Context: an optimization exercise on an open-source flow, tuned for small area, a short achievable clock period and few clock cycles. The choices shown serve that exercise and are no tape-out recipe.
The RTL was checked by simulation tests, not by an equivalence proof against the original design.
Some runs may be left out. An edit can pass the tests and still lose a function that they never use.

## constraint.sdc

```tcl
create_clock -name core_clock -period 18.0 [get_ports {clk}]
set_input_delay 3.6000 -clock core_clock [delete_from_list [all_inputs] [get_ports {clk}]]
set_output_delay 3.6000 -clock core_clock [all_outputs]
set_load 0.01 [all_outputs]
```

## run.sh

```bash
#!/bin/bash
# synth_recipe.tcl (not shown) runs the flow's synth.tcl, then flattens the netlist and writes it again
# the make line also repeats each setting of config.mk as NAME=value (left out here)
make -C /OpenROAD-flow-scripts/flow DESIGN_CONFIG=/design/flow/config.mk WORK_HOME=/design/flow/orfs CLKGATE_MAP_FILE= SYNTH_SCRIPT=/design/flow/synth_recipe.tcl finish
```

## design.v

```verilog
module Registrador(
    input  wire        Clk,
    input  wire        Reset,
    input  wire        Load,
    input  wire [31:0] Entrada,
    output reg  [31:0] Saida
);
    always @(posedge Clk or posedge Reset) begin
        if (Reset)
            Saida <= 32'd0;
        else if (Load)
            Saida <= Entrada;
    end
endmodule
module Instr_Reg(
    input  wire        Clk,
    input  wire        Reset,
    input  wire        Load_ir,
    input  wire [31:0] Entrada,
    output reg  [5:0]  Instr31_26,
    output reg  [4:0]  Instr25_21,
    output reg  [4:0]  Instr20_16,
    output reg  [15:0] Instr15_0
);
    always @(posedge Clk or posedge Reset) begin
        if (Reset) begin
            Instr31_26 <= 6'd0;
            Instr25_21 <= 5'd0;
            Instr20_16 <= 5'd0;
            Instr15_0  <= 16'd0;
        end else if (Load_ir) begin
            Instr31_26 <= Entrada[31:26];
            Instr25_21 <= Entrada[25:21];
            Instr20_16 <= Entrada[20:16];
            Instr15_0  <= Entrada[15:0];
        end
    end
endmodule
module Banco_reg(
    input  wire        Clk,
    input  wire        Reset,
    input  wire        RegWrite,
    input  wire [4:0]  ReadReg1,
    input  wire [4:0]  ReadReg2,
    input  wire [4:0]  WriteReg,
    input  wire [31:0] WriteData,
    output wire [31:0] ReadData1,
    output wire [31:0] ReadData2
);
    reg [31:0] Reg [0:31];
    integer k;
    assign ReadData1 = Reg[ReadReg1];
    assign ReadData2 = Reg[ReadReg2];
    always @(posedge Clk or posedge Reset) begin
        if (Reset) begin
            for (k = 0; k < 32; k = k + 1)
                Reg[k] <= (k == 2 || k == 3) ? 32'd1 : 32'd0;
        end else if (RegWrite) begin
            Reg[WriteReg] <= WriteData;
        end
    end
endmodule
module RegDesloc(
    input  wire        Clk,
    input  wire        Reset,
    input  wire [2:0]  Shift,
    input  wire [4:0]  N,
    input  wire [31:0] Entrada,
    output wire [31:0] Saida
);
    reg [31:0] temp;
    wire [63:0] rr = {temp, temp} >> N;
    wire [63:0] rl = {temp, temp} << N;
    always @(posedge Clk or posedge Reset) begin
        if (Reset)
            temp <= 32'd0;
        else begin
            case (Shift)
                3'b001: temp <= Entrada;
                3'b010: temp <= temp << N;
                3'b011: temp <= temp >> N;
                3'b100: temp <= $signed(temp) >>> N;
                3'b101: temp <= rr[31:0];
                3'b110: temp <= rl[63:32];
                default: temp <= temp;
            endcase
        end
    end
    assign Saida = temp;
endmodule
module Ula32(
    input  wire [31:0] A,
    input  wire [31:0] B,
    input  wire [2:0]  Seletor,
    output wire [31:0] S,
    output wire        Overflow,
    output wire        Negativo,
    output wire        z,
    output wire        Igual,
    output wire        Maior,
    output wire        Menor
);
    reg  [31:0] s_temp;
    reg  [31:0] novo_B;
    wire [31:0] soma_temp;
    wire [31:0] carry_temp;
    always @* begin
        case (Seletor)
            3'b001:  novo_B = B;
            3'b100:  novo_B = 32'd1;
            default: novo_B = ~B;
        endcase
    end
    assign soma_temp[0]  = A[0] ^ novo_B[0] ^ Seletor[1];
    assign carry_temp[0] = (Seletor[1] & (A[0] | novo_B[0])) | (A[0] & novo_B[0]);
    genvar g;
    generate
        for (g = 1; g < 32; g = g + 1) begin : rc
            assign soma_temp[g]  = A[g] ^ novo_B[g] ^ carry_temp[g-1];
            assign carry_temp[g] = (carry_temp[g-1] & (A[g] | novo_B[g])) | (A[g] & novo_B[g]);
        end
    endgenerate
    always @* begin
        case (Seletor)
            3'b000:  s_temp = A;
            3'b001:  s_temp = soma_temp;
            3'b010:  s_temp = soma_temp;
            3'b011:  s_temp = A & B;
            3'b110:  s_temp = A ^ B;
            3'b101:  s_temp = ~A;
            3'b100:  s_temp = soma_temp;
            default: s_temp = 32'd0;
        endcase
    end
    wire overflow_temp = carry_temp[31] ^ carry_temp[30];
    wire igual_temp    = (soma_temp == 32'd0) ? ~overflow_temp : 1'b0;
    assign S        = s_temp;
    assign Negativo = s_temp[31];
    assign z        = (s_temp == 32'd0);
    assign Overflow = overflow_temp;
    assign Igual    = igual_temp;
    assign Maior    = ((~soma_temp[31] & ~overflow_temp) | (overflow_temp & ~A[31])) & ~igual_temp;
    assign Menor    = (soma_temp[31] & ~overflow_temp) | (overflow_temp & A[31]);
endmodule
module Controle(input wire [5:0] Opcode,
input wire [5:0] func,
input wire [0:0] clk,
input wire reset,
output reg [0:0] PCWrite,
output reg [0:0] PCWriteCond,
output reg [1:0] PCWriteCondMux,
output reg [2:0] MuxBranch,
output reg [2:0] MuxMemoriaEnd,
output reg [0:0] IRWrite,
output reg [0:0] RegWrite,
output reg [1:0] RegDst,
output reg [2:0] MuxULA1,
output reg [2:0] ALUControl,
output reg [0:0] ALUOutControl,
output reg [0:0] DivControl,
output reg [2:0] MuxULA2,
output reg [1:0] MuxMemoriaDado,
output reg [0:0] AControl,
output reg [0:0] BControl,
output reg [0:0] EPCCont,
output reg [0:0] MultControl,
output reg [2:0] RDControl,
output reg [0:0] MuxRD,
output reg [0:0] MuxSaidaLO,
output reg [0:0] MuxSaidaHI,
output reg [1:0] ContShifts,
output reg [3:0] MuxWriteData,
output reg [0:0] MuxHILO,
output reg [0:0] LuiControl,
output reg [0:0] MuxMDR,
output reg [2:0] ControleBits,
output reg [0:0] CHi,
output reg [0:0] CLo,
output reg [0:0] MemRead,
output reg [0:0] MDRControl);
parameter TipoR = 6'd0;
parameter Addi = 6'd8;
parameter Beq = 6'd4;
parameter Bne = 6'd5;
parameter Bgt = 6'd7;
parameter Ble = 6'd6;
parameter Lui = 6'd15;
parameter Lw = 6'd35;
parameter Sw = 6'd43;
parameter J = 6'd2;
parameter Jal = 6'd3;
parameter Add = 6'd32;
parameter Sub = 6'd34;
parameter Srl = 6'd0;
parameter Sra = 6'd3;
parameter Sll = 6'd2;
parameter Slt = 6'd42;
parameter And = 6'd36;
parameter Jr = 6'd8;
parameter Sllv = 6'd4;
parameter Srav = 6'd7;
parameter S_RESET  = 5'd0;
parameter S_INIT   = 5'd1;
parameter S_FETCH  = 5'd2;
parameter S_FWAIT  = 5'd3;
parameter S_IR     = 5'd4;
parameter S_DEC    = 5'd5;
parameter S_ALU    = 5'd6;
parameter S_ALUWB  = 5'd7;
parameter S_SLT    = 5'd8;
parameter S_ADDI   = 5'd9;
parameter S_ADDIWB = 5'd10;
parameter S_SHLD   = 5'd11;
parameter S_SH     = 5'd12;
parameter S_SHWB   = 5'd13;
parameter S_LUI    = 5'd14;
parameter S_MADDR  = 5'd15;
parameter S_LWA    = 5'd16;
parameter S_LWWAIT = 5'd17;
parameter S_LWMDR  = 5'd18;
parameter S_LWWB   = 5'd19;
parameter S_SW     = 5'd20;
parameter S_BR     = 5'd21;
parameter S_J      = 5'd22;
parameter S_JAL    = 5'd23;
parameter S_JR     = 5'd24;
reg [4:0] state;
reg [4:0] next;
wire rtype    = (Opcode == TipoR);
wire shamt_op = rtype && (func == Sll || func == Srl || func == Sra);
wire var_op   = rtype && (func == Sllv || func == Srav);
always @(*) begin
	case (state)
		S_RESET:  next = S_INIT;
		S_INIT:   next = S_FETCH;
		S_FETCH:  next = S_FWAIT;
		S_FWAIT:  next = S_IR;
		S_IR:     next = S_DEC;
		S_DEC:
			case (Opcode)
				TipoR:
					case (func)
						Add, Sub, And:  next = S_ALU;
						Slt:            next = S_SLT;
						Sll, Srl, Sra,
						Sllv, Srav:     next = S_SHLD;
						Jr:             next = S_JR;
						default:        next = S_FETCH;
					endcase
				Addi:               next = S_ADDI;
				Beq, Bne, Bgt, Ble: next = S_BR;
				Lui:                next = S_LUI;
				Lw, Sw:             next = S_MADDR;
				J:                  next = S_J;
				Jal:                next = S_JAL;
				default:            next = S_FETCH;
			endcase
		S_ALU:    next = S_ALUWB;
		S_ADDI:   next = S_ADDIWB;
		S_SHLD:   next = S_SH;
		S_SH:     next = S_SHWB;
		S_MADDR:  next = (Opcode == Sw) ? S_SW : S_LWA;
		S_LWA:    next = S_LWWAIT;
		S_LWWAIT: next = S_LWMDR;
		S_LWMDR:  next = S_LWWB;
		default:  next = S_FETCH;
	endcase
end
always @(posedge clk) begin
	if (reset)
		state <= S_RESET;
	else
		state <= next;
end
always @(*) begin
	PCWrite = 1'd0;
	PCWriteCond = 1'd0;
	PCWriteCondMux = 2'd0;
	MuxBranch = 3'd0;
	MuxMemoriaEnd = 3'd0;
	IRWrite = 1'd0;
	RegWrite = 1'd0;
	RegDst = 2'd0;
	MuxULA1 = 3'd0;
	ALUControl = 3'd0;
	ALUOutControl = 1'd0;
	DivControl = 1'd0;
	MuxULA2 = 3'd0;
	MuxMemoriaDado = 2'd0;
	AControl = 1'd0;
	BControl = 1'd0;
	EPCCont = 1'd0;
	MultControl = 1'd0;
	RDControl = 3'd0;
	MuxRD = 1'd0;
	MuxSaidaLO = 1'd0;
	MuxSaidaHI = 1'd0;
	ContShifts = 2'd0;
	MuxWriteData = 4'd0;
	MuxHILO = 1'd0;
	LuiControl = 1'd0;
	MuxMDR = 1'd0;
	ControleBits = 3'd0;
	CHi = 1'd0;
	CLo = 1'd0;
	MemRead = 1'd0;
	MDRControl = 1'd0;
	case (state)
		S_INIT: begin
			RegWrite = 1'd1;
			RegDst = 2'd3;
			MuxWriteData = 4'b1000;
		end
		S_FETCH: begin
			MuxMemoriaEnd = 3'd0;
			MuxULA1 = 3'd0;
			MuxULA2 = 3'd1;
			ALUControl = 3'd1;
			PCWrite = 1'd1;
			MuxBranch = 3'd0;
		end
		S_IR: begin
			IRWrite = 1'd1;
		end
		S_DEC: begin
			AControl = 1'd1;
			BControl = 1'd1;
			MuxULA1 = 3'd0;
			MuxULA2 = 3'd4;
			ALUControl = 3'd1;
			ALUOutControl = 1'd1;
		end
		S_ALU: begin
			MuxULA1 = 3'b100;
			MuxULA2 = 3'b000;
			ALUControl = (func == Sub) ? 3'b010 : (func == And) ? 3'b011 : 3'b001;
			ALUOutControl = 1'd1;
		end
		S_ALUWB: begin
			RegWrite = 1'd1;
			RegDst = 2'd1;
			MuxWriteData = 4'd0;
		end
		S_SLT: begin
			MuxULA1 = 3'b100;
			MuxULA2 = 3'b000;
			ALUControl = 3'b010;
			RegWrite = 1'd1;
			RegDst = 2'd1;
			MuxWriteData = 4'd3;
		end
		S_ADDI: begin
			MuxULA1 = 3'b100;
			MuxULA2 = 3'b010;
			ALUControl = 3'b001;
			ALUOutControl = 1'd1;
		end
		S_ADDIWB: begin
			RegWrite = 1'd1;
			RegDst = 2'd0;
			MuxWriteData = 4'd0;
		end
		S_SHLD: begin
			MuxULA1 = 3'b100;
			MuxULA2 = 3'b000;
			MuxRD = shamt_op;
			RDControl = 3'b001;
		end
		S_SH: begin
			ContShifts = var_op ? 2'b01 : 2'b10;
			RDControl = (func == Sll || func == Sllv) ? 3'b010 :
			            (func == Srl) ? 3'b011 : 3'b100;
		end
		S_SHWB: begin
			RegWrite = 1'd1;
			RegDst = 2'd1;
			MuxWriteData = 4'd4;
		end
		S_LUI: begin
			LuiControl = 1'd1;
			RegWrite = 1'd1;
			RegDst = 2'd0;
			MuxWriteData = 4'd7;
		end
		S_MADDR: begin
			MuxULA1 = 3'b100;
			MuxULA2 = 3'b010;
			ALUControl = 3'b001;
			ALUOutControl = 1'd1;
		end
		S_LWA: begin
			MuxMemoriaEnd = 3'd1;
		end
		S_LWMDR: begin
			MuxMDR = 1'd0;
			ControleBits = 3'd0;
			MDRControl = 1'd1;
		end
		S_LWWB: begin
			RegWrite = 1'd1;
			RegDst = 2'd0;
			MuxWriteData = 4'd2;
		end
		S_SW: begin
			MuxMemoriaEnd = 3'd1;
			MuxMemoriaDado = 2'd0;
			MemRead = 1'd1;
		end
		S_BR: begin
			MuxULA1 = 3'b100;
			MuxULA2 = 3'b000;
			ALUControl = 3'b010;
			PCWriteCond = 1'd1;
			MuxBranch = 3'd2;
			PCWriteCondMux = (Opcode == Beq) ? 2'b01 : (Opcode == Bne) ? 2'b00 :
			                 (Opcode == Bgt) ? 2'b10 : 2'b11;
		end
		S_J: begin
			PCWrite = 1'd1;
			MuxBranch = 3'd3;
		end
		S_JAL: begin
			PCWrite = 1'd1;
			MuxBranch = 3'd3;
			RegWrite = 1'd1;
			RegDst = 2'd2;
			MuxWriteData = 4'd5;
		end
		S_JR: begin
			MuxULA1 = 3'b100;
			ALUControl = 3'b000;
			PCWrite = 1'd1;
			MuxBranch = 3'd0;
		end
		default: ;
	endcase
end
endmodule
module CaixaLui(input wire [0:0] LuiControl, input wire [0:0] clk, input wire [15:0] OffsetFio, output wire [31:0] LuiFio);
assign LuiFio = {OffsetFio,16'd0};
endmodule 
module ExtensorBits1(input wire [0:0] MenorFio, output wire [31:0] Ext1bitFio);
assign Ext1bitFio = {31'd0, MenorFio[0:0]};
endmodule
module ExtensorSinal16(input wire [15:0] OffsetFio, output wire [31:0] Ext16Fio);
assign Ext16Fio = {{16{OffsetFio[15]}}, OffsetFio[15:0]};
endmodule
module ExtensorSinal26(input wire [25:0] JFio, output wire [31:0] Ext26Fio);
assign Ext26Fio = {6'd0, JFio[25:0]};
endmodule
module J20B( input wire [15:0] OffsetFio, input wire [4:0] Fio2016, output wire [20:0] J20F);
assign J20F = {Fio2016,OffsetFio};
endmodule 
module J26B( input wire [20:0] J20F, input wire [4:0] RSFio, output wire [25:0] JFio);
assign JFio = {RSFio,J20F};
endmodule 
module J5B( input wire [15:0] J20F, output wire [5:0] JFio);
assign JFio = J20F[5:0];
endmodule 
module Juncao( input wire [31:0] PCULAFio, input wire [27:0] ShiftLCimaFio, output wire [31:0] JumpFio);
assign JumpFio = {PCULAFio[31:28],ShiftLCimaFio};
endmodule 
module MUXWriteData (input wire [3:0] MuxWriteData, input wire [31:0] AluOutFio , input wire [31:0] EPCFio , input wire [31:0] MDRFio,
						input wire [31:0] Menor , input wire [31:0] RegDeslFio , input wire [31:0] SaidaPCFio, 
		    				input wire [31:0] MuxHiLoFio, input wire [31:0] LuiFio,
						output reg [31:0] WriteDataFio);	
	always @* begin
		case(MuxWriteData)
			4'b0000:
			begin
			WriteDataFio <= AluOutFio;
			end
			4'b0001:
			begin
			WriteDataFio <= EPCFio;
			end
			4'b0010:
			begin
			WriteDataFio <= MDRFio;
			end
			4'b0011:
			begin
			WriteDataFio <= Menor;
			end
			4'b0100:
			begin
			WriteDataFio <= RegDeslFio;
			end
			4'b0101:
			begin
			WriteDataFio <= SaidaPCFio;
			end
			4'b0110:
			begin
			WriteDataFio <= MuxHiLoFio;
			end
			4'b0111:
			begin
			WriteDataFio <= LuiFio;
			end
			4'b1000:
			begin
			WriteDataFio <= {24'b0,8'b11100011};
			end
			default: WriteDataFio <= 0;
		endcase
	end				
endmodule
module MuxHi( input wire [31:0] MultHiFio, input wire [31:0] DivHiFio, input wire [0:0] MuxHi, output reg [31:0] MuxHiFio);
always @* begin
		case(MuxHi)
			1'b0: 
			begin
			MuxHiFio <= MultHiFio;
			end
			1'b1:
			begin
			MuxHiFio <= DivHiFio;
			end
			default: MuxHiFio <= 0;
		endcase
	end
endmodule
module MuxMDR (input wire[0:0] MuxMDR, input wire [31:0] ExtBitsFio, input wire [31:0] QtdBitsDadoFio,
			 output reg [31:0] MuxMDRFio); 	
	always @* begin
		case(MuxMDR)
			1'b0: 
			begin
			MuxMDRFio <= QtdBitsDadoFio;
			end
			1'b1:
			begin
			MuxMDRFio <= ExtBitsFio;
			end
			default: MuxMDRFio <= 0;
		endcase
	end
endmodule
module MuxMemoriaEndereco( input wire [2:0] MuxMemoriaEnd, input wire [31:0] SaidaPCFio, input wire [31:0] ALUOutFio, input wire[31:0] RDFio, output reg [31:0] MuxMemFio);
	always @* begin 
		case(MuxMemoriaEnd)
			3'b000:
			begin
				MuxMemFio <= SaidaPCFio;
			end
			3'b001:
			begin
				MuxMemFio <= ALUOutFio;
			end
			3'b010:
			begin
				MuxMemFio <= {24'd0,8'b11111111};
			end
			3'b011:
			begin
				MuxMemFio <= {24'd0,8'b11111110};
			end
			3'b100:
			begin
				MuxMemFio <= {24'd0,8'b11111101};
			end
			3'b101:
			begin
				MuxMemFio <= RDFio;
			end
			default: MuxMemFio <= 0;
		endcase
	end
endmodule 
module MuxPC( input wire [2:0] RegDst, input wire [31:0] SaidaAritDadoFio , input wire [31:0] EPCFio, input wire [31:0] ALUOutFio, input wire [31:0] JumpFio, input wire [31:0] MDRFio, output reg [31:0] PCFio);
	always @* begin 
		case(RegDst)
			3'b000:
			begin
				PCFio <= SaidaAritDadoFio;
			end	
			3'b001:
			begin
				PCFio <= EPCFio;
			end
			3'b010:
			begin
				PCFio <= ALUOutFio;
			end
			3'b011:
			begin
				PCFio <= JumpFio;
			end
			3'b100:
			begin
				PCFio <= MDRFio;
			end
			default: PCFio <= 0;
		endcase
	end
endmodule 
module MuxPCWriteCond( input wire [1:0]PCWriteCondMux, input wire [0:0] ZeroFio, input wire [0:0] MaiorFio,input wire [0:0] MenorFio, input wire [0:0] IgualFio, output reg [0:0] MuxPCWriteCondFio);
	wire [0:0] NotZero;
	wire [0:0] OuFio;
	assign NotZero = ~ ZeroFio;
	always @* begin 
		case(PCWriteCondMux)
			2'b00:
			begin
				MuxPCWriteCondFio <= NotZero;
			end	
			2'b01:
			begin
				MuxPCWriteCondFio <= ZeroFio;
			end
			2'b10:
			begin
				MuxPCWriteCondFio <= MaiorFio;
			end
			2'b11:
			begin
				MuxPCWriteCondFio <= MenorFio | IgualFio;
			end
			default: MuxPCWriteCondFio <= 0;
		endcase
	end
endmodule 
module MuxRegDesl( input wire [1:0] ContShifts, input wire [4:0] Shamt, input wire [31:0] BFio, output reg [4:0] RegWriteFio);
	always @* begin 
		case(ContShifts)
			2'b00:
			begin
				RegWriteFio <= 5'b10000;
			end	
			2'b01:
			begin
				RegWriteFio <= BFio[4:0];
			end
			2'b10:
			begin
				RegWriteFio <= Shamt;
			end
			default: RegWriteFio <= 0;
		endcase
	end
endmodule 
module MuxULA1( input wire [31:0] Ext26Fio, input wire [31:0] PCULAFio, input wire [31:0] AFio, input wire [31:0] MemoriaFio,
input wire [2:0] MuxULA1, output reg [31:0] MuxULA1Fio);
always @* begin
		case(MuxULA1)
			3'b000: 
			begin
			MuxULA1Fio <= PCULAFio;
			end
			3'b010:
			begin
			MuxULA1Fio <= Ext26Fio;
			end
			3'b011: 
			begin
			MuxULA1Fio <= 32'd0;
			end
			3'b100:
			begin
			MuxULA1Fio <= AFio;
			end
			3'b101:
			begin
			MuxULA1Fio <= MemoriaFio;
			end
			default: MuxULA1Fio <= 0;
		endcase
	end
endmodule
module MuxULA2 (input wire [2:0]CRTMuxULA2 ,input wire [31:0] BFio, 
				input wire [31:0] Ext16Fio,  input wire [31:0] ShiftLFio,
				 output reg [31:0] MuxULA2Fio);
	always @* begin
		case(CRTMuxULA2)
			3'b000:
			begin
				MuxULA2Fio <= BFio;
			end
			3'b001:
			begin
				MuxULA2Fio <= {29'd0, 3'd100};
			end
			3'b010:
			begin
				MuxULA2Fio <= Ext16Fio;
			end
			3'b011:
			begin
				MuxULA2Fio <= {31'd0, 1'd1};
			end
			3'b100:
			begin
				MuxULA2Fio <= ShiftLFio;
			end
			3'b101:
			begin
				MuxULA2Fio <= {32'd0};
			end
			default: MuxULA2Fio <= 0;
		endcase
	end
endmodule
module MuxWriteR( input wire [1:0] RegDst, input wire [4:0] FioVinte, input wire [15:0] FioQuinze, output reg [4:0] RegWriteFio);
	always @* begin 
		case(RegDst)
			2'b00:
			begin
				RegWriteFio <= FioVinte;
			end	
			2'b01:
			begin
				RegWriteFio <= FioQuinze[15:11];
			end
			2'b10:
			begin
				RegWriteFio <= 5'b11111;
			end
			2'b11:
			begin
				RegWriteFio <= 5'b11101;
			end
			default: RegWriteFio <= 0;
		endcase
	end
endmodule 
module MuxxMemoriaDado (input wire[1:0] MuxMemoriaDado, input wire [31:0] BFio, input wire [31:0] SaidaAritDadoFio,
						 input wire [31:0] QtdBitsDadoFio , output reg [31:0] MuxDadoFio); 	
	always @* begin
		case(MuxMemoriaDado)
			2'b00: 
			begin
			MuxDadoFio <= BFio;
			end
			2'b01:
			begin
			MuxDadoFio <= SaidaAritDadoFio;
			end
			2'b10:
			begin
			MuxDadoFio <= QtdBitsDadoFio;
			end
			default: MuxDadoFio <= 0;
		endcase
	end
endmodule
module PCCond(input wire [0:0] PCWriteCond, input wire [0:0] PCWrite, input wire [0:0] MuxPCWriteCondFio, output wire [0:0] PCWriteFio);
wire [0:0] PCWriteCondAND;
assign PCWriteCondAND = PCWriteCond[0:0] & MuxPCWriteCondFio[0:0];
assign PCWriteFio = PCWriteCondAND[0:0] | PCWrite[0:0];
endmodule
module QuantidadeDeBits(input wire [31:0] BFio, input wire [31:0] MemFio, input wire [2:0] ControleBits,
 output reg[31:0] QtdBitsDadoFio);
	always @* begin
		case(ControleBits)
			3'b000:  
			begin
			QtdBitsDadoFio <= MemFio;
			end
			3'b001:  
			begin
			QtdBitsDadoFio <= {MemFio[7:0], 24'd0};
			end
			3'b010:  
			begin
			QtdBitsDadoFio <= {MemFio[15:0], 15'd0};
			end
			3'b011:  
			begin
			QtdBitsDadoFio <= {MemFio[31:16], BFio[15:0]};
			end
			3'b100:  
			begin
			QtdBitsDadoFio <= {MemFio[31:8], BFio[7:0]};
			end
			default: QtdBitsDadoFio <= 0;
		endcase
	end	
 endmodule
module ShiftLeft28(input wire [25:0] JFio, output wire [27:0] ShiftCimaFio);
assign ShiftCimaFio = JFio[25:0] << 2'b10;
endmodule
module ShiftLeft32(input wire [31:0] Ext16Fio, output wire [31:0] ShiftLFio);
assign ShiftLFio = Ext16Fio[31:0] << 2'b10;
endmodule
module CPU(
    input  wire        clk,
    input  wire        reset,
    output wire [31:0] mem_addr,
    output wire [31:0] mem_wdata,
    output wire        mem_wr,
    input  wire [31:0] mem_rdata
);
    wire [31:0] inst10_MuxULA1Fio;
    wire [31:0] inst11_MuxULA2Fio;
    wire inst12_Igual;
    wire inst12_Maior;
    wire inst12_Menor;
    wire inst12_Negativo;
    wire inst12_Overflow;
    wire [31:0] inst12_S;
    wire inst12_z;
    wire [31:0] inst13_Saida;
    wire inst14_AControl;
    wire [2:0] inst14_ALUControl;
    wire inst14_ALUOutControl;
    wire inst14_BControl;
    wire inst14_CHi;
    wire inst14_CLo;
    wire [1:0] inst14_ContShifts;
    wire [2:0] inst14_ControleBits;
    wire inst14_DivControl;
    wire inst14_EPCCont;
    wire inst14_IRWrite;
    wire inst14_LuiControl;
    wire inst14_MDRControl;
    wire inst14_MultControl;
    wire [2:0] inst14_MuxBranch;
    wire inst14_MuxHILO;
    wire inst14_MuxMDR;
    wire [1:0] inst14_MuxMemoriaDado;
    wire [2:0] inst14_MuxMemoriaEnd;
    wire inst14_MuxRD;
    wire inst14_MuxSaidaHI;
    wire inst14_MuxSaidaLO;
    wire [2:0] inst14_MuxULA1;
    wire [2:0] inst14_MuxULA2;
    wire [3:0] inst14_MuxWriteData;
    wire inst14_PCWrite;
    wire inst14_PCWriteCond;
    wire [1:0] inst14_PCWriteCondMux;
    wire [2:0] inst14_RDControl;
    wire [1:0] inst14_RegDst;
    wire inst14_RegWrite;
    wire [4:0] inst16_RegWriteFio;
    wire [31:0] inst18_MuxHiLoFio;
    wire inst22_PCWriteFio;
    wire [31:0] inst24_QtdBitsDadoFio;
    wire [31:0] inst26_Saida;
    wire [31:0] inst27_MuxMDRFio;
    wire [31:0] inst28_Saida;
    wire [4:0] inst29_RegWriteFio;
    wire [31:0] inst30_MuxHiFio;
    wire [5:0] inst31_JFio;
    wire [31:0] inst32_WriteDataFio;
    wire [31:0] inst34_Ext1bitFio;
    wire [31:0] inst35_EPCFio;
    wire [31:0] inst36_Ext16Fio;
    wire inst37_MuxPCWriteCondFio;
    wire [31:0] inst38_ShiftLFio;
    wire [20:0] inst39_J20F;
    wire [15:0] inst3_Instr15_0;
    wire [4:0] inst3_Instr20_16;
    wire [4:0] inst3_Instr25_21;
    wire [5:0] inst3_Instr31_26;
    wire [25:0] inst40_JFio;
    wire [27:0] inst42_ShiftCimaFio;
    wire [31:0] inst43_JumpFio;
    wire [31:0] inst44_Ext26Fio;
    wire [31:0] inst4_PCFio;
    wire [31:0] inst6_LuiFio;
    wire [31:0] inst7_ReadData1;
    wire [31:0] inst7_ReadData2;
    wire [31:0] inst8_Saida;
    wire [31:0] inst9_Saida;
    wire [31:0] inst_Saida;
    assign inst35_EPCFio = 32'd0;
    assign inst18_MuxHiLoFio = 32'd0;
    Instr_Reg u_inst3 (.Clk(clk), .Reset(reset), .Load_ir(inst14_IRWrite), .Entrada(mem_rdata), .Instr31_26(inst3_Instr31_26), .Instr25_21(inst3_Instr25_21), .Instr20_16(inst3_Instr20_16), .Instr15_0(inst3_Instr15_0));
    Registrador u_inst8 (.Clk(clk), .Reset(reset), .Load(inst14_BControl), .Entrada(inst7_ReadData2), .Saida(inst8_Saida));
    Registrador u_inst9 (.Clk(clk), .Reset(reset), .Load(inst14_AControl), .Entrada(inst7_ReadData1), .Saida(inst9_Saida));
    Ula32 u_inst12 (.A(inst10_MuxULA1Fio), .B(inst11_MuxULA2Fio), .Seletor(inst14_ALUControl), .S(inst12_S), .Overflow(inst12_Overflow), .Negativo(inst12_Negativo), .z(inst12_z), .Igual(inst12_Igual), .Maior(inst12_Maior), .Menor(inst12_Menor));
    MuxPC u_inst4 (.RegDst(inst14_MuxBranch), .SaidaAritDadoFio(inst12_S), .EPCFio(inst35_EPCFio), .ALUOutFio(inst13_Saida), .JumpFio(inst43_JumpFio), .MDRFio(inst26_Saida), .PCFio(inst4_PCFio));
    MuxULA2 u_inst11 (.CRTMuxULA2(inst14_MuxULA2), .BFio(inst8_Saida), .Ext16Fio(inst36_Ext16Fio), .ShiftLFio(inst38_ShiftLFio), .MuxULA2Fio(inst11_MuxULA2Fio));
    PCCond u_inst22 (.PCWriteCond(inst14_PCWriteCond), .PCWrite(inst14_PCWrite), .MuxPCWriteCondFio(inst37_MuxPCWriteCondFio), .PCWriteFio(inst22_PCWriteFio));
    QuantidadeDeBits u_inst24 (.BFio(inst8_Saida), .MemFio(mem_rdata), .ControleBits(inst14_ControleBits), .QtdBitsDadoFio(inst24_QtdBitsDadoFio));
    MuxxMemoriaDado u_inst25 (.MuxMemoriaDado(inst14_MuxMemoriaDado), .BFio(inst8_Saida), .SaidaAritDadoFio(inst12_S), .QtdBitsDadoFio(inst24_QtdBitsDadoFio), .MuxDadoFio(mem_wdata));
    Registrador u_inst26 (.Clk(clk), .Reset(reset), .Load(inst14_MDRControl), .Entrada(inst27_MuxMDRFio), .Saida(inst26_Saida));
    MuxMDR u_inst27 (.MuxMDR(inst14_MuxMDR), .ExtBitsFio(inst36_Ext16Fio), .QtdBitsDadoFio(inst24_QtdBitsDadoFio), .MuxMDRFio(inst27_MuxMDRFio));
    RegDesloc u_inst28 (.Clk(clk), .Reset(reset), .Shift(inst14_RDControl), .N(inst29_RegWriteFio), .Entrada(inst30_MuxHiFio), .Saida(inst28_Saida));
    MuxHi u_inst30 (.MultHiFio(inst10_MuxULA1Fio), .DivHiFio(inst11_MuxULA2Fio), .MuxHi(inst14_MuxRD), .MuxHiFio(inst30_MuxHiFio));
    MUXWriteData u_inst32 (.MuxWriteData(inst14_MuxWriteData), .AluOutFio(inst13_Saida), .EPCFio(inst35_EPCFio), .MDRFio(inst26_Saida), .Menor(inst34_Ext1bitFio), .RegDeslFio(inst28_Saida), .SaidaPCFio(inst_Saida), .MuxHiLoFio(inst18_MuxHiLoFio), .LuiFio(inst6_LuiFio), .WriteDataFio(inst32_WriteDataFio));
    ExtensorBits1 u_inst34 (.MenorFio(inst12_Menor), .Ext1bitFio(inst34_Ext1bitFio));
    ExtensorSinal16 u_inst36 (.OffsetFio(inst3_Instr15_0), .Ext16Fio(inst36_Ext16Fio));
    ShiftLeft32 u_inst38 (.Ext16Fio(inst36_Ext16Fio), .ShiftLFio(inst38_ShiftLFio));
    J20B u_inst39 (.OffsetFio(inst3_Instr15_0), .Fio2016(inst3_Instr20_16), .J20F(inst39_J20F));
    J26B u_inst40 (.J20F(inst39_J20F), .RSFio(inst3_Instr25_21), .JFio(inst40_JFio));
    ShiftLeft28 u_inst42 (.JFio(inst40_JFio), .ShiftCimaFio(inst42_ShiftCimaFio));
    Juncao u_inst43 (.PCULAFio(inst_Saida), .ShiftLCimaFio(inst42_ShiftCimaFio), .JumpFio(inst43_JumpFio));
    ExtensorSinal26 u_inst44 (.JFio(inst40_JFio), .Ext26Fio(inst44_Ext26Fio));
    Registrador u_inst13 (.Clk(clk), .Reset(reset), .Load(inst14_ALUOutControl), .Entrada(inst12_S), .Saida(inst13_Saida));
    Registrador u_inst (.Clk(clk), .Load(inst22_PCWriteFio), .Entrada(inst4_PCFio), .Saida(inst_Saida), .Reset(reset));
    MuxRegDesl u_inst29 (.ContShifts(inst14_ContShifts), .Shamt(inst3_Instr15_0[10:6]), .BFio(inst8_Saida), .RegWriteFio(inst29_RegWriteFio));
    MuxPCWriteCond u_inst37 (.PCWriteCondMux(inst14_PCWriteCondMux), .ZeroFio(inst12_z), .MaiorFio(inst12_Maior), .MenorFio(inst12_Menor), .IgualFio(inst12_Igual), .MuxPCWriteCondFio(inst37_MuxPCWriteCondFio));
    MuxMemoriaEndereco u_inst1 (.MuxMemoriaEnd(inst14_MuxMemoriaEnd), .SaidaPCFio(inst_Saida), .ALUOutFio(inst13_Saida), .RDFio(inst28_Saida), .MuxMemFio(mem_addr));
    CaixaLui u_inst6 (.LuiControl(inst14_LuiControl), .clk(clk), .OffsetFio(inst3_Instr15_0), .LuiFio(inst6_LuiFio));
    MuxULA1 u_inst10 (.Ext26Fio(inst44_Ext26Fio), .PCULAFio(inst_Saida), .AFio(inst9_Saida), .MemoriaFio(mem_rdata), .MuxULA1(inst14_MuxULA1), .MuxULA1Fio(inst10_MuxULA1Fio));
    MuxWriteR u_inst16 (.RegDst(inst14_RegDst), .FioVinte(inst3_Instr20_16), .FioQuinze(inst3_Instr15_0), .RegWriteFio(inst16_RegWriteFio));
    J5B u_inst31 (.J20F(inst3_Instr15_0), .JFio(inst31_JFio));
    Banco_reg u_inst7 (.Clk(clk), .Reset(reset), .RegWrite(inst14_RegWrite), .ReadReg1(inst3_Instr25_21), .ReadReg2(inst3_Instr20_16), .WriteReg(inst16_RegWriteFio), .WriteData(inst32_WriteDataFio), .ReadData1(inst7_ReadData1), .ReadData2(inst7_ReadData2));
    Controle u_inst14 (.Opcode(inst3_Instr31_26), .func(inst31_JFio), .clk(clk), .PCWrite(inst14_PCWrite), .PCWriteCond(inst14_PCWriteCond), .PCWriteCondMux(inst14_PCWriteCondMux), .MuxBranch(inst14_MuxBranch), .MuxMemoriaEnd(inst14_MuxMemoriaEnd), .IRWrite(inst14_IRWrite), .RegWrite(inst14_RegWrite), .RegDst(inst14_RegDst), .MuxULA1(inst14_MuxULA1), .ALUControl(inst14_ALUControl), .ALUOutControl(inst14_ALUOutControl), .DivControl(inst14_DivControl), .MuxULA2(inst14_MuxULA2), .MuxMemoriaDado(inst14_MuxMemoriaDado), .AControl(inst14_AControl), .BControl(inst14_BControl), .EPCCont(inst14_EPCCont), .MultControl(inst14_MultControl), .RDControl(inst14_RDControl), .MuxRD(inst14_MuxRD), .MuxSaidaLO(inst14_MuxSaidaLO), .MuxSaidaHI(inst14_MuxSaidaHI), .ContShifts(inst14_ContShifts), .MuxWriteData(inst14_MuxWriteData), .MuxHILO(inst14_MuxHILO), .LuiControl(inst14_LuiControl), .MuxMDR(inst14_MuxMDR), .ControleBits(inst14_ControleBits), .CHi(inst14_CHi), .CLo(inst14_CLo), .MemRead(mem_wr), .MDRControl(inst14_MDRControl), .reset(reset));
endmodule
```

## config.mk

```make
export PLATFORM = sky130hd
export DESIGN_NAME = CPU
export DESIGN_NICKNAME = CPU
export VERILOG_FILES = /design/flow/design.v
export SDC_FILE = /design/flow/constraint.sdc
export NUM_CORES = 4
export LEC_CHECK = 0
export CAP_MARGIN = 20
export CORE_MARGIN = 2
export CORE_UTILIZATION = 30
export PLACE_DENSITY = 0.35
export SLEW_MARGIN = 20
```

==> qor.tcl, run 1 <==
set qor(status) {finished clean}
set qor(headroom_to_the_max_slew_limit) 0.1271
set qor(gp_congestion) 0.9560
set qor(drt_wl_total_um) 445300
set qor(cpLargestDelayFamily) {adder cells}
set qor(rsz0062_at_grt) {no}
set qor(syn-cell-area_mm2) 0.06547
set qor(multiInputGateArea_mm2) 0.03247
set qor(clock_cell_area_share) 0.06752
set qor(hold_buffers) 0
set qor(io_pins) 99
set qor(num_tap_cells) 2854
set qor(min_period_over_period) 0.9649
set qor(multi_input_logic_portion_of_the_cell_area) 0.4266
set qor(total_number_of_yosys_warnings) 20
set qor(clk_transition_reported_paths_ns) 0.06
set qor(place.detailed.instances) 9692
set qor(clock_buffers) 234
set qor(detail-route-antenna-nets) 0
set qor(first_iter_violations) 9207
set qor(cts-resized-gates) 0
set qor(grt_pass1_wl_um) 595200
set qor(buffer_ports.inserted) 98
set qor(cts_made_buffers) 156
set qor(final_critical_path_setup_slack_ns) 0.6311
set qor(crit_path_dat_ns) 18.05
set qor(detail_route.drc_violations) 0
set qor(vertical_extent_of_the_die_um) 471.1
set qor(antenna_violations_before_repair) 48
set qor(cts_buffer_depth) 3
set qor(slew_viol_final) 0
set qor(post-cts-setup-buffers) 0
set qor(synth.top_cell.area_share) 0.4763
set qor(final-hold-violation-count) 0
set qor(h-tree-depth) 4
set qor(largest_cell_class) {multi-input gates}
set qor(largest_net_degree_at_the_start_of_global_routing) 157
set qor(post_synth.cell_area_avg_um2) 9.179
set qor(crit_path_end_kind) {register}
set qor(globalRoute.totalOverflow) 0
set qor(finalClockSkew_ns) 0.03449
set qor(timing.hold.worst.class) {register to register}
set qor(tritoncts_clock_tree) {done}
set qor(finish.cell_count_without_fillers) 9981
set qor(grt_pass1_vias) 62410
set qor(cts-root-buf) {sky130_fd_sc_hd__clkbuf_16}
set qor(die_w_um) 471.1
set qor(post_drt_wl_per_cell_um) 44.62
set qor(buffers) 414
set qor(num-nets-final) 7067
set qor(cts.sink_count) 1253
set qor(final_worst_path_period_need_ns) 17.37
set qor(seqAreaFraction) 0.4117
set qor(dpl_worst_slack_ns) 0.6157
set qor(worstSkewPairLatency_ns) 0.83
set qor(cell_type_with_the_highest_occurrence_count_on_the_critical_path) {sky130_fd_sc_hd__fa_1}
set qor(place_hpwl_um) 281100
set qor(globalRouteTotalUtil) 0.3922
set qor(seq_cell_count) 1253
set qor(die_area_mm2) 0.2220
set qor(detail_route.vias_per_cell) 6.504
set qor(worstMarginPinSlew_ns) 1.309
Testbench counts for the RTL of run 1, summed over its fixed seeds: cycles 89,820.
run 1: cells by family (layout without fill, tap and decap cells):
family                   Yosys count  after routing  synth area share
AND/OR/NAND/NOR                 1962           1962            0.1276
AO/OA/AOI/OAI                   2772           2772            0.2795
flip-flops                      1253           1253            0.4786
multiplexers                     330            330           0.05468
XOR/XNOR                          39             39          0.005218
buffers and inverters            740            722           0.04371
adder cells (fa/ha/maj)           36             36           0.01066
other                              0             13                 0
run 1: sequential cells by signal, indices dropped and copies added, names as in the netlist:
signal              cells
u_inst13.Saida         32
u_inst.Saida           32
u_inst14.state          5
u_inst3.Instr15_0      16
u_inst3.Instr31_26      6
u_inst3.Instr25_21      5
u_inst28.temp          32
u_inst9.Saida          32
u_inst3.Instr20_16      5
u_inst26.Saida         32
u_inst8.Saida          32
u_inst7.Reg          1024
run 1: tightest hold or removal path, stage by stage, from the launching register on:
cell and delay (ns):
sky130_fd_sc_hd__dfrtp_1 0.33, sky130_fd_sc_hd__nand2_1 0.05, sky130_fd_sc_hd__o21ai_0 0.06
run 1: cell usage after synthesis, types with 9 or more instances:
master	instances
sky130_fd_sc_hd__dfrtp_1	1246
sky130_fd_sc_hd__nand2_1	773
sky130_fd_sc_hd__nor2_1	737
sky130_fd_sc_hd__o21ai_0	721
sky130_fd_sc_hd__a21oi_1	694
sky130_fd_sc_hd__clkbuf_1	620
sky130_fd_sc_hd__a22oi_1	376
sky130_fd_sc_hd__a22o_1	344
sky130_fd_sc_hd__a221oi_1	326
sky130_fd_sc_hd__mux2i_1	162
sky130_fd_sc_hd__mux2_2	156
sky130_fd_sc_hd__nand4_1	131
sky130_fd_sc_hd__nand3_1	121
sky130_fd_sc_hd__nor3_1	61
sky130_fd_sc_hd__o32ai_1	51
sky130_fd_sc_hd__buf_1	47
sky130_fd_sc_hd__a211oi_1	46
sky130_fd_sc_hd__a222oi_1	37
sky130_fd_sc_hd__buf_2	33
sky130_fd_sc_hd__fa_1	33
sky130_fd_sc_hd__inv_1	32
sky130_fd_sc_hd__and2_1	27
sky130_fd_sc_hd__o22ai_1	27
sky130_fd_sc_hd__a31oi_1	23
sky130_fd_sc_hd__nor4_1	22
sky130_fd_sc_hd__xor2_1	20
sky130_fd_sc_hd__xnor2_1	19
sky130_fd_sc_hd__nand2b_1	17
sky130_fd_sc_hd__a21boi_0	15
sky130_fd_sc_hd__o211ai_1	14
sky130_fd_sc_hd__a221o_1	11
sky130_fd_sc_hd__a2bb2oi_1	11
sky130_fd_sc_hd__nor2b_1	11
sky130_fd_sc_hd__o21ai_1	11
sky130_fd_sc_hd__and3_1	9
sky130_fd_sc_hd__or2_2	9
run 1: path summary, 6_finish.rpt:
kind | startpoint | endpoint | slack [ns] | cells after the start
worst max-delay path | u_inst3.Instr15_0[0] | u_inst.Saida[21] | 0.63 | 53
worst min-delay path | u_inst9.Saida[1] | u_inst9.Saida[1] | 0.49 | 2
worst max register to register | u_inst3.Instr15_0[0] | u_inst.Saida[21] | 0.63 | 53
worst min register to register | u_inst9.Saida[1] | u_inst9.Saida[1] | 0.49 | 2
max in group asynchronous | reset | u_inst7.Reg[14][12] | 11.06 | 6
min in group asynchronous | reset | u_inst28.temp[20] | 3.23 | 2
run 1: through the flow:
| step | setup TNS, ns | instance area, um^2 | util |
|---|---|---|---|
| after global routing | 0 | 76080 | 0.3507 |
| final | 0 | 76110 | 0.3508 |
| after floorplan | -3579.49 | 65470 | - |
| after detailed placement | 0 | 70910 | 0.3268 |
| after CTS | 0 | 76040 | 0.3505 |
| after global placement | 0 | 70900 | 0.3268 |
run 1: routing by layer:
layer / track usage / routed length [um] / vias up
met5: 0 / 200 / -
met3: 0.08694 / 36730 / 1023
met4: 0.1823 / 23790 / 30
li1: - / - / 26260
met2: 0.5984 / 195200 / 3756
met1: 0.5276 / 189400 / 33850
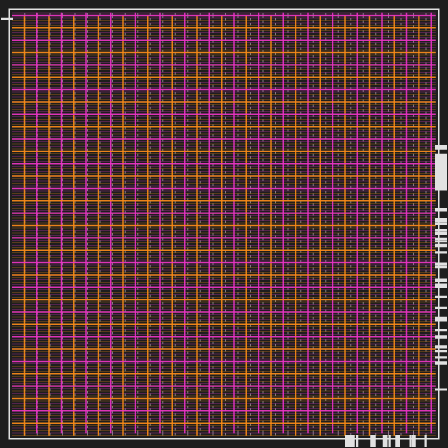
*PDN straps and rails, run 1*
Pins as bars on the die edge. Tap cells in grey.
Orange shows VSS. Magenta shows VDD.
The core has 171 rows. 172 met1 rails follow the rows. 2854 tap cells. 34 straps on met5.

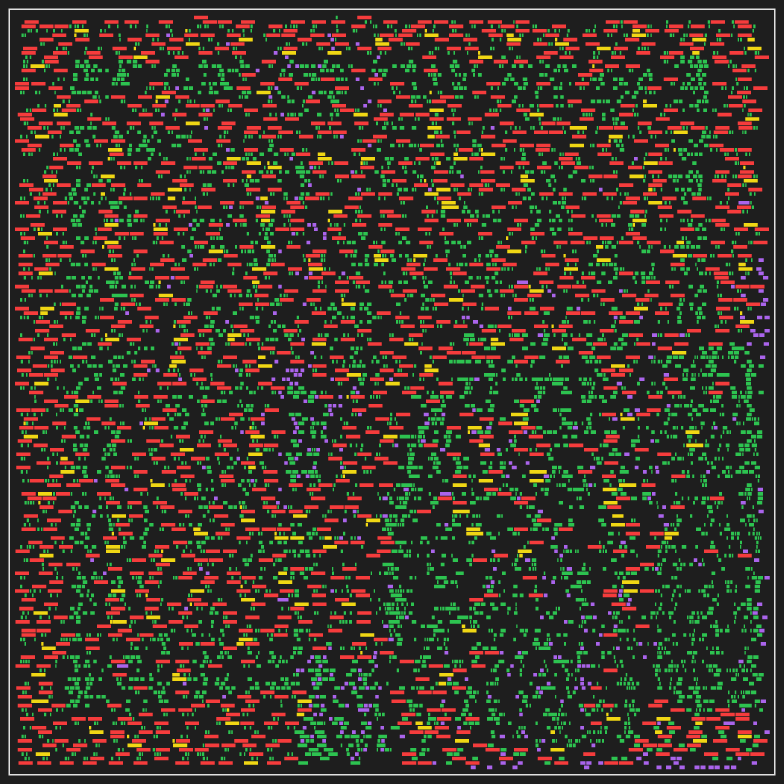
*Cell classes on the final placement, run 1*
Yellow shows clock drivers and dummy loads, cells 275. Green shows combinational and other logic, cells 5172. Red shows flops, cells 1253. Purple shows other buffers and delay cells, cells 414.

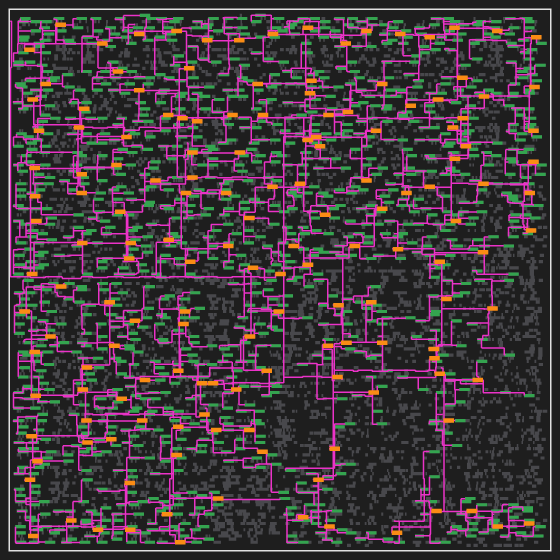
*Clock distribution, run 1*
Magenta shows clock wires, length 21.1 mm. Orange shows clock drivers, count 156. Green shows flip-flops, count 1253.
Position of the flops: all over the die. There are 157 routed clock nets.

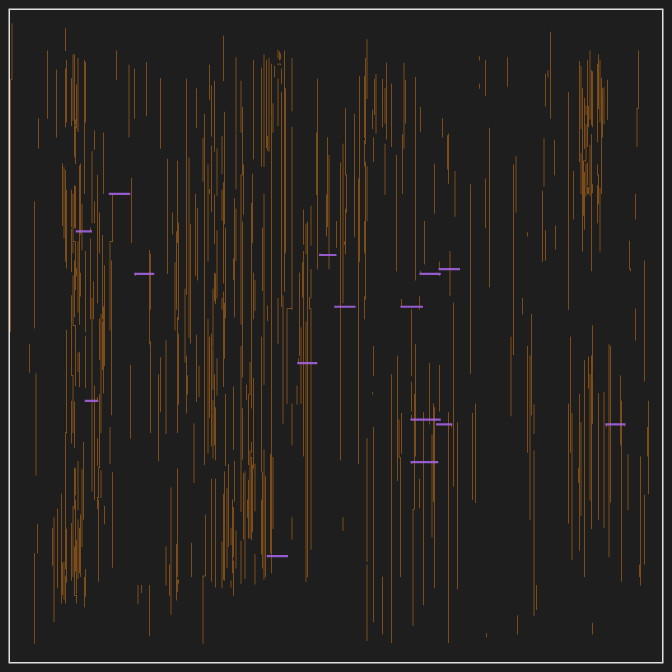
*Wiring by layer, run 1*
Only two layers are drawn.
Purple shows metal 5, wire length 201 um. Orange shows metal 4, wire length 23.8 mm.

--- run 2 (changed files replaced; the others as in run 1) ---
==> design.v <==
module CPU(
    input  wire        clk,
    input  wire        reset,
    output wire [31:0] mem_addr,
    output wire [31:0] mem_wdata,
    output wire        mem_wr,
    input  wire [31:0] mem_rdata
);
    reg  [31:0] rf [0:31];
    reg  [31:0] rf_v;
    reg         e_v;         
    reg         e_we;        
    reg  [4:0]  e_wd;        
    reg  [31:0] e_a, e_b;    
    reg  [15:0] e_imm;       
    reg         e_pc4hi;     
    reg  [15:0] e_tgt;       
    reg         e_sub, e_useimm;
    reg  [2:0]  e_rsel;      
    reg         e_shl, e_sra, e_shvar;
    reg         e_ld, e_st;
    reg         e_br;
    reg  [1:0]  e_bty;       
    reg         e_jmp;       
    reg         e_jr;        
    reg  [31:0] ldr;         
    reg  [15:0] fpc;
    reg         s1_f, s2_f, s1_ld, s2_ld;
    reg  [15:0] s1_pc, s2_pc;
    reg  [4:0]  s1_rt, s2_rt;
    wire [31:0] simm  = {{16{e_imm[15]}}, e_imm};
    wire [31:0] opb   = e_sub ? ~e_b : (e_useimm ? simm : e_b);
    wire [31:0] sum   = e_a + opb + {31'd0, e_sub};
    wire        lt    = (e_a[31] ^ e_b[31]) ? e_a[31] : sum[31];
    wire        eq    = (e_a == e_b);
    wire [31:0] sh_in  = e_shvar ? e_a : e_b;
    wire [4:0]  sh_amt = e_shvar ? e_b[4:0] : e_imm[10:6];
    reg  [31:0] sh_rev;
    integer i;
    always @* for (i = 0; i < 32; i = i + 1) sh_rev[i] = sh_in[31 - i];
    wire [31:0] sh_src = e_shl ? sh_rev : sh_in;
    wire [31:0] sh_r   = $signed({e_sra & sh_in[31], sh_src}) >>> sh_amt;
    reg  [31:0] sh_out;
    always @* for (i = 0; i < 32; i = i + 1) sh_out[i] = e_shl ? sh_r[31 - i] : sh_r[i];
    reg [31:0] e_res;
    always @* begin
        case (e_rsel)
            3'd0: e_res = sum;
            3'd1: e_res = e_a & e_b;
            3'd2: e_res = {31'd0, lt};
            3'd3: e_res = sh_out;
            3'd4: e_res = {e_imm, 16'd0};
            3'd5: e_res = {15'd0, e_pc4hi, e_imm};
            default: e_res = ldr;
        endcase
    end
    reg cond;
    always @* begin
        case (e_bty)
            2'd0: cond = eq;
            2'd1: cond = ~eq;
            2'd2: cond = ~lt & ~eq;
            default: cond = lt | eq;
        endcase
    end
    wire redirect = e_v & (e_jmp | e_jr | (e_br & cond));
    wire dmem     = e_v & (e_ld | e_st);
    wire [15:0] rtgt = e_jr ? e_a[15:0] : e_tgt;
    wire [15:0] addr = redirect ? rtgt : (dmem ? sum[15:0] : fpc);
    wire        fetch = ~dmem;
    assign mem_addr  = {16'd0, addr};
    assign mem_wdata = e_b;
    assign mem_wr    = e_v & e_st;
    wire        wen = e_v & e_we;
    always @(posedge clk) begin
        if (wen) rf[e_wd] <= e_res;
    end
    always @(posedge clk or posedge reset) begin
        if (reset) rf_v <= 32'd0;
        else if (wen) rf_v[e_wd] <= 1'b1;
    end
    always @(posedge clk or posedge reset) begin
        if (reset) begin
            fpc  <= 16'd0;
            s1_f <= 1'b0;
            s2_f <= 1'b0;
            s1_ld <= 1'b0;
            s2_ld <= 1'b0;
        end else begin
            if (fetch) fpc <= addr + 16'd4;
            s1_f  <= fetch;
            s2_f  <= s1_f & ~redirect;
            s1_ld <= e_v & e_ld;
            s2_ld <= s1_ld;
        end
    end
    always @(posedge clk) begin
        s1_pc <= addr;
        s2_pc <= s1_pc;
        s1_rt <= e_wd;
        s2_rt <= s1_rt;
        ldr   <= mem_rdata;
    end
    wire [31:0] ins = mem_rdata;
    wire [5:0]  op  = ins[31:26];
    wire [4:0]  rs  = ins[25:21];
    wire [4:0]  rt  = ins[20:16];
    wire [4:0]  rd  = ins[15:11];
    wire [5:0]  fn  = ins[5:0];
    wire rtype = (op == 6'd0);
    wire f_add = rtype & (fn == 6'd32);
    wire f_sub = rtype & (fn == 6'd34);
    wire f_and = rtype & (fn == 6'd36);
    wire f_slt = rtype & (fn == 6'd42);
    wire f_srl = rtype & (fn == 6'd0);
    wire f_sll = rtype & (fn == 6'd2);
    wire f_sra = rtype & (fn == 6'd3);
    wire f_sllv = rtype & (fn == 6'd4);
    wire f_srav = rtype & (fn == 6'd7);
    wire f_jr  = rtype & (fn == 6'd8);
    wire o_addi = (op == 6'd8);
    wire o_lui  = (op == 6'd15);
    wire o_beq  = (op == 6'd4);
    wire o_bne  = (op == 6'd5);
    wire o_bgt  = (op == 6'd7);
    wire o_ble  = (op == 6'd6);
    wire o_lw   = (op == 6'd35);
    wire o_sw   = (op == 6'd43);
    wire o_j    = (op == 6'd2);
    wire o_jal  = (op == 6'd3);
    wire o_br   = o_beq | o_bne | o_bgt | o_ble;
    wire r_alu  = f_add | f_sub | f_and | f_slt;
    wire r_sh   = f_srl | f_sll | f_sra | f_sllv | f_srav;
    wire use_rs = r_alu | f_sllv | f_srav | f_jr | o_addi | o_br | o_lw | o_sw;
    wire use_rt = r_alu | r_sh | o_br | o_sw;
    wire we_d   = r_alu | r_sh | o_addi | o_lui | o_jal;    
    wire [4:0] wd_d = (r_alu | r_sh) ? rd : (o_jal ? 5'd31 : rt);
    wire has_dst = we_d | o_lw;
    wire p1 = e_v & e_ld;
    wire hz1 = p1 & ((use_rs & (rs == e_wd)) | (use_rt & (rt == e_wd)) | (has_dst & (wd_d == e_wd)));
    wire hz2 = s1_ld & ((use_rs & (rs == s1_rt)) | (use_rt & (rt == s1_rt)) | (has_dst & (wd_d == s1_rt)));
    wire hz  = hz1 | hz2;
    wire d_ins  = s2_f & ~redirect;
    wire d_ldwb = s2_ld;
    function [31:0] rinit(input [4:0] r);
        rinit = (r == 5'd2 || r == 5'd3) ? 32'd1 : (r == 5'd29) ? 32'd227 : 32'd0;
    endfunction
    wire [31:0] rf_a = rf_v[rs] ? rf[rs] : rinit(rs);
    wire [31:0] rf_b = rf_v[rt] ? rf[rt] : rinit(rt);
    wire byp_a = wen & (e_wd == rs);
    wire byp_b = wen & (e_wd == rt);
    wire [31:0] a_d = byp_a ? e_res : rf_a;
    wire [31:0] b_d = byp_b ? e_res : rf_b;
    wire [15:0] pc4  = s2_pc + 16'd4;
    wire        pc4hi = (s2_pc[15:2] == 14'h3fff);
    wire [15:0] btgt = pc4 + {ins[13:0], 2'b00};
    wire [15:0] jtgt = {ins[13:0], 2'b00};
    always @(posedge clk or posedge reset) begin
        if (reset) e_v <= 1'b0;
        else e_v <= d_ins | d_ldwb;
    end
    always @(posedge clk) begin
        e_a <= a_d;
        e_b <= b_d;
        e_imm <= o_jal ? pc4 : ins[15:0];
        e_pc4hi <= pc4hi;
        e_tgt <= hz ? s2_pc : ((o_j | o_jal) ? jtgt : btgt);
        if (d_ldwb) begin
            e_we <= 1'b1;
            e_wd <= s2_rt;
            e_rsel <= 3'd6;
            e_ld <= 1'b0; e_st <= 1'b0; e_br <= 1'b0; e_jmp <= 1'b0; e_jr <= 1'b0;
        end else begin
            e_we  <= we_d & ~hz;
            e_wd  <= wd_d;
            e_rsel <= (f_and) ? 3'd1 : f_slt ? 3'd2 : r_sh ? 3'd3 : o_lui ? 3'd4 : o_jal ? 3'd5 : 3'd0;
            e_ld  <= o_lw & ~hz;
            e_st  <= o_sw & ~hz;
            e_br  <= o_br & ~hz;
            e_jmp <= hz | o_j | o_jal;
            e_jr  <= f_jr & ~hz;
        end
        e_sub   <= f_sub | f_slt | o_br;
        e_useimm <= o_addi | o_lw | o_sw;
        e_shl   <= f_sll | f_sllv;
        e_sra   <= f_sra | f_srav;
        e_shvar <= f_sllv | f_srav;
        e_bty   <= o_beq ? 2'd0 : o_bne ? 2'd1 : o_bgt ? 2'd2 : 2'd3;
    end
endmodule
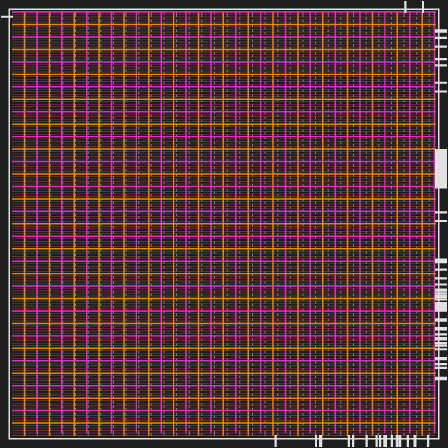
*PDN straps and rails, run 2*
Pins as bars on the die edge. Tap cells in grey.
Magenta shows VDD. Orange shows VSS.
171 met1 rails follow the rows. 34 straps on met5. 2838 tap cells. 99 signal pins sit on the boundary.

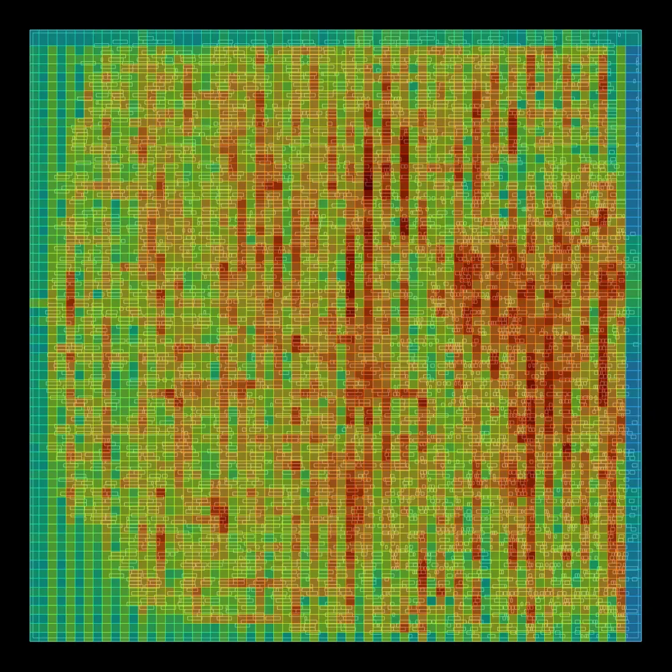
*Routing congestion, run 2*
utilization of the core after routing: 0.3455
met3 global-route usage: 0.03134

==> run 2 against run 1 <==
  * Still clean on timing, DRC and antenna
  * Clock skew grew 0.0086 ns
  * Area after synthesis shrank 1.6%
  * Count of clock-buffer cells in the layout shrank 27
  * Register-to-register slack gained 10 ns
  * Core utilization shrank 0.53 points
  * Synthesized cell count shrank 42%
  * Routed wire length shrank 42%
  * Sequential share of layout area grew 7.4 points
  * Final cell count shrank 28%
  * Via count shrank 38%
  * Largest cell class is now sequential cells
==> qor.tcl, run 2 <==
set qor(finalSetupViolCount) 0
set qor(grt_pass1_vias) 41050 ;# -34%
set qor(cts.sink_count) 1269 ;# +1.3%
set qor(hold_buffers) 0 ;# unchanged
set qor(startpoint) {e_useimm}
set qor(buffer_ports.inserted) 82 ;# -16%
set qor(grt_pass1_wl_um) 354000 ;# -41%
set qor(synth-compound-area-share) 0.06634 ;# -0.2132
set qor(die_area_mm2) 0.2185 ;# -1.6%
set qor(worstSkewPairLatency_ns) 0.83 ;# about the same
set qor(rsz0062_at_grt) {no}
set qor(synthMuxAreaShare) 0.2702 ;# +0.2155
set qor(min_period_over_period) 0.5491 ;# -0.4159
set qor(cts_made_buffers) 158 ;# +1.3%
set qor(crit_path_dat_ns) 6.28 ;# -11.77 ns
set qor(detail_route.drc_violations) 0 ;# unchanged
set qor(place_hpwl_um) 163800 ;# -42%
set qor(globalRouteTotalUtil) 0.2354 ;# -0.1569
set qor(cts_buffer_depth) 3 ;# unchanged
set qor(finish.cell_count_without_fillers) 7153 ;# -28%
set qor(h-tree-depth) 4 ;# unchanged
set qor(synthSimpleGateAreaFrac) 0.05096 ;# -0.07663
set qor(syn-cell-area_mm2) 0.06443 ;# -1.6%
set qor(synthXorXnorAreaFrac) 0.01305 ;# +0.007833
set qor(r2r_start) {e_useimm}
set qor(largest_net_degree_at_the_start_of_global_routing) 93 ;# -41%
set qor(worstMarginPinSlew_ns) 1.296 ;# -0.01363 ns
set qor(slew_viol_final) 0 ;# unchanged
set qor(synthTopCellsByCount) {sky130_fd_sc_hd__edfxtp_1 (1024), sky130_fd_sc_hd__mux4_2 (655), sky130_fd_sc_hd__nand2_1 (222)}
set qor(status) {finished clean}
set qor(vertical_extent_of_the_die_um) 467.4 ;# -0.79%
set qor(dpl_worst_slack_ns) 9.045 ;# +8.429 ns
set qor(combinational_family_with_the_most_area_after_synthesis) {multiplexers}
set qor(die_w_um) 467.4 ;# -0.79%
set qor(total_number_of_yosys_warnings) 1 ;# -95%
set qor(largest-register) {rf}
set qor(gp_congestion) 0.8892 ;# -7.0%
set qor(clk_transition_reported_paths_ns) 0.06 ;# about the same
set qor(drt_wl_total_um) 258500 ;# -42%
set qor(cts-resized-gates) 0 ;# unchanged
set qor(detail_route.vias_per_cell) 5.608 ;# -14%
set qor(headroom_to_the_max_slew_limit) 0.1328 ;# +0.005745
set qor(cts-root-buf) {sky130_fd_sc_hd__clkbuf_16}
set qor(detail-route-antenna-nets) 0 ;# unchanged
set qor(tritoncts_clock_tree) {done}
set qor(synth_edf_count) 1024
set qor(synth.top_cell.area_share) 0.4773 ;# +0.001015
set qor(io_pins) 99 ;# unchanged
set qor(final_critical_path_setup_slack_ns) 8.117 ;# +7.486 ns
set qor(finalClockSkew_ns) 0.04311 ;# +0.008615 ns
set qor(num-nets-final) 4301 ;# -39%
set qor(post_synth.cell_area_avg_um2) 15.69 ;# +71%
set qor(multiInputGateArea_mm2) 0.02732 ;# -16%
set qor(hold_path.startpoint) {s1_pc[12]}
set qor(antenna_violations_before_repair) 14 ;# -71%
set qor(globalRoute.totalOverflow) 0 ;# unchanged
set qor(largest_reg_flops) 1024 ;# unchanged
set qor(post_drt_wl_per_cell_um) 36.14 ;# -19%
set qor(synth-adder-area-share) 0.01666 ;# +0.005999
set qor(final-hold-violation-count) 0 ;# unchanged
set qor(crit_path_end_kind) {output port}
set qor(post-synth-top-count-cell) {sky130_fd_sc_hd__edfxtp_1}
set qor(timing.hold.worst.class) {register to register}
set qor(first_iter_violations) 3560 ;# -61%
set qor(finalSetupTns_ns) 0 ;# unchanged
Testbench counts for the RTL of run 2, summed over its fixed seeds: cycles 24,196.
run 2: final timing paths:
check	slack [ns]	to	cells past startpoint
worst min-delay path	0.32	s2_pc[12]	0
worst max-delay path	8.12	mem_addr[14]	15
max in group asynchronous	14.10	rf_v[25]	3
worst min register to register	0.32	s2_pc[12]	0
worst max register to register	10.95	rf[12][28]	17
min in group asynchronous	3.33	s1_f	3
run 2: per-stage QoR:
stage	cell area, um^2	hold WS [ns]	util
6_report	73930	0.3238	0.3455
5_1_grt	73920	0.3311	0.3454
4_1_cts	73910	0.3248	0.3454
3_5_place_dp	68980	0.3121	0.3224
3_3_place_gp	68920	0.3102	0.3221
2_1_floorplan	64480	0.3096	-
run 2: critical path, delay by kind of cell (launching register included):
kind / cells / cell delay, ns
muxes: 2 / 0.69
adders and majority gates: 2 / 0.68
buffers and inverters: 3 / 1.13
AOI/OAI and AO/OA: 5 / 1.62
xor gates and xnor gates: 1 / 0.64
DFF: 1 / 0.31
and+or+nand+nor: 2 / 0.35
run 2: cells by family (layout without fill, tap and decap cells):
logic type	after synthesis	count (layout)
flip-flops	1269	1269
multiplexers	914	914
AND/OR/NAND/NOR	701	701
AO/OA/AOI/OAI	662	662
buffers and inverters	380	569
XOR/XNOR	96	96
adder cells (fa/ha/maj)	84	84
other	1	20
run 2: final cells by class:
cell class | instances | share of cell area
Antenna cell | 4 | 0.0001354
Clock buffer | 207 | 0.05848
Clock inverter | 81 | 0.008276
Inverter | 64 | 0.003250
Multi-Input combinational cell | 2473 | 0.3696
Sequential cell | 1269 | 0.4859
Tap cell | 2838 | 0.04803
Timing Repair Buffer | 217 | 0.02630
run 2: routing by layer:
layer,share of wire,up-vias,track usage
met5,0.000027,-,0
met4,0.027,2,0.06510
met3,0.043,287,0.03134
met2,0.49,1178,0.3947
met1,0.44,21750,0.3193
li1,-,16900,-
--- run 3 (changed files replaced; the others as in run 2) ---
==> design.v <==
module CPU(
    input  wire        clk,
    input  wire        reset,
    output wire [31:0] mem_addr,
    output wire [31:0] mem_wdata,
    output wire        mem_wr,
    input  wire [31:0] mem_rdata
);
    reg  [31:0] rf [0:31];
    reg  [31:0] rf_v;
    reg  [15:0] mar;         
    reg  [15:0] fpc;         
    reg         mwr;
    reg  [31:0] wdata;
    assign mem_addr  = {16'd0, mar};
    assign mem_wdata = wdata;
    assign mem_wr    = mwr;
    reg         s0_f, s1_f, s2_f;      
    reg         s0_ld, s1_ld, s2_ld;   
    reg  [4:0]  s0_rt, s1_rt, s2_rt;   
    reg  [15:0] s1_pc, s2_pc;
    reg  [31:0] ir;          
    reg         e_v;
    reg         e_we;
    reg  [4:0]  e_wd;
    reg  [2:0]  e_rsel;      
    reg         e_sub, e_useimm;
    reg         e_shl, e_sra, e_shvar;
    reg         e_ld, e_st;
    reg         e_br;
    reg  [1:0]  e_bty;       
    reg         e_jmp;       
    reg         e_jr;
    reg  [15:0] e_tgt;
    reg  [16:0] e_pc4;
    function [31:0] rinit(input [4:0] r);
        rinit = (r == 5'd2 || r == 5'd3) ? 32'd1 : (r == 5'd29) ? 32'd227 : 32'd0;
    endfunction
    wire [4:0]  ers = ir[25:21];
    wire [4:0]  ert = ir[20:16];
    wire [31:0] va  = rf_v[ers] ? rf[ers] : rinit(ers);
    wire [31:0] vb  = rf_v[ert] ? rf[ert] : rinit(ert);
    wire [31:0] simm  = {{16{ir[15]}}, ir[15:0]};
    wire [31:0] opb   = e_sub ? ~vb : (e_useimm ? simm : vb);
    wire [31:0] sum   = va + opb + {31'd0, e_sub};
    wire        lt    = $signed(va) < $signed(vb);
    wire        eq    = (va == vb);
    wire [15:0] daddr = va[15:0] + ir[15:0];
    wire [31:0] sh_in  = e_shvar ? va : vb;
    wire [4:0]  sh_amt = e_shvar ? vb[4:0] : ir[10:6];
    reg  [31:0] sh_rev;
    integer i;
    always @* for (i = 0; i < 32; i = i + 1) sh_rev[i] = sh_in[31 - i];
    wire [31:0] sh_src = e_shl ? sh_rev : sh_in;
    wire [31:0] sh_r   = $signed({e_sra & sh_in[31], sh_src}) >>> sh_amt;
    reg  [31:0] sh_out;
    always @* for (i = 0; i < 32; i = i + 1) sh_out[i] = e_shl ? sh_r[31 - i] : sh_r[i];
    reg [31:0] e_res;
    always @* begin
        case (e_rsel)
            3'd0: e_res = sum;
            3'd1: e_res = va & vb;
            3'd2: e_res = {31'd0, lt};
            3'd3: e_res = sh_out;
            3'd4: e_res = {ir[15:0], 16'd0};
            3'd5: e_res = {15'd0, e_pc4};
            default: e_res = ir;
        endcase
    end
    reg cond;
    always @* begin
        case (e_bty)
            2'd0: cond = eq;
            2'd1: cond = ~eq;
            2'd2: cond = ~lt & ~eq;
            default: cond = lt | eq;
        endcase
    end
    wire e_redir = e_v & (e_jmp | e_jr | (e_br & cond));
    wire e_dm    = e_v & (e_ld | e_st);
    wire [15:0] e_rtgt = e_jr ? va[15:0] : e_tgt;
    wire wen = e_v & e_we;
    always @(posedge clk) begin
        if (wen) rf[e_wd] <= e_res;
    end
    always @(posedge clk or posedge reset) begin
        if (reset) rf_v <= 32'd0;
        else if (wen) rf_v[e_wd] <= 1'b1;
    end
    wire [31:0] ins = mem_rdata;
    wire [5:0]  op  = ins[31:26];
    wire [4:0]  rs  = ins[25:21];
    wire [4:0]  rt  = ins[20:16];
    wire [4:0]  rd  = ins[15:11];
    wire [5:0]  fn  = ins[5:0];
    wire rtype = (op == 6'd0);
    wire f_add = rtype & (fn == 6'd32);
    wire f_sub = rtype & (fn == 6'd34);
    wire f_and = rtype & (fn == 6'd36);
    wire f_slt = rtype & (fn == 6'd42);
    wire f_srl = rtype & (fn == 6'd0);
    wire f_sll = rtype & (fn == 6'd2);
    wire f_sra = rtype & (fn == 6'd3);
    wire f_sllv = rtype & (fn == 6'd4);
    wire f_srav = rtype & (fn == 6'd7);
    wire f_jr  = rtype & (fn == 6'd8);
    wire o_addi = (op == 6'd8);
    wire o_lui  = (op == 6'd15);
    wire o_beq  = (op == 6'd4);
    wire o_bne  = (op == 6'd5);
    wire o_bgt  = (op == 6'd7);
    wire o_ble  = (op == 6'd6);
    wire o_lw   = (op == 6'd35);
    wire o_sw   = (op == 6'd43);
    wire o_j    = (op == 6'd2);
    wire o_jal  = (op == 6'd3);
    wire o_br   = o_beq | o_bne | o_bgt | o_ble;
    wire r_alu  = f_add | f_sub | f_and | f_slt;
    wire r_sh   = f_srl | f_sll | f_sra | f_sllv | f_srav;
    wire use_rs = r_alu | f_sllv | f_srav | f_jr | o_addi | o_br | o_lw | o_sw;
    wire use_rt = r_alu | r_sh | o_br | o_sw;
    wire we_d   = r_alu | r_sh | o_addi | o_lui | o_jal;    
    wire [4:0] wd_d = (r_alu | r_sh) ? rd : (o_jal ? 5'd31 : rt);
    wire has_dst = we_d | o_lw;
    function conflict(input [4:0] r);
        conflict = (use_rs & (rs == r)) | (use_rt & (rt == r)) | (has_dst & (wd_d == r));
    endfunction
    wire hz = (e_v & e_ld & conflict(e_wd)) | (s0_ld & conflict(s0_rt)) | (s1_ld & conflict(s1_rt));
    wire d_ins  = s2_f & ~e_redir;
    wire d_ldwb = s2_ld;
    wire d_jump = o_j | o_jal;
    wire d_redir = d_ins & (d_jump | hz) & ~e_dm;
    wire [16:0] pc4  = {1'b0, s2_pc} + 17'd4;
    wire [15:0] btgt = pc4[15:0] + {ins[13:0], 2'b00};
    wire [15:0] jtgt = {ins[13:0], 2'b00};
    wire [15:0] d_rtgt = hz ? s2_pc : jtgt;
    reg  [15:0] mar_n;
    reg         fetch_n;
    always @* begin
        if (e_redir)      begin mar_n = e_rtgt; fetch_n = 1'b1; end
        else if (e_dm)    begin mar_n = daddr;  fetch_n = 1'b0; end
        else if (d_redir) begin mar_n = d_rtgt; fetch_n = 1'b1; end
        else              begin mar_n = fpc;    fetch_n = 1'b1; end
    end
    wire squash = e_redir | d_redir;
    always @(posedge clk or posedge reset) begin
        if (reset) begin
            mar  <= 16'd0;
            fpc  <= 16'd4;
            mwr  <= 1'b0;
            s0_f <= 1'b1;
            s1_f <= 1'b0;
            s2_f <= 1'b0;
            s0_ld <= 1'b0;
            s1_ld <= 1'b0;
            s2_ld <= 1'b0;
            e_v  <= 1'b0;
        end else begin
            mar  <= mar_n;
            if (fetch_n) fpc <= mar_n + 16'd4;
            mwr  <= e_v & e_st;
            s0_f <= fetch_n;
            s1_f <= s0_f & ~squash;
            s2_f <= s1_f & ~squash;
            s0_ld <= e_v & e_ld;
            s1_ld <= s0_ld;
            s2_ld <= s1_ld;
            e_v  <= d_ldwb | (d_ins & ~(hz & ~e_dm));
        end
    end
    always @(posedge clk) begin
        wdata <= vb;
        s0_rt <= e_wd;
        s1_rt <= s0_rt;
        s2_rt <= s1_rt;
        s1_pc <= mar;
        s2_pc <= s1_pc;
        ir    <= mem_rdata;
        e_pc4 <= pc4;
        e_tgt <= hz ? s2_pc : (d_jump ? jtgt : btgt);
        if (d_ldwb) begin
            e_we <= 1'b1;
            e_wd <= s2_rt;
            e_rsel <= 3'd6;
            e_ld <= 1'b0; e_st <= 1'b0; e_br <= 1'b0; e_jmp <= 1'b0; e_jr <= 1'b0;
        end else begin
            e_we  <= we_d & ~hz;
            e_wd  <= wd_d;
            e_rsel <= f_and ? 3'd1 : f_slt ? 3'd2 : r_sh ? 3'd3 : o_lui ? 3'd4 : o_jal ? 3'd5 : 3'd0;
            e_ld  <= o_lw & ~hz;
            e_st  <= o_sw & ~hz;
            e_br  <= o_br & ~hz;
            e_jmp <= (hz | d_jump) & e_dm;
            e_jr  <= f_jr & ~hz;
        end
        e_sub   <= f_sub | f_slt;
        e_useimm <= o_addi | o_lw | o_sw;
        e_shl   <= f_sll | f_sllv;
        e_sra   <= f_sra | f_srav;
        e_shvar <= f_sllv | f_srav;
        e_bty   <= o_beq ? 2'd0 : o_bne ? 2'd1 : o_bgt ? 2'd2 : 2'd3;
    end
endmodule
==> config.mk <==
export PLATFORM = sky130hd
export DESIGN_NAME = CPU
export DESIGN_NICKNAME = CPU
export VERILOG_FILES = /design/flow/design.v
export SDC_FILE = /design/flow/constraint.sdc
export NUM_CORES = 4
export LEC_CHECK = 0
export ABC_CLOCK_PERIOD_IN_PS = 4000
export CAP_MARGIN = 20
export CORE_MARGIN = 2
export CORE_UTILIZATION = 30
export PLACE_DENSITY = 0.35
export SLEW_MARGIN = 20
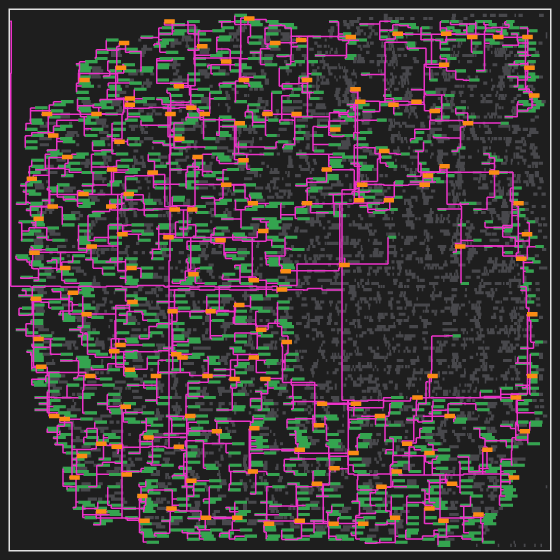
*Clock distribution, run 3*
Orange shows clock drivers, count 156. Magenta shows clock wires, length 19700 um. Green shows flip-flops, count 1261.
There are 157 routed clock nets. Position of the flops: all over the die.

==> run 3 against run 2 <==
  * Count of clock-buffer cells in the layout down 4
  * Critical path depth rose by 9
  * Core utilization is 0.21 points higher
  * Still clean on timing, DRC and antenna
  * Die area rose by 4.0%
  * Via count up 20%
  * Register-to-register slack lost 2.8 ns
  * Sequential share of layout area fell by 2.1 points
  * Highest routed layer unchanged
  * First-iteration DRC count up 47%
  * Global-route usage increased by 4.2 points
  * Design area grew 4.4%
  * Critical path type is now register to register
==> qor.tcl, run 3 <==
set qor(placeableCoreArea_mm2) 0.2221
set qor(grt_busiest_layer) {met2}
set qor(crit_fanout) 62
set qor(finalClockSkew_ns) 0.05220 ;# +0.009093 ns
set qor(fmax_mhz) 101.6
set qor(status) {finished clean}
set qor(finalSetupViolCount) 0 ;# unchanged
set qor(combinational_family_with_the_most_area_after_synthesis) {multiplexers}
set qor(grt_pass1_vias) 48130 ;# +17%
set qor(cts_buffer_depth) 3 ;# unchanged
set qor(largest_reg_flops) 1024 ;# unchanged
set qor(post-cts-setup-buffers) 0
set qor(synth_edf_count) 1024 ;# unchanged
set qor(die_area_mm2) 0.2272 ;# +4.0%
set qor(num-fill-cells) 21630
set qor(routed-via-count) 48080
set qor(finalSetupTns_ns) 0 ;# unchanged
set qor(synth.top_cell.area_share) 0.4588 ;# -0.01849
set qor(gp_congestion) 0.9336 ;# +5.0%
set qor(top_cells_by_area_in_the_synthesized_netlist) {sky130_fd_sc_hd__edfxtp_1 (46%), sky130_fd_sc_hd__mux4_2 (11%), sky130_fd_sc_hd__mux2i_1 (7.0%), sky130_fd_sc_hd__dfxtp_1 (4.9%), sky130_fd_sc_hd__dfrtp_1 (2.6%)}
set qor(synthMuxAreaShare) 0.1998 ;# -0.07039
set qor(hold_buffers) 0 ;# unchanged
set qor(layout_commonest_cell) {sky130_fd_sc_hd__edfxtp_1}
set qor(synthSimpleGateAreaFrac) 0.07019 ;# +0.01923
set qor(syn-cell-area_mm2) 0.06702 ;# +4.0%
set qor(h-tree-depth) 4 ;# unchanged
set qor(die_w_um) 476.7 ;# +2.0%
set qor(grt_pass1_wl_um) 433200 ;# +22%
set qor(yosysSeqAreaShare) 0.5350
set qor(crit_path_end_kind) {register}
set qor(initial_core_util) 0.3018
set qor(post_drt_wl_per_cell_um) 39.40 ;# +9.0%
set qor(cts_made_buffers) 156 ;# -1.3%
set qor(num-nets-final) 5206 ;# +21%
set qor(tritoncts_clock_tree) {done}
set qor(synth.lib_cells_used.distinct) 122
set qor(buffer_ports.inserted) 82 ;# unchanged
set qor(synthXorXnorAreaFrac) 0.01451 ;# +0.001455
set qor(fp-row-count) 173
set qor(synth_cells) 4907
set qor(synth-compound-area-share) 0.1183 ;# +0.05198
set qor(timing.critical_path.slowest_cell_delay_ns) 1.00
set qor(detail_route.drc_violations) 0 ;# unchanged
set qor(worstSetupStartpointType) {register}
set qor(gr-usage-met1) 0.3793 ;# +0.06000
set qor(worstSkewPairLatency_ns) 0.86 ;# +0.03 ns
set qor(vertical_extent_of_the_die_um) 476.7 ;# +2.0%
set qor(worst_ep_required_time_ns) 18.77
set qor(total_number_of_yosys_warnings) 1 ;# unchanged
set qor(antenna_violations_before_repair) 16 ;# +2
set qor(min_period_over_period) 0.5470 ;# -0.002044
set qor(drive_above_1_share) 0.1925
set qor(largest-register) {rf}
set qor(headroom_to_the_max_slew_limit) 0.2213 ;# +0.08843
set qor(worstMarginPinSlew_ns) 1.165 ;# -0.1304 ns
set qor(post_synth.cell_area_avg_um2) 13.66 ;# -13%
set qor(setup.worst_path.class) {register to register}
set qor(detail-route-antenna-nets) 0 ;# unchanged
set qor(first_iter_violations) 5240 ;# +47%
set qor(rsz0062_at_grt) {no}
set qor(area_growth_syn_to_layout_pct) 15.16
set qor(cts-root-buf) {sky130_fd_sc_hd__clkbuf_16}
set qor(yosys_register_bits) 1261
set qor(clk_transition_reported_paths_ns) 0.06 ;# about the same
set qor(yosys.area.top_type) {sky130_fd_sc_hd__edfxtp_1}
set qor(synthTopCellsByCount) {sky130_fd_sc_hd__edfxtp_1 (1024), sky130_fd_sc_hd__mux2i_1 (472), sky130_fd_sc_hd__mux4_2 (318)}
set qor(place_hpwl_um) 216100 ;# +32%
set qor(crit_path_dat_ns) 10.62 ;# +4.34 ns
set qor(use_met2) 0.4492 ;# +0.05451
set qor(synth_flop_cell) {sky130_fd_sc_hd__edfxtp_1}
set qor(drt-pass1-iter-count) 8
set qor(final-hold-violation-count) 0 ;# unchanged
set qor(detail_route.vias_per_cell) 5.901 ;# +5.2%
set qor(final_cell_mix) {sky130_fd_sc_hd__edfxtp_1 (1024), sky130_fd_sc_hd__mux2i_1 (469), sky130_fd_sc_hd__mux4_2 (318), sky130_fd_sc_hd__nand2_1 (229), sky130_fd_sc_hd__a22oi_1 (225)}
set qor(async_set_or_reset_register_ratio_after_synthesis) 0.05710
set qor(globalRoute.totalOverflow) 0 ;# unchanged
set qor(cts-resized-gates) 0 ;# unchanged
set qor(cell_type_with_the_highest_occurrence_count_on_the_critical_path) {sky130_fd_sc_hd__nor4_1}
set qor(slew_viol_final) 0 ;# unchanged
set qor(critical_path.slowest_cell) {sky130_fd_sc_hd__nor4_1}
set qor(grtUsageMet3) 0.03534 ;# +0.004007
set qor(drv.max_cap_violation_count) 0
set qor(cts.sink_count) 1261 ;# -0.63%
set qor(post-synth-top-count-cell) {sky130_fd_sc_hd__edfxtp_1}
set qor(drt_wl_total_um) 321100 ;# +24%
set qor(crit_chain) {buf_4 -> buf_12 -> buf_4 -> mux4_2 -> a22oi_1 -> a22oi_1 -> nor2_1 -> inv_1 -> ha_1 -> nand4_1 -> nor4_1 -> o21ai_0 -> nor4_1 -> nand2_1 -> a2111o_1 -> o211a_1 -> a31oi_1 -> or2_2 -> ha_1 -> inv_1 -> nor4_1 -> nand4_1 -> xor2_1 -> o21ai_0}
set qor(io_pins) 99 ;# unchanged
set qor(timing.hold.worst.class) {register to register}
set qor(largest_net_degree_at_the_start_of_global_routing) 101 ;# +8.6%
set qor(final_worst_path_period_need_ns) 9.846
set qor(synth-adder-area-share) 0.02509 ;# +0.008427
Testbench counts for the RTL of run 3, summed over its fixed seeds: cycles 25,609.
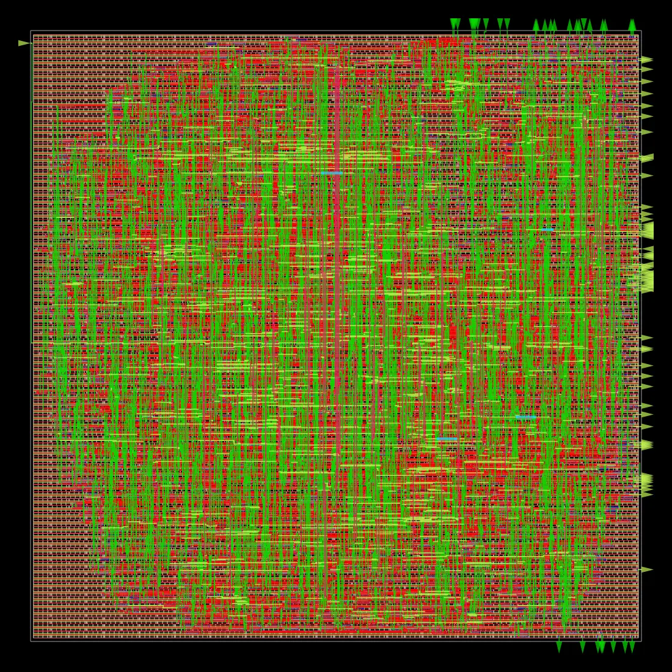
*Signal routing as the flow saved it, run 3*
total routing usage reported by global routing: 0.2770
top sig layer: met5
met2 wire len: 150700 um

==> run 3: final timing paths <==
path / from / endpoint / slack [ns] / depth (start not counted)
max reg2reg: ir[21] / fpc[14] / 8.15 / 24
min reg2reg: s1_pc[6] / s2_pc[6] / 0.32 / 0
min in group asynchronous: reset / fpc[9] / 3.05 / 2
min: s1_pc[6] / s2_pc[6] / 0.32 / 0
max in group asynchronous: reset / rf_v[0] / 13.85 / 3
max: ir[21] / fpc[14] / 8.15 / 24
==> run 3: logic make-up after synthesis <==
| group | count (synthesis) |
|---|---|
| adders and majority gates | 132 |
| and+or+nand+nor | 949 |
| buffers and inverters | 454 |
| xor gates and xnor gates | 111 |
| AOI/OAI and AO/OA | 1127 |
| muxes | 872 |
| DFF | 1261 |
| other | 1 |
==> run 3: critical path: cells and delay by family, from the launching register on <==
family,cells,cell delay (ns)
and+or+nand+nor,8,3.63
buffers and inverters,5,2.10
AOI/OAI and AO/OA,7,1.71
DFF,1,0.68
muxes,1,0.59
adders and majority gates,2,0.50
xor gates and xnor gates,1,0.18
==> run 3: final cells by class <==
class,instances,area (um^2),area share
multi-input cells,3207,29280,0.3793
diodes,5,12.51,0.0001621
flip-flops and latches,1261,35890,0.4650
repair buffers,314,2728,0.03534
well taps,2975,3722,0.04823
inverters,100,376.6,0.004879
clock buffers,203,4278,0.05542
clock inverters,83,899.6,0.01166
==> run 3: routing by layer <==
metal / wire [um] / share of wire / vias to the layer above
li1: - / - / 20010
met5: 49 / 0.00015 / -
met3: 16300 / 0.051 / 401
met4: 12540 / 0.039 / 8
met2: 150700 / 0.47 / 1837
met1: 141400 / 0.44 / 25830
==> run 3: metrics by stage <==
stage / std cells / hold slack (ns) / worst slack (ns) / cell area [um^2] / util
final: 8148 / 0.3240 / 8.154 / 77180 / 0.3475
after CTS: 8142 / 0.3268 / 8.163 / 77150 / 0.3474
after floorplan: 4922 / 0.3096 / 10.81 / 67080 / -
after global placement: 7851 / 0.3118 / 7.664 / 71860 / 0.3236
after global routing: 8144 / 0.3314 / 7.528 / 77170 / 0.3475
after detailed placement: 7856 / 0.3132 / 8.148 / 71970 / 0.3241
==> inputs of run 4 (changes only) <==
--- a/config.mk
+++ b/config.mk
@@ -7,3 +7,2 @@
 export LEC_CHECK = 0
-export ABC_CLOCK_PERIOD_IN_PS = 4000
 export CAP_MARGIN = 20
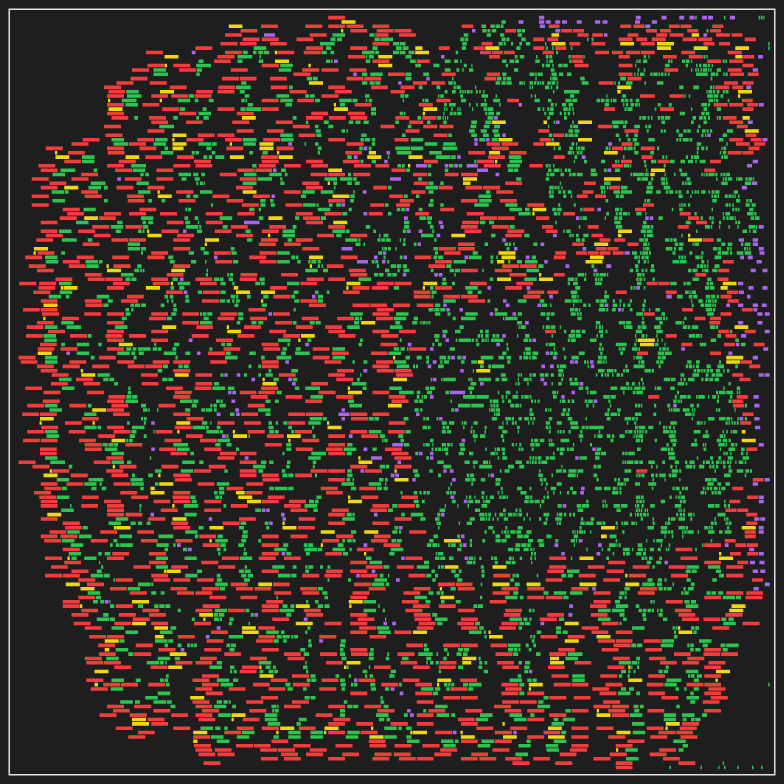
*Cell classes on the final placement, run 4*
Red shows flops, cells 1261. Purple shows other buffers and delay cells, cells 314. Green shows combinational and other logic, cells 3307. Yellow shows clock drivers and dummy loads, cells 286.

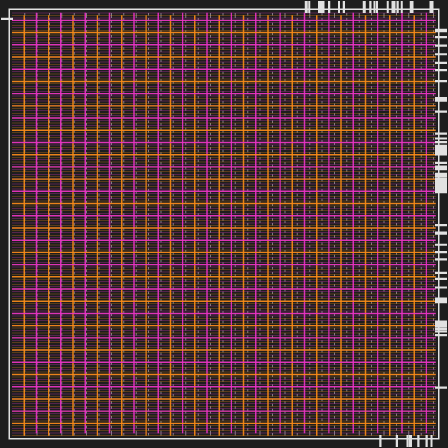
*PDN straps and rails, run 4*
Pins as bars on the die edge. Tap cells in grey.
Orange shows VSS. Magenta shows VDD.
34 straps on met4. 99 signal pins sit on the boundary. 2975 tap cells. 174 met1 rails follow the rows.

==> run 4 against run 3 <==
  * Still clean on timing, DRC and antenna
  * Setup slack unchanged
  * First-iteration DRC count unchanged
  * Critical endpoint unchanged
  * Highest routed layer unchanged
==> qor.tcl, run 4 <==
set qor(status) {finished clean}
set qor(routed-via-count) 48080 ;# unchanged
set qor(final_cell_mix) {sky130_fd_sc_hd__edfxtp_1 (1024), sky130_fd_sc_hd__mux2i_1 (469), sky130_fd_sc_hd__mux4_2 (318), sky130_fd_sc_hd__nand2_1 (229), sky130_fd_sc_hd__a22oi_1 (225)}
set qor(cts-resized-gates) 0 ;# unchanged
set qor(antenna_violations_before_repair) 16 ;# unchanged
set qor(buffer_ports.inserted) 82 ;# unchanged
set qor(hold_buffers) 0 ;# unchanged
set qor(synth.top_cell.area_share) 0.4588 ;# unchanged
set qor(topRoutingLayerUsed) {met5}
set qor(timing.critical_path.slowest_cell_delay_ns) 1.00 ;# about the same
set qor(headroom_to_the_max_slew_limit) 0.2213 ;# unchanged
set qor(grt_pass1_vias) 48130 ;# unchanged
set qor(dpl_worst_slack_ns) 8.148 ;# unchanged
set qor(total_number_of_yosys_warnings) 1 ;# unchanged
set qor(drt_wl_total_um) 321100 ;# unchanged
set qor(die_w_um) 476.7 ;# unchanged
set qor(setup.worst_path.class) {register to register}
set qor(routed-wl-met2_um) 150700 ;# unchanged
set qor(synth_cells) 4907 ;# unchanged
set qor(drive_above_1_share) 0.1925 ;# unchanged
set qor(die_area_mm2) 0.2272 ;# unchanged
set qor(detail-route-antenna-nets) 0 ;# unchanged
set qor(cpLargestDelayFamily) {simple AND/OR/NAND/NOR gates}
set qor(h-tree-depth) 4 ;# unchanged
set qor(post_synth.cell_area_avg_um2) 13.66 ;# unchanged
set qor(critical_path.slowest_cell) {sky130_fd_sc_hd__nor4_1}
set qor(gp_congestion) 0.9336 ;# unchanged
set qor(synth_edf_count) 1024 ;# unchanged
set qor(yosys_register_bits) 1261 ;# unchanged
set qor(place_hpwl_um) 216100 ;# unchanged
set qor(finalClockSkew_ns) 0.05220 ;# unchanged
set qor(slew_viol_final) 0 ;# unchanged
set qor(grt_pass1_wl_um) 433200 ;# unchanged
set qor(async_set_or_reset_register_ratio_after_synthesis) 0.05710 ;# unchanged
set qor(met1_length_um) 141400 ;# unchanged
set qor(drv.max_cap_violation_count) 0 ;# unchanged
set qor(final-hold-violation-count) 0 ;# unchanged
set qor(hold_path.startpoint) {s1_pc[6]}
set qor(cts_buffer_depth) 3 ;# unchanged
set qor(cts-root-buf) {sky130_fd_sc_hd__clkbuf_16}
set qor(post-synth-top-count-cell) {sky130_fd_sc_hd__edfxtp_1}
set qor(cts_made_buffers) 156 ;# unchanged
set qor(crit_path_dat_ns) 10.62 ;# about the same
set qor(area_growth_syn_to_layout_pct) 15.16 ;# unchanged
set qor(finalSetupTns_ns) 0 ;# unchanged
set qor(detail_route.drc_violations) 0 ;# unchanged
set qor(fmax_mhz) 101.6 ;# unchanged
set qor(io_pins) 99 ;# unchanged
set qor(final_worst_path_period_need_ns) 9.846 ;# unchanged
set qor(vertical_extent_of_the_die_um) 476.7 ;# unchanged
set qor(post-route-util) 0.3475 ;# unchanged
set qor(synth.lib_cells_used.distinct) 122 ;# unchanged
set qor(cell_type_with_the_highest_occurrence_count_on_the_critical_path) {sky130_fd_sc_hd__nor4_1}
set qor(syn-cell-area_mm2) 0.06702 ;# unchanged
set qor(fp-row-count) 173 ;# unchanged
set qor(placeableCoreArea_mm2) 0.2221 ;# unchanged
set qor(rsz0062_at_grt) {no}
set qor(timing.hold.worst.class) {register to register}
set qor(final_critical_path_setup_slack_ns) 8.154 ;# unchanged
set qor(first_iter_violations) 5240 ;# unchanged
set qor(detail_route.vias_per_cell) 5.901 ;# unchanged
set qor(worstSetupStartpointType) {register}
set qor(clk_transition_reported_paths_ns) 0.06 ;# about the same
set qor(post_drt_wl_per_cell_um) 39.40 ;# unchanged
set qor(startpoint) {ir[21]}
set qor(globalRouteTotalUtil) 0.2770 ;# unchanged
set qor(min_period_over_period) 0.5470 ;# unchanged
set qor(cp_num_buf_inv) 5 ;# unchanged
set qor(post-cts-setup-buffers) 0 ;# unchanged
set qor(largest_reg_flops) 1024 ;# unchanged
set qor(globalRoute.totalOverflow) 0 ;# unchanged
set qor(r2r_start) {ir[21]}
set qor(worstSkewPairLatency_ns) 0.86 ;# about the same
set qor(layout_commonest_cell) {sky130_fd_sc_hd__edfxtp_1}
set qor(finalSetupViolCount) 0 ;# unchanged
set qor(num-nets-final) 5206 ;# unchanged
set qor(drt-pass1-iter-count) 8 ;# unchanged
run 4: cell counts in the layout (fill, tap and decap cells not counted):
No cell type changed its count.
run 4: cell families after synthesis:
| group | Yosys count | share of synthesized area |
|---|---|---|
| flops | 1261 | 0.5350 |
| compound gates | 1127 | 0.1183 |
| simple gates | 949 | 0.07019 |
| mux | 872 | 0.1998 |
| buf+inv | 454 | 0.03700 |
| fa+ha+maj | 132 | 0.02509 |
| xor+xnor | 111 | 0.01451 |
| other cells | 1 | 0.00005595 |
run 4: worst paths after layout:
| kind | depth (start not counted) | slack, ns | endpoint |
|---|---|---|---|
| setup / recovery | 24 | 8.15 | fpc[14] |
| hold / removal | 0 | 0.32 | s2_pc[6] |
| setup reg to reg | 24 | 8.15 | fpc[14] |
| hold reg to reg | 0 | 0.32 | s2_pc[6] |
| max in group asynchronous | 3 | 13.85 | rf_v[0] |
| min in group asynchronous | 2 | 3.05 | fpc[9] |
run 4: stage by stage:
stage	cells	instance area [um^2]	hold slack (ns)
4_1_cts	8142	77150	0.3268
3_3_place_gp	7851	71860	0.3118
3_5_place_dp	7856	71970	0.3132
2_1_floorplan	4922	67080	0.3096
6_report	8148	77180	0.3240
5_1_grt	8144	77170	0.3314
run 4: layout make-up:
type / count / area (um^2)
Antenna cell: 5 / 12.51
Multi-Input combinational cell: 3207 / 29280
Tap cell: 2975 / 3722
Clock inverter: 83 / 899.6
Inverter: 100 / 376.6
Timing Repair Buffer: 314 / 2728
Sequential cell: 1261 / 35890
Clock buffer: 203 / 4278
Fill cell: 21630 / 144900
run 4: layer usage:
layer	vias to the layer above	track usage
met4	8	0.1003
met3	401	0.03534
met5	-	0
li1	20010	-
met2	1837	0.4492
met1	25830	0.3793
### Wiring by layer, run 4

Only two layers are drawn.
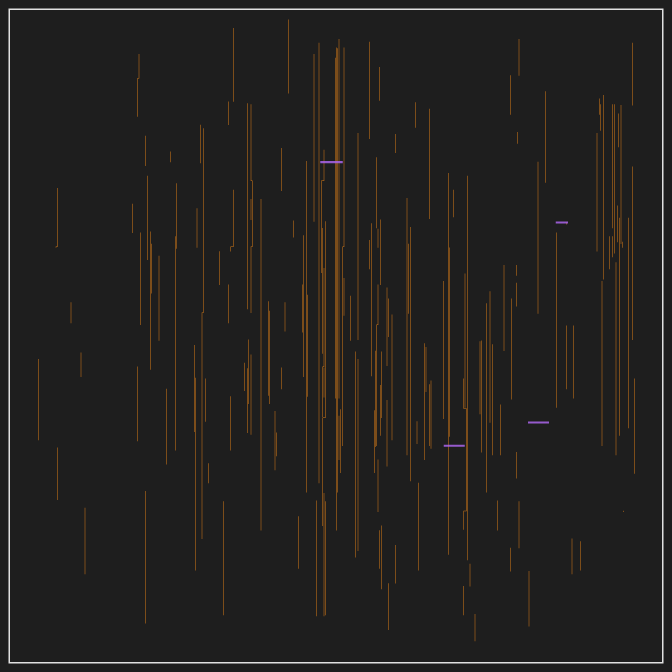

==> inputs of run 5 (changes only) <==
==> flow/run.sh (new file) <==
#!/bin/bash
# Standard synthesis unchanged, then the standard ORFS layout with repair_timing
# aiming for a setup margin of 11 ns against the design's clock.
set -e
bash standard.sh synth > synth.log 2>&1
bash standard.sh SETUP_SLACK_MARGIN=11 finish > layout.log 2>&1
==> standard.sh (new file) <==
#!/bin/bash
# synth_recipe.tcl (not shown) runs the flow's synth.tcl, then flattens the netlist and writes it again
# the make line also repeats each setting of config.mk as NAME=value (left out here)
make -C /OpenROAD-flow-scripts/flow DESIGN_CONFIG=/design/flow/config.mk WORK_HOME=/design/flow/orfs CLKGATE_MAP_FILE= SYNTH_SCRIPT=/design/flow/synth_recipe.tcl "${@:-finish}"
removed: run.sh
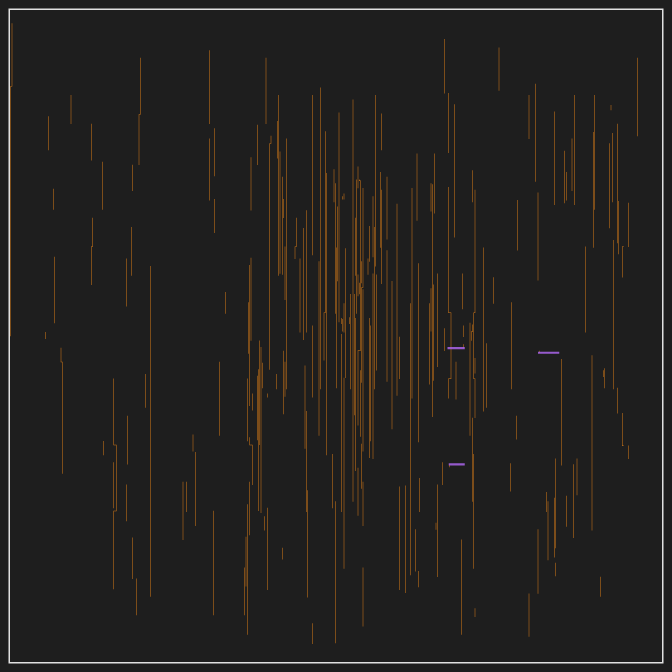
*Wiring by layer, run 5*
Only two layers are drawn.
total routing usage reported by global routing: 0.2881
DR vias: 49880
routed wire length per instance: 40.82 um
wirelength, routed: 339200 um

==> run 5 against run 4 <==
  * Critical path type unchanged
  * Worst hold slack better by 0.00077 ns
  * Register-to-register slack better by 2.9 ns
  * Largest cell class unchanged
  * Still clean on timing, DRC and antenna
  * Area after synthesis unchanged
==> qor.tcl, run 5 <==
set qor(place_area_mm2) 0.07196 ;# about the same
set qor(drv.max_cap_violation_count) 0 ;# unchanged
set qor(timing.critical_path.slowest_cell_delay_ns) 0.82 ;# -0.18 ns
set qor(final-hold-violation-count) 0 ;# unchanged
set qor(hold_buffers) 0 ;# unchanged
set qor(grt_pass1_wl_um) 447100 ;# +3.2%
set qor(status) {finished clean}
set qor(placeableCoreArea_mm2) 0.2221 ;# unchanged
set qor(die_w_um) 476.7 ;# unchanged
set qor(grt_pass1_vias) 48570 ;# +0.92%
set qor(synth.top_cell.area_share) 0.4588 ;# unchanged
set qor(r2r.worst_path.cells) 28 ;# +17%
set qor(die_area_mm2) 0.2272 ;# unchanged
set qor(h-tree-depth) 4 ;# unchanged
set qor(detail-route-antenna-nets) 0 ;# unchanged
set qor(critPathCapture) {rf[19][30]}
set qor(gp_congestion) 0.9333 ;# about the same
set qor(finalSetupViolCount) 0 ;# unchanged
set qor(vertical_extent_of_the_die_um) 476.7 ;# unchanged
set qor(fmax_mhz) 144.1 ;# +42%
set qor(rsz0062_at_grt) {yes}
set qor(r2r_start) {ir[20]}
set qor(synth_edf_count) 1024 ;# unchanged
set qor(detail_route.drc_violations) 0 ;# unchanged
set qor(r2r_end) {rf[19][30]}
set qor(yosys_register_bits) 1261 ;# unchanged
set qor(finalSetupTns_ns) 0 ;# unchanged
set qor(timing.hold.worst.class) {register to register}
set qor(final_cell_mix) {sky130_fd_sc_hd__edfxtp_1 (1024), sky130_fd_sc_hd__mux2i_1 (467), sky130_fd_sc_hd__mux4_2 (321), sky130_fd_sc_hd__buf_4 (272), sky130_fd_sc_hd__nand2_1 (227)}
set qor(headroom_to_the_max_slew_limit) 0.1942 ;# -0.02710
set qor(layout_commonest_cell) {sky130_fd_sc_hd__edfxtp_1}
set qor(io_pins) 99 ;# unchanged
set qor(area_growth_syn_to_layout_pct) 19.94
set qor(detail_route.vias_per_cell) 6.003 ;# +1.7%
set qor(post_route_design_area_mm2) 0.08038 ;# +4.1%
set qor(startpoint) {ir[20]}
set qor(buffer_ports.inserted) 82 ;# unchanged
set qor(largest_reg_flops) 1024 ;# unchanged
set qor(cpLargestDelayFamily) {simple AND/OR/NAND/NOR gates}
set qor(post_synth.cell_area_avg_um2) 13.66 ;# unchanged
set qor(async_set_or_reset_register_ratio_after_synthesis) 0.05710 ;# unchanged
set qor(final_critical_path_setup_slack_ns) 11.06 ;# +2.905 ns
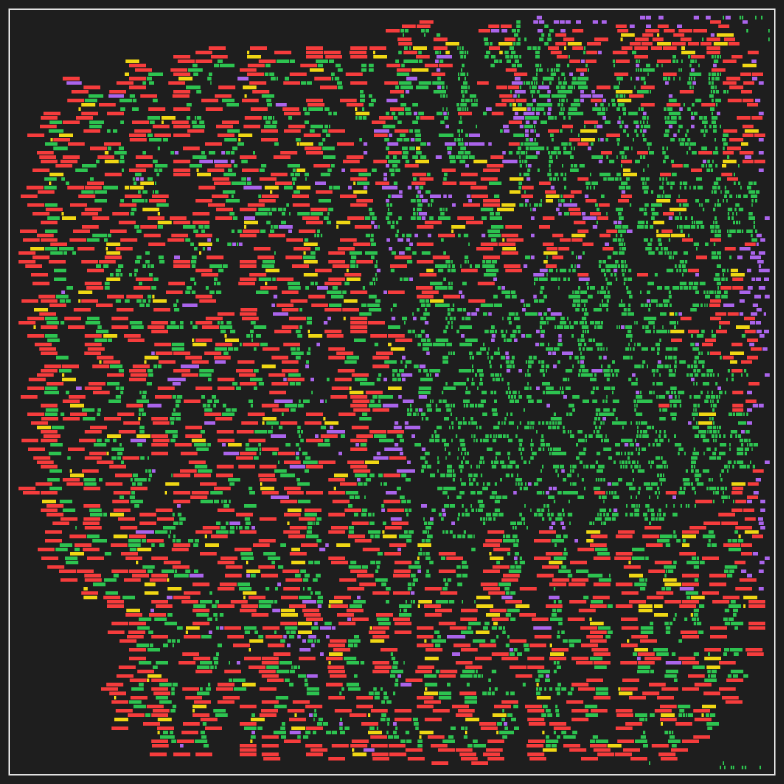
*Cell classes on the final placement, run 5*
Purple shows other buffers and delay cells, cells 464. Red shows flops, cells 1261. Yellow shows clock drivers and dummy loads, cells 288. Green shows combinational and other logic, cells 3313.

## run 5: logic make-up after synthesis
kind of cell / after synthesis / synth area share
fa+ha+maj: 132 / 0.02509
other cells: 1 / 0.00005595
simple gates: 949 / 0.07019
buf+inv: 454 / 0.03700
xor+xnor: 111 / 0.01451
flops: 1261 / 0.5350
compound gates: 1127 / 0.1183
mux: 872 / 0.1998
## run 5: how the worst min path moves through the flow
stage | end | depth (start not counted) | start
6_report | s2_pc[4] | 0 | s1_pc[4]
3_5_place_dp | s2_pc[0] | 0 | s1_pc[0]
2_1_floorplan | s2_pc[0] | 0 | s1_pc[0]
5_1_grt | s2_pc[6] | 0 | s1_pc[6]
4_1_cts | s2_pc[9] | 0 | s1_pc[9]
3_3_place_gp | s2_pc[9] | 0 | s1_pc[9]
## run 5: layout make-up
class | instances | area (um^2)
tap | 2975 | 3722
sequential | 1261 | 35890
timing repair buffer | 464 | 5140
fill | 21520 | 141700
multi-input combinational | 3213 | 30140
inverter | 100 | 379.1
clock buffer | 202 | 4263
clock inverter | 86 | 823.3
antenna | 9 | 22.52
## run 5: through the flow
stage,instances
after floorplan,4922
after global placement,7848
after detailed placement,7850
after CTS,8233
after global routing,8303
final,8310
## run 5: repair_timing
action,CTS,global route
setup buffers,81,54
pin swaps,26,44
gates resized for setup,201,110
endpoints found under the setup margin,1063,299
gates cloned,14,12
## run 5: metal layers
layer / wire length (um) / vias up / GRT usage
met1: 146700 / 26780 / 0.3920
li1: - / 20410 / -
met5: 34 / - / 0
met4: 12990 / 6 / 0.09127
met3: 21020 / 500 / 0.04457
met2: 158500 / 2193 / 0.4702
## run 5: worst register-to-register path: cells and delay by family, from the launching register on
family / cells / cell delay [ns]
AOI/OAI and AO/OA: 11 / 2.01
DFF: 1 / 0.32
muxes: 1 / 0.18
adders and majority gates: 1 / 0.27
and+or+nand+nor: 8 / 2.29
buffers and inverters: 7 / 1.59
--- run 6 (changed files replaced; the others as in run 5) ---
==> design.v <==
module CPU(
    input  wire        clk,
    input  wire        reset,
    output wire [31:0] mem_addr,
    output wire [31:0] mem_wdata,
    output wire        mem_wr,
    input  wire [31:0] mem_rdata
);
    reg  [31:0] rf [0:31];
    reg         rst_q;
    reg  [15:0] mar;         
    reg  [15:0] lf;          
    reg         mwr;
    reg  [31:0] wdata;
    assign mem_addr  = {16'd0, mar};
    assign mem_wdata = wdata;
    assign mem_wr    = mwr;
    reg         s0_f, s1_f, s2_f;      
    reg         s0_ld, s1_ld, s2_ld;   
    reg  [4:0]  s0_rt, s1_rt, s2_rt;   
    reg  [15:0] s1_pc, s2_pc;
    reg  [31:0] ir;          
    reg  [31:0] sel_a, sel_b;    
    reg         e_v;
    reg         e_hz;        
    reg         e_we;
    reg  [4:0]  e_wd;
    reg  [15:0] e_pc;
    reg  [1:0]  e_imm;       
    reg         e_link;      
    reg  [1:0]  e_rsel;      
    reg         e_add;       
    reg         e_sub;
    reg         e_shl, e_sra, e_shvar;
    reg         e_ld, e_st;
    reg         e_br;
    reg  [1:0]  e_bty;       
    reg         e_jmp;       
    reg         e_jr;
    function [31:0] rinit(input [4:0] r);
        rinit = (r == 5'd2 || r == 5'd3) ? 32'd1 : (r == 5'd29) ? 32'd227 : 32'd0;
    endfunction
    integer i;
    reg  [31:0] ra, rb;
    always @* begin
        ra = 32'd0;
        rb = 32'd0;
        for (i = 0; i < 32; i = i + 1) begin
            ra = ra | (rf[i] & {32{sel_a[i]}});
            rb = rb | (rf[i] & {32{sel_b[i]}});
        end
    end
    wire [16:0] pc4 = {1'b0, e_pc} + 17'd4;
    reg  [31:0] immv;
    always @* begin
        case (e_imm)
            2'd1: immv = {{16{ir[15]}}, ir[15:0]};
            2'd2: immv = {ir[15:0], 16'd0};
            2'd3: immv = ir;
            default: immv = e_link ? {15'd0, pc4} : 32'd0;
        endcase
    end
    wire [31:0] va = ra;
    wire [31:0] vb = rb | immv;
    wire [31:0] opb = e_sub ? ~vb : vb;
    wire [31:0] sum = va + opb + {31'd0, e_sub};
    wire        lt  = (va[31] ^ vb[31]) ? va[31] : sum[31];
    wire        eq  = (va == vb);
    wire [31:0] sh_in  = e_shvar ? va : vb;
    wire [4:0]  sh_amt = e_shvar ? vb[4:0] : ir[10:6];
    reg  [31:0] sh_rev;
    always @* for (i = 0; i < 32; i = i + 1) sh_rev[i] = sh_in[31 - i];
    wire [31:0] sh_src = e_shl ? sh_rev : sh_in;
    wire [31:0] sh_r   = $signed({e_sra & sh_in[31], sh_src}) >>> sh_amt;
    reg  [31:0] sh_out;
    always @* for (i = 0; i < 32; i = i + 1) sh_out[i] = e_shl ? sh_r[31 - i] : sh_r[i];
    reg [31:0] e_oth;
    always @* begin
        case (e_rsel)
            2'd1: e_oth = va & vb;
            2'd2: e_oth = {31'd0, lt};
            2'd3: e_oth = sh_out;
            default: e_oth = 32'd0;
        endcase
    end
    wire [31:0] e_res = e_add ? sum : e_oth;
    reg cond;
    always @* begin
        case (e_bty)
            2'd0: cond = eq;
            2'd1: cond = ~eq;
            2'd2: cond = ~lt & ~eq;
            default: cond = lt | eq;
        endcase
    end
    wire e_ok    = e_v & ~e_hz;
    wire e_redir = e_v & (e_hz | e_jmp | e_jr | (e_br & cond));
    wire e_dm    = e_ok & (e_ld | e_st);
    wire [15:0] btgt   = pc4[15:0] + {ir[13:0], 2'b00};
    wire [15:0] e_rtgt = e_hz ? e_pc : e_jr ? va[15:0] : e_br ? btgt : {ir[13:0], 2'b00};
    wire [15:0] daddr  = va[15:0] + ir[15:0];
    wire        wen    = e_ok & e_we;
    always @(posedge clk) rst_q <= reset;
    genvar g;
    generate
        for (g = 0; g < 32; g = g + 1) begin : rfw
            always @(posedge clk)
                if (rst_q | (wen & (e_wd == g))) rf[g] <= e_res | (rst_q ? rinit(g) : 32'd0);
        end
    endgenerate
    wire [31:0] ins = mem_rdata;
    wire [5:0]  op  = ins[31:26];
    wire [4:0]  rs  = ins[25:21];
    wire [4:0]  rt  = ins[20:16];
    wire [4:0]  rd  = ins[15:11];
    wire [5:0]  fn  = ins[5:0];
    wire rtype = (op == 6'd0);
    wire f_add = rtype & (fn == 6'd32);
    wire f_sub = rtype & (fn == 6'd34);
    wire f_and = rtype & (fn == 6'd36);
    wire f_slt = rtype & (fn == 6'd42);
    wire f_srl = rtype & (fn == 6'd0);
    wire f_sll = rtype & (fn == 6'd2);
    wire f_sra = rtype & (fn == 6'd3);
    wire f_sllv = rtype & (fn == 6'd4);
    wire f_srav = rtype & (fn == 6'd7);
    wire f_jr  = rtype & (fn == 6'd8);
    wire o_addi = (op == 6'd8);
    wire o_lui  = (op == 6'd15);
    wire o_beq  = (op == 6'd4);
    wire o_bne  = (op == 6'd5);
    wire o_bgt  = (op == 6'd7);
    wire o_ble  = (op == 6'd6);
    wire o_lw   = (op == 6'd35);
    wire o_sw   = (op == 6'd43);
    wire o_j    = (op == 6'd2);
    wire o_jal  = (op == 6'd3);
    wire o_br   = o_beq | o_bne | o_bgt | o_ble;
    wire r_alu  = f_add | f_sub | f_and | f_slt;
    wire r_sh   = f_srl | f_sll | f_sra | f_sllv | f_srav;
    wire use_rs = r_alu | f_sllv | f_srav | f_jr | o_addi | o_br | o_lw | o_sw;
    wire use_rt = r_alu | r_sh | o_br | o_sw;
    wire we_d   = r_alu | r_sh | o_addi | o_lui | o_jal;    
    wire [4:0] wd_d = (r_alu | r_sh) ? rd : (o_jal ? 5'd31 : rt);
    wire has_dst = we_d | o_lw;
    function conflict(input [4:0] r);
        conflict = (use_rs & (rs == r)) | (use_rt & (rt == r)) | (has_dst & (wd_d == r));
    endfunction
    wire hz = (e_ok & e_ld & conflict(e_wd)) | (s0_ld & conflict(s0_rt)) | (s1_ld & conflict(s1_rt));
    wire d_ins  = s2_f & ~e_redir;
    wire d_ldwb = s2_ld;
    wire d_jump = o_j | o_jal;
    wire p31 = (e_ok & e_ld & (e_wd == 5'd31)) | (s0_ld & (s0_rt == 5'd31)) | (s1_ld & (s1_rt == 5'd31));
    wire d_redir = d_ins & d_jump & ~e_dm & ~(o_jal & p31);
    wire [15:0] d_rtgt = {ins[13:0], 2'b00};
    reg  [15:0] mar_n;
    reg         fetch_n;
    always @* begin
        if (e_redir)      begin mar_n = e_rtgt; fetch_n = 1'b1; end
        else if (e_dm)    begin mar_n = daddr;  fetch_n = 1'b0; end
        else if (d_redir) begin mar_n = d_rtgt; fetch_n = 1'b1; end
        else              begin mar_n = lf + 16'd4; fetch_n = 1'b1; end
    end
    wire squash = e_redir | d_redir;
    always @(posedge clk or posedge reset) begin
        if (reset) begin
            mar  <= 16'd0;
            lf   <= 16'd0;
            mwr  <= 1'b0;
            s0_f <= 1'b1;
            s1_f <= 1'b0;
            s2_f <= 1'b0;
            s0_ld <= 1'b0;
            s1_ld <= 1'b0;
            s2_ld <= 1'b0;
            e_v  <= 1'b0;
            e_add  <= 1'b0;
            e_rsel <= 2'd0;
        end else begin
            mar  <= mar_n;
            if (fetch_n) lf <= mar_n;
            mwr  <= e_ok & e_st;
            s0_f <= fetch_n;
            s1_f <= s0_f & ~squash;
            s2_f <= s1_f & ~squash;
            s0_ld <= e_ok & e_ld;
            s1_ld <= s0_ld;
            s2_ld <= s1_ld;
            e_v  <= d_ldwb | d_ins;
            e_add  <= d_ldwb | ~(f_and | f_slt | r_sh);
            e_rsel <= d_ldwb ? 2'd0 : f_and ? 2'd1 : f_slt ? 2'd2 : r_sh ? 2'd3 : 2'd0;
        end
    end
    always @(posedge clk) begin
        wdata <= vb;
        s0_rt <= e_wd;
        s1_rt <= s0_rt;
        s2_rt <= s1_rt;
        s1_pc <= mar;
        s2_pc <= s1_pc;
        ir    <= mem_rdata;
        e_pc  <= s2_pc;
        e_hz  <= hz & ~d_ldwb;
        for (i = 0; i < 32; i = i + 1) begin
            sel_a[i] <= (rs == i) & ~d_ldwb & ~o_lui & ~o_jal;
            sel_b[i] <= (rt == i) & ~d_ldwb & ~o_addi & ~o_lui & ~o_jal & ~o_lw;
        end
        if (d_ldwb) begin
            e_we <= 1'b1;
            e_wd <= s2_rt;
            e_imm <= 2'd3;
            e_link <= 1'b0;
            e_ld <= 1'b0; e_st <= 1'b0; e_br <= 1'b0; e_jmp <= 1'b0; e_jr <= 1'b0;
            e_sub <= 1'b0;
        end else begin
            e_we  <= we_d;
            e_wd  <= wd_d;
            e_imm <= o_addi ? 2'd1 : o_lui ? 2'd2 : 2'd0;
            e_link <= o_jal;
            e_ld  <= o_lw;
            e_st  <= o_sw;
            e_br  <= o_br;
            e_jmp <= d_jump & (e_dm | (o_jal & p31));
            e_jr  <= f_jr;
            e_sub <= f_sub | f_slt | o_br;
        end
        e_shl   <= f_sll | f_sllv;
        e_sra   <= f_sra | f_srav;
        e_shvar <= f_sllv | f_srav;
        e_bty   <= o_beq ? 2'd0 : o_bne ? 2'd1 : o_bgt ? 2'd2 : 2'd3;
    end
endmodule
==> flow/run.sh <==
#!/bin/bash
# Standard synthesis unchanged, then the standard ORFS layout with repair_timing
# aiming for a setup margin against the design's clock (MARGIN ns).
set -e
MARGIN=12.5
bash standard.sh synth > synth.log 2>&1
bash standard.sh SETUP_SLACK_MARGIN=$MARGIN finish > layout.log 2>&1
==> config.mk <==
export PLATFORM = sky130hd
export DESIGN_NAME = CPU
export DESIGN_NICKNAME = CPU
export VERILOG_FILES = /design/flow/design.v
export SDC_FILE = /design/flow/constraint.sdc
export NUM_CORES = 4
export LEC_CHECK = 0
export CAP_MARGIN = 20
export CORE_MARGIN = 2
export CORE_UTILIZATION = 30
export CTS_BUF_LIST = sky130_fd_sc_hd__clkbuf_8
export CTS_CLUSTER_DIAMETER = 50
export CTS_CLUSTER_SIZE = 12
export PLACE_DENSITY = 0.35
export SLEW_MARGIN = 20
==> run 6 against run 5 <==
  * Critical endpoint is now rf[15][17]
  * Register-to-register slack better by 1.2 ns
  * Non-clock buffer count is 19 lower
  * Critical path depth is 13 lower
  * First-iteration DRC count is 57% higher
  * Die area is 12% lower
  * Global-route usage is 8.5 points higher
  * Still clean on timing, DRC and antenna
  * Final cell count is 9.4% lower
  * Flip-flop and latch count is 19 higher
  * Clock skew is 0.025 ns higher
==> qor.tcl, run 6 <==
set qor(grt_pass1_vias) 48410 ;# -0.33%
set qor(fmax_mhz) 175.4 ;# +22%
set qor(worstSkewPairLatency_ns) 1.06
set qor(final_critical_path_setup_slack_ns) 12.30 ;# +1.240 ns
set qor(grtUsageMet3) 0.1242 ;# +0.07968
set qor(critical_path.slowest_cell) {sky130_fd_sc_hd__o21ai_4}
set qor(yosys_register_bits) 1280 ;# +1.5%
set qor(rsz0062_at_grt) {yes}
set qor(post-synth-top-count-cell) {sky130_fd_sc_hd__edfxtp_1}
set qor(cts_buffer_depth) 3
set qor(crit_path_end_kind) {register}
set qor(finalSetupViolCount) 0 ;# unchanged
set qor(synth.top_cell.area_share) 0.5245 ;# +0.06568
set qor(headroom_to_the_max_slew_limit) 0.02425 ;# -0.1699
set qor(worstSetupStartpointType) {register}
set qor(use_met2) 0.5601 ;# +0.08996
set qor(synth.lib_cells_used.distinct) 94
set qor(clk_transition_reported_paths_ns) 0.08
set qor(syn-cell-area_mm2) 0.05863
set qor(cts-root-buf) {sky130_fd_sc_hd__clkbuf_8}
set qor(layout_commonest_cell) {sky130_fd_sc_hd__edfxtp_1}
set qor(drt-pass1-iter-count) 8
set qor(cts.sink_count) 1280
set qor(globalRouteTotalUtil) 0.3727 ;# +0.08464
set qor(worstMarginPinSlew_ns) 1.464
set qor(antenna_violations_before_repair) 27
set qor(detail_route.drc_violations) 0 ;# unchanged
set qor(detail-route-antenna-nets) 0 ;# unchanged
set qor(die_w_um) 446.1 ;# -6.4%
set qor(num-fill-cells) 18870 ;# -12%
set qor(synth_cells) 4518
set qor(min_period_over_period) 0.3167
set qor(drive_above_1_share) 0.2162
set qor(worst_ep_required_time_ns) 18.63
set qor(status) {finished clean}
set qor(crit_chain) {buf_6 -> a22oi_1 -> nand4_1 -> nor4_4 -> buf_4 -> buf_4 -> o22ai_1 -> a221oi_2 -> mux2i_1 -> mux2i_1 -> a22oi_1 -> o21ai_0 -> nand2_1 -> o21ai_0 -> o21ai_4}
set qor(top_cells_by_area_in_the_synthesized_netlist) {sky130_fd_sc_hd__edfxtp_1 (52%), sky130_fd_sc_hd__a22oi_1 (10%), sky130_fd_sc_hd__dfxtp_1 (7.3%), sky130_fd_sc_hd__nand4_1 (2.3%), sky130_fd_sc_hd__ha_1 (2.0%)}
set qor(yosysSeqAreaShare) 0.6156
set qor(drt_wl_total_um) 383500 ;# +13%
set qor(multiInputGateArea_mm2) 0.02254 ;# -25%
set qor(synth_flop_cell) {sky130_fd_sc_hd__edfxtp_1}
set qor(final_worst_path_period_need_ns) 5.701
set qor(slew_viol_final) 0
set qor(async_set_or_reset_register_ratio_after_synthesis) 0.03359 ;# -0.02350
set qor(largest_net_degree_at_the_start_of_global_routing) 44
set qor(place_area_mm2) 0.06331 ;# -12%
set qor(finalSetupTns_ns) 0 ;# unchanged
set qor(setup.worst_path.class) {register to register}
set qor(synthTopCellsByCount) {sky130_fd_sc_hd__edfxtp_1 (1024), sky130_fd_sc_hd__a22oi_1 (806), sky130_fd_sc_hd__dfxtp_1 (213), sky130_fd_sc_hd__nand4_1 (213)}
set qor(tritoncts_clock_tree) {done}
set qor(crit_path_dat_ns) 6.33
set qor(gr-usage-met1) 0.4623 ;# +0.07029
set qor(placeableCoreArea_mm2) 0.1946 ;# -12%
set qor(yosys.area.top_type) {sky130_fd_sc_hd__edfxtp_1}
set qor(h-tree-depth) 4 ;# unchanged
set qor(place_hpwl_um) 232600
set qor(seq_area_mm2) 0.03626 ;# +1.0%
set qor(gp_congestion) 0.9469 ;# +1.5%
set qor(final-hold-violation-count) 0 ;# unchanged
set qor(vertical_extent_of_the_die_um) 446.1 ;# -6.4%
set qor(timing.hold.worst.class) {register to register}
set qor(first_iter_violations) 9070
set qor(crit_fanout) 32
set qor(cts_made_buffers) 173
set qor(globalRoute.totalOverflow) 0
set qor(drv.max_cap_violation_count) 0 ;# unchanged
set qor(grt_pass1_wl_um) 488400 ;# +9.2%
set qor(num-nets-final) 4970
set qor(largest_reg_flops) 1024 ;# unchanged
set qor(dpl_worst_slack_ns) 9.977
set qor(timing.critical_path.slowest_cell_delay_ns) 0.97 ;# +0.15 ns
set qor(finalClockSkew_ns) 0.08449
set qor(total_number_of_yosys_warnings) 2
set qor(area_growth_syn_to_layout_pct) 21.38
set qor(largest-register) {rf}
set qor(io_pins) 99 ;# unchanged
set qor(fp-row-count) 162
set qor(buffer_ports.inserted) 82 ;# unchanged
set qor(routed-via-count) 51560 ;# +3.4%
set qor(detail_route.vias_per_cell) 6.848 ;# +14%
set qor(post_synth.cell_area_avg_um2) 12.98 ;# -5.0%
set qor(post_route_design_area_mm2) 0.07116 ;# -11%
set qor(synth_edf_count) 1024 ;# unchanged
set qor(final_cell_mix) {sky130_fd_sc_hd__edfxtp_1 (1024), sky130_fd_sc_hd__a22oi_1 (790), sky130_fd_sc_hd__buf_4 (222), sky130_fd_sc_hd__nand4_1 (213), sky130_fd_sc_hd__nor2_1 (189)}
set qor(post_drt_wl_per_cell_um) 50.93 ;# +25%
set qor(grt_busiest_layer) {met2}
set qor(die_area_mm2) 0.1990 ;# -12%
Testbench counts for the RTL of run 6, summed over its fixed seeds: cycles 25,639.
## run 6: cell types whose count changed after synthesis, sizes merged, moves of 55 or more
| cell | change |
|---|---|
| o21ai | -55 |
| mux4 | -355 |
| a221oi | +87 |
| a21oi | -104 |
| a22o | +91 |
| mux2i | -374 |
| nand4 | +168 |
| a22oi | +581 |
## run 6: kinds of logic (layout without fill, tap and decap cells)
kind of cell    after synthesis  after routing  share of synthesized area
xor+xnor                    158            158                    0.02360
other cells                   1             32                 0.00006396
compound gates             1564           1574                     0.2039
flops                      1280           1280                     0.6156
fa+ha+maj                    95             95                    0.02066
mux                         117            117                    0.02168
simple gates                903            903                    0.07866
buf+inv                     400            829                    0.03581
## run 6: critical path: cells and delay by family, from the launching register on
kind / cells / cell delay, ns
flip-flops: 1 / 0.86
multiplexers: 2 / 0.68
AO/OA/AOI/OAI: 7 / 2.45
AND/OR/NAND/NOR: 3 / 0.35
buffers and inverters: 3 / 0.86
## run 6: metrics by stage
stage	std cells	utilization	hold slack [ns]
6_report	7530	0.3657	0.3185
5_1_grt	7519	0.3656	0.3312
4_1_cts	7446	0.3591	0.3192
3_5_place_dp	7048	0.3254	0.3121
3_3_place_gp	7047	0.3251	0.3099
2_1_floorplan	4533	-	0.3096
## run 6: per-layer routing
layer	vias to the layer above	part of all wire
met4	14	0.076
li1	19170	-
met3	1361	0.12
met1	26410	0.38
met2	4604	0.43
met5	-	0.00027
## run 6: final cells by class
| cell class | count | area share |
|---|---|---|
| tap | 2542 | 0.04469 |
| inverter | 78 | 0.004184 |
| sequential | 1280 | 0.5095 |
| timing repair buffer | 445 | 0.07006 |
| clock inverter | 127 | 0.01960 |
| clock buffer | 179 | 0.03462 |
| antenna | 16 | 0.0005626 |
| multi-input combinational | 2863 | 0.3168 |
## run 6: path summary, 6_finish.rpt
| kind | from | to | slack, ns | depth (start not counted) |
|---|---|---|---|---|
| setup / recovery | sel_a[11] | rf[15][17] | 12.30 | 15 |
| hold / removal | s1_pc[4] | s2_pc[4] | 0.32 | 0 |
| setup reg to reg | sel_a[11] | rf[15][17] | 12.30 | 15 |
| hold reg to reg | s1_pc[4] | s2_pc[4] | 0.32 | 0 |
| max in group asynchronous | reset | e_v | 14.39 | 3 |
| min in group asynchronous | reset | e_add | 3.12 | 3 |
## run 6: timing repair
| item | 4_1_cts | 5_1_grt |
|---|---|---|
| hold buffers | 0 | 0 |
| setup endpoints to repair | 1123 | 556 |
| gates resized for setup | 423 | 142 |
| gates cloned | 15 | 6 |
| pin swaps | 64 | 56 |
| buffers inserted | 77 | 60 |
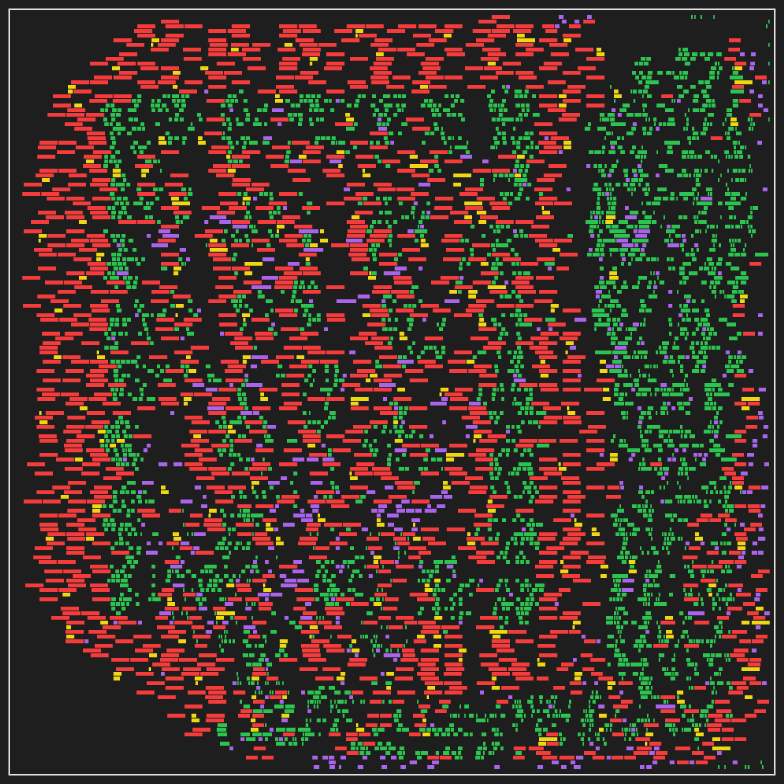
*Cell classes on the final placement, run 6*
Green shows combinational and other logic, cells 2941. Red shows flops, cells 1280. Purple shows other buffers and delay cells, cells 445. Yellow shows clock drivers and dummy loads, cells 306.

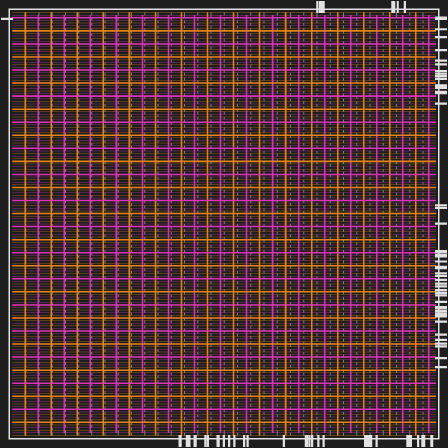
*PDN straps and rails, run 6*
Pins as bars on the die edge. Tap cells in grey.
Magenta shows VDD. Orange shows VSS.
32 straps on met4. 99 signal pins sit on the boundary. 2542 tap cells. 32 straps on met5. 163 met1 rails follow the rows.

### Signal routing as the flow saved it, run 6

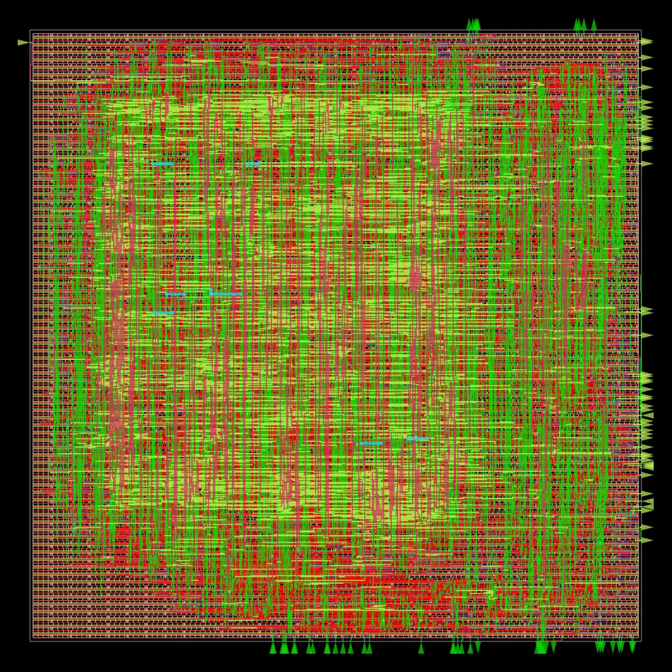

==> inputs of run 7 (changes only) <==
--- a/config.mk
+++ b/config.mk
@@ -7,3 +7,3 @@
 export LEC_CHECK = 0
-export CAP_MARGIN = 20
+export CAP_MARGIN = 35
 export CORE_MARGIN = 2
@@ -14,2 +14,2 @@
 export PLACE_DENSITY = 0.35
-export SLEW_MARGIN = 20
+export SLEW_MARGIN = 35
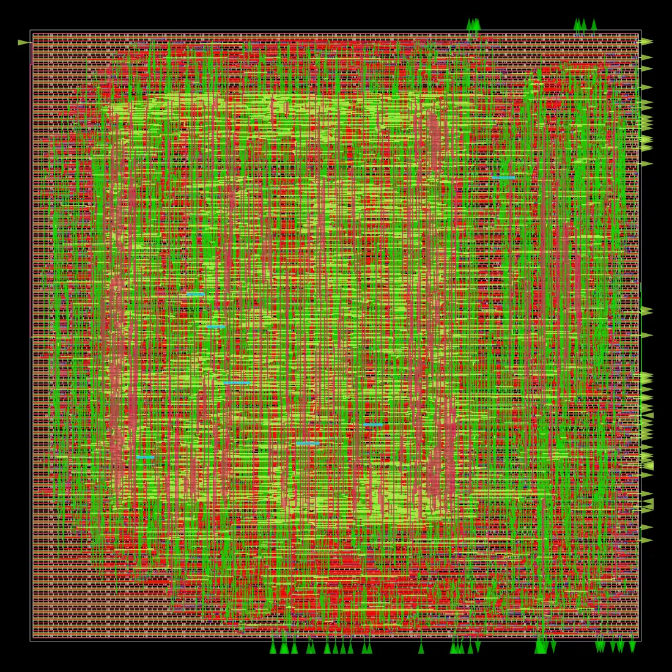
*Signal routing as the flow saved it, run 7*
DR vias: 51230
wirelength, routed: 376700 um

==> run 7 against run 6 <==
  * Synthesized cell count unchanged
  * Count of clock-buffer cells in the layout decreased by 1
  * Highest routed layer unchanged
  * Register-to-register slack improved by 0.19 ns
  * Clock skew decreased by 0.020 ns
  * Maximum frequency increased by 3.5%
  * Via count decreased by 0.65%
  * Worst hold slack improved by 0.0071 ns
  * Critical endpoint is now mar[11]
==> qor.tcl, run 7 <==
set qor(detail-route-antenna-nets) 0 ;# unchanged
set qor(layout_commonest_cell) {sky130_fd_sc_hd__edfxtp_1}
set qor(timing.hold.worst.class) {register to register}
set qor(grtUsageMet3) 0.1149 ;# -0.009395
set qor(synth_flop_cell) {sky130_fd_sc_hd__edfxtp_1}
set qor(fmax_mhz) 181.5 ;# +3.5%
set qor(largest_reg_flops) 1024 ;# unchanged
set qor(yosys.area.top_type) {sky130_fd_sc_hd__edfxtp_1}
set qor(cts_buffer_depth) 3 ;# unchanged
set qor(final_critical_path_setup_slack_ns) 12.49 ;# +0.1911 ns
set qor(hold_buffers) 0 ;# unchanged
set qor(place.detailed.instances) 7059 ;# +0.16%
set qor(worst_ep_required_time_ns) 18.85 ;# +0.22 ns
set qor(yosysSeqAreaShare) 0.6156 ;# unchanged
set qor(tritoncts_clock_tree) {done}
set qor(place_hpwl_um) 234000 ;# +0.59%
set qor(globalRoute.totalOverflow) 0 ;# unchanged
set qor(largest-register) {rf}
set qor(crit_path_end_kind) {register}
set qor(final_worst_path_period_need_ns) 5.510 ;# -0.1911 ns
set qor(h-tree-depth) 4 ;# unchanged
set qor(crit_path_dat_ns) 6.36 ;# +0.03 ns
set qor(worstMarginPinSlew_ns) 1.014 ;# -0.4499 ns
set qor(post-route-util) 0.3640 ;# -0.001684
set qor(detail_route.drc_violations) 0 ;# unchanged
set qor(r2r.worst_path.cells) 21 ;# +6
set qor(gp_congestion) 0.9469 ;# unchanged
set qor(grt_pass1_vias) 48210 ;# -0.42%
set qor(post_route_design_area_mm2) 0.07084 ;# -0.46%
set qor(min_period_over_period) 0.3061 ;# -0.01062
set qor(finalClockSkew_ns) 0.06465 ;# -0.01984 ns
set qor(setup.worst_path.class) {register to register}
set qor(yosys_register_bits) 1280 ;# unchanged
set qor(finalSetupViolCount) 0 ;# unchanged
set qor(cts.sink_count) 1280 ;# unchanged
set qor(worstSetupStartpointType) {register}
set qor(cts_made_buffers) 174 ;# +0.58%
set qor(clk_transition_reported_paths_ns) 0.08 ;# about the same
set qor(status) {finished clean}
set qor(final-hold-violation-count) 0 ;# unchanged
set qor(post-synth-top-count-cell) {sky130_fd_sc_hd__edfxtp_1}
set qor(hold_ws_ns) 0.3256 ;# +0.007132 ns
set qor(worstSkewPairLatency_ns) 1.02 ;# -0.04 ns
set qor(first_iter_violations) 9030 ;# -0.44%
set qor(slew_viol_final) 0 ;# unchanged
set qor(die_w_um) 446.1 ;# unchanged
set qor(grt_busiest_layer) {met2}
set qor(vertical_extent_of_the_die_um) 446.1 ;# unchanged
set qor(num-nets-final) 4962 ;# -0.16%
set qor(finalSetupTns_ns) 0 ;# unchanged
set qor(rsz0062_at_grt) {yes}
set qor(post_drt_wl_per_cell_um) 50.09 ;# -1.6%
set qor(final_cell_mix) {sky130_fd_sc_hd__edfxtp_1 (1024), sky130_fd_sc_hd__a22oi_1 (799), sky130_fd_sc_hd__nand4_1 (213), sky130_fd_sc_hd__buf_4 (212), sky130_fd_sc_hd__nor2_1 (191)}
set qor(grt_pass1_wl_um) 483200 ;# -1.1%
set qor(fp-row-count) 162 ;# unchanged
set qor(die_area_mm2) 0.1990 ;# unchanged
set qor(post_synth.cell_area_avg_um2) 12.98 ;# unchanged
set qor(drv.max_cap_violation_count) 0 ;# unchanged
set qor(cts-root-buf) {sky130_fd_sc_hd__clkbuf_8}
set qor(buffer_ports.inserted) 82 ;# unchanged
set qor(antenna_violations_before_repair) 28 ;# +3.7%
set qor(largest_net_degree_at_the_start_of_global_routing) 44 ;# unchanged
set qor(synth.lib_cells_used.distinct) 94 ;# unchanged
set qor(top_cells_by_area_in_the_synthesized_netlist) {sky130_fd_sc_hd__edfxtp_1 (52%), sky130_fd_sc_hd__a22oi_1 (10%), sky130_fd_sc_hd__dfxtp_1 (7.3%), sky130_fd_sc_hd__nand4_1 (2.3%), sky130_fd_sc_hd__ha_1 (2.0%)}
set qor(detail_route.vias_per_cell) 6.813 ;# -0.51%
set qor(finish.cell_count_without_fillers) 7520 ;# -0.13%
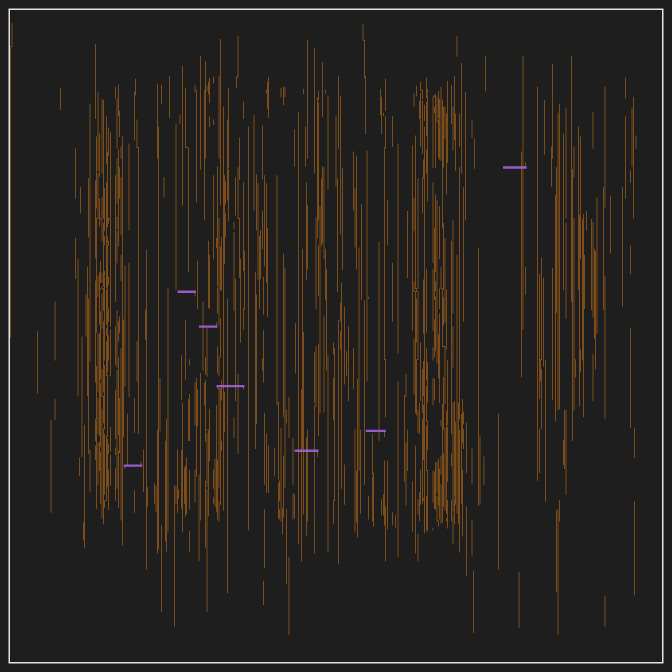
*Wiring by layer, run 7*
Only two layers are drawn.
Purple shows metal 5, wire length 92.0 um. Orange shows metal 4, wire length 29.4 mm.

## run 7: metal layers
layer | vias up | share of wire | routed length (um)
li1 | 19150 | - | -
met1 | 26360 | 0.38 | 142300
met2 | 4355 | 0.43 | 162100
met3 | 1349 | 0.11 | 42700
met4 | 14 | 0.078 | 29420
met5 | - | 0.00024 | 92
## run 7: kinds of logic after synthesis
kind of cell / Yosys count / share of synthesized area
AOI/OAI and AO/OA: 1564 / 0.2039
DFF: 1280 / 0.6156
and+or+nand+nor: 903 / 0.07866
buffers and inverters: 400 / 0.03581
xor gates and xnor gates: 158 / 0.02360
muxes: 117 / 0.02168
adders and majority gates: 95 / 0.02066
other: 1 / 0.00006396
## run 7: layout make-up
type	count	area share
Tap cell	2542	0.04490
Timing Repair Buffer	443	0.06958
Clock inverter	134	0.01731
Antenna cell	9	0.0003179
Sequential cell	1280	0.5120
Inverter	78	0.004204
Multi-Input combinational cell	2856	0.3171
Clock buffer	178	0.03458
## run 7: worst paths after layout
check,from,to,slack (ns)
worst max-delay path,sel_a[10],mar[11],12.49
worst min-delay path,s1_pc[12],s2_pc[12],0.33
worst max register to register,sel_a[10],mar[11],12.49
worst min register to register,s1_pc[12],s2_pc[12],0.33
max in group asynchronous,reset,mwr,14.34
min in group asynchronous,reset,e_add,3.18
## run 7: what timing repair did
item                       4_1_cts  5_1_grt
setup endpoints to repair     1123      632
resized for setup              382      162
pin swaps                       54       69
cloned                           9        4
setup buffers                   73       54
## run 7: worst max-delay path, stage by stage (launching register included)
cell and delay, ns:
sky130_fd_sc_hd__dfxtp_2 0.49, sky130_fd_sc_hd__buf_6 0.36, sky130_fd_sc_hd__a22oi_1 0.30, sky130_fd_sc_hd__nand4_1 0.19, sky130_fd_sc_hd__nor4_4 0.43, sky130_fd_sc_hd__buf_6 0.23
sky130_fd_sc_hd__inv_1 0.10, sky130_fd_sc_hd__ha_1 0.30, sky130_fd_sc_hd__a21o_1 0.20, sky130_fd_sc_hd__a21o_1 0.18, sky130_fd_sc_hd__a21o_1 0.17, sky130_fd_sc_hd__a221o_1 0.32
sky130_fd_sc_hd__a41oi_2 0.26, sky130_fd_sc_hd__nand3_2 0.13, sky130_fd_sc_hd__xnor2_2 0.24, sky130_fd_sc_hd__o31a_1 0.34, sky130_fd_sc_hd__nor3_2 0.09, sky130_fd_sc_hd__a221oi_4 0.30
sky130_fd_sc_hd__buf_12 0.17, sky130_fd_sc_hd__buf_16 0.15, sky130_fd_sc_hd__mux2i_4 0.23, sky130_fd_sc_hd__o21ai_0 0.11
==> inputs of run 8 (changes only) <==
--- a/config.mk
+++ b/config.mk
@@ -9,3 +9,3 @@
 export CORE_MARGIN = 2
-export CORE_UTILIZATION = 30
+export CORE_UTILIZATION = 45
 export CTS_BUF_LIST = sky130_fd_sc_hd__clkbuf_8
@@ -13,3 +13,3 @@
 export CTS_CLUSTER_SIZE = 12
-export PLACE_DENSITY = 0.35
+export PLACE_DENSITY = 0.55
 export SLEW_MARGIN = 35
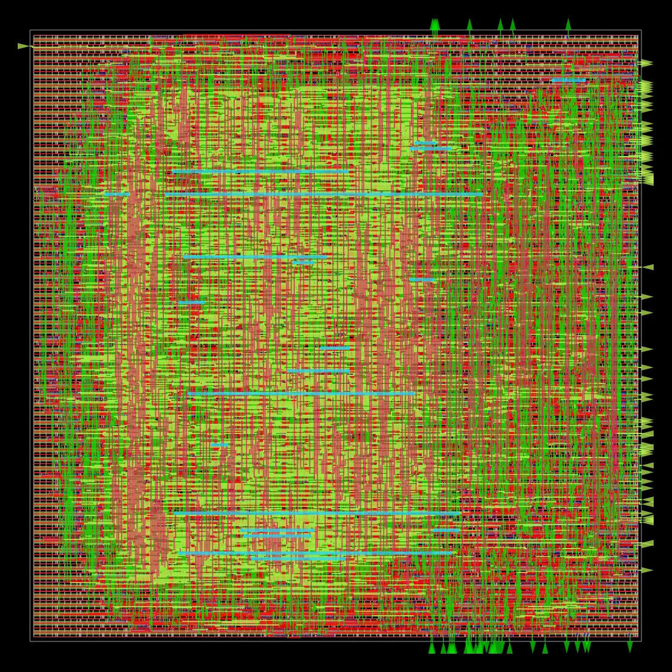
*Signal routing as the flow saved it, run 8*
met2 wire len: 124900 um
routed metal-1 wire length: 106800 um
routed length on met3: 54830 um
DR vias: 52390

==> run 8 against run 7 <==
  * Still clean
  * Critical path depth decreased by 1
  * Core utilization up 17 points
  * Design area fell by 2.3%
  * Clock skew is 0.012 ns higher
  * Setup slack got worse by 0.13 ns
  * Area after synthesis unchanged
  * Register-to-register slack worse by 0.13 ns
  * Routed wire length fell by 15%
  * Critical endpoint is now lf[14]
  * Largest cell class unchanged
==> qor.tcl, run 8 <==
set qor(synthTopCellsByCount) {sky130_fd_sc_hd__edfxtp_1 (1024), sky130_fd_sc_hd__a22oi_1 (806), sky130_fd_sc_hd__dfxtp_1 (213), sky130_fd_sc_hd__nand4_1 (213)}
set qor(largest_reg_flops) 1024 ;# unchanged
set qor(grt_pass1_vias) 47890 ;# -0.65%
set qor(final_cell_mix) {sky130_fd_sc_hd__edfxtp_1 (1024), sky130_fd_sc_hd__a22oi_1 (789), sky130_fd_sc_hd__buf_4 (275), sky130_fd_sc_hd__nand4_1 (213), sky130_fd_sc_hd__nor2_1 (188)}
set qor(timing.hold.worst.class) {register to register}
set qor(globalRouteTotalUtil) 0.4670
set qor(timing.critical_path.slowest_cell_delay_ns) 0.87 ;# +0.38 ns
set qor(synth_edf_count) 1024
set qor(detail-route-antenna-nets) 0 ;# unchanged
set qor(buffer_ports.inserted) 82 ;# unchanged
set qor(first_iter_violations) 12620 ;# +40%
set qor(hold_ws_ns) 0.3146 ;# -0.01106 ns
set qor(synth.lib_cells_used.distinct) 94 ;# unchanged
set qor(slew_viol_final) 0 ;# unchanged
set qor(status) {finished clean}
set qor(final_critical_path_setup_slack_ns) 12.36 ;# -0.1306 ns
set qor(yosys.area.top_type) {sky130_fd_sc_hd__edfxtp_1}
set qor(crit_path_end_kind) {register}
set qor(num-nets-final) 4988 ;# +0.52%
set qor(die_w_um) 365.0 ;# -18%
set qor(die_area_mm2) 0.1332 ;# -33%
set qor(dpl_worst_slack_ns) 10.84
set qor(cts_buffer_depth) 3 ;# unchanged
set qor(globalRoute.totalOverflow) 0 ;# unchanged
set qor(crit_chain) {buf_6 -> buf_16 -> buf_4 -> a22oi_1 -> nand4_1 -> nor4_1 -> buf_4 -> inv_1 -> ha_1 -> nor4_1 -> nand4_1 -> or2_2 -> nand2_1 -> o31a_1 -> nor3_2 -> a221oi_4 -> buf_12 -> bufbuf_16 -> mux2i_1 -> o21bai_1}
set qor(detail_route.drc_violations) 0 ;# unchanged
set qor(fmax_mhz) 177.3 ;# -2.3%
set qor(detail_route.vias_per_cell) 7.798 ;# +14%
set qor(yosysSeqAreaShare) 0.6156 ;# unchanged
set qor(fp-row-count) 132 ;# -19%
set qor(rsz0062_at_grt) {yes}
set qor(min_period_over_period) 0.3134 ;# +0.007256
set qor(synth.top_cell.area_share) 0.5245
set qor(final-hold-violation-count) 0 ;# unchanged
set qor(drt-pass1-iter-count) 17
set qor(drt_wl_total_um) 318900 ;# -15%
set qor(area_growth_syn_to_layout_pct) 18.05
set qor(synth_cells) 4518
set qor(yosys_register_bits) 1280 ;# unchanged
set qor(post_drt_wl_per_cell_um) 47.48 ;# -5.2%
set qor(antenna_violations_before_repair) 23 ;# -18%
set qor(io_pins) 99
set qor(initial_core_util) 0.4528
set qor(worstMarginPinSlew_ns) 1.124 ;# +0.1108 ns
set qor(post-synth-top-count-cell) {sky130_fd_sc_hd__edfxtp_1}
set qor(crit_fanout) 21
set qor(syn-cell-area_mm2) 0.05863
set qor(cts_made_buffers) 150 ;# -14%
set qor(top_cells_by_area_in_the_synthesized_netlist) {sky130_fd_sc_hd__edfxtp_1 (52%), sky130_fd_sc_hd__a22oi_1 (10%), sky130_fd_sc_hd__dfxtp_1 (7.3%), sky130_fd_sc_hd__nand4_1 (2.3%), sky130_fd_sc_hd__ha_1 (2.0%)}
set qor(post_synth.cell_area_avg_um2) 12.98 ;# unchanged
set qor(layout_commonest_cell) {sky130_fd_sc_hd__edfxtp_1}
set qor(placeableCoreArea_mm2) 0.1295
set qor(gp_congestion) 1.047 ;# +11%
set qor(finalSetupTns_ns) 0 ;# unchanged
set qor(async_set_or_reset_register_ratio_after_synthesis) 0.03359
set qor(total_number_of_yosys_warnings) 2
set qor(grt_pass1_wl_um) 419200 ;# -13%
set qor(worst_ep_required_time_ns) 18.81 ;# -0.04 ns
set qor(critical_path.slowest_cell) {sky130_fd_sc_hd__nor4_1}
set qor(finalClockSkew_ns) 0.07696 ;# +0.01231 ns
set qor(crit_path_dat_ns) 6.45 ;# +0.09 ns
set qor(h-tree-depth) 4 ;# unchanged
set qor(cts-root-buf) {sky130_fd_sc_hd__clkbuf_8}
set qor(synth_flop_cell) {sky130_fd_sc_hd__edfxtp_1}
set qor(drive_above_1_share) 0.2107
set qor(worstSetupStartpointType) {register}
set qor(hold_buffers) 0 ;# unchanged
set qor(vertical_extent_of_the_die_um) 365.0 ;# -18%
set qor(clk_transition_reported_paths_ns) 0.08 ;# about the same
set qor(finalSetupViolCount) 0 ;# unchanged
set qor(place_hpwl_um) 193300 ;# -17%
set qor(drv.max_cap_violation_count) 0 ;# unchanged
set qor(tritoncts_clock_tree) {done}
set qor(final_worst_path_period_need_ns) 5.640 ;# +0.1306 ns
set qor(cts.sink_count) 1280 ;# unchanged
set qor(largest-register) {rf}
set qor(largest_net_degree_at_the_start_of_global_routing) 44 ;# unchanged
set qor(setup.worst_path.class) {register to register}
set qor(worstSkewPairLatency_ns) 0.95 ;# -0.07 ns
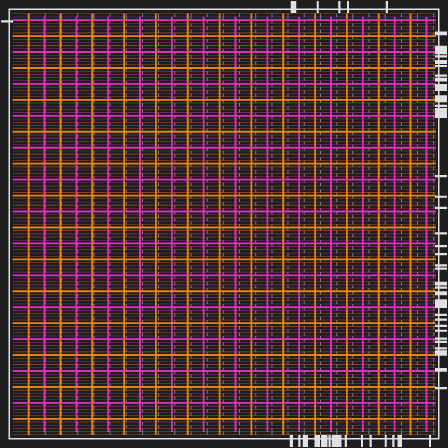
*PDN straps and rails, run 8*
Pins as bars on the die edge. Tap cells in grey.
Magenta shows VDD. Orange shows VSS.
26 straps on met5. 1742 tap cells. 26 straps on met4.

run 8: final cells by class:
cell class / instances / area (um^2)
Sequential cell: 1280 / 36260
Clock inverter: 89 / 708.2
Timing Repair inverter: 1 / 5.005
Timing Repair Buffer: 491 / 5225
Inverter: 78 / 299.0
Tap cell: 1742 / 2180
Clock buffer: 160 / 2202
Antenna cell: 20 / 50.05
Fill cell: 11010 / 60270
Multi-Input combinational cell: 2857 / 22290
run 8: cells by family (layout without fill, tap and decap cells):
kind of cell	count (synthesis)	after routing	share of synthesized area
adders and majority gates	95	95	0.02066
buffers and inverters	400	819	0.03581
DFF	1280	1280	0.6156
and+or+nand+nor	903	903	0.07866
other	1	36	0.00006396
muxes	117	117	0.02168
AOI/OAI and AO/OA	1564	1568	0.2039
xor gates and xnor gates	158	158	0.02360
run 8: what timing repair did:
action / CTS / global route
setup endpoints to repair: 977 / 673
cloned: 5 / 7
pin swaps: 48 / 71
resized for setup: 289 / 183
setup buffers: 58 / 122
run 8: through the flow:
stage          instance area (um^2)  instances    util
4_1_cts                       67040       6565  0.5178
3_5_place_dp                  62290       6253  0.4811
3_3_place_gp                  62100       6250  0.4796
6_report                      69210       6718  0.5345
2_1_floorplan                 58720       4533       -
5_1_grt                       69170       6703  0.5342
run 8: layer usage:
| layer | up-vias | track usage | part of all wire |
|---|---|---|---|
| met3 | 1934 | 0.2556 | 0.17 |
| met2 | 5957 | 0.6393 | 0.39 |
| li1 | 19130 | - | - |
| met1 | 25330 | 0.5529 | 0.33 |
| met4 | 40 | 0.3216 | 0.098 |
| met5 | - | 0.04394 | 0.0036 |
run 8: worst paths after layout:
kind                                 from  endpoint  slack [ns]  cells past startpoint
worst max-delay path            sel_a[14]    lf[14]       12.36                     20
worst min-delay path            s2_pc[14]  e_pc[14]        0.31                      0
worst max register to register  sel_a[14]    lf[14]       12.36                     20
worst min register to register  s2_pc[14]  e_pc[14]        0.31                      0
max in group asynchronous           reset    mar[7]       14.31                      2
min in group asynchronous           reset     s0_ld        3.20                      2
run 8: worst max-delay path, delay by kind of cell, from the launching register on:
family	cells	cell delay, ns
compound gates	4	0.78
fa+ha+maj	1	0.29
buf+inv	7	1.49
flops	1	0.33
mux	1	0.30
simple gates	7	2.25
### Clock distribution, run 8

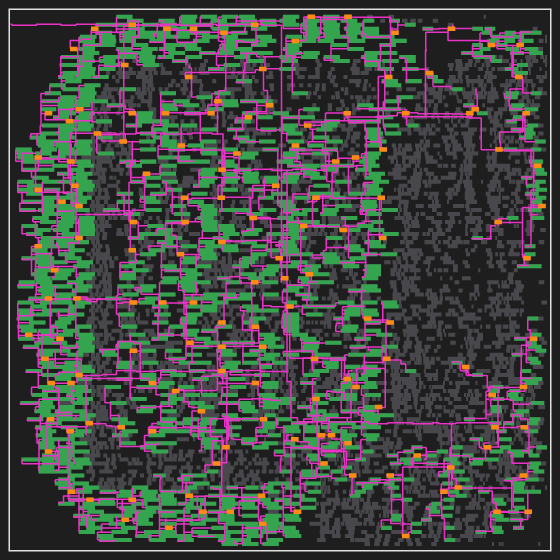

==> inputs of run 9 (changes only) <==
==> flow/run.sh (replaced) <==
#!/bin/bash
# Standard synthesis unchanged, then the standard ORFS layout with repair_timing
# aiming for a setup margin against the design's clock (MARGIN ns), and CTS
# without dummy clock loads (same clustering and buffer as config.mk).
set -e
MARGIN=12.5
CTS="-sink_clustering_enable -repair_clock_nets -sink_clustering_size 12 -sink_clustering_max_diameter 50 -buf_list sky130_fd_sc_hd__clkbuf_8 -dont_use_dummy_load"
bash standard.sh synth > synth.log 2>&1
bash standard.sh SETUP_SLACK_MARGIN=$MARGIN "CTS_ARGS=$CTS" finish > layout.log 2>&1
--- a/config.mk
+++ b/config.mk
@@ -9,3 +9,3 @@
 export CORE_MARGIN = 2
-export CORE_UTILIZATION = 45
+export CORE_UTILIZATION = 30
 export CTS_BUF_LIST = sky130_fd_sc_hd__clkbuf_8
@@ -13,3 +13,4 @@
 export CTS_CLUSTER_SIZE = 12
-export PLACE_DENSITY = 0.55
+export PLACE_DENSITY = 0.35
 export SLEW_MARGIN = 35
+export TNS_END_PERCENT = 0
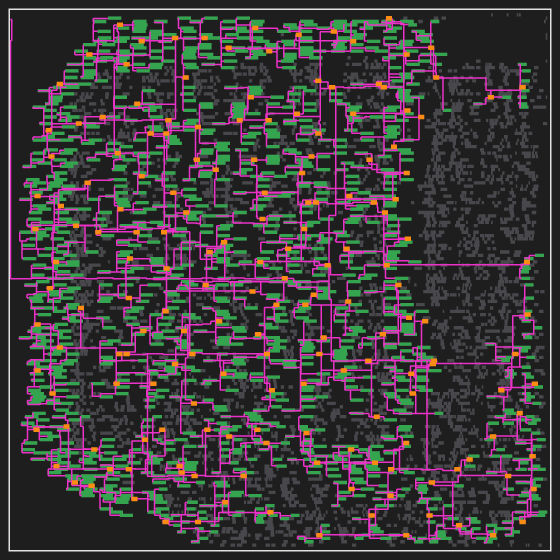
*Clock distribution, run 9*
Magenta shows clock wires, length 18600 um. Orange shows clock drivers, count 176. Green shows flip-flops, count 1280.
Position of the flops: all over the die.

==> run 9 against run 8 <==
  * Still clean
  * First-iteration DRC count down 31%
  * Die area is 49% higher
  * Setup slack got worse by 0.15 ns
  * Register-to-register slack worse by 0.15 ns
  * Synthesized cell count did not move
  * Final cell count up 9.5%
  * Core utilization fell by 18 points
  * Critical path type unchanged
==> qor.tcl, run 9 <==
set qor(status) {finished clean}
set qor(gp_congestion) 0.9412 ;# -10%
set qor(hold_ws_ns) 0.2884 ;# -0.02612 ns
set qor(placeableCoreArea_mm2) 0.1946 ;# +50%
set qor(finalClockSkew_ns) 0.09978 ;# +0.02283 ns
set qor(r2r_end) {rf[6][31]}
set qor(cts.sink_count) 1280 ;# unchanged
set qor(drt-pass1-iter-count) 10 ;# -7
set qor(drv.max_cap_violation_count) 0 ;# unchanged
set qor(detail_route.drc_violations) 0 ;# unchanged
set qor(area_growth_syn_to_layout_pct) 17.20
set qor(synth_edf_count) 1024 ;# unchanged
set qor(hold_path.startpoint) {s2_pc[0]}
set qor(globalRoute.totalOverflow) 0 ;# unchanged
set qor(synth_cells) 4518 ;# unchanged
set qor(post_synth.cell_area_avg_um2) 12.98 ;# unchanged
set qor(place.detailed.instances) 7071 ;# +13%
set qor(slew_viol_final) 0 ;# unchanged
set qor(synth.top_cell.area_share) 0.5245 ;# unchanged
set qor(io_pins) 99 ;# unchanged
set qor(clk_transition_reported_paths_ns) 0.08 ;# about the same
set qor(syn-cell-area_mm2) 0.05863 ;# unchanged
set qor(place_hpwl_um) 233000 ;# +21%
set qor(final_worst_path_period_need_ns) 5.786 ;# +0.1459 ns
set qor(synthTopCellsByCount) {sky130_fd_sc_hd__edfxtp_1 (1024), sky130_fd_sc_hd__a22oi_1 (806), sky130_fd_sc_hd__dfxtp_1 (213), sky130_fd_sc_hd__nand4_1 (213)}
set qor(final_cell_mix) {sky130_fd_sc_hd__edfxtp_1 (1024), sky130_fd_sc_hd__a22oi_1 (804), sky130_fd_sc_hd__nand4_1 (213), sky130_fd_sc_hd__buf_4 (203), sky130_fd_sc_hd__nor2_1 (191)}
set qor(detail_route.vias_per_cell) 6.835 ;# -12%
set qor(grt_pass1_vias) 47550 ;# -0.72%
set qor(first_iter_violations) 8685 ;# -31%
set qor(finalSetupViolCount) 0 ;# unchanged
set qor(finish.cell_count_without_fillers) 7353 ;# +9.5%
set qor(crit_path_dat_ns) 6.42 ;# -0.03 ns
set qor(synth.lib_cells_used.distinct) 94 ;# unchanged
set qor(r2r_start) {sel_b[8]}
set qor(setup.worst_path.class) {register to register}
set qor(cts_buffer_depth) 3 ;# unchanged
set qor(cts-root-buf) {sky130_fd_sc_hd__clkbuf_8}
set qor(buffer_ports.inserted) 82 ;# unchanged
set qor(r2r.worst_path.cells) 13 ;# -35%
set qor(rsz0062_at_grt) {yes}
set qor(layout_commonest_cell) {sky130_fd_sc_hd__edfxtp_1}
set qor(worstSkewPairLatency_ns) 1.01 ;# +0.06 ns
set qor(vertical_extent_of_the_die_um) 446.1 ;# +22%
set qor(num-nets-final) 4931 ;# -1.1%
set qor(cts_made_buffers) 176 ;# +17%
set qor(final-hold-violation-count) 0 ;# unchanged
set qor(total_number_of_yosys_warnings) 2 ;# unchanged
set qor(num-fill-cells) 18890 ;# +72%
set qor(top_cells_by_area_in_the_synthesized_netlist) {sky130_fd_sc_hd__edfxtp_1 (52%), sky130_fd_sc_hd__a22oi_1 (10%), sky130_fd_sc_hd__dfxtp_1 (7.3%), sky130_fd_sc_hd__nand4_1 (2.3%), sky130_fd_sc_hd__ha_1 (2.0%)}
set qor(worst_ep_required_time_ns) 18.63 ;# -0.18 ns
set qor(yosysSeqAreaShare) 0.6156 ;# unchanged
set qor(crit_fanout) 32 ;# +52%
set qor(fmax_mhz) 172.8 ;# -2.5%
set qor(crit_path_end_kind) {register}
set qor(die_w_um) 446.1 ;# +22%
set qor(final_critical_path_setup_slack_ns) 12.21 ;# -0.1459 ns
set qor(grt_pass1_wl_um) 475700 ;# +13%
set qor(worstMarginPinSlew_ns) 1.029 ;# -0.09510 ns
set qor(hold_end) {e_pc[0]}
set qor(synth_flop_cell) {sky130_fd_sc_hd__edfxtp_1}
set qor(largest-register) {rf}
set qor(drt_wl_total_um) 370500 ;# +16%
set qor(largest_net_degree_at_the_start_of_global_routing) 44 ;# unchanged
set qor(yosys_register_bits) 1280 ;# unchanged
set qor(post_drt_wl_per_cell_um) 50.39 ;# +6.1%
set qor(timing.reg2reg.setup_slack_ns) 12.21 ;# -0.15 ns
set qor(min_period_over_period) 0.3215 ;# +0.008106
set qor(die_area_mm2) 0.1990 ;# +49%
set qor(routed-via-count) 50260 ;# -4.1%
set qor(yosys.area.top_type) {sky130_fd_sc_hd__edfxtp_1}
set qor(post-synth-top-count-cell) {sky130_fd_sc_hd__edfxtp_1}
set qor(dpl_worst_slack_ns) 10.35 ;# -0.4830 ns
set qor(h-tree-depth) 4 ;# unchanged
set qor(initial_core_util) 0.3013 ;# -0.1515
set qor(detail-route-antenna-nets) 0 ;# unchanged
set qor(async_set_or_reset_register_ratio_after_synthesis) 0.03359 ;# unchanged
set qor(globalRouteTotalUtil) 0.3623 ;# -0.1048
set qor(fp-row-count) 162 ;# +23%
set qor(worstSetupStartpointType) {register}
set qor(antenna_violations_before_repair) 21 ;# -8.7%
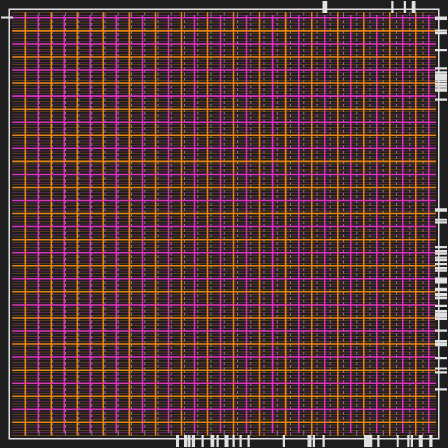
*PDN straps and rails, run 9*
Pins as bars on the die edge. Tap cells in grey.
Magenta shows VDD. Orange shows VSS.
32 straps on met5. 163 met1 rails follow the rows. 2542 tap cells. 99 signal pins sit on the boundary.

-- run 9: cell counts after synthesis --
Identical to the previous run, type by type.
-- run 9: how the worst max path moves through the flow --
| stage | start | endpoint | slack [ns] | depth (start not counted) |
|---|---|---|---|---|
| 6_report | sel_b[8] | rf[6][31] | 12.21 | 13 |
| 5_1_grt | sel_b[26] | rf[22][31] | 12.34 | 15 |
| 4_1_cts | sel_b[21] | rf[31][28] | 12.33 | 20 |
| 3_5_place_dp | e_imm[0] | rf[0][30] | 10.35 | 19 |
| 3_3_place_gp | sel_a[24] | rf[30][30] | 9.90 | 18 |
| 2_1_floorplan | mem_rdata[2] | e_hz | 12.25 | 13 |
-- run 9: final cells by class --
cell class,instances,area (um^2),area share
multi-input combinational,2854,22110,0.3218
antenna,11,27.53,0.0004006
timing repair buffer,412,4424,0.06439
tap,2542,3181,0.04629
inverter,78,301.5,0.004388
sequential,1280,36240,0.5275
clock buffer,176,2422,0.03525
-- run 9: worst max-delay path, stage by stage (launching register included) --
cell,delay [ns]
sky130_fd_sc_hd__dfxtp_4,0.38
sky130_fd_sc_hd__buf_12,0.20
sky130_fd_sc_hd__a222oi_1,0.80
sky130_fd_sc_hd__o21ai_1,0.19
sky130_fd_sc_hd__nor2_2,0.29
sky130_fd_sc_hd__nand2_2,0.15
sky130_fd_sc_hd__o21bai_4,0.12
sky130_fd_sc_hd__buf_4,0.44
sky130_fd_sc_hd__mux2i_1,0.67
sky130_fd_sc_hd__mux2i_1,0.26
sky130_fd_sc_hd__a21oi_1,0.25
sky130_fd_sc_hd__a221oi_2,0.08
sky130_fd_sc_hd__a31oi_1,0.67
sky130_fd_sc_hd__a221o_2,0.81
-- run 9: what timing repair did --
action                     in CTS  in global routing
gates resized for setup       253                128
setup endpoints to repair    1097                722
buffers inserted               48                 40
gates cloned                    4                  3
hold buffers                    0                  0
pin swaps                      37                 54
-- run 9: stage by stage --
stage | cell area, um^2
2_1_floorplan | 58690
3_3_place_gp | 63320
3_5_place_dp | 63790
4_1_cts | 67740
5_1_grt | 68690
6_report | 68710
-- run 9: routing by layer --
layer	vias up	track usage	wire, um
met2	4059	0.5521	160600
li1	18920	-	-
met1	26000	0.4566	142600
met4	12	0.2193	27780
met5	-	0	62
met3	1264	0.1000	39530
-- run 9: cell families after synthesis --
family | count (synthesis) | share of synthesized area
AO/OA/AOI/OAI | 1564 | 0.2039
other | 1 | 0.00006396
multiplexers | 117 | 0.02168
buffers and inverters | 400 | 0.03581
AND/OR/NAND/NOR | 903 | 0.07866
adder cells (fa/ha/maj) | 95 | 0.02066
flip-flops | 1280 | 0.6156
XOR/XNOR | 158 | 0.02360
==> inputs of run 10 (changes only) <==
--- a/flow/run.sh
+++ b/flow/run.sh
@@ -5,3 +5,3 @@
 set -e
-MARGIN=12.5
+MARGIN=12.75
 CTS="-sink_clustering_enable -repair_clock_nets -sink_clustering_size 12 -sink_clustering_max_diameter 50 -buf_list sky130_fd_sc_hd__clkbuf_8 -dont_use_dummy_load"
--- a/config.mk
+++ b/config.mk
@@ -15,2 +15 @@
 export SLEW_MARGIN = 35
-export TNS_END_PERCENT = 0
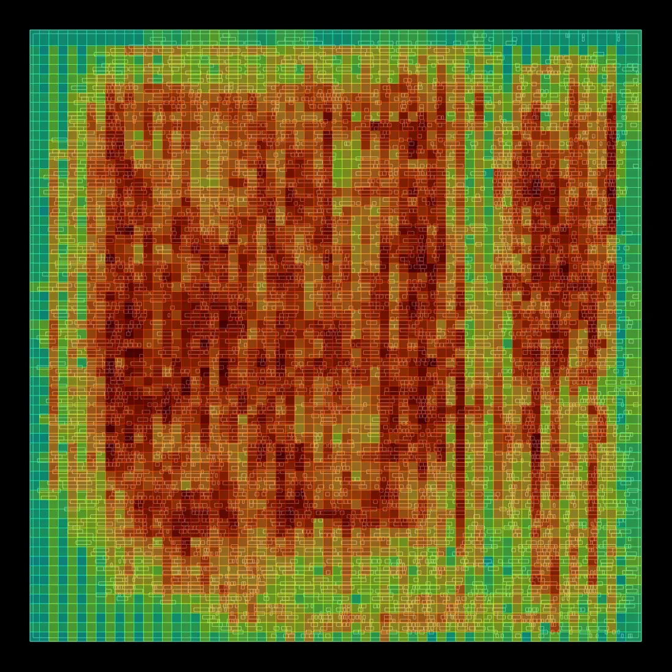
*Routing congestion, run 10*
utilization of the core after routing: 0.3772
routed wire length per instance: 51.68 um
most congested layer reported by global routing: met2
met3 global-route usage: 0.1194
met1 usage in global routing: 0.4835

==> run 10 against run 9 <==
  * Highest routed layer unchanged
  * Maximum frequency rose by 5.7%
  * Final cell count rose by 3.5%
  * Worst hold slack improved by 0.011 ns
  * Still clean on timing, DRC and antenna
  * Synthesized cell count did not move
  * Setup slack improved by 0.31 ns
  * Sequential share of layout area fell by 3.3 points
  * Non-clock buffer count rose by 263
  * Critical endpoint is now rf[1][29]
  * Count of clock-buffer cells in the layout fell by 4
  * Routed wire length rose by 6.2%
  * Design area rose by 6.8%
==> qor.tcl, run 10 <==
set qor(status) {finished clean}
set qor(synth_cells) 4518 ;# unchanged
set qor(place_hpwl_um) 237500 ;# +1.9%
set qor(top_cells_by_area_in_the_synthesized_netlist) {sky130_fd_sc_hd__edfxtp_1 (52%), sky130_fd_sc_hd__a22oi_1 (10%), sky130_fd_sc_hd__dfxtp_1 (7.3%), sky130_fd_sc_hd__nand4_1 (2.3%), sky130_fd_sc_hd__ha_1 (2.0%)}
set qor(crit_path_end_kind) {register}
set qor(cts_buffer_depth) 3 ;# unchanged
set qor(finalClockSkew_ns) 0.1243 ;# +0.02451 ns
set qor(cts.sink_count) 1280 ;# unchanged
set qor(fmax_mhz) 182.7 ;# +5.7%
set qor(vertical_extent_of_the_die_um) 446.1 ;# unchanged
set qor(worst_ep_required_time_ns) 18.69 ;# +0.06 ns
set qor(critical_path.slowest_cell) {sky130_fd_sc_hd__or4_4}
set qor(globalRoute.totalOverflow) 0 ;# unchanged
set qor(synthMuxAreaShare) 0.02168 ;# unchanged
set qor(synth-compound-area-share) 0.2039 ;# unchanged
set qor(hold_end) {s2_pc[1]}
set qor(buffer_ports.inserted) 82 ;# unchanged
set qor(placeableCoreArea_mm2) 0.1946 ;# unchanged
set qor(drt-pass1-iter-count) 11 ;# +1
set qor(detail_route.vias_per_cell) 6.882 ;# +0.69%
set qor(slew_viol_final) 0 ;# unchanged
set qor(min_period_over_period) 0.3041 ;# -0.01735
set qor(largest_net_degree_at_the_start_of_global_routing) 44 ;# unchanged
set qor(yosysSeqAreaShare) 0.6156 ;# unchanged
set qor(timing.critical_path.slowest_cell_delay_ns) 0.50 ;# -0.31 ns
set qor(total_number_of_yosys_warnings) 2 ;# unchanged
set qor(die_area_mm2) 0.1990 ;# unchanged
set qor(num-nets-final) 5190 ;# +5.3%
set qor(r2r_end) {rf[1][29]}
set qor(initial_core_util) 0.3013 ;# unchanged
set qor(r2r.worst_path.cells) 22 ;# +9
set qor(finish.cell_count_without_fillers) 7612 ;# +3.5%
set qor(worstSkewPairLatency_ns) 1.02 ;# about the same
set qor(routed-via-count) 52390 ;# +4.2%
set qor(final-hold-violation-count) 0 ;# unchanged
set qor(timing.reg2reg.setup_slack_ns) 12.53 ;# +0.31 ns
set qor(r2r_start) {sel_b[27]}
set qor(drv.max_cap_violation_count) 0 ;# unchanged
set qor(drt_wl_total_um) 393400 ;# +6.2%
set qor(synth_edf_count) 1024 ;# unchanged
set qor(place_area_mm2) 0.06391 ;# +0.20%
set qor(detail-route-antenna-nets) 0 ;# unchanged
set qor(cp_num_buf_inv) 6 ;# +4
set qor(finalSetupViolCount) 0 ;# unchanged
set qor(cpLargestDelayFamily) {compound AO/OA/AOI/OAI gates}
set qor(post-synth-top-count-cell) {sky130_fd_sc_hd__edfxtp_1}
set qor(antenna_violations_before_repair) 34 ;# +62%
set qor(setup.worst_path.class) {register to register}
set qor(cts-root-buf) {sky130_fd_sc_hd__clkbuf_8}
set qor(worstSetupStartpointType) {register}
set qor(combinational_family_with_the_most_area_after_synthesis) {compound AO/OA/AOI/OAI gates}
set qor(synth.top_cell.area_share) 0.5245 ;# unchanged
set qor(cts_made_buffers) 172 ;# -2.3%
set qor(cell_type_with_the_highest_occurrence_count_on_the_critical_path) {sky130_fd_sc_hd__buf_12}
set qor(syn-cell-area_mm2) 0.05863 ;# unchanged
set qor(largest-register) {rf}
set qor(synth.lib_cells_used.distinct) 94 ;# unchanged
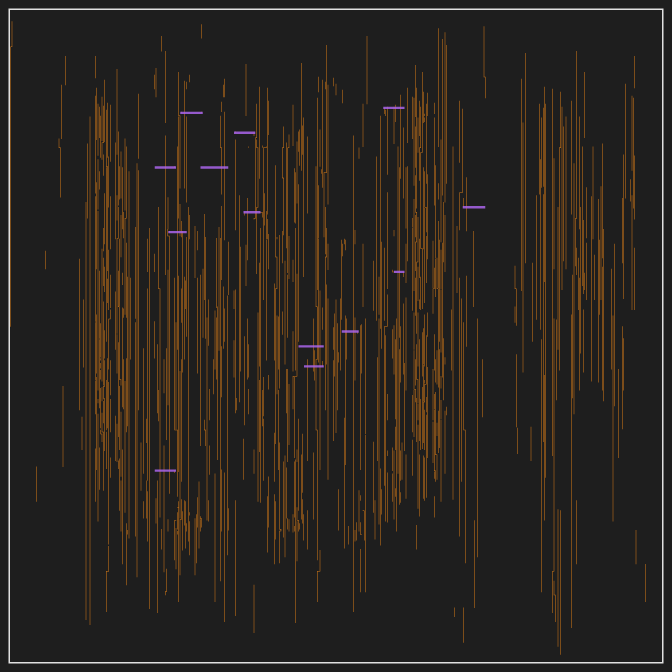
*Wiring by layer, run 10*
Only two layers are drawn.
Purple shows metal 5, wire length 161 um. Orange shows metal 4, wire length 34.2 mm.

-- run 10: what timing repair did --
item	4_1_cts	5_1_grt
gates resized for setup	648	185
endpoints found under the hold margin	0	0
cloned	31	9
setup buffers	234	85
setup endpoints to repair	1128	837
pin swaps	110	112
-- run 10: how the worst max path moves through the flow --
stage          cells past startpoint  slack, ns          to
6_report                          22      12.53   rf[1][29]
5_1_grt                           24      12.53      mar[7]
2_1_floorplan                     13      12.69        e_hz
4_1_cts                           23      12.61      mar[7]
3_5_place_dp                      19      10.37  rf[20][30]
3_3_place_gp                      18      10.33  rf[27][30]
-- run 10: layout make-up --
| class | instances | area [um^2] |
|---|---|---|
| well taps | 2542 | 3181 |
| repair buffers | 675 | 8127 |
| diodes | 11 | 27.53 |
| inverters | 78 | 305.3 |
| flip-flops and latches | 1280 | 36280 |
| fillers | 18640 | 121200 |
| multi-input cells | 2854 | 23100 |
| clock buffers | 172 | 2367 |
-- run 10: logic make-up after synthesis --
family	after synthesis
xor+xnor	158
compound gates	1564
other cells	1
buf+inv	400
flops	1280
fa+ha+maj	95
simple gates	903
mux	117
-- run 10: stage by stage --
step	utilization	setup WS, ns
after detailed placement	0.3285	10.37
final	0.3772	12.53
after CTS	0.3676	12.61
after floorplan	-	12.69
after global placement	0.3258	10.33
after global routing	0.3771	12.53
-- run 10: per-layer routing --
metal / global-route usage / wire [um]
met5: 0 / 161
met4: 0.2552 / 34210
met3: 0.1194 / 45010
met2: 0.5674 / 164400
met1: 0.4835 / 149600
==> inputs of run 11 (changes only) <==
--- a/flow/run.sh
+++ b/flow/run.sh
@@ -5,3 +5,3 @@
 set -e
-MARGIN=12.75
+MARGIN=12.5
 CTS="-sink_clustering_enable -repair_clock_nets -sink_clustering_size 12 -sink_clustering_max_diameter 50 -buf_list sky130_fd_sc_hd__clkbuf_8 -dont_use_dummy_load"
==> run 11 against run 10 <==
  * Critical path depth shrank 6
  * Area after synthesis is the same
  * Non-clock buffer count shrank 227
  * Global-route usage shrank 1.6 points
  * Largest cell class unchanged
==> qor.tcl, run 11 <==
set qor(detail-route-antenna-nets) 0 ;# unchanged
set qor(drv.max_cap_violation_count) 0 ;# unchanged
set qor(initial_core_util) 0.3013 ;# unchanged
set qor(cts_buffer_depth) 3 ;# unchanged
set qor(drt-pass1-iter-count) 10 ;# -1
set qor(synth_cells) 4518 ;# unchanged
set qor(cts.sink_count) 1280 ;# unchanged
set qor(cts_made_buffers) 174 ;# +1.2%
set qor(finalClockSkew_ns) 0.1006 ;# -0.02365 ns
set qor(finalSetupViolCount) 0 ;# unchanged
set qor(min_period_over_period) 0.3080 ;# +0.003922
set qor(final_cell_mix) {sky130_fd_sc_hd__edfxtp_1 (1024), sky130_fd_sc_hd__a22oi_1 (799), sky130_fd_sc_hd__buf_4 (216), sky130_fd_sc_hd__nand4_1 (213), sky130_fd_sc_hd__nor2_1 (191)}
set qor(slew_viol_final) 0 ;# unchanged
set qor(largest_net_degree_at_the_start_of_global_routing) 44 ;# unchanged
set qor(total_number_of_yosys_warnings) 2 ;# unchanged
set qor(globalRoute.totalOverflow) 0 ;# unchanged
set qor(cpLargestDelayFamily) {compound AO/OA/AOI/OAI gates}
set qor(status) {finished clean}
set qor(multiInputGateArea_mm2) 0.02233 ;# -3.4%
set qor(num-nets-final) 4966 ;# -4.3%
set qor(top_cells_by_area_in_the_synthesized_netlist) {sky130_fd_sc_hd__edfxtp_1 (52%), sky130_fd_sc_hd__a22oi_1 (10%), sky130_fd_sc_hd__dfxtp_1 (7.3%), sky130_fd_sc_hd__nand4_1 (2.3%), sky130_fd_sc_hd__ha_1 (2.0%)}
set qor(detail_route.vias_per_cell) 6.854 ;# -0.40%
set qor(die_area_mm2) 0.1990 ;# unchanged
set qor(dpl_worst_slack_ns) 9.977 ;# -0.3885 ns
set qor(synth.lib_cells_used.distinct) 94 ;# unchanged
set qor(yosys_register_bits) 1280
set qor(syn-cell-area_mm2) 0.05863 ;# unchanged
set qor(buffer_ports.inserted) 82 ;# unchanged
set qor(num-fill-cells) 18900 ;# +1.4%
set qor(crit_chain) {buf_8 -> buf_16 -> buf_8 -> a222oi_1 -> nand4_1 -> a211o_4 -> buf_4 -> a221oi_1 -> mux2i_1 -> a211oi_1 -> and3_1 -> a2111oi_0 -> a21o_1 -> mux2i_1 -> o21ai_2 -> buf_4}
set qor(place_hpwl_um) 234000 ;# -1.5%
set qor(worstSetupStartpointType) {register}
set qor(startpoint) {sel_b[5]}
set qor(synth.top_cell.area_share) 0.5245 ;# unchanged
set qor(r2r_start) {sel_b[5]}
set qor(yosysSeqAreaShare) 0.6156 ;# unchanged
set qor(seq_area_mm2) 0.03627 ;# about the same
set qor(cts-root-buf) {sky130_fd_sc_hd__clkbuf_8}
set qor(antenna_violations_before_repair) 27 ;# -21%
set qor(largest-register) {rf}
set qor(synth_edf_count) 1024 ;# unchanged
set qor(place_area_mm2) 0.06362 ;# -0.46%
set qor(setup.worst_path.class) {register to register}
set qor(final_critical_path_setup_slack_ns) 12.46 ;# -0.07060 ns
set qor(topRoutingLayerUsed) {met5}
set qor(crit_path_end_kind) {register}
set qor(timing.critical_path.slowest_cell_delay_ns) 0.73 ;# +0.23 ns
set qor(worst_ep_required_time_ns) 18.62 ;# -0.07 ns
set qor(final-hold-violation-count) 0 ;# unchanged
set qor(vertical_extent_of_the_die_um) 446.1 ;# unchanged
set qor(placeableCoreArea_mm2) 0.1946 ;# unchanged
set qor(cp_num_buf_inv) 5 ;# -1
set qor(worstSkewPairLatency_ns) 1.01 ;# about the same
set qor(fmax_mhz) 180.4 ;# -1.3%
set qor(critical_path.slowest_cell) {sky130_fd_sc_hd__a221oi_1}
set qor(post-synth-top-count-cell) {sky130_fd_sc_hd__edfxtp_1}
set qor(area_growth_syn_to_layout_pct) 18.55
[run 11: cell count changes in the layout (fill, tap and decap cells not counted), moves of 12 or more]
cell / delta
sky130_fd_sc_hd__o21ai_0: +16
sky130_fd_sc_hd__a22oi_1: +19
sky130_fd_sc_hd__buf_16: -31
sky130_fd_sc_hd__buf_4: -143
sky130_fd_sc_hd__buf_12: -50
sky130_fd_sc_hd__buf_8: +15
sky130_fd_sc_hd__a221oi_1: +15
sky130_fd_sc_hd__a22oi_2: -19
sky130_fd_sc_hd__nor4_4: -12
sky130_fd_sc_hd__clkdlybuf4s50_1: +19
sky130_fd_sc_hd__buf_2: -16
[run 11: logic make-up (layout without fill, tap and decap cells)]
logic type | after synthesis | after routing | synth area share
and+or+nand+nor | 903 | 903 | 0.07866
AOI/OAI and AO/OA | 1564 | 1566 | 0.2039
buffers and inverters | 400 | 700 | 0.03581
DFF | 1280 | 1280 | 0.6156
adders and majority gates | 95 | 95 | 0.02066
other | 1 | 23 | 0.00006396
muxes | 117 | 117 | 0.02168
xor gates and xnor gates | 158 | 158 | 0.02360
[run 11: repair_timing]
item,4_1_cts,5_1_grt
pin swaps,52,62
setup buffers,77,54
resized for setup,387,134
setup endpoints to repair,1110,544
cloned,10,3
[run 11: layout make-up]
type,instances,area share
multi-input combinational,2855,0.3213
sequential,1280,0.5218
tap,2542,0.04576
clock buffer,174,0.03446
antenna,7,0.0002520
timing repair buffer,448,0.07221
inverter,78,0.004284
[run 11: worst register-to-register path: stages, from the launching register on]
cell and delay (ns):
sky130_fd_sc_hd__dfxtp_2 0.32, sky130_fd_sc_hd__buf_8 0.18, sky130_fd_sc_hd__buf_16 0.25, sky130_fd_sc_hd__buf_8 0.19, sky130_fd_sc_hd__a222oi_1 0.46, sky130_fd_sc_hd__nand4_1 0.25
sky130_fd_sc_hd__a211o_4 0.37, sky130_fd_sc_hd__buf_4 0.18, sky130_fd_sc_hd__a221oi_1 0.73, sky130_fd_sc_hd__mux2i_1 0.43, sky130_fd_sc_hd__a211oi_1 0.43, sky130_fd_sc_hd__and3_1 0.20
sky130_fd_sc_hd__a2111oi_0 0.07, sky130_fd_sc_hd__a21o_1 0.27, sky130_fd_sc_hd__mux2i_1 0.43, sky130_fd_sc_hd__o21ai_2 0.12, sky130_fd_sc_hd__buf_4 0.27
[run 11: final timing paths]
check	end	slack (ns)	depth (start not counted)
worst min-delay path	s2_pc[12]	0.31	0
worst max register to register	rf[2][2]	12.46	16
worst min register to register	s2_pc[12]	0.31	0
min in group asynchronous	e_add	3.21	3
max in group asynchronous	mwr	14.30	3
worst max-delay path	rf[2][2]	12.46	16
[run 11: metrics by stage]
step | util | std cells | hold slack [ns]
floorplan | - | 4533 | 0.3096
global placement | 0.3251 | 7047 | 0.3099
detailed placement | 0.3269 | 7059 | 0.3121
CTS | 0.3515 | 7320 | 0.3129
global route | 0.3571 | 7380 | 0.3122
finish | 0.3572 | 7384 | 0.3121
[run 11: metal layers]
layer / vias up / global-route usage
li1: 18980 / -
met1: 25930 / 0.4557
met2: 4321 / 0.5577
met3: 1363 / 0.1218
met4: 18 / 0.2242
met5: - / 0
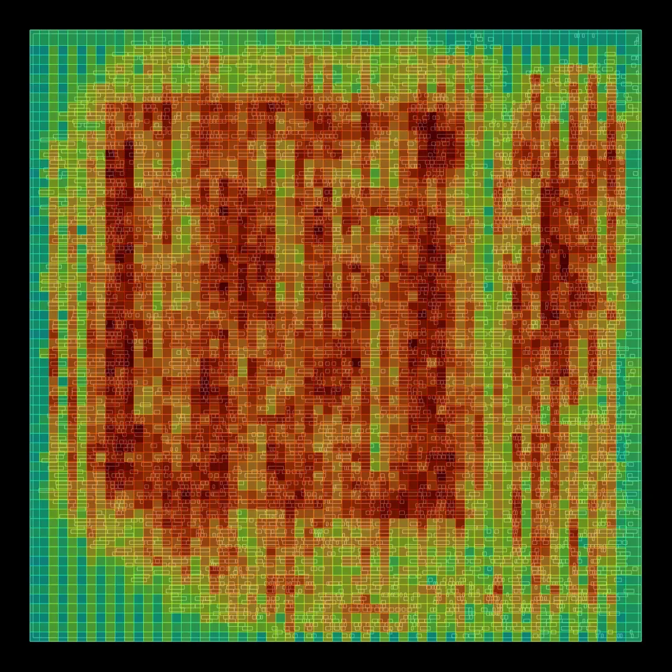
*Routing congestion, run 11*
GRT met2 Usage: 0.5577
utilization of the core after routing: 0.3572
routed wire length per instance: 51.06 um
total routing usage reported by global routing: 0.3690
met1 usage in global routing: 0.4557

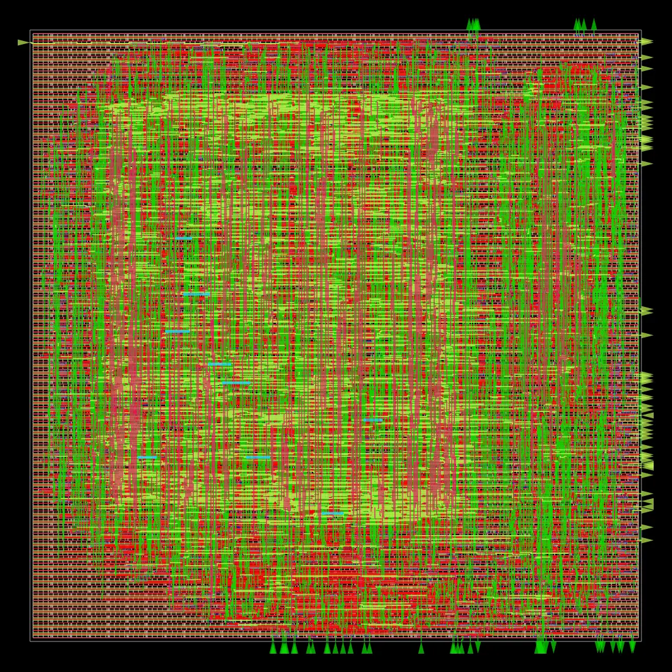
*Signal routing as the flow saved it, run 11*
met2 wire len: 161300 um
DR vias: 50610
wirelength, routed: 377000 um
routed metal-1 wire length: 141500 um
routed length on met3: 44040 um

### Clock distribution, run 11

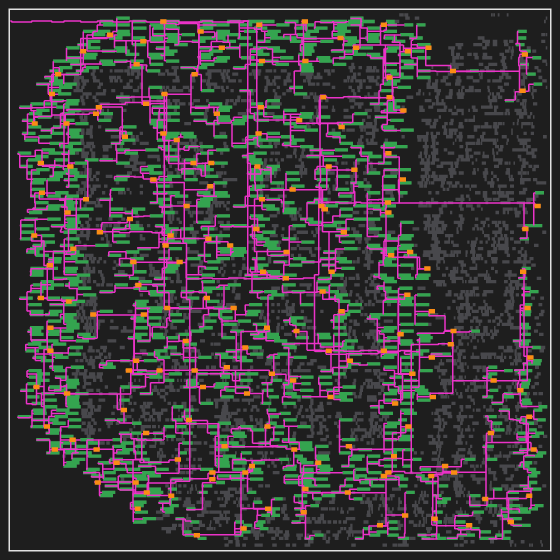

==> inputs of run 12 (changes only) <==
--- a/flow/run.sh
+++ b/flow/run.sh
@@ -6,3 +6,3 @@
 MARGIN=12.5
-CTS="-sink_clustering_enable -repair_clock_nets -sink_clustering_size 12 -sink_clustering_max_diameter 50 -buf_list sky130_fd_sc_hd__clkbuf_8 -dont_use_dummy_load"
+CTS="-sink_clustering_enable -repair_clock_nets -sink_clustering_size 16 -sink_clustering_max_diameter 60 -buf_list sky130_fd_sc_hd__clkbuf_8 -dont_use_dummy_load"
 bash standard.sh synth > synth.log 2>&1
--- a/config.mk
+++ b/config.mk
@@ -11,4 +11,4 @@
 export CTS_BUF_LIST = sky130_fd_sc_hd__clkbuf_8
-export CTS_CLUSTER_DIAMETER = 50
-export CTS_CLUSTER_SIZE = 12
+export CTS_CLUSTER_DIAMETER = 60
+export CTS_CLUSTER_SIZE = 16
 export PLACE_DENSITY = 0.35
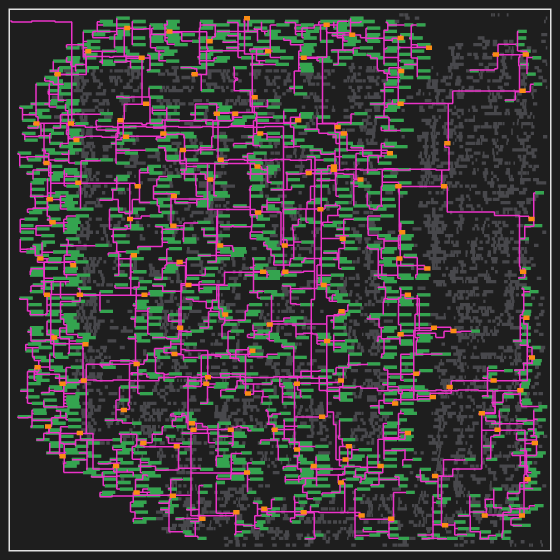
*Clock distribution, run 12*
Orange shows clock drivers, count 140. Green shows flip-flops, count 1280. Magenta shows clock wires, length 18100 um.
Position of the flops: all over the die. There are 141 routed clock nets.

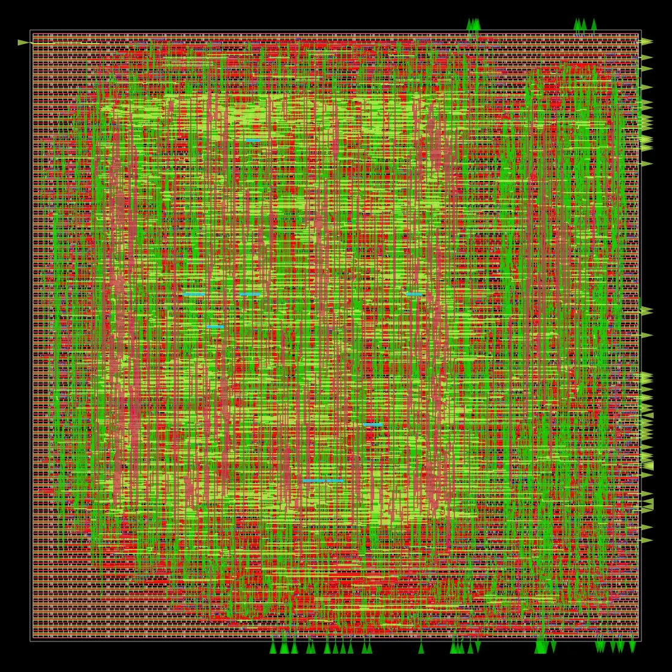
*Signal routing as the flow saved it, run 12*
met2 wire len: 162300 um
routed metal-1 wire length: 140900 um
DR vias: 50880

==> run 12 against run 11 <==
  * Register-to-register slack got worse by 0.03 ns
  * Global-route usage is 0.26 points lower
  * First-iteration DRC count rose by 6.6%
  * Critical path depth rose by 2
  * Sequential share of layout area is 0.071 points lower
  * Via count is 0.52% higher
  * Core utilization barely moved
  * Design area grew 0.13%
  * Area after synthesis unchanged
  * Maximum frequency down 0.51%
  * Largest cell class unchanged
==> qor.tcl, run 12 <==
set qor(status) {finished clean}
set qor(gp_congestion) 0.9469
set qor(cts.sink_count) 1280 ;# unchanged
set qor(fmax_mhz) 179.4 ;# -0.51%
set qor(synthXorXnorAreaFrac) 0.02360 ;# unchanged
set qor(synth-compound-area-share) 0.2039 ;# unchanged
set qor(worstSetupStartpointType) {register}
set qor(tritoncts_clock_tree) {done}
set qor(largest-register) {rf}
set qor(finish.cell_count_without_fillers) 7388 ;# +0.054%
set qor(r2r_end) {rf[11][26]}
set qor(cts_made_buffers) 140 ;# -20%
set qor(r2r.worst_path.cells) 18 ;# +2
set qor(post-synth-top-count-cell) {sky130_fd_sc_hd__edfxtp_1}
set qor(drt_wl_total_um) 377500 ;# +0.12%
set qor(final_cell_mix) {sky130_fd_sc_hd__edfxtp_1 (1024), sky130_fd_sc_hd__a22oi_1 (798), sky130_fd_sc_hd__buf_4 (237), sky130_fd_sc_hd__nand4_1 (213), sky130_fd_sc_hd__nor2_1 (191)}
set qor(detail-route-antenna-nets) 0 ;# unchanged
set qor(top_cells_by_area_in_the_synthesized_netlist) {sky130_fd_sc_hd__edfxtp_1 (52%), sky130_fd_sc_hd__a22oi_1 (10%), sky130_fd_sc_hd__dfxtp_1 (7.3%), sky130_fd_sc_hd__nand4_1 (2.3%), sky130_fd_sc_hd__ha_1 (2.0%)}
set qor(globalRoute.totalOverflow) 0 ;# unchanged
set qor(io_pins) 99
set qor(total_number_of_yosys_warnings) 2 ;# unchanged
set qor(finalClockSkew_ns) 0.1357 ;# +0.03503 ns
set qor(antenna_violations_before_repair) 22 ;# -19%
set qor(drt-pass1-iter-count) 10 ;# unchanged
set qor(hold_ws_ns) 0.3027 ;# -0.009355 ns
set qor(worstSkewPairLatency_ns) 1.00 ;# about the same
set qor(final-hold-violation-count) 0 ;# unchanged
set qor(crit_path_end_kind) {register}
set qor(globalRouteTotalUtil) 0.3664 ;# -0.002591
set qor(drive_above_1_share) 0.1993
set qor(timing.critical_path.slowest_cell_delay_ns) 0.55 ;# -0.18 ns
set qor(combinational_family_with_the_most_area_after_synthesis) {compound AO/OA/AOI/OAI gates}
set qor(buffer_ports.inserted) 82 ;# unchanged
set qor(synth-adder-area-share) 0.02066 ;# unchanged
set qor(worstMarginPinSlew_ns) 1.056
set qor(r2r_start) {sel_a[29]}
set qor(final_worst_path_period_need_ns) 5.573
set qor(drv.max_cap_violation_count) 0 ;# unchanged
set qor(synth_cells) 4518 ;# unchanged
set qor(synth.top_cell.area_share) 0.5245 ;# unchanged
set qor(timing.reg2reg.setup_slack_ns) 12.43 ;# -0.03 ns
set qor(critPathCapture) {rf[11][26]}
set qor(synthMuxAreaShare) 0.02168 ;# unchanged
set qor(largest_net_degree_at_the_start_of_global_routing) 44 ;# unchanged
set qor(setup.worst_path.class) {register to register}
set qor(synthSimpleGateAreaFrac) 0.07866 ;# unchanged
set qor(h-tree-depth) 4
set qor(critical_path.slowest_cell) {sky130_fd_sc_hd__a221o_4}
set qor(detail_route.drc_violations) 0
set qor(post_synth.cell_area_avg_um2) 12.98
set qor(cts-root-buf) {sky130_fd_sc_hd__clkbuf_8}
set qor(synth.lib_cells_used.distinct) 94 ;# unchanged
set qor(slew_viol_final) 0 ;# unchanged
set qor(crit_fanout) 32
set qor(grt_pass1_vias) 47390
set qor(place.detailed.instances) 7059 ;# unchanged
set qor(area_growth_syn_to_layout_pct) 18.70
set qor(die_w_um) 446.1
set qor(post_route_design_area_mm2) 0.06959
set qor(clk_transition_reported_paths_ns) 0.10
set qor(worst_ep_required_time_ns) 18.57 ;# -0.05 ns
set qor(yosysSeqAreaShare) 0.6156 ;# unchanged
set qor(final_critical_path_setup_slack_ns) 12.43 ;# -0.02850 ns
set qor(die_area_mm2) 0.1990 ;# unchanged
set qor(synthTopCellsByCount) {sky130_fd_sc_hd__edfxtp_1 (1024), sky130_fd_sc_hd__a22oi_1 (806), sky130_fd_sc_hd__dfxtp_1 (213), sky130_fd_sc_hd__nand4_1 (213)}
set qor(finalSetupViolCount) 0 ;# unchanged
set qor(yosys_register_bits) 1280 ;# unchanged
set qor(synth_flop_cell) {sky130_fd_sc_hd__edfxtp_1}
set qor(hold_buffers) 0
set qor(post_drt_wl_per_cell_um) 51.09 ;# about the same
set qor(fp-row-count) 162
set qor(synth_edf_count) 1024 ;# unchanged
set qor(crit_path_dat_ns) 6.14
set qor(post-route-util) 0.3576 ;# +0.0004500
set qor(async_set_or_reset_register_ratio_after_synthesis) 0.03359
set qor(num-nets-final) 4963 ;# -0.060%
set qor(yosys.area.top_type) {sky130_fd_sc_hd__edfxtp_1}
set qor(cp_num_buf_inv) 3 ;# -2
set qor(crit_chain) {buf_12 -> a22oi_2 -> nand4_1 -> nor4_2 -> buf_4 -> clkinvlp_4 -> fa_2 -> a21oi_4 -> nor2_1 -> a2111oi_4 -> o21ai_4 -> a21oi_2 -> o21ai_2 -> o21ai_0 -> nand2b_1 -> a31oi_4 -> xnor2_1 -> a221o_4}
set qor(cpLargestDelayFamily) {compound AO/OA/AOI/OAI gates}
set qor(placeableCoreArea_mm2) 0.1946 ;# unchanged
set qor(crit_cells) 18 ;# +2
set qor(place_area_mm2) 0.06362 ;# unchanged
set qor(grt_pass1_wl_um) 480700
set qor(place_hpwl_um) 234000 ;# unchanged
set qor(dpl_worst_slack_ns) 9.977 ;# unchanged
set qor(headroom_to_the_max_slew_limit) 0.2962
set qor(syn-cell-area_mm2) 0.05863 ;# unchanged
set qor(vertical_extent_of_the_die_um) 446.1 ;# unchanged
set qor(timing.hold.worst.class) {register to register}
set qor(initial_core_util) 0.3013 ;# unchanged
set qor(detail_route.vias_per_cell) 6.886 ;# +0.46%
set qor(largest_reg_flops) 1024
set qor(startpoint) {sel_a[29]}
set qor(min_period_over_period) 0.3096 ;# +0.001583
set qor(first_iter_violations) 8721
set qor(finalSetupTns_ns) 0
set qor(layout_commonest_cell) {sky130_fd_sc_hd__edfxtp_1}
set qor(rsz0062_at_grt) {yes}
set qor(cts_buffer_depth) 3 ;# unchanged
[run 12: logic make-up (layout without fill, tap and decap cells)]
| kind of cell | count (synthesis) | in the layout |
|---|---|---|
| adder cells (fa/ha/maj) | 95 | 95 |
| buffers and inverters | 400 | 698 |
| flip-flops | 1280 | 1280 |
| AO/OA/AOI/OAI | 1564 | 1565 |
| XOR/XNOR | 158 | 158 |
| AND/OR/NAND/NOR | 903 | 903 |
| multiplexers | 117 | 117 |
| other | 1 | 30 |
[run 12: worst min path at each step]
| stage | startpoint | to | slack [ns] | cells after the start |
|---|---|---|---|---|
| finish | s1_pc[15] | s2_pc[15] | 0.30 | 0 |
| global route | s1_pc[15] | s2_pc[15] | 0.31 | 0 |
| CTS | s1_pc[15] | s2_pc[15] | 0.31 | 0 |
| detailed placement | s2_pc[10] | e_pc[10] | 0.31 | 0 |
| global placement | s1_pc[0] | s2_pc[0] | 0.31 | 0 |
| floorplan | s2_pc[0] | e_pc[0] | 0.31 | 0 |
[run 12: area by class of cell]
cell class	instances	area [um^2]
Tap cell	2542	3181
Timing Repair Buffer	480	5484
Clock buffer	140	1927
Sequential cell	1280	36260
Fill cell	18910	125000
Multi-Input combinational cell	2854	22410
Inverter	78	297.8
Antenna cell	14	35.03
[run 12: timing repair]
action / in CTS / in global routing
resized for setup: 330 / 205
endpoints found under the setup margin: 1100 / 675
setup buffers: 60 / 95
pin swaps: 46 / 65
gates cloned: 6 / 14
[run 12: routing by layer]
metal	global-route usage	up-vias	routed length, um
met4	0.2024	16	28940
met2	0.5597	4461	162300
met5	0	-	90
li1	-	18970	-
met3	0.1182	1412	45200
met1	0.4571	26010	140900

## Gallery

Routing congestion.
picture 1
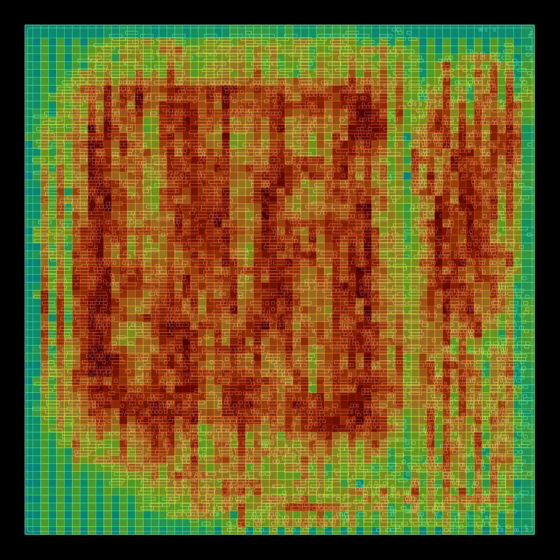
picture 2
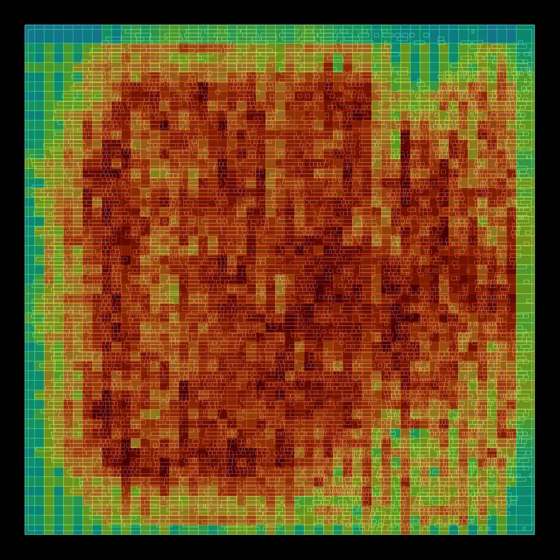
picture 3
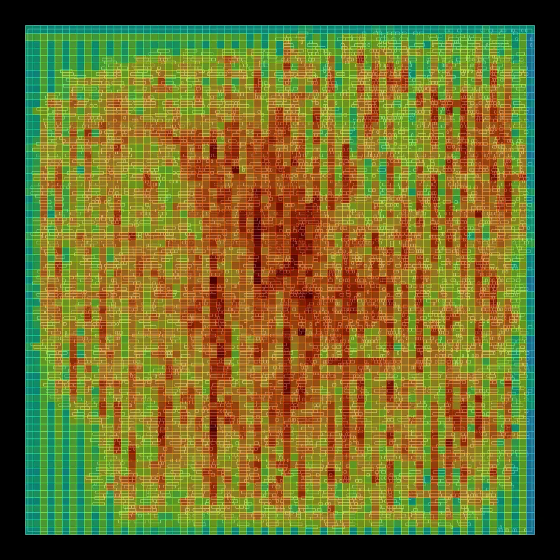
picture 4
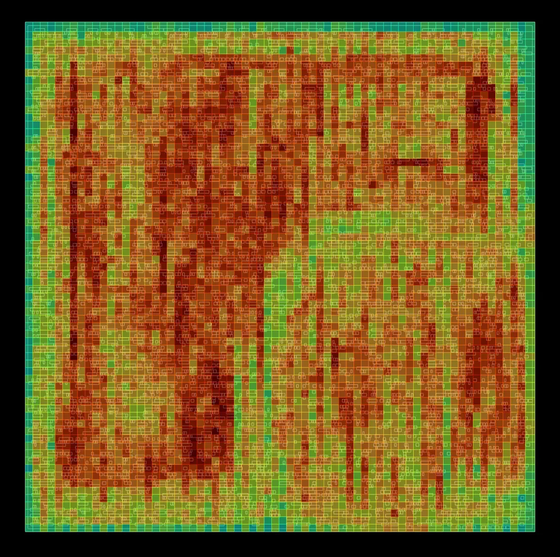
The one with the highest utilization is picture 2.
run 1 -> picture 4
run 8 -> picture 2
run 5 -> picture 3
run 12 -> picture 1


==> notes/layouts.md <==
Pictures saved along the way, in no particular order.

Routing congestion.
panel A
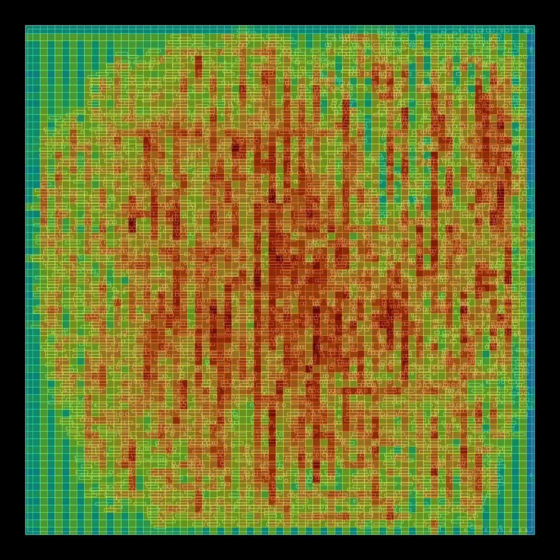
panel B
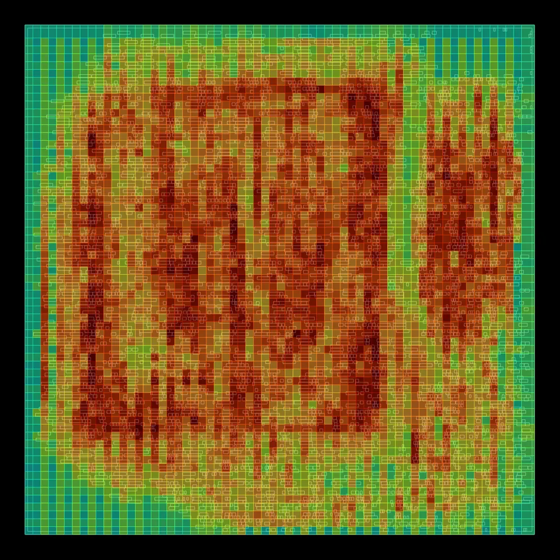
- highest track usage: panel B
- most wire per cell: panel B
Run 3 is panel A.
Run 9 is panel B.

## static timing again, ports no longer ideal
Ports are ideal in the flow. The routed layouts listed here were re-timed in OpenROAD. Step 1 (the two cells are an assumption about what drives the block):
set clk [get_ports {clk}]
set_driving_cell -lib_cell sky130_fd_sc_hd__clkbuf_16 $clk
set_driving_cell -lib_cell sky130_fd_sc_hd__buf_2 [delete_from_list [all_inputs] $clk]
Step 2 moves the port delays by t, midway between the first and last clock arrival at a register: inputs arrive t later, outputs are due t later. That takes back most of the time a late clock gives input paths. a / b / c = no drivers / after step 1 / after step 2; a / b = the first two.
run	shift t [ns]	setup slack, ns	worst setup path at the end	clock arrival spread, ns	pins driven straight from the clock port
run 1	0.901	0.631 / 0.631 / 0.631	register to register	0.035 / 0.035	1
run 2	0.895	8.117 / 8.035 / 8.929	register to output	0.045 / 0.045	1
run 3	0.914	8.154 / 8.154 / 8.154	register to register	0.052 / 0.052	1
run 4	0.914	8.154 / 8.154 / 8.154	register to register	0.052 / 0.052	1
run 5	0.901	11.059 / 11.059 / 10.240	input to register	0.060 / 0.060	1
run 6	1.106	12.299 / 12.299 / 11.705	input to register	0.084 / 0.084	1
run 7	1.077	12.490 / 12.490 / 11.596	input to register	0.065 / 0.065	1
run 8	0.992	12.360 / 12.360 / 11.583	input to register	0.077 / 0.077	1
run 9	1.040	12.214 / 12.214 / 11.529	input to register	0.100 / 0.100	1
run 10	1.041	12.526 / 12.526 / 11.878	input to register	0.125 / 0.124	1
run 11	1.055	12.455 / 12.455 / 11.537	input to register	0.101 / 0.101	1
run 12	1.030	12.427 / 12.427 / 11.722	input to register	0.136 / 0.135	1
After both steps setup and hold are still met in every run listed. For run 11, which loses most, drivers alone change the setup slack by 0.000 ns; drivers and shift together by -0.918 ns.
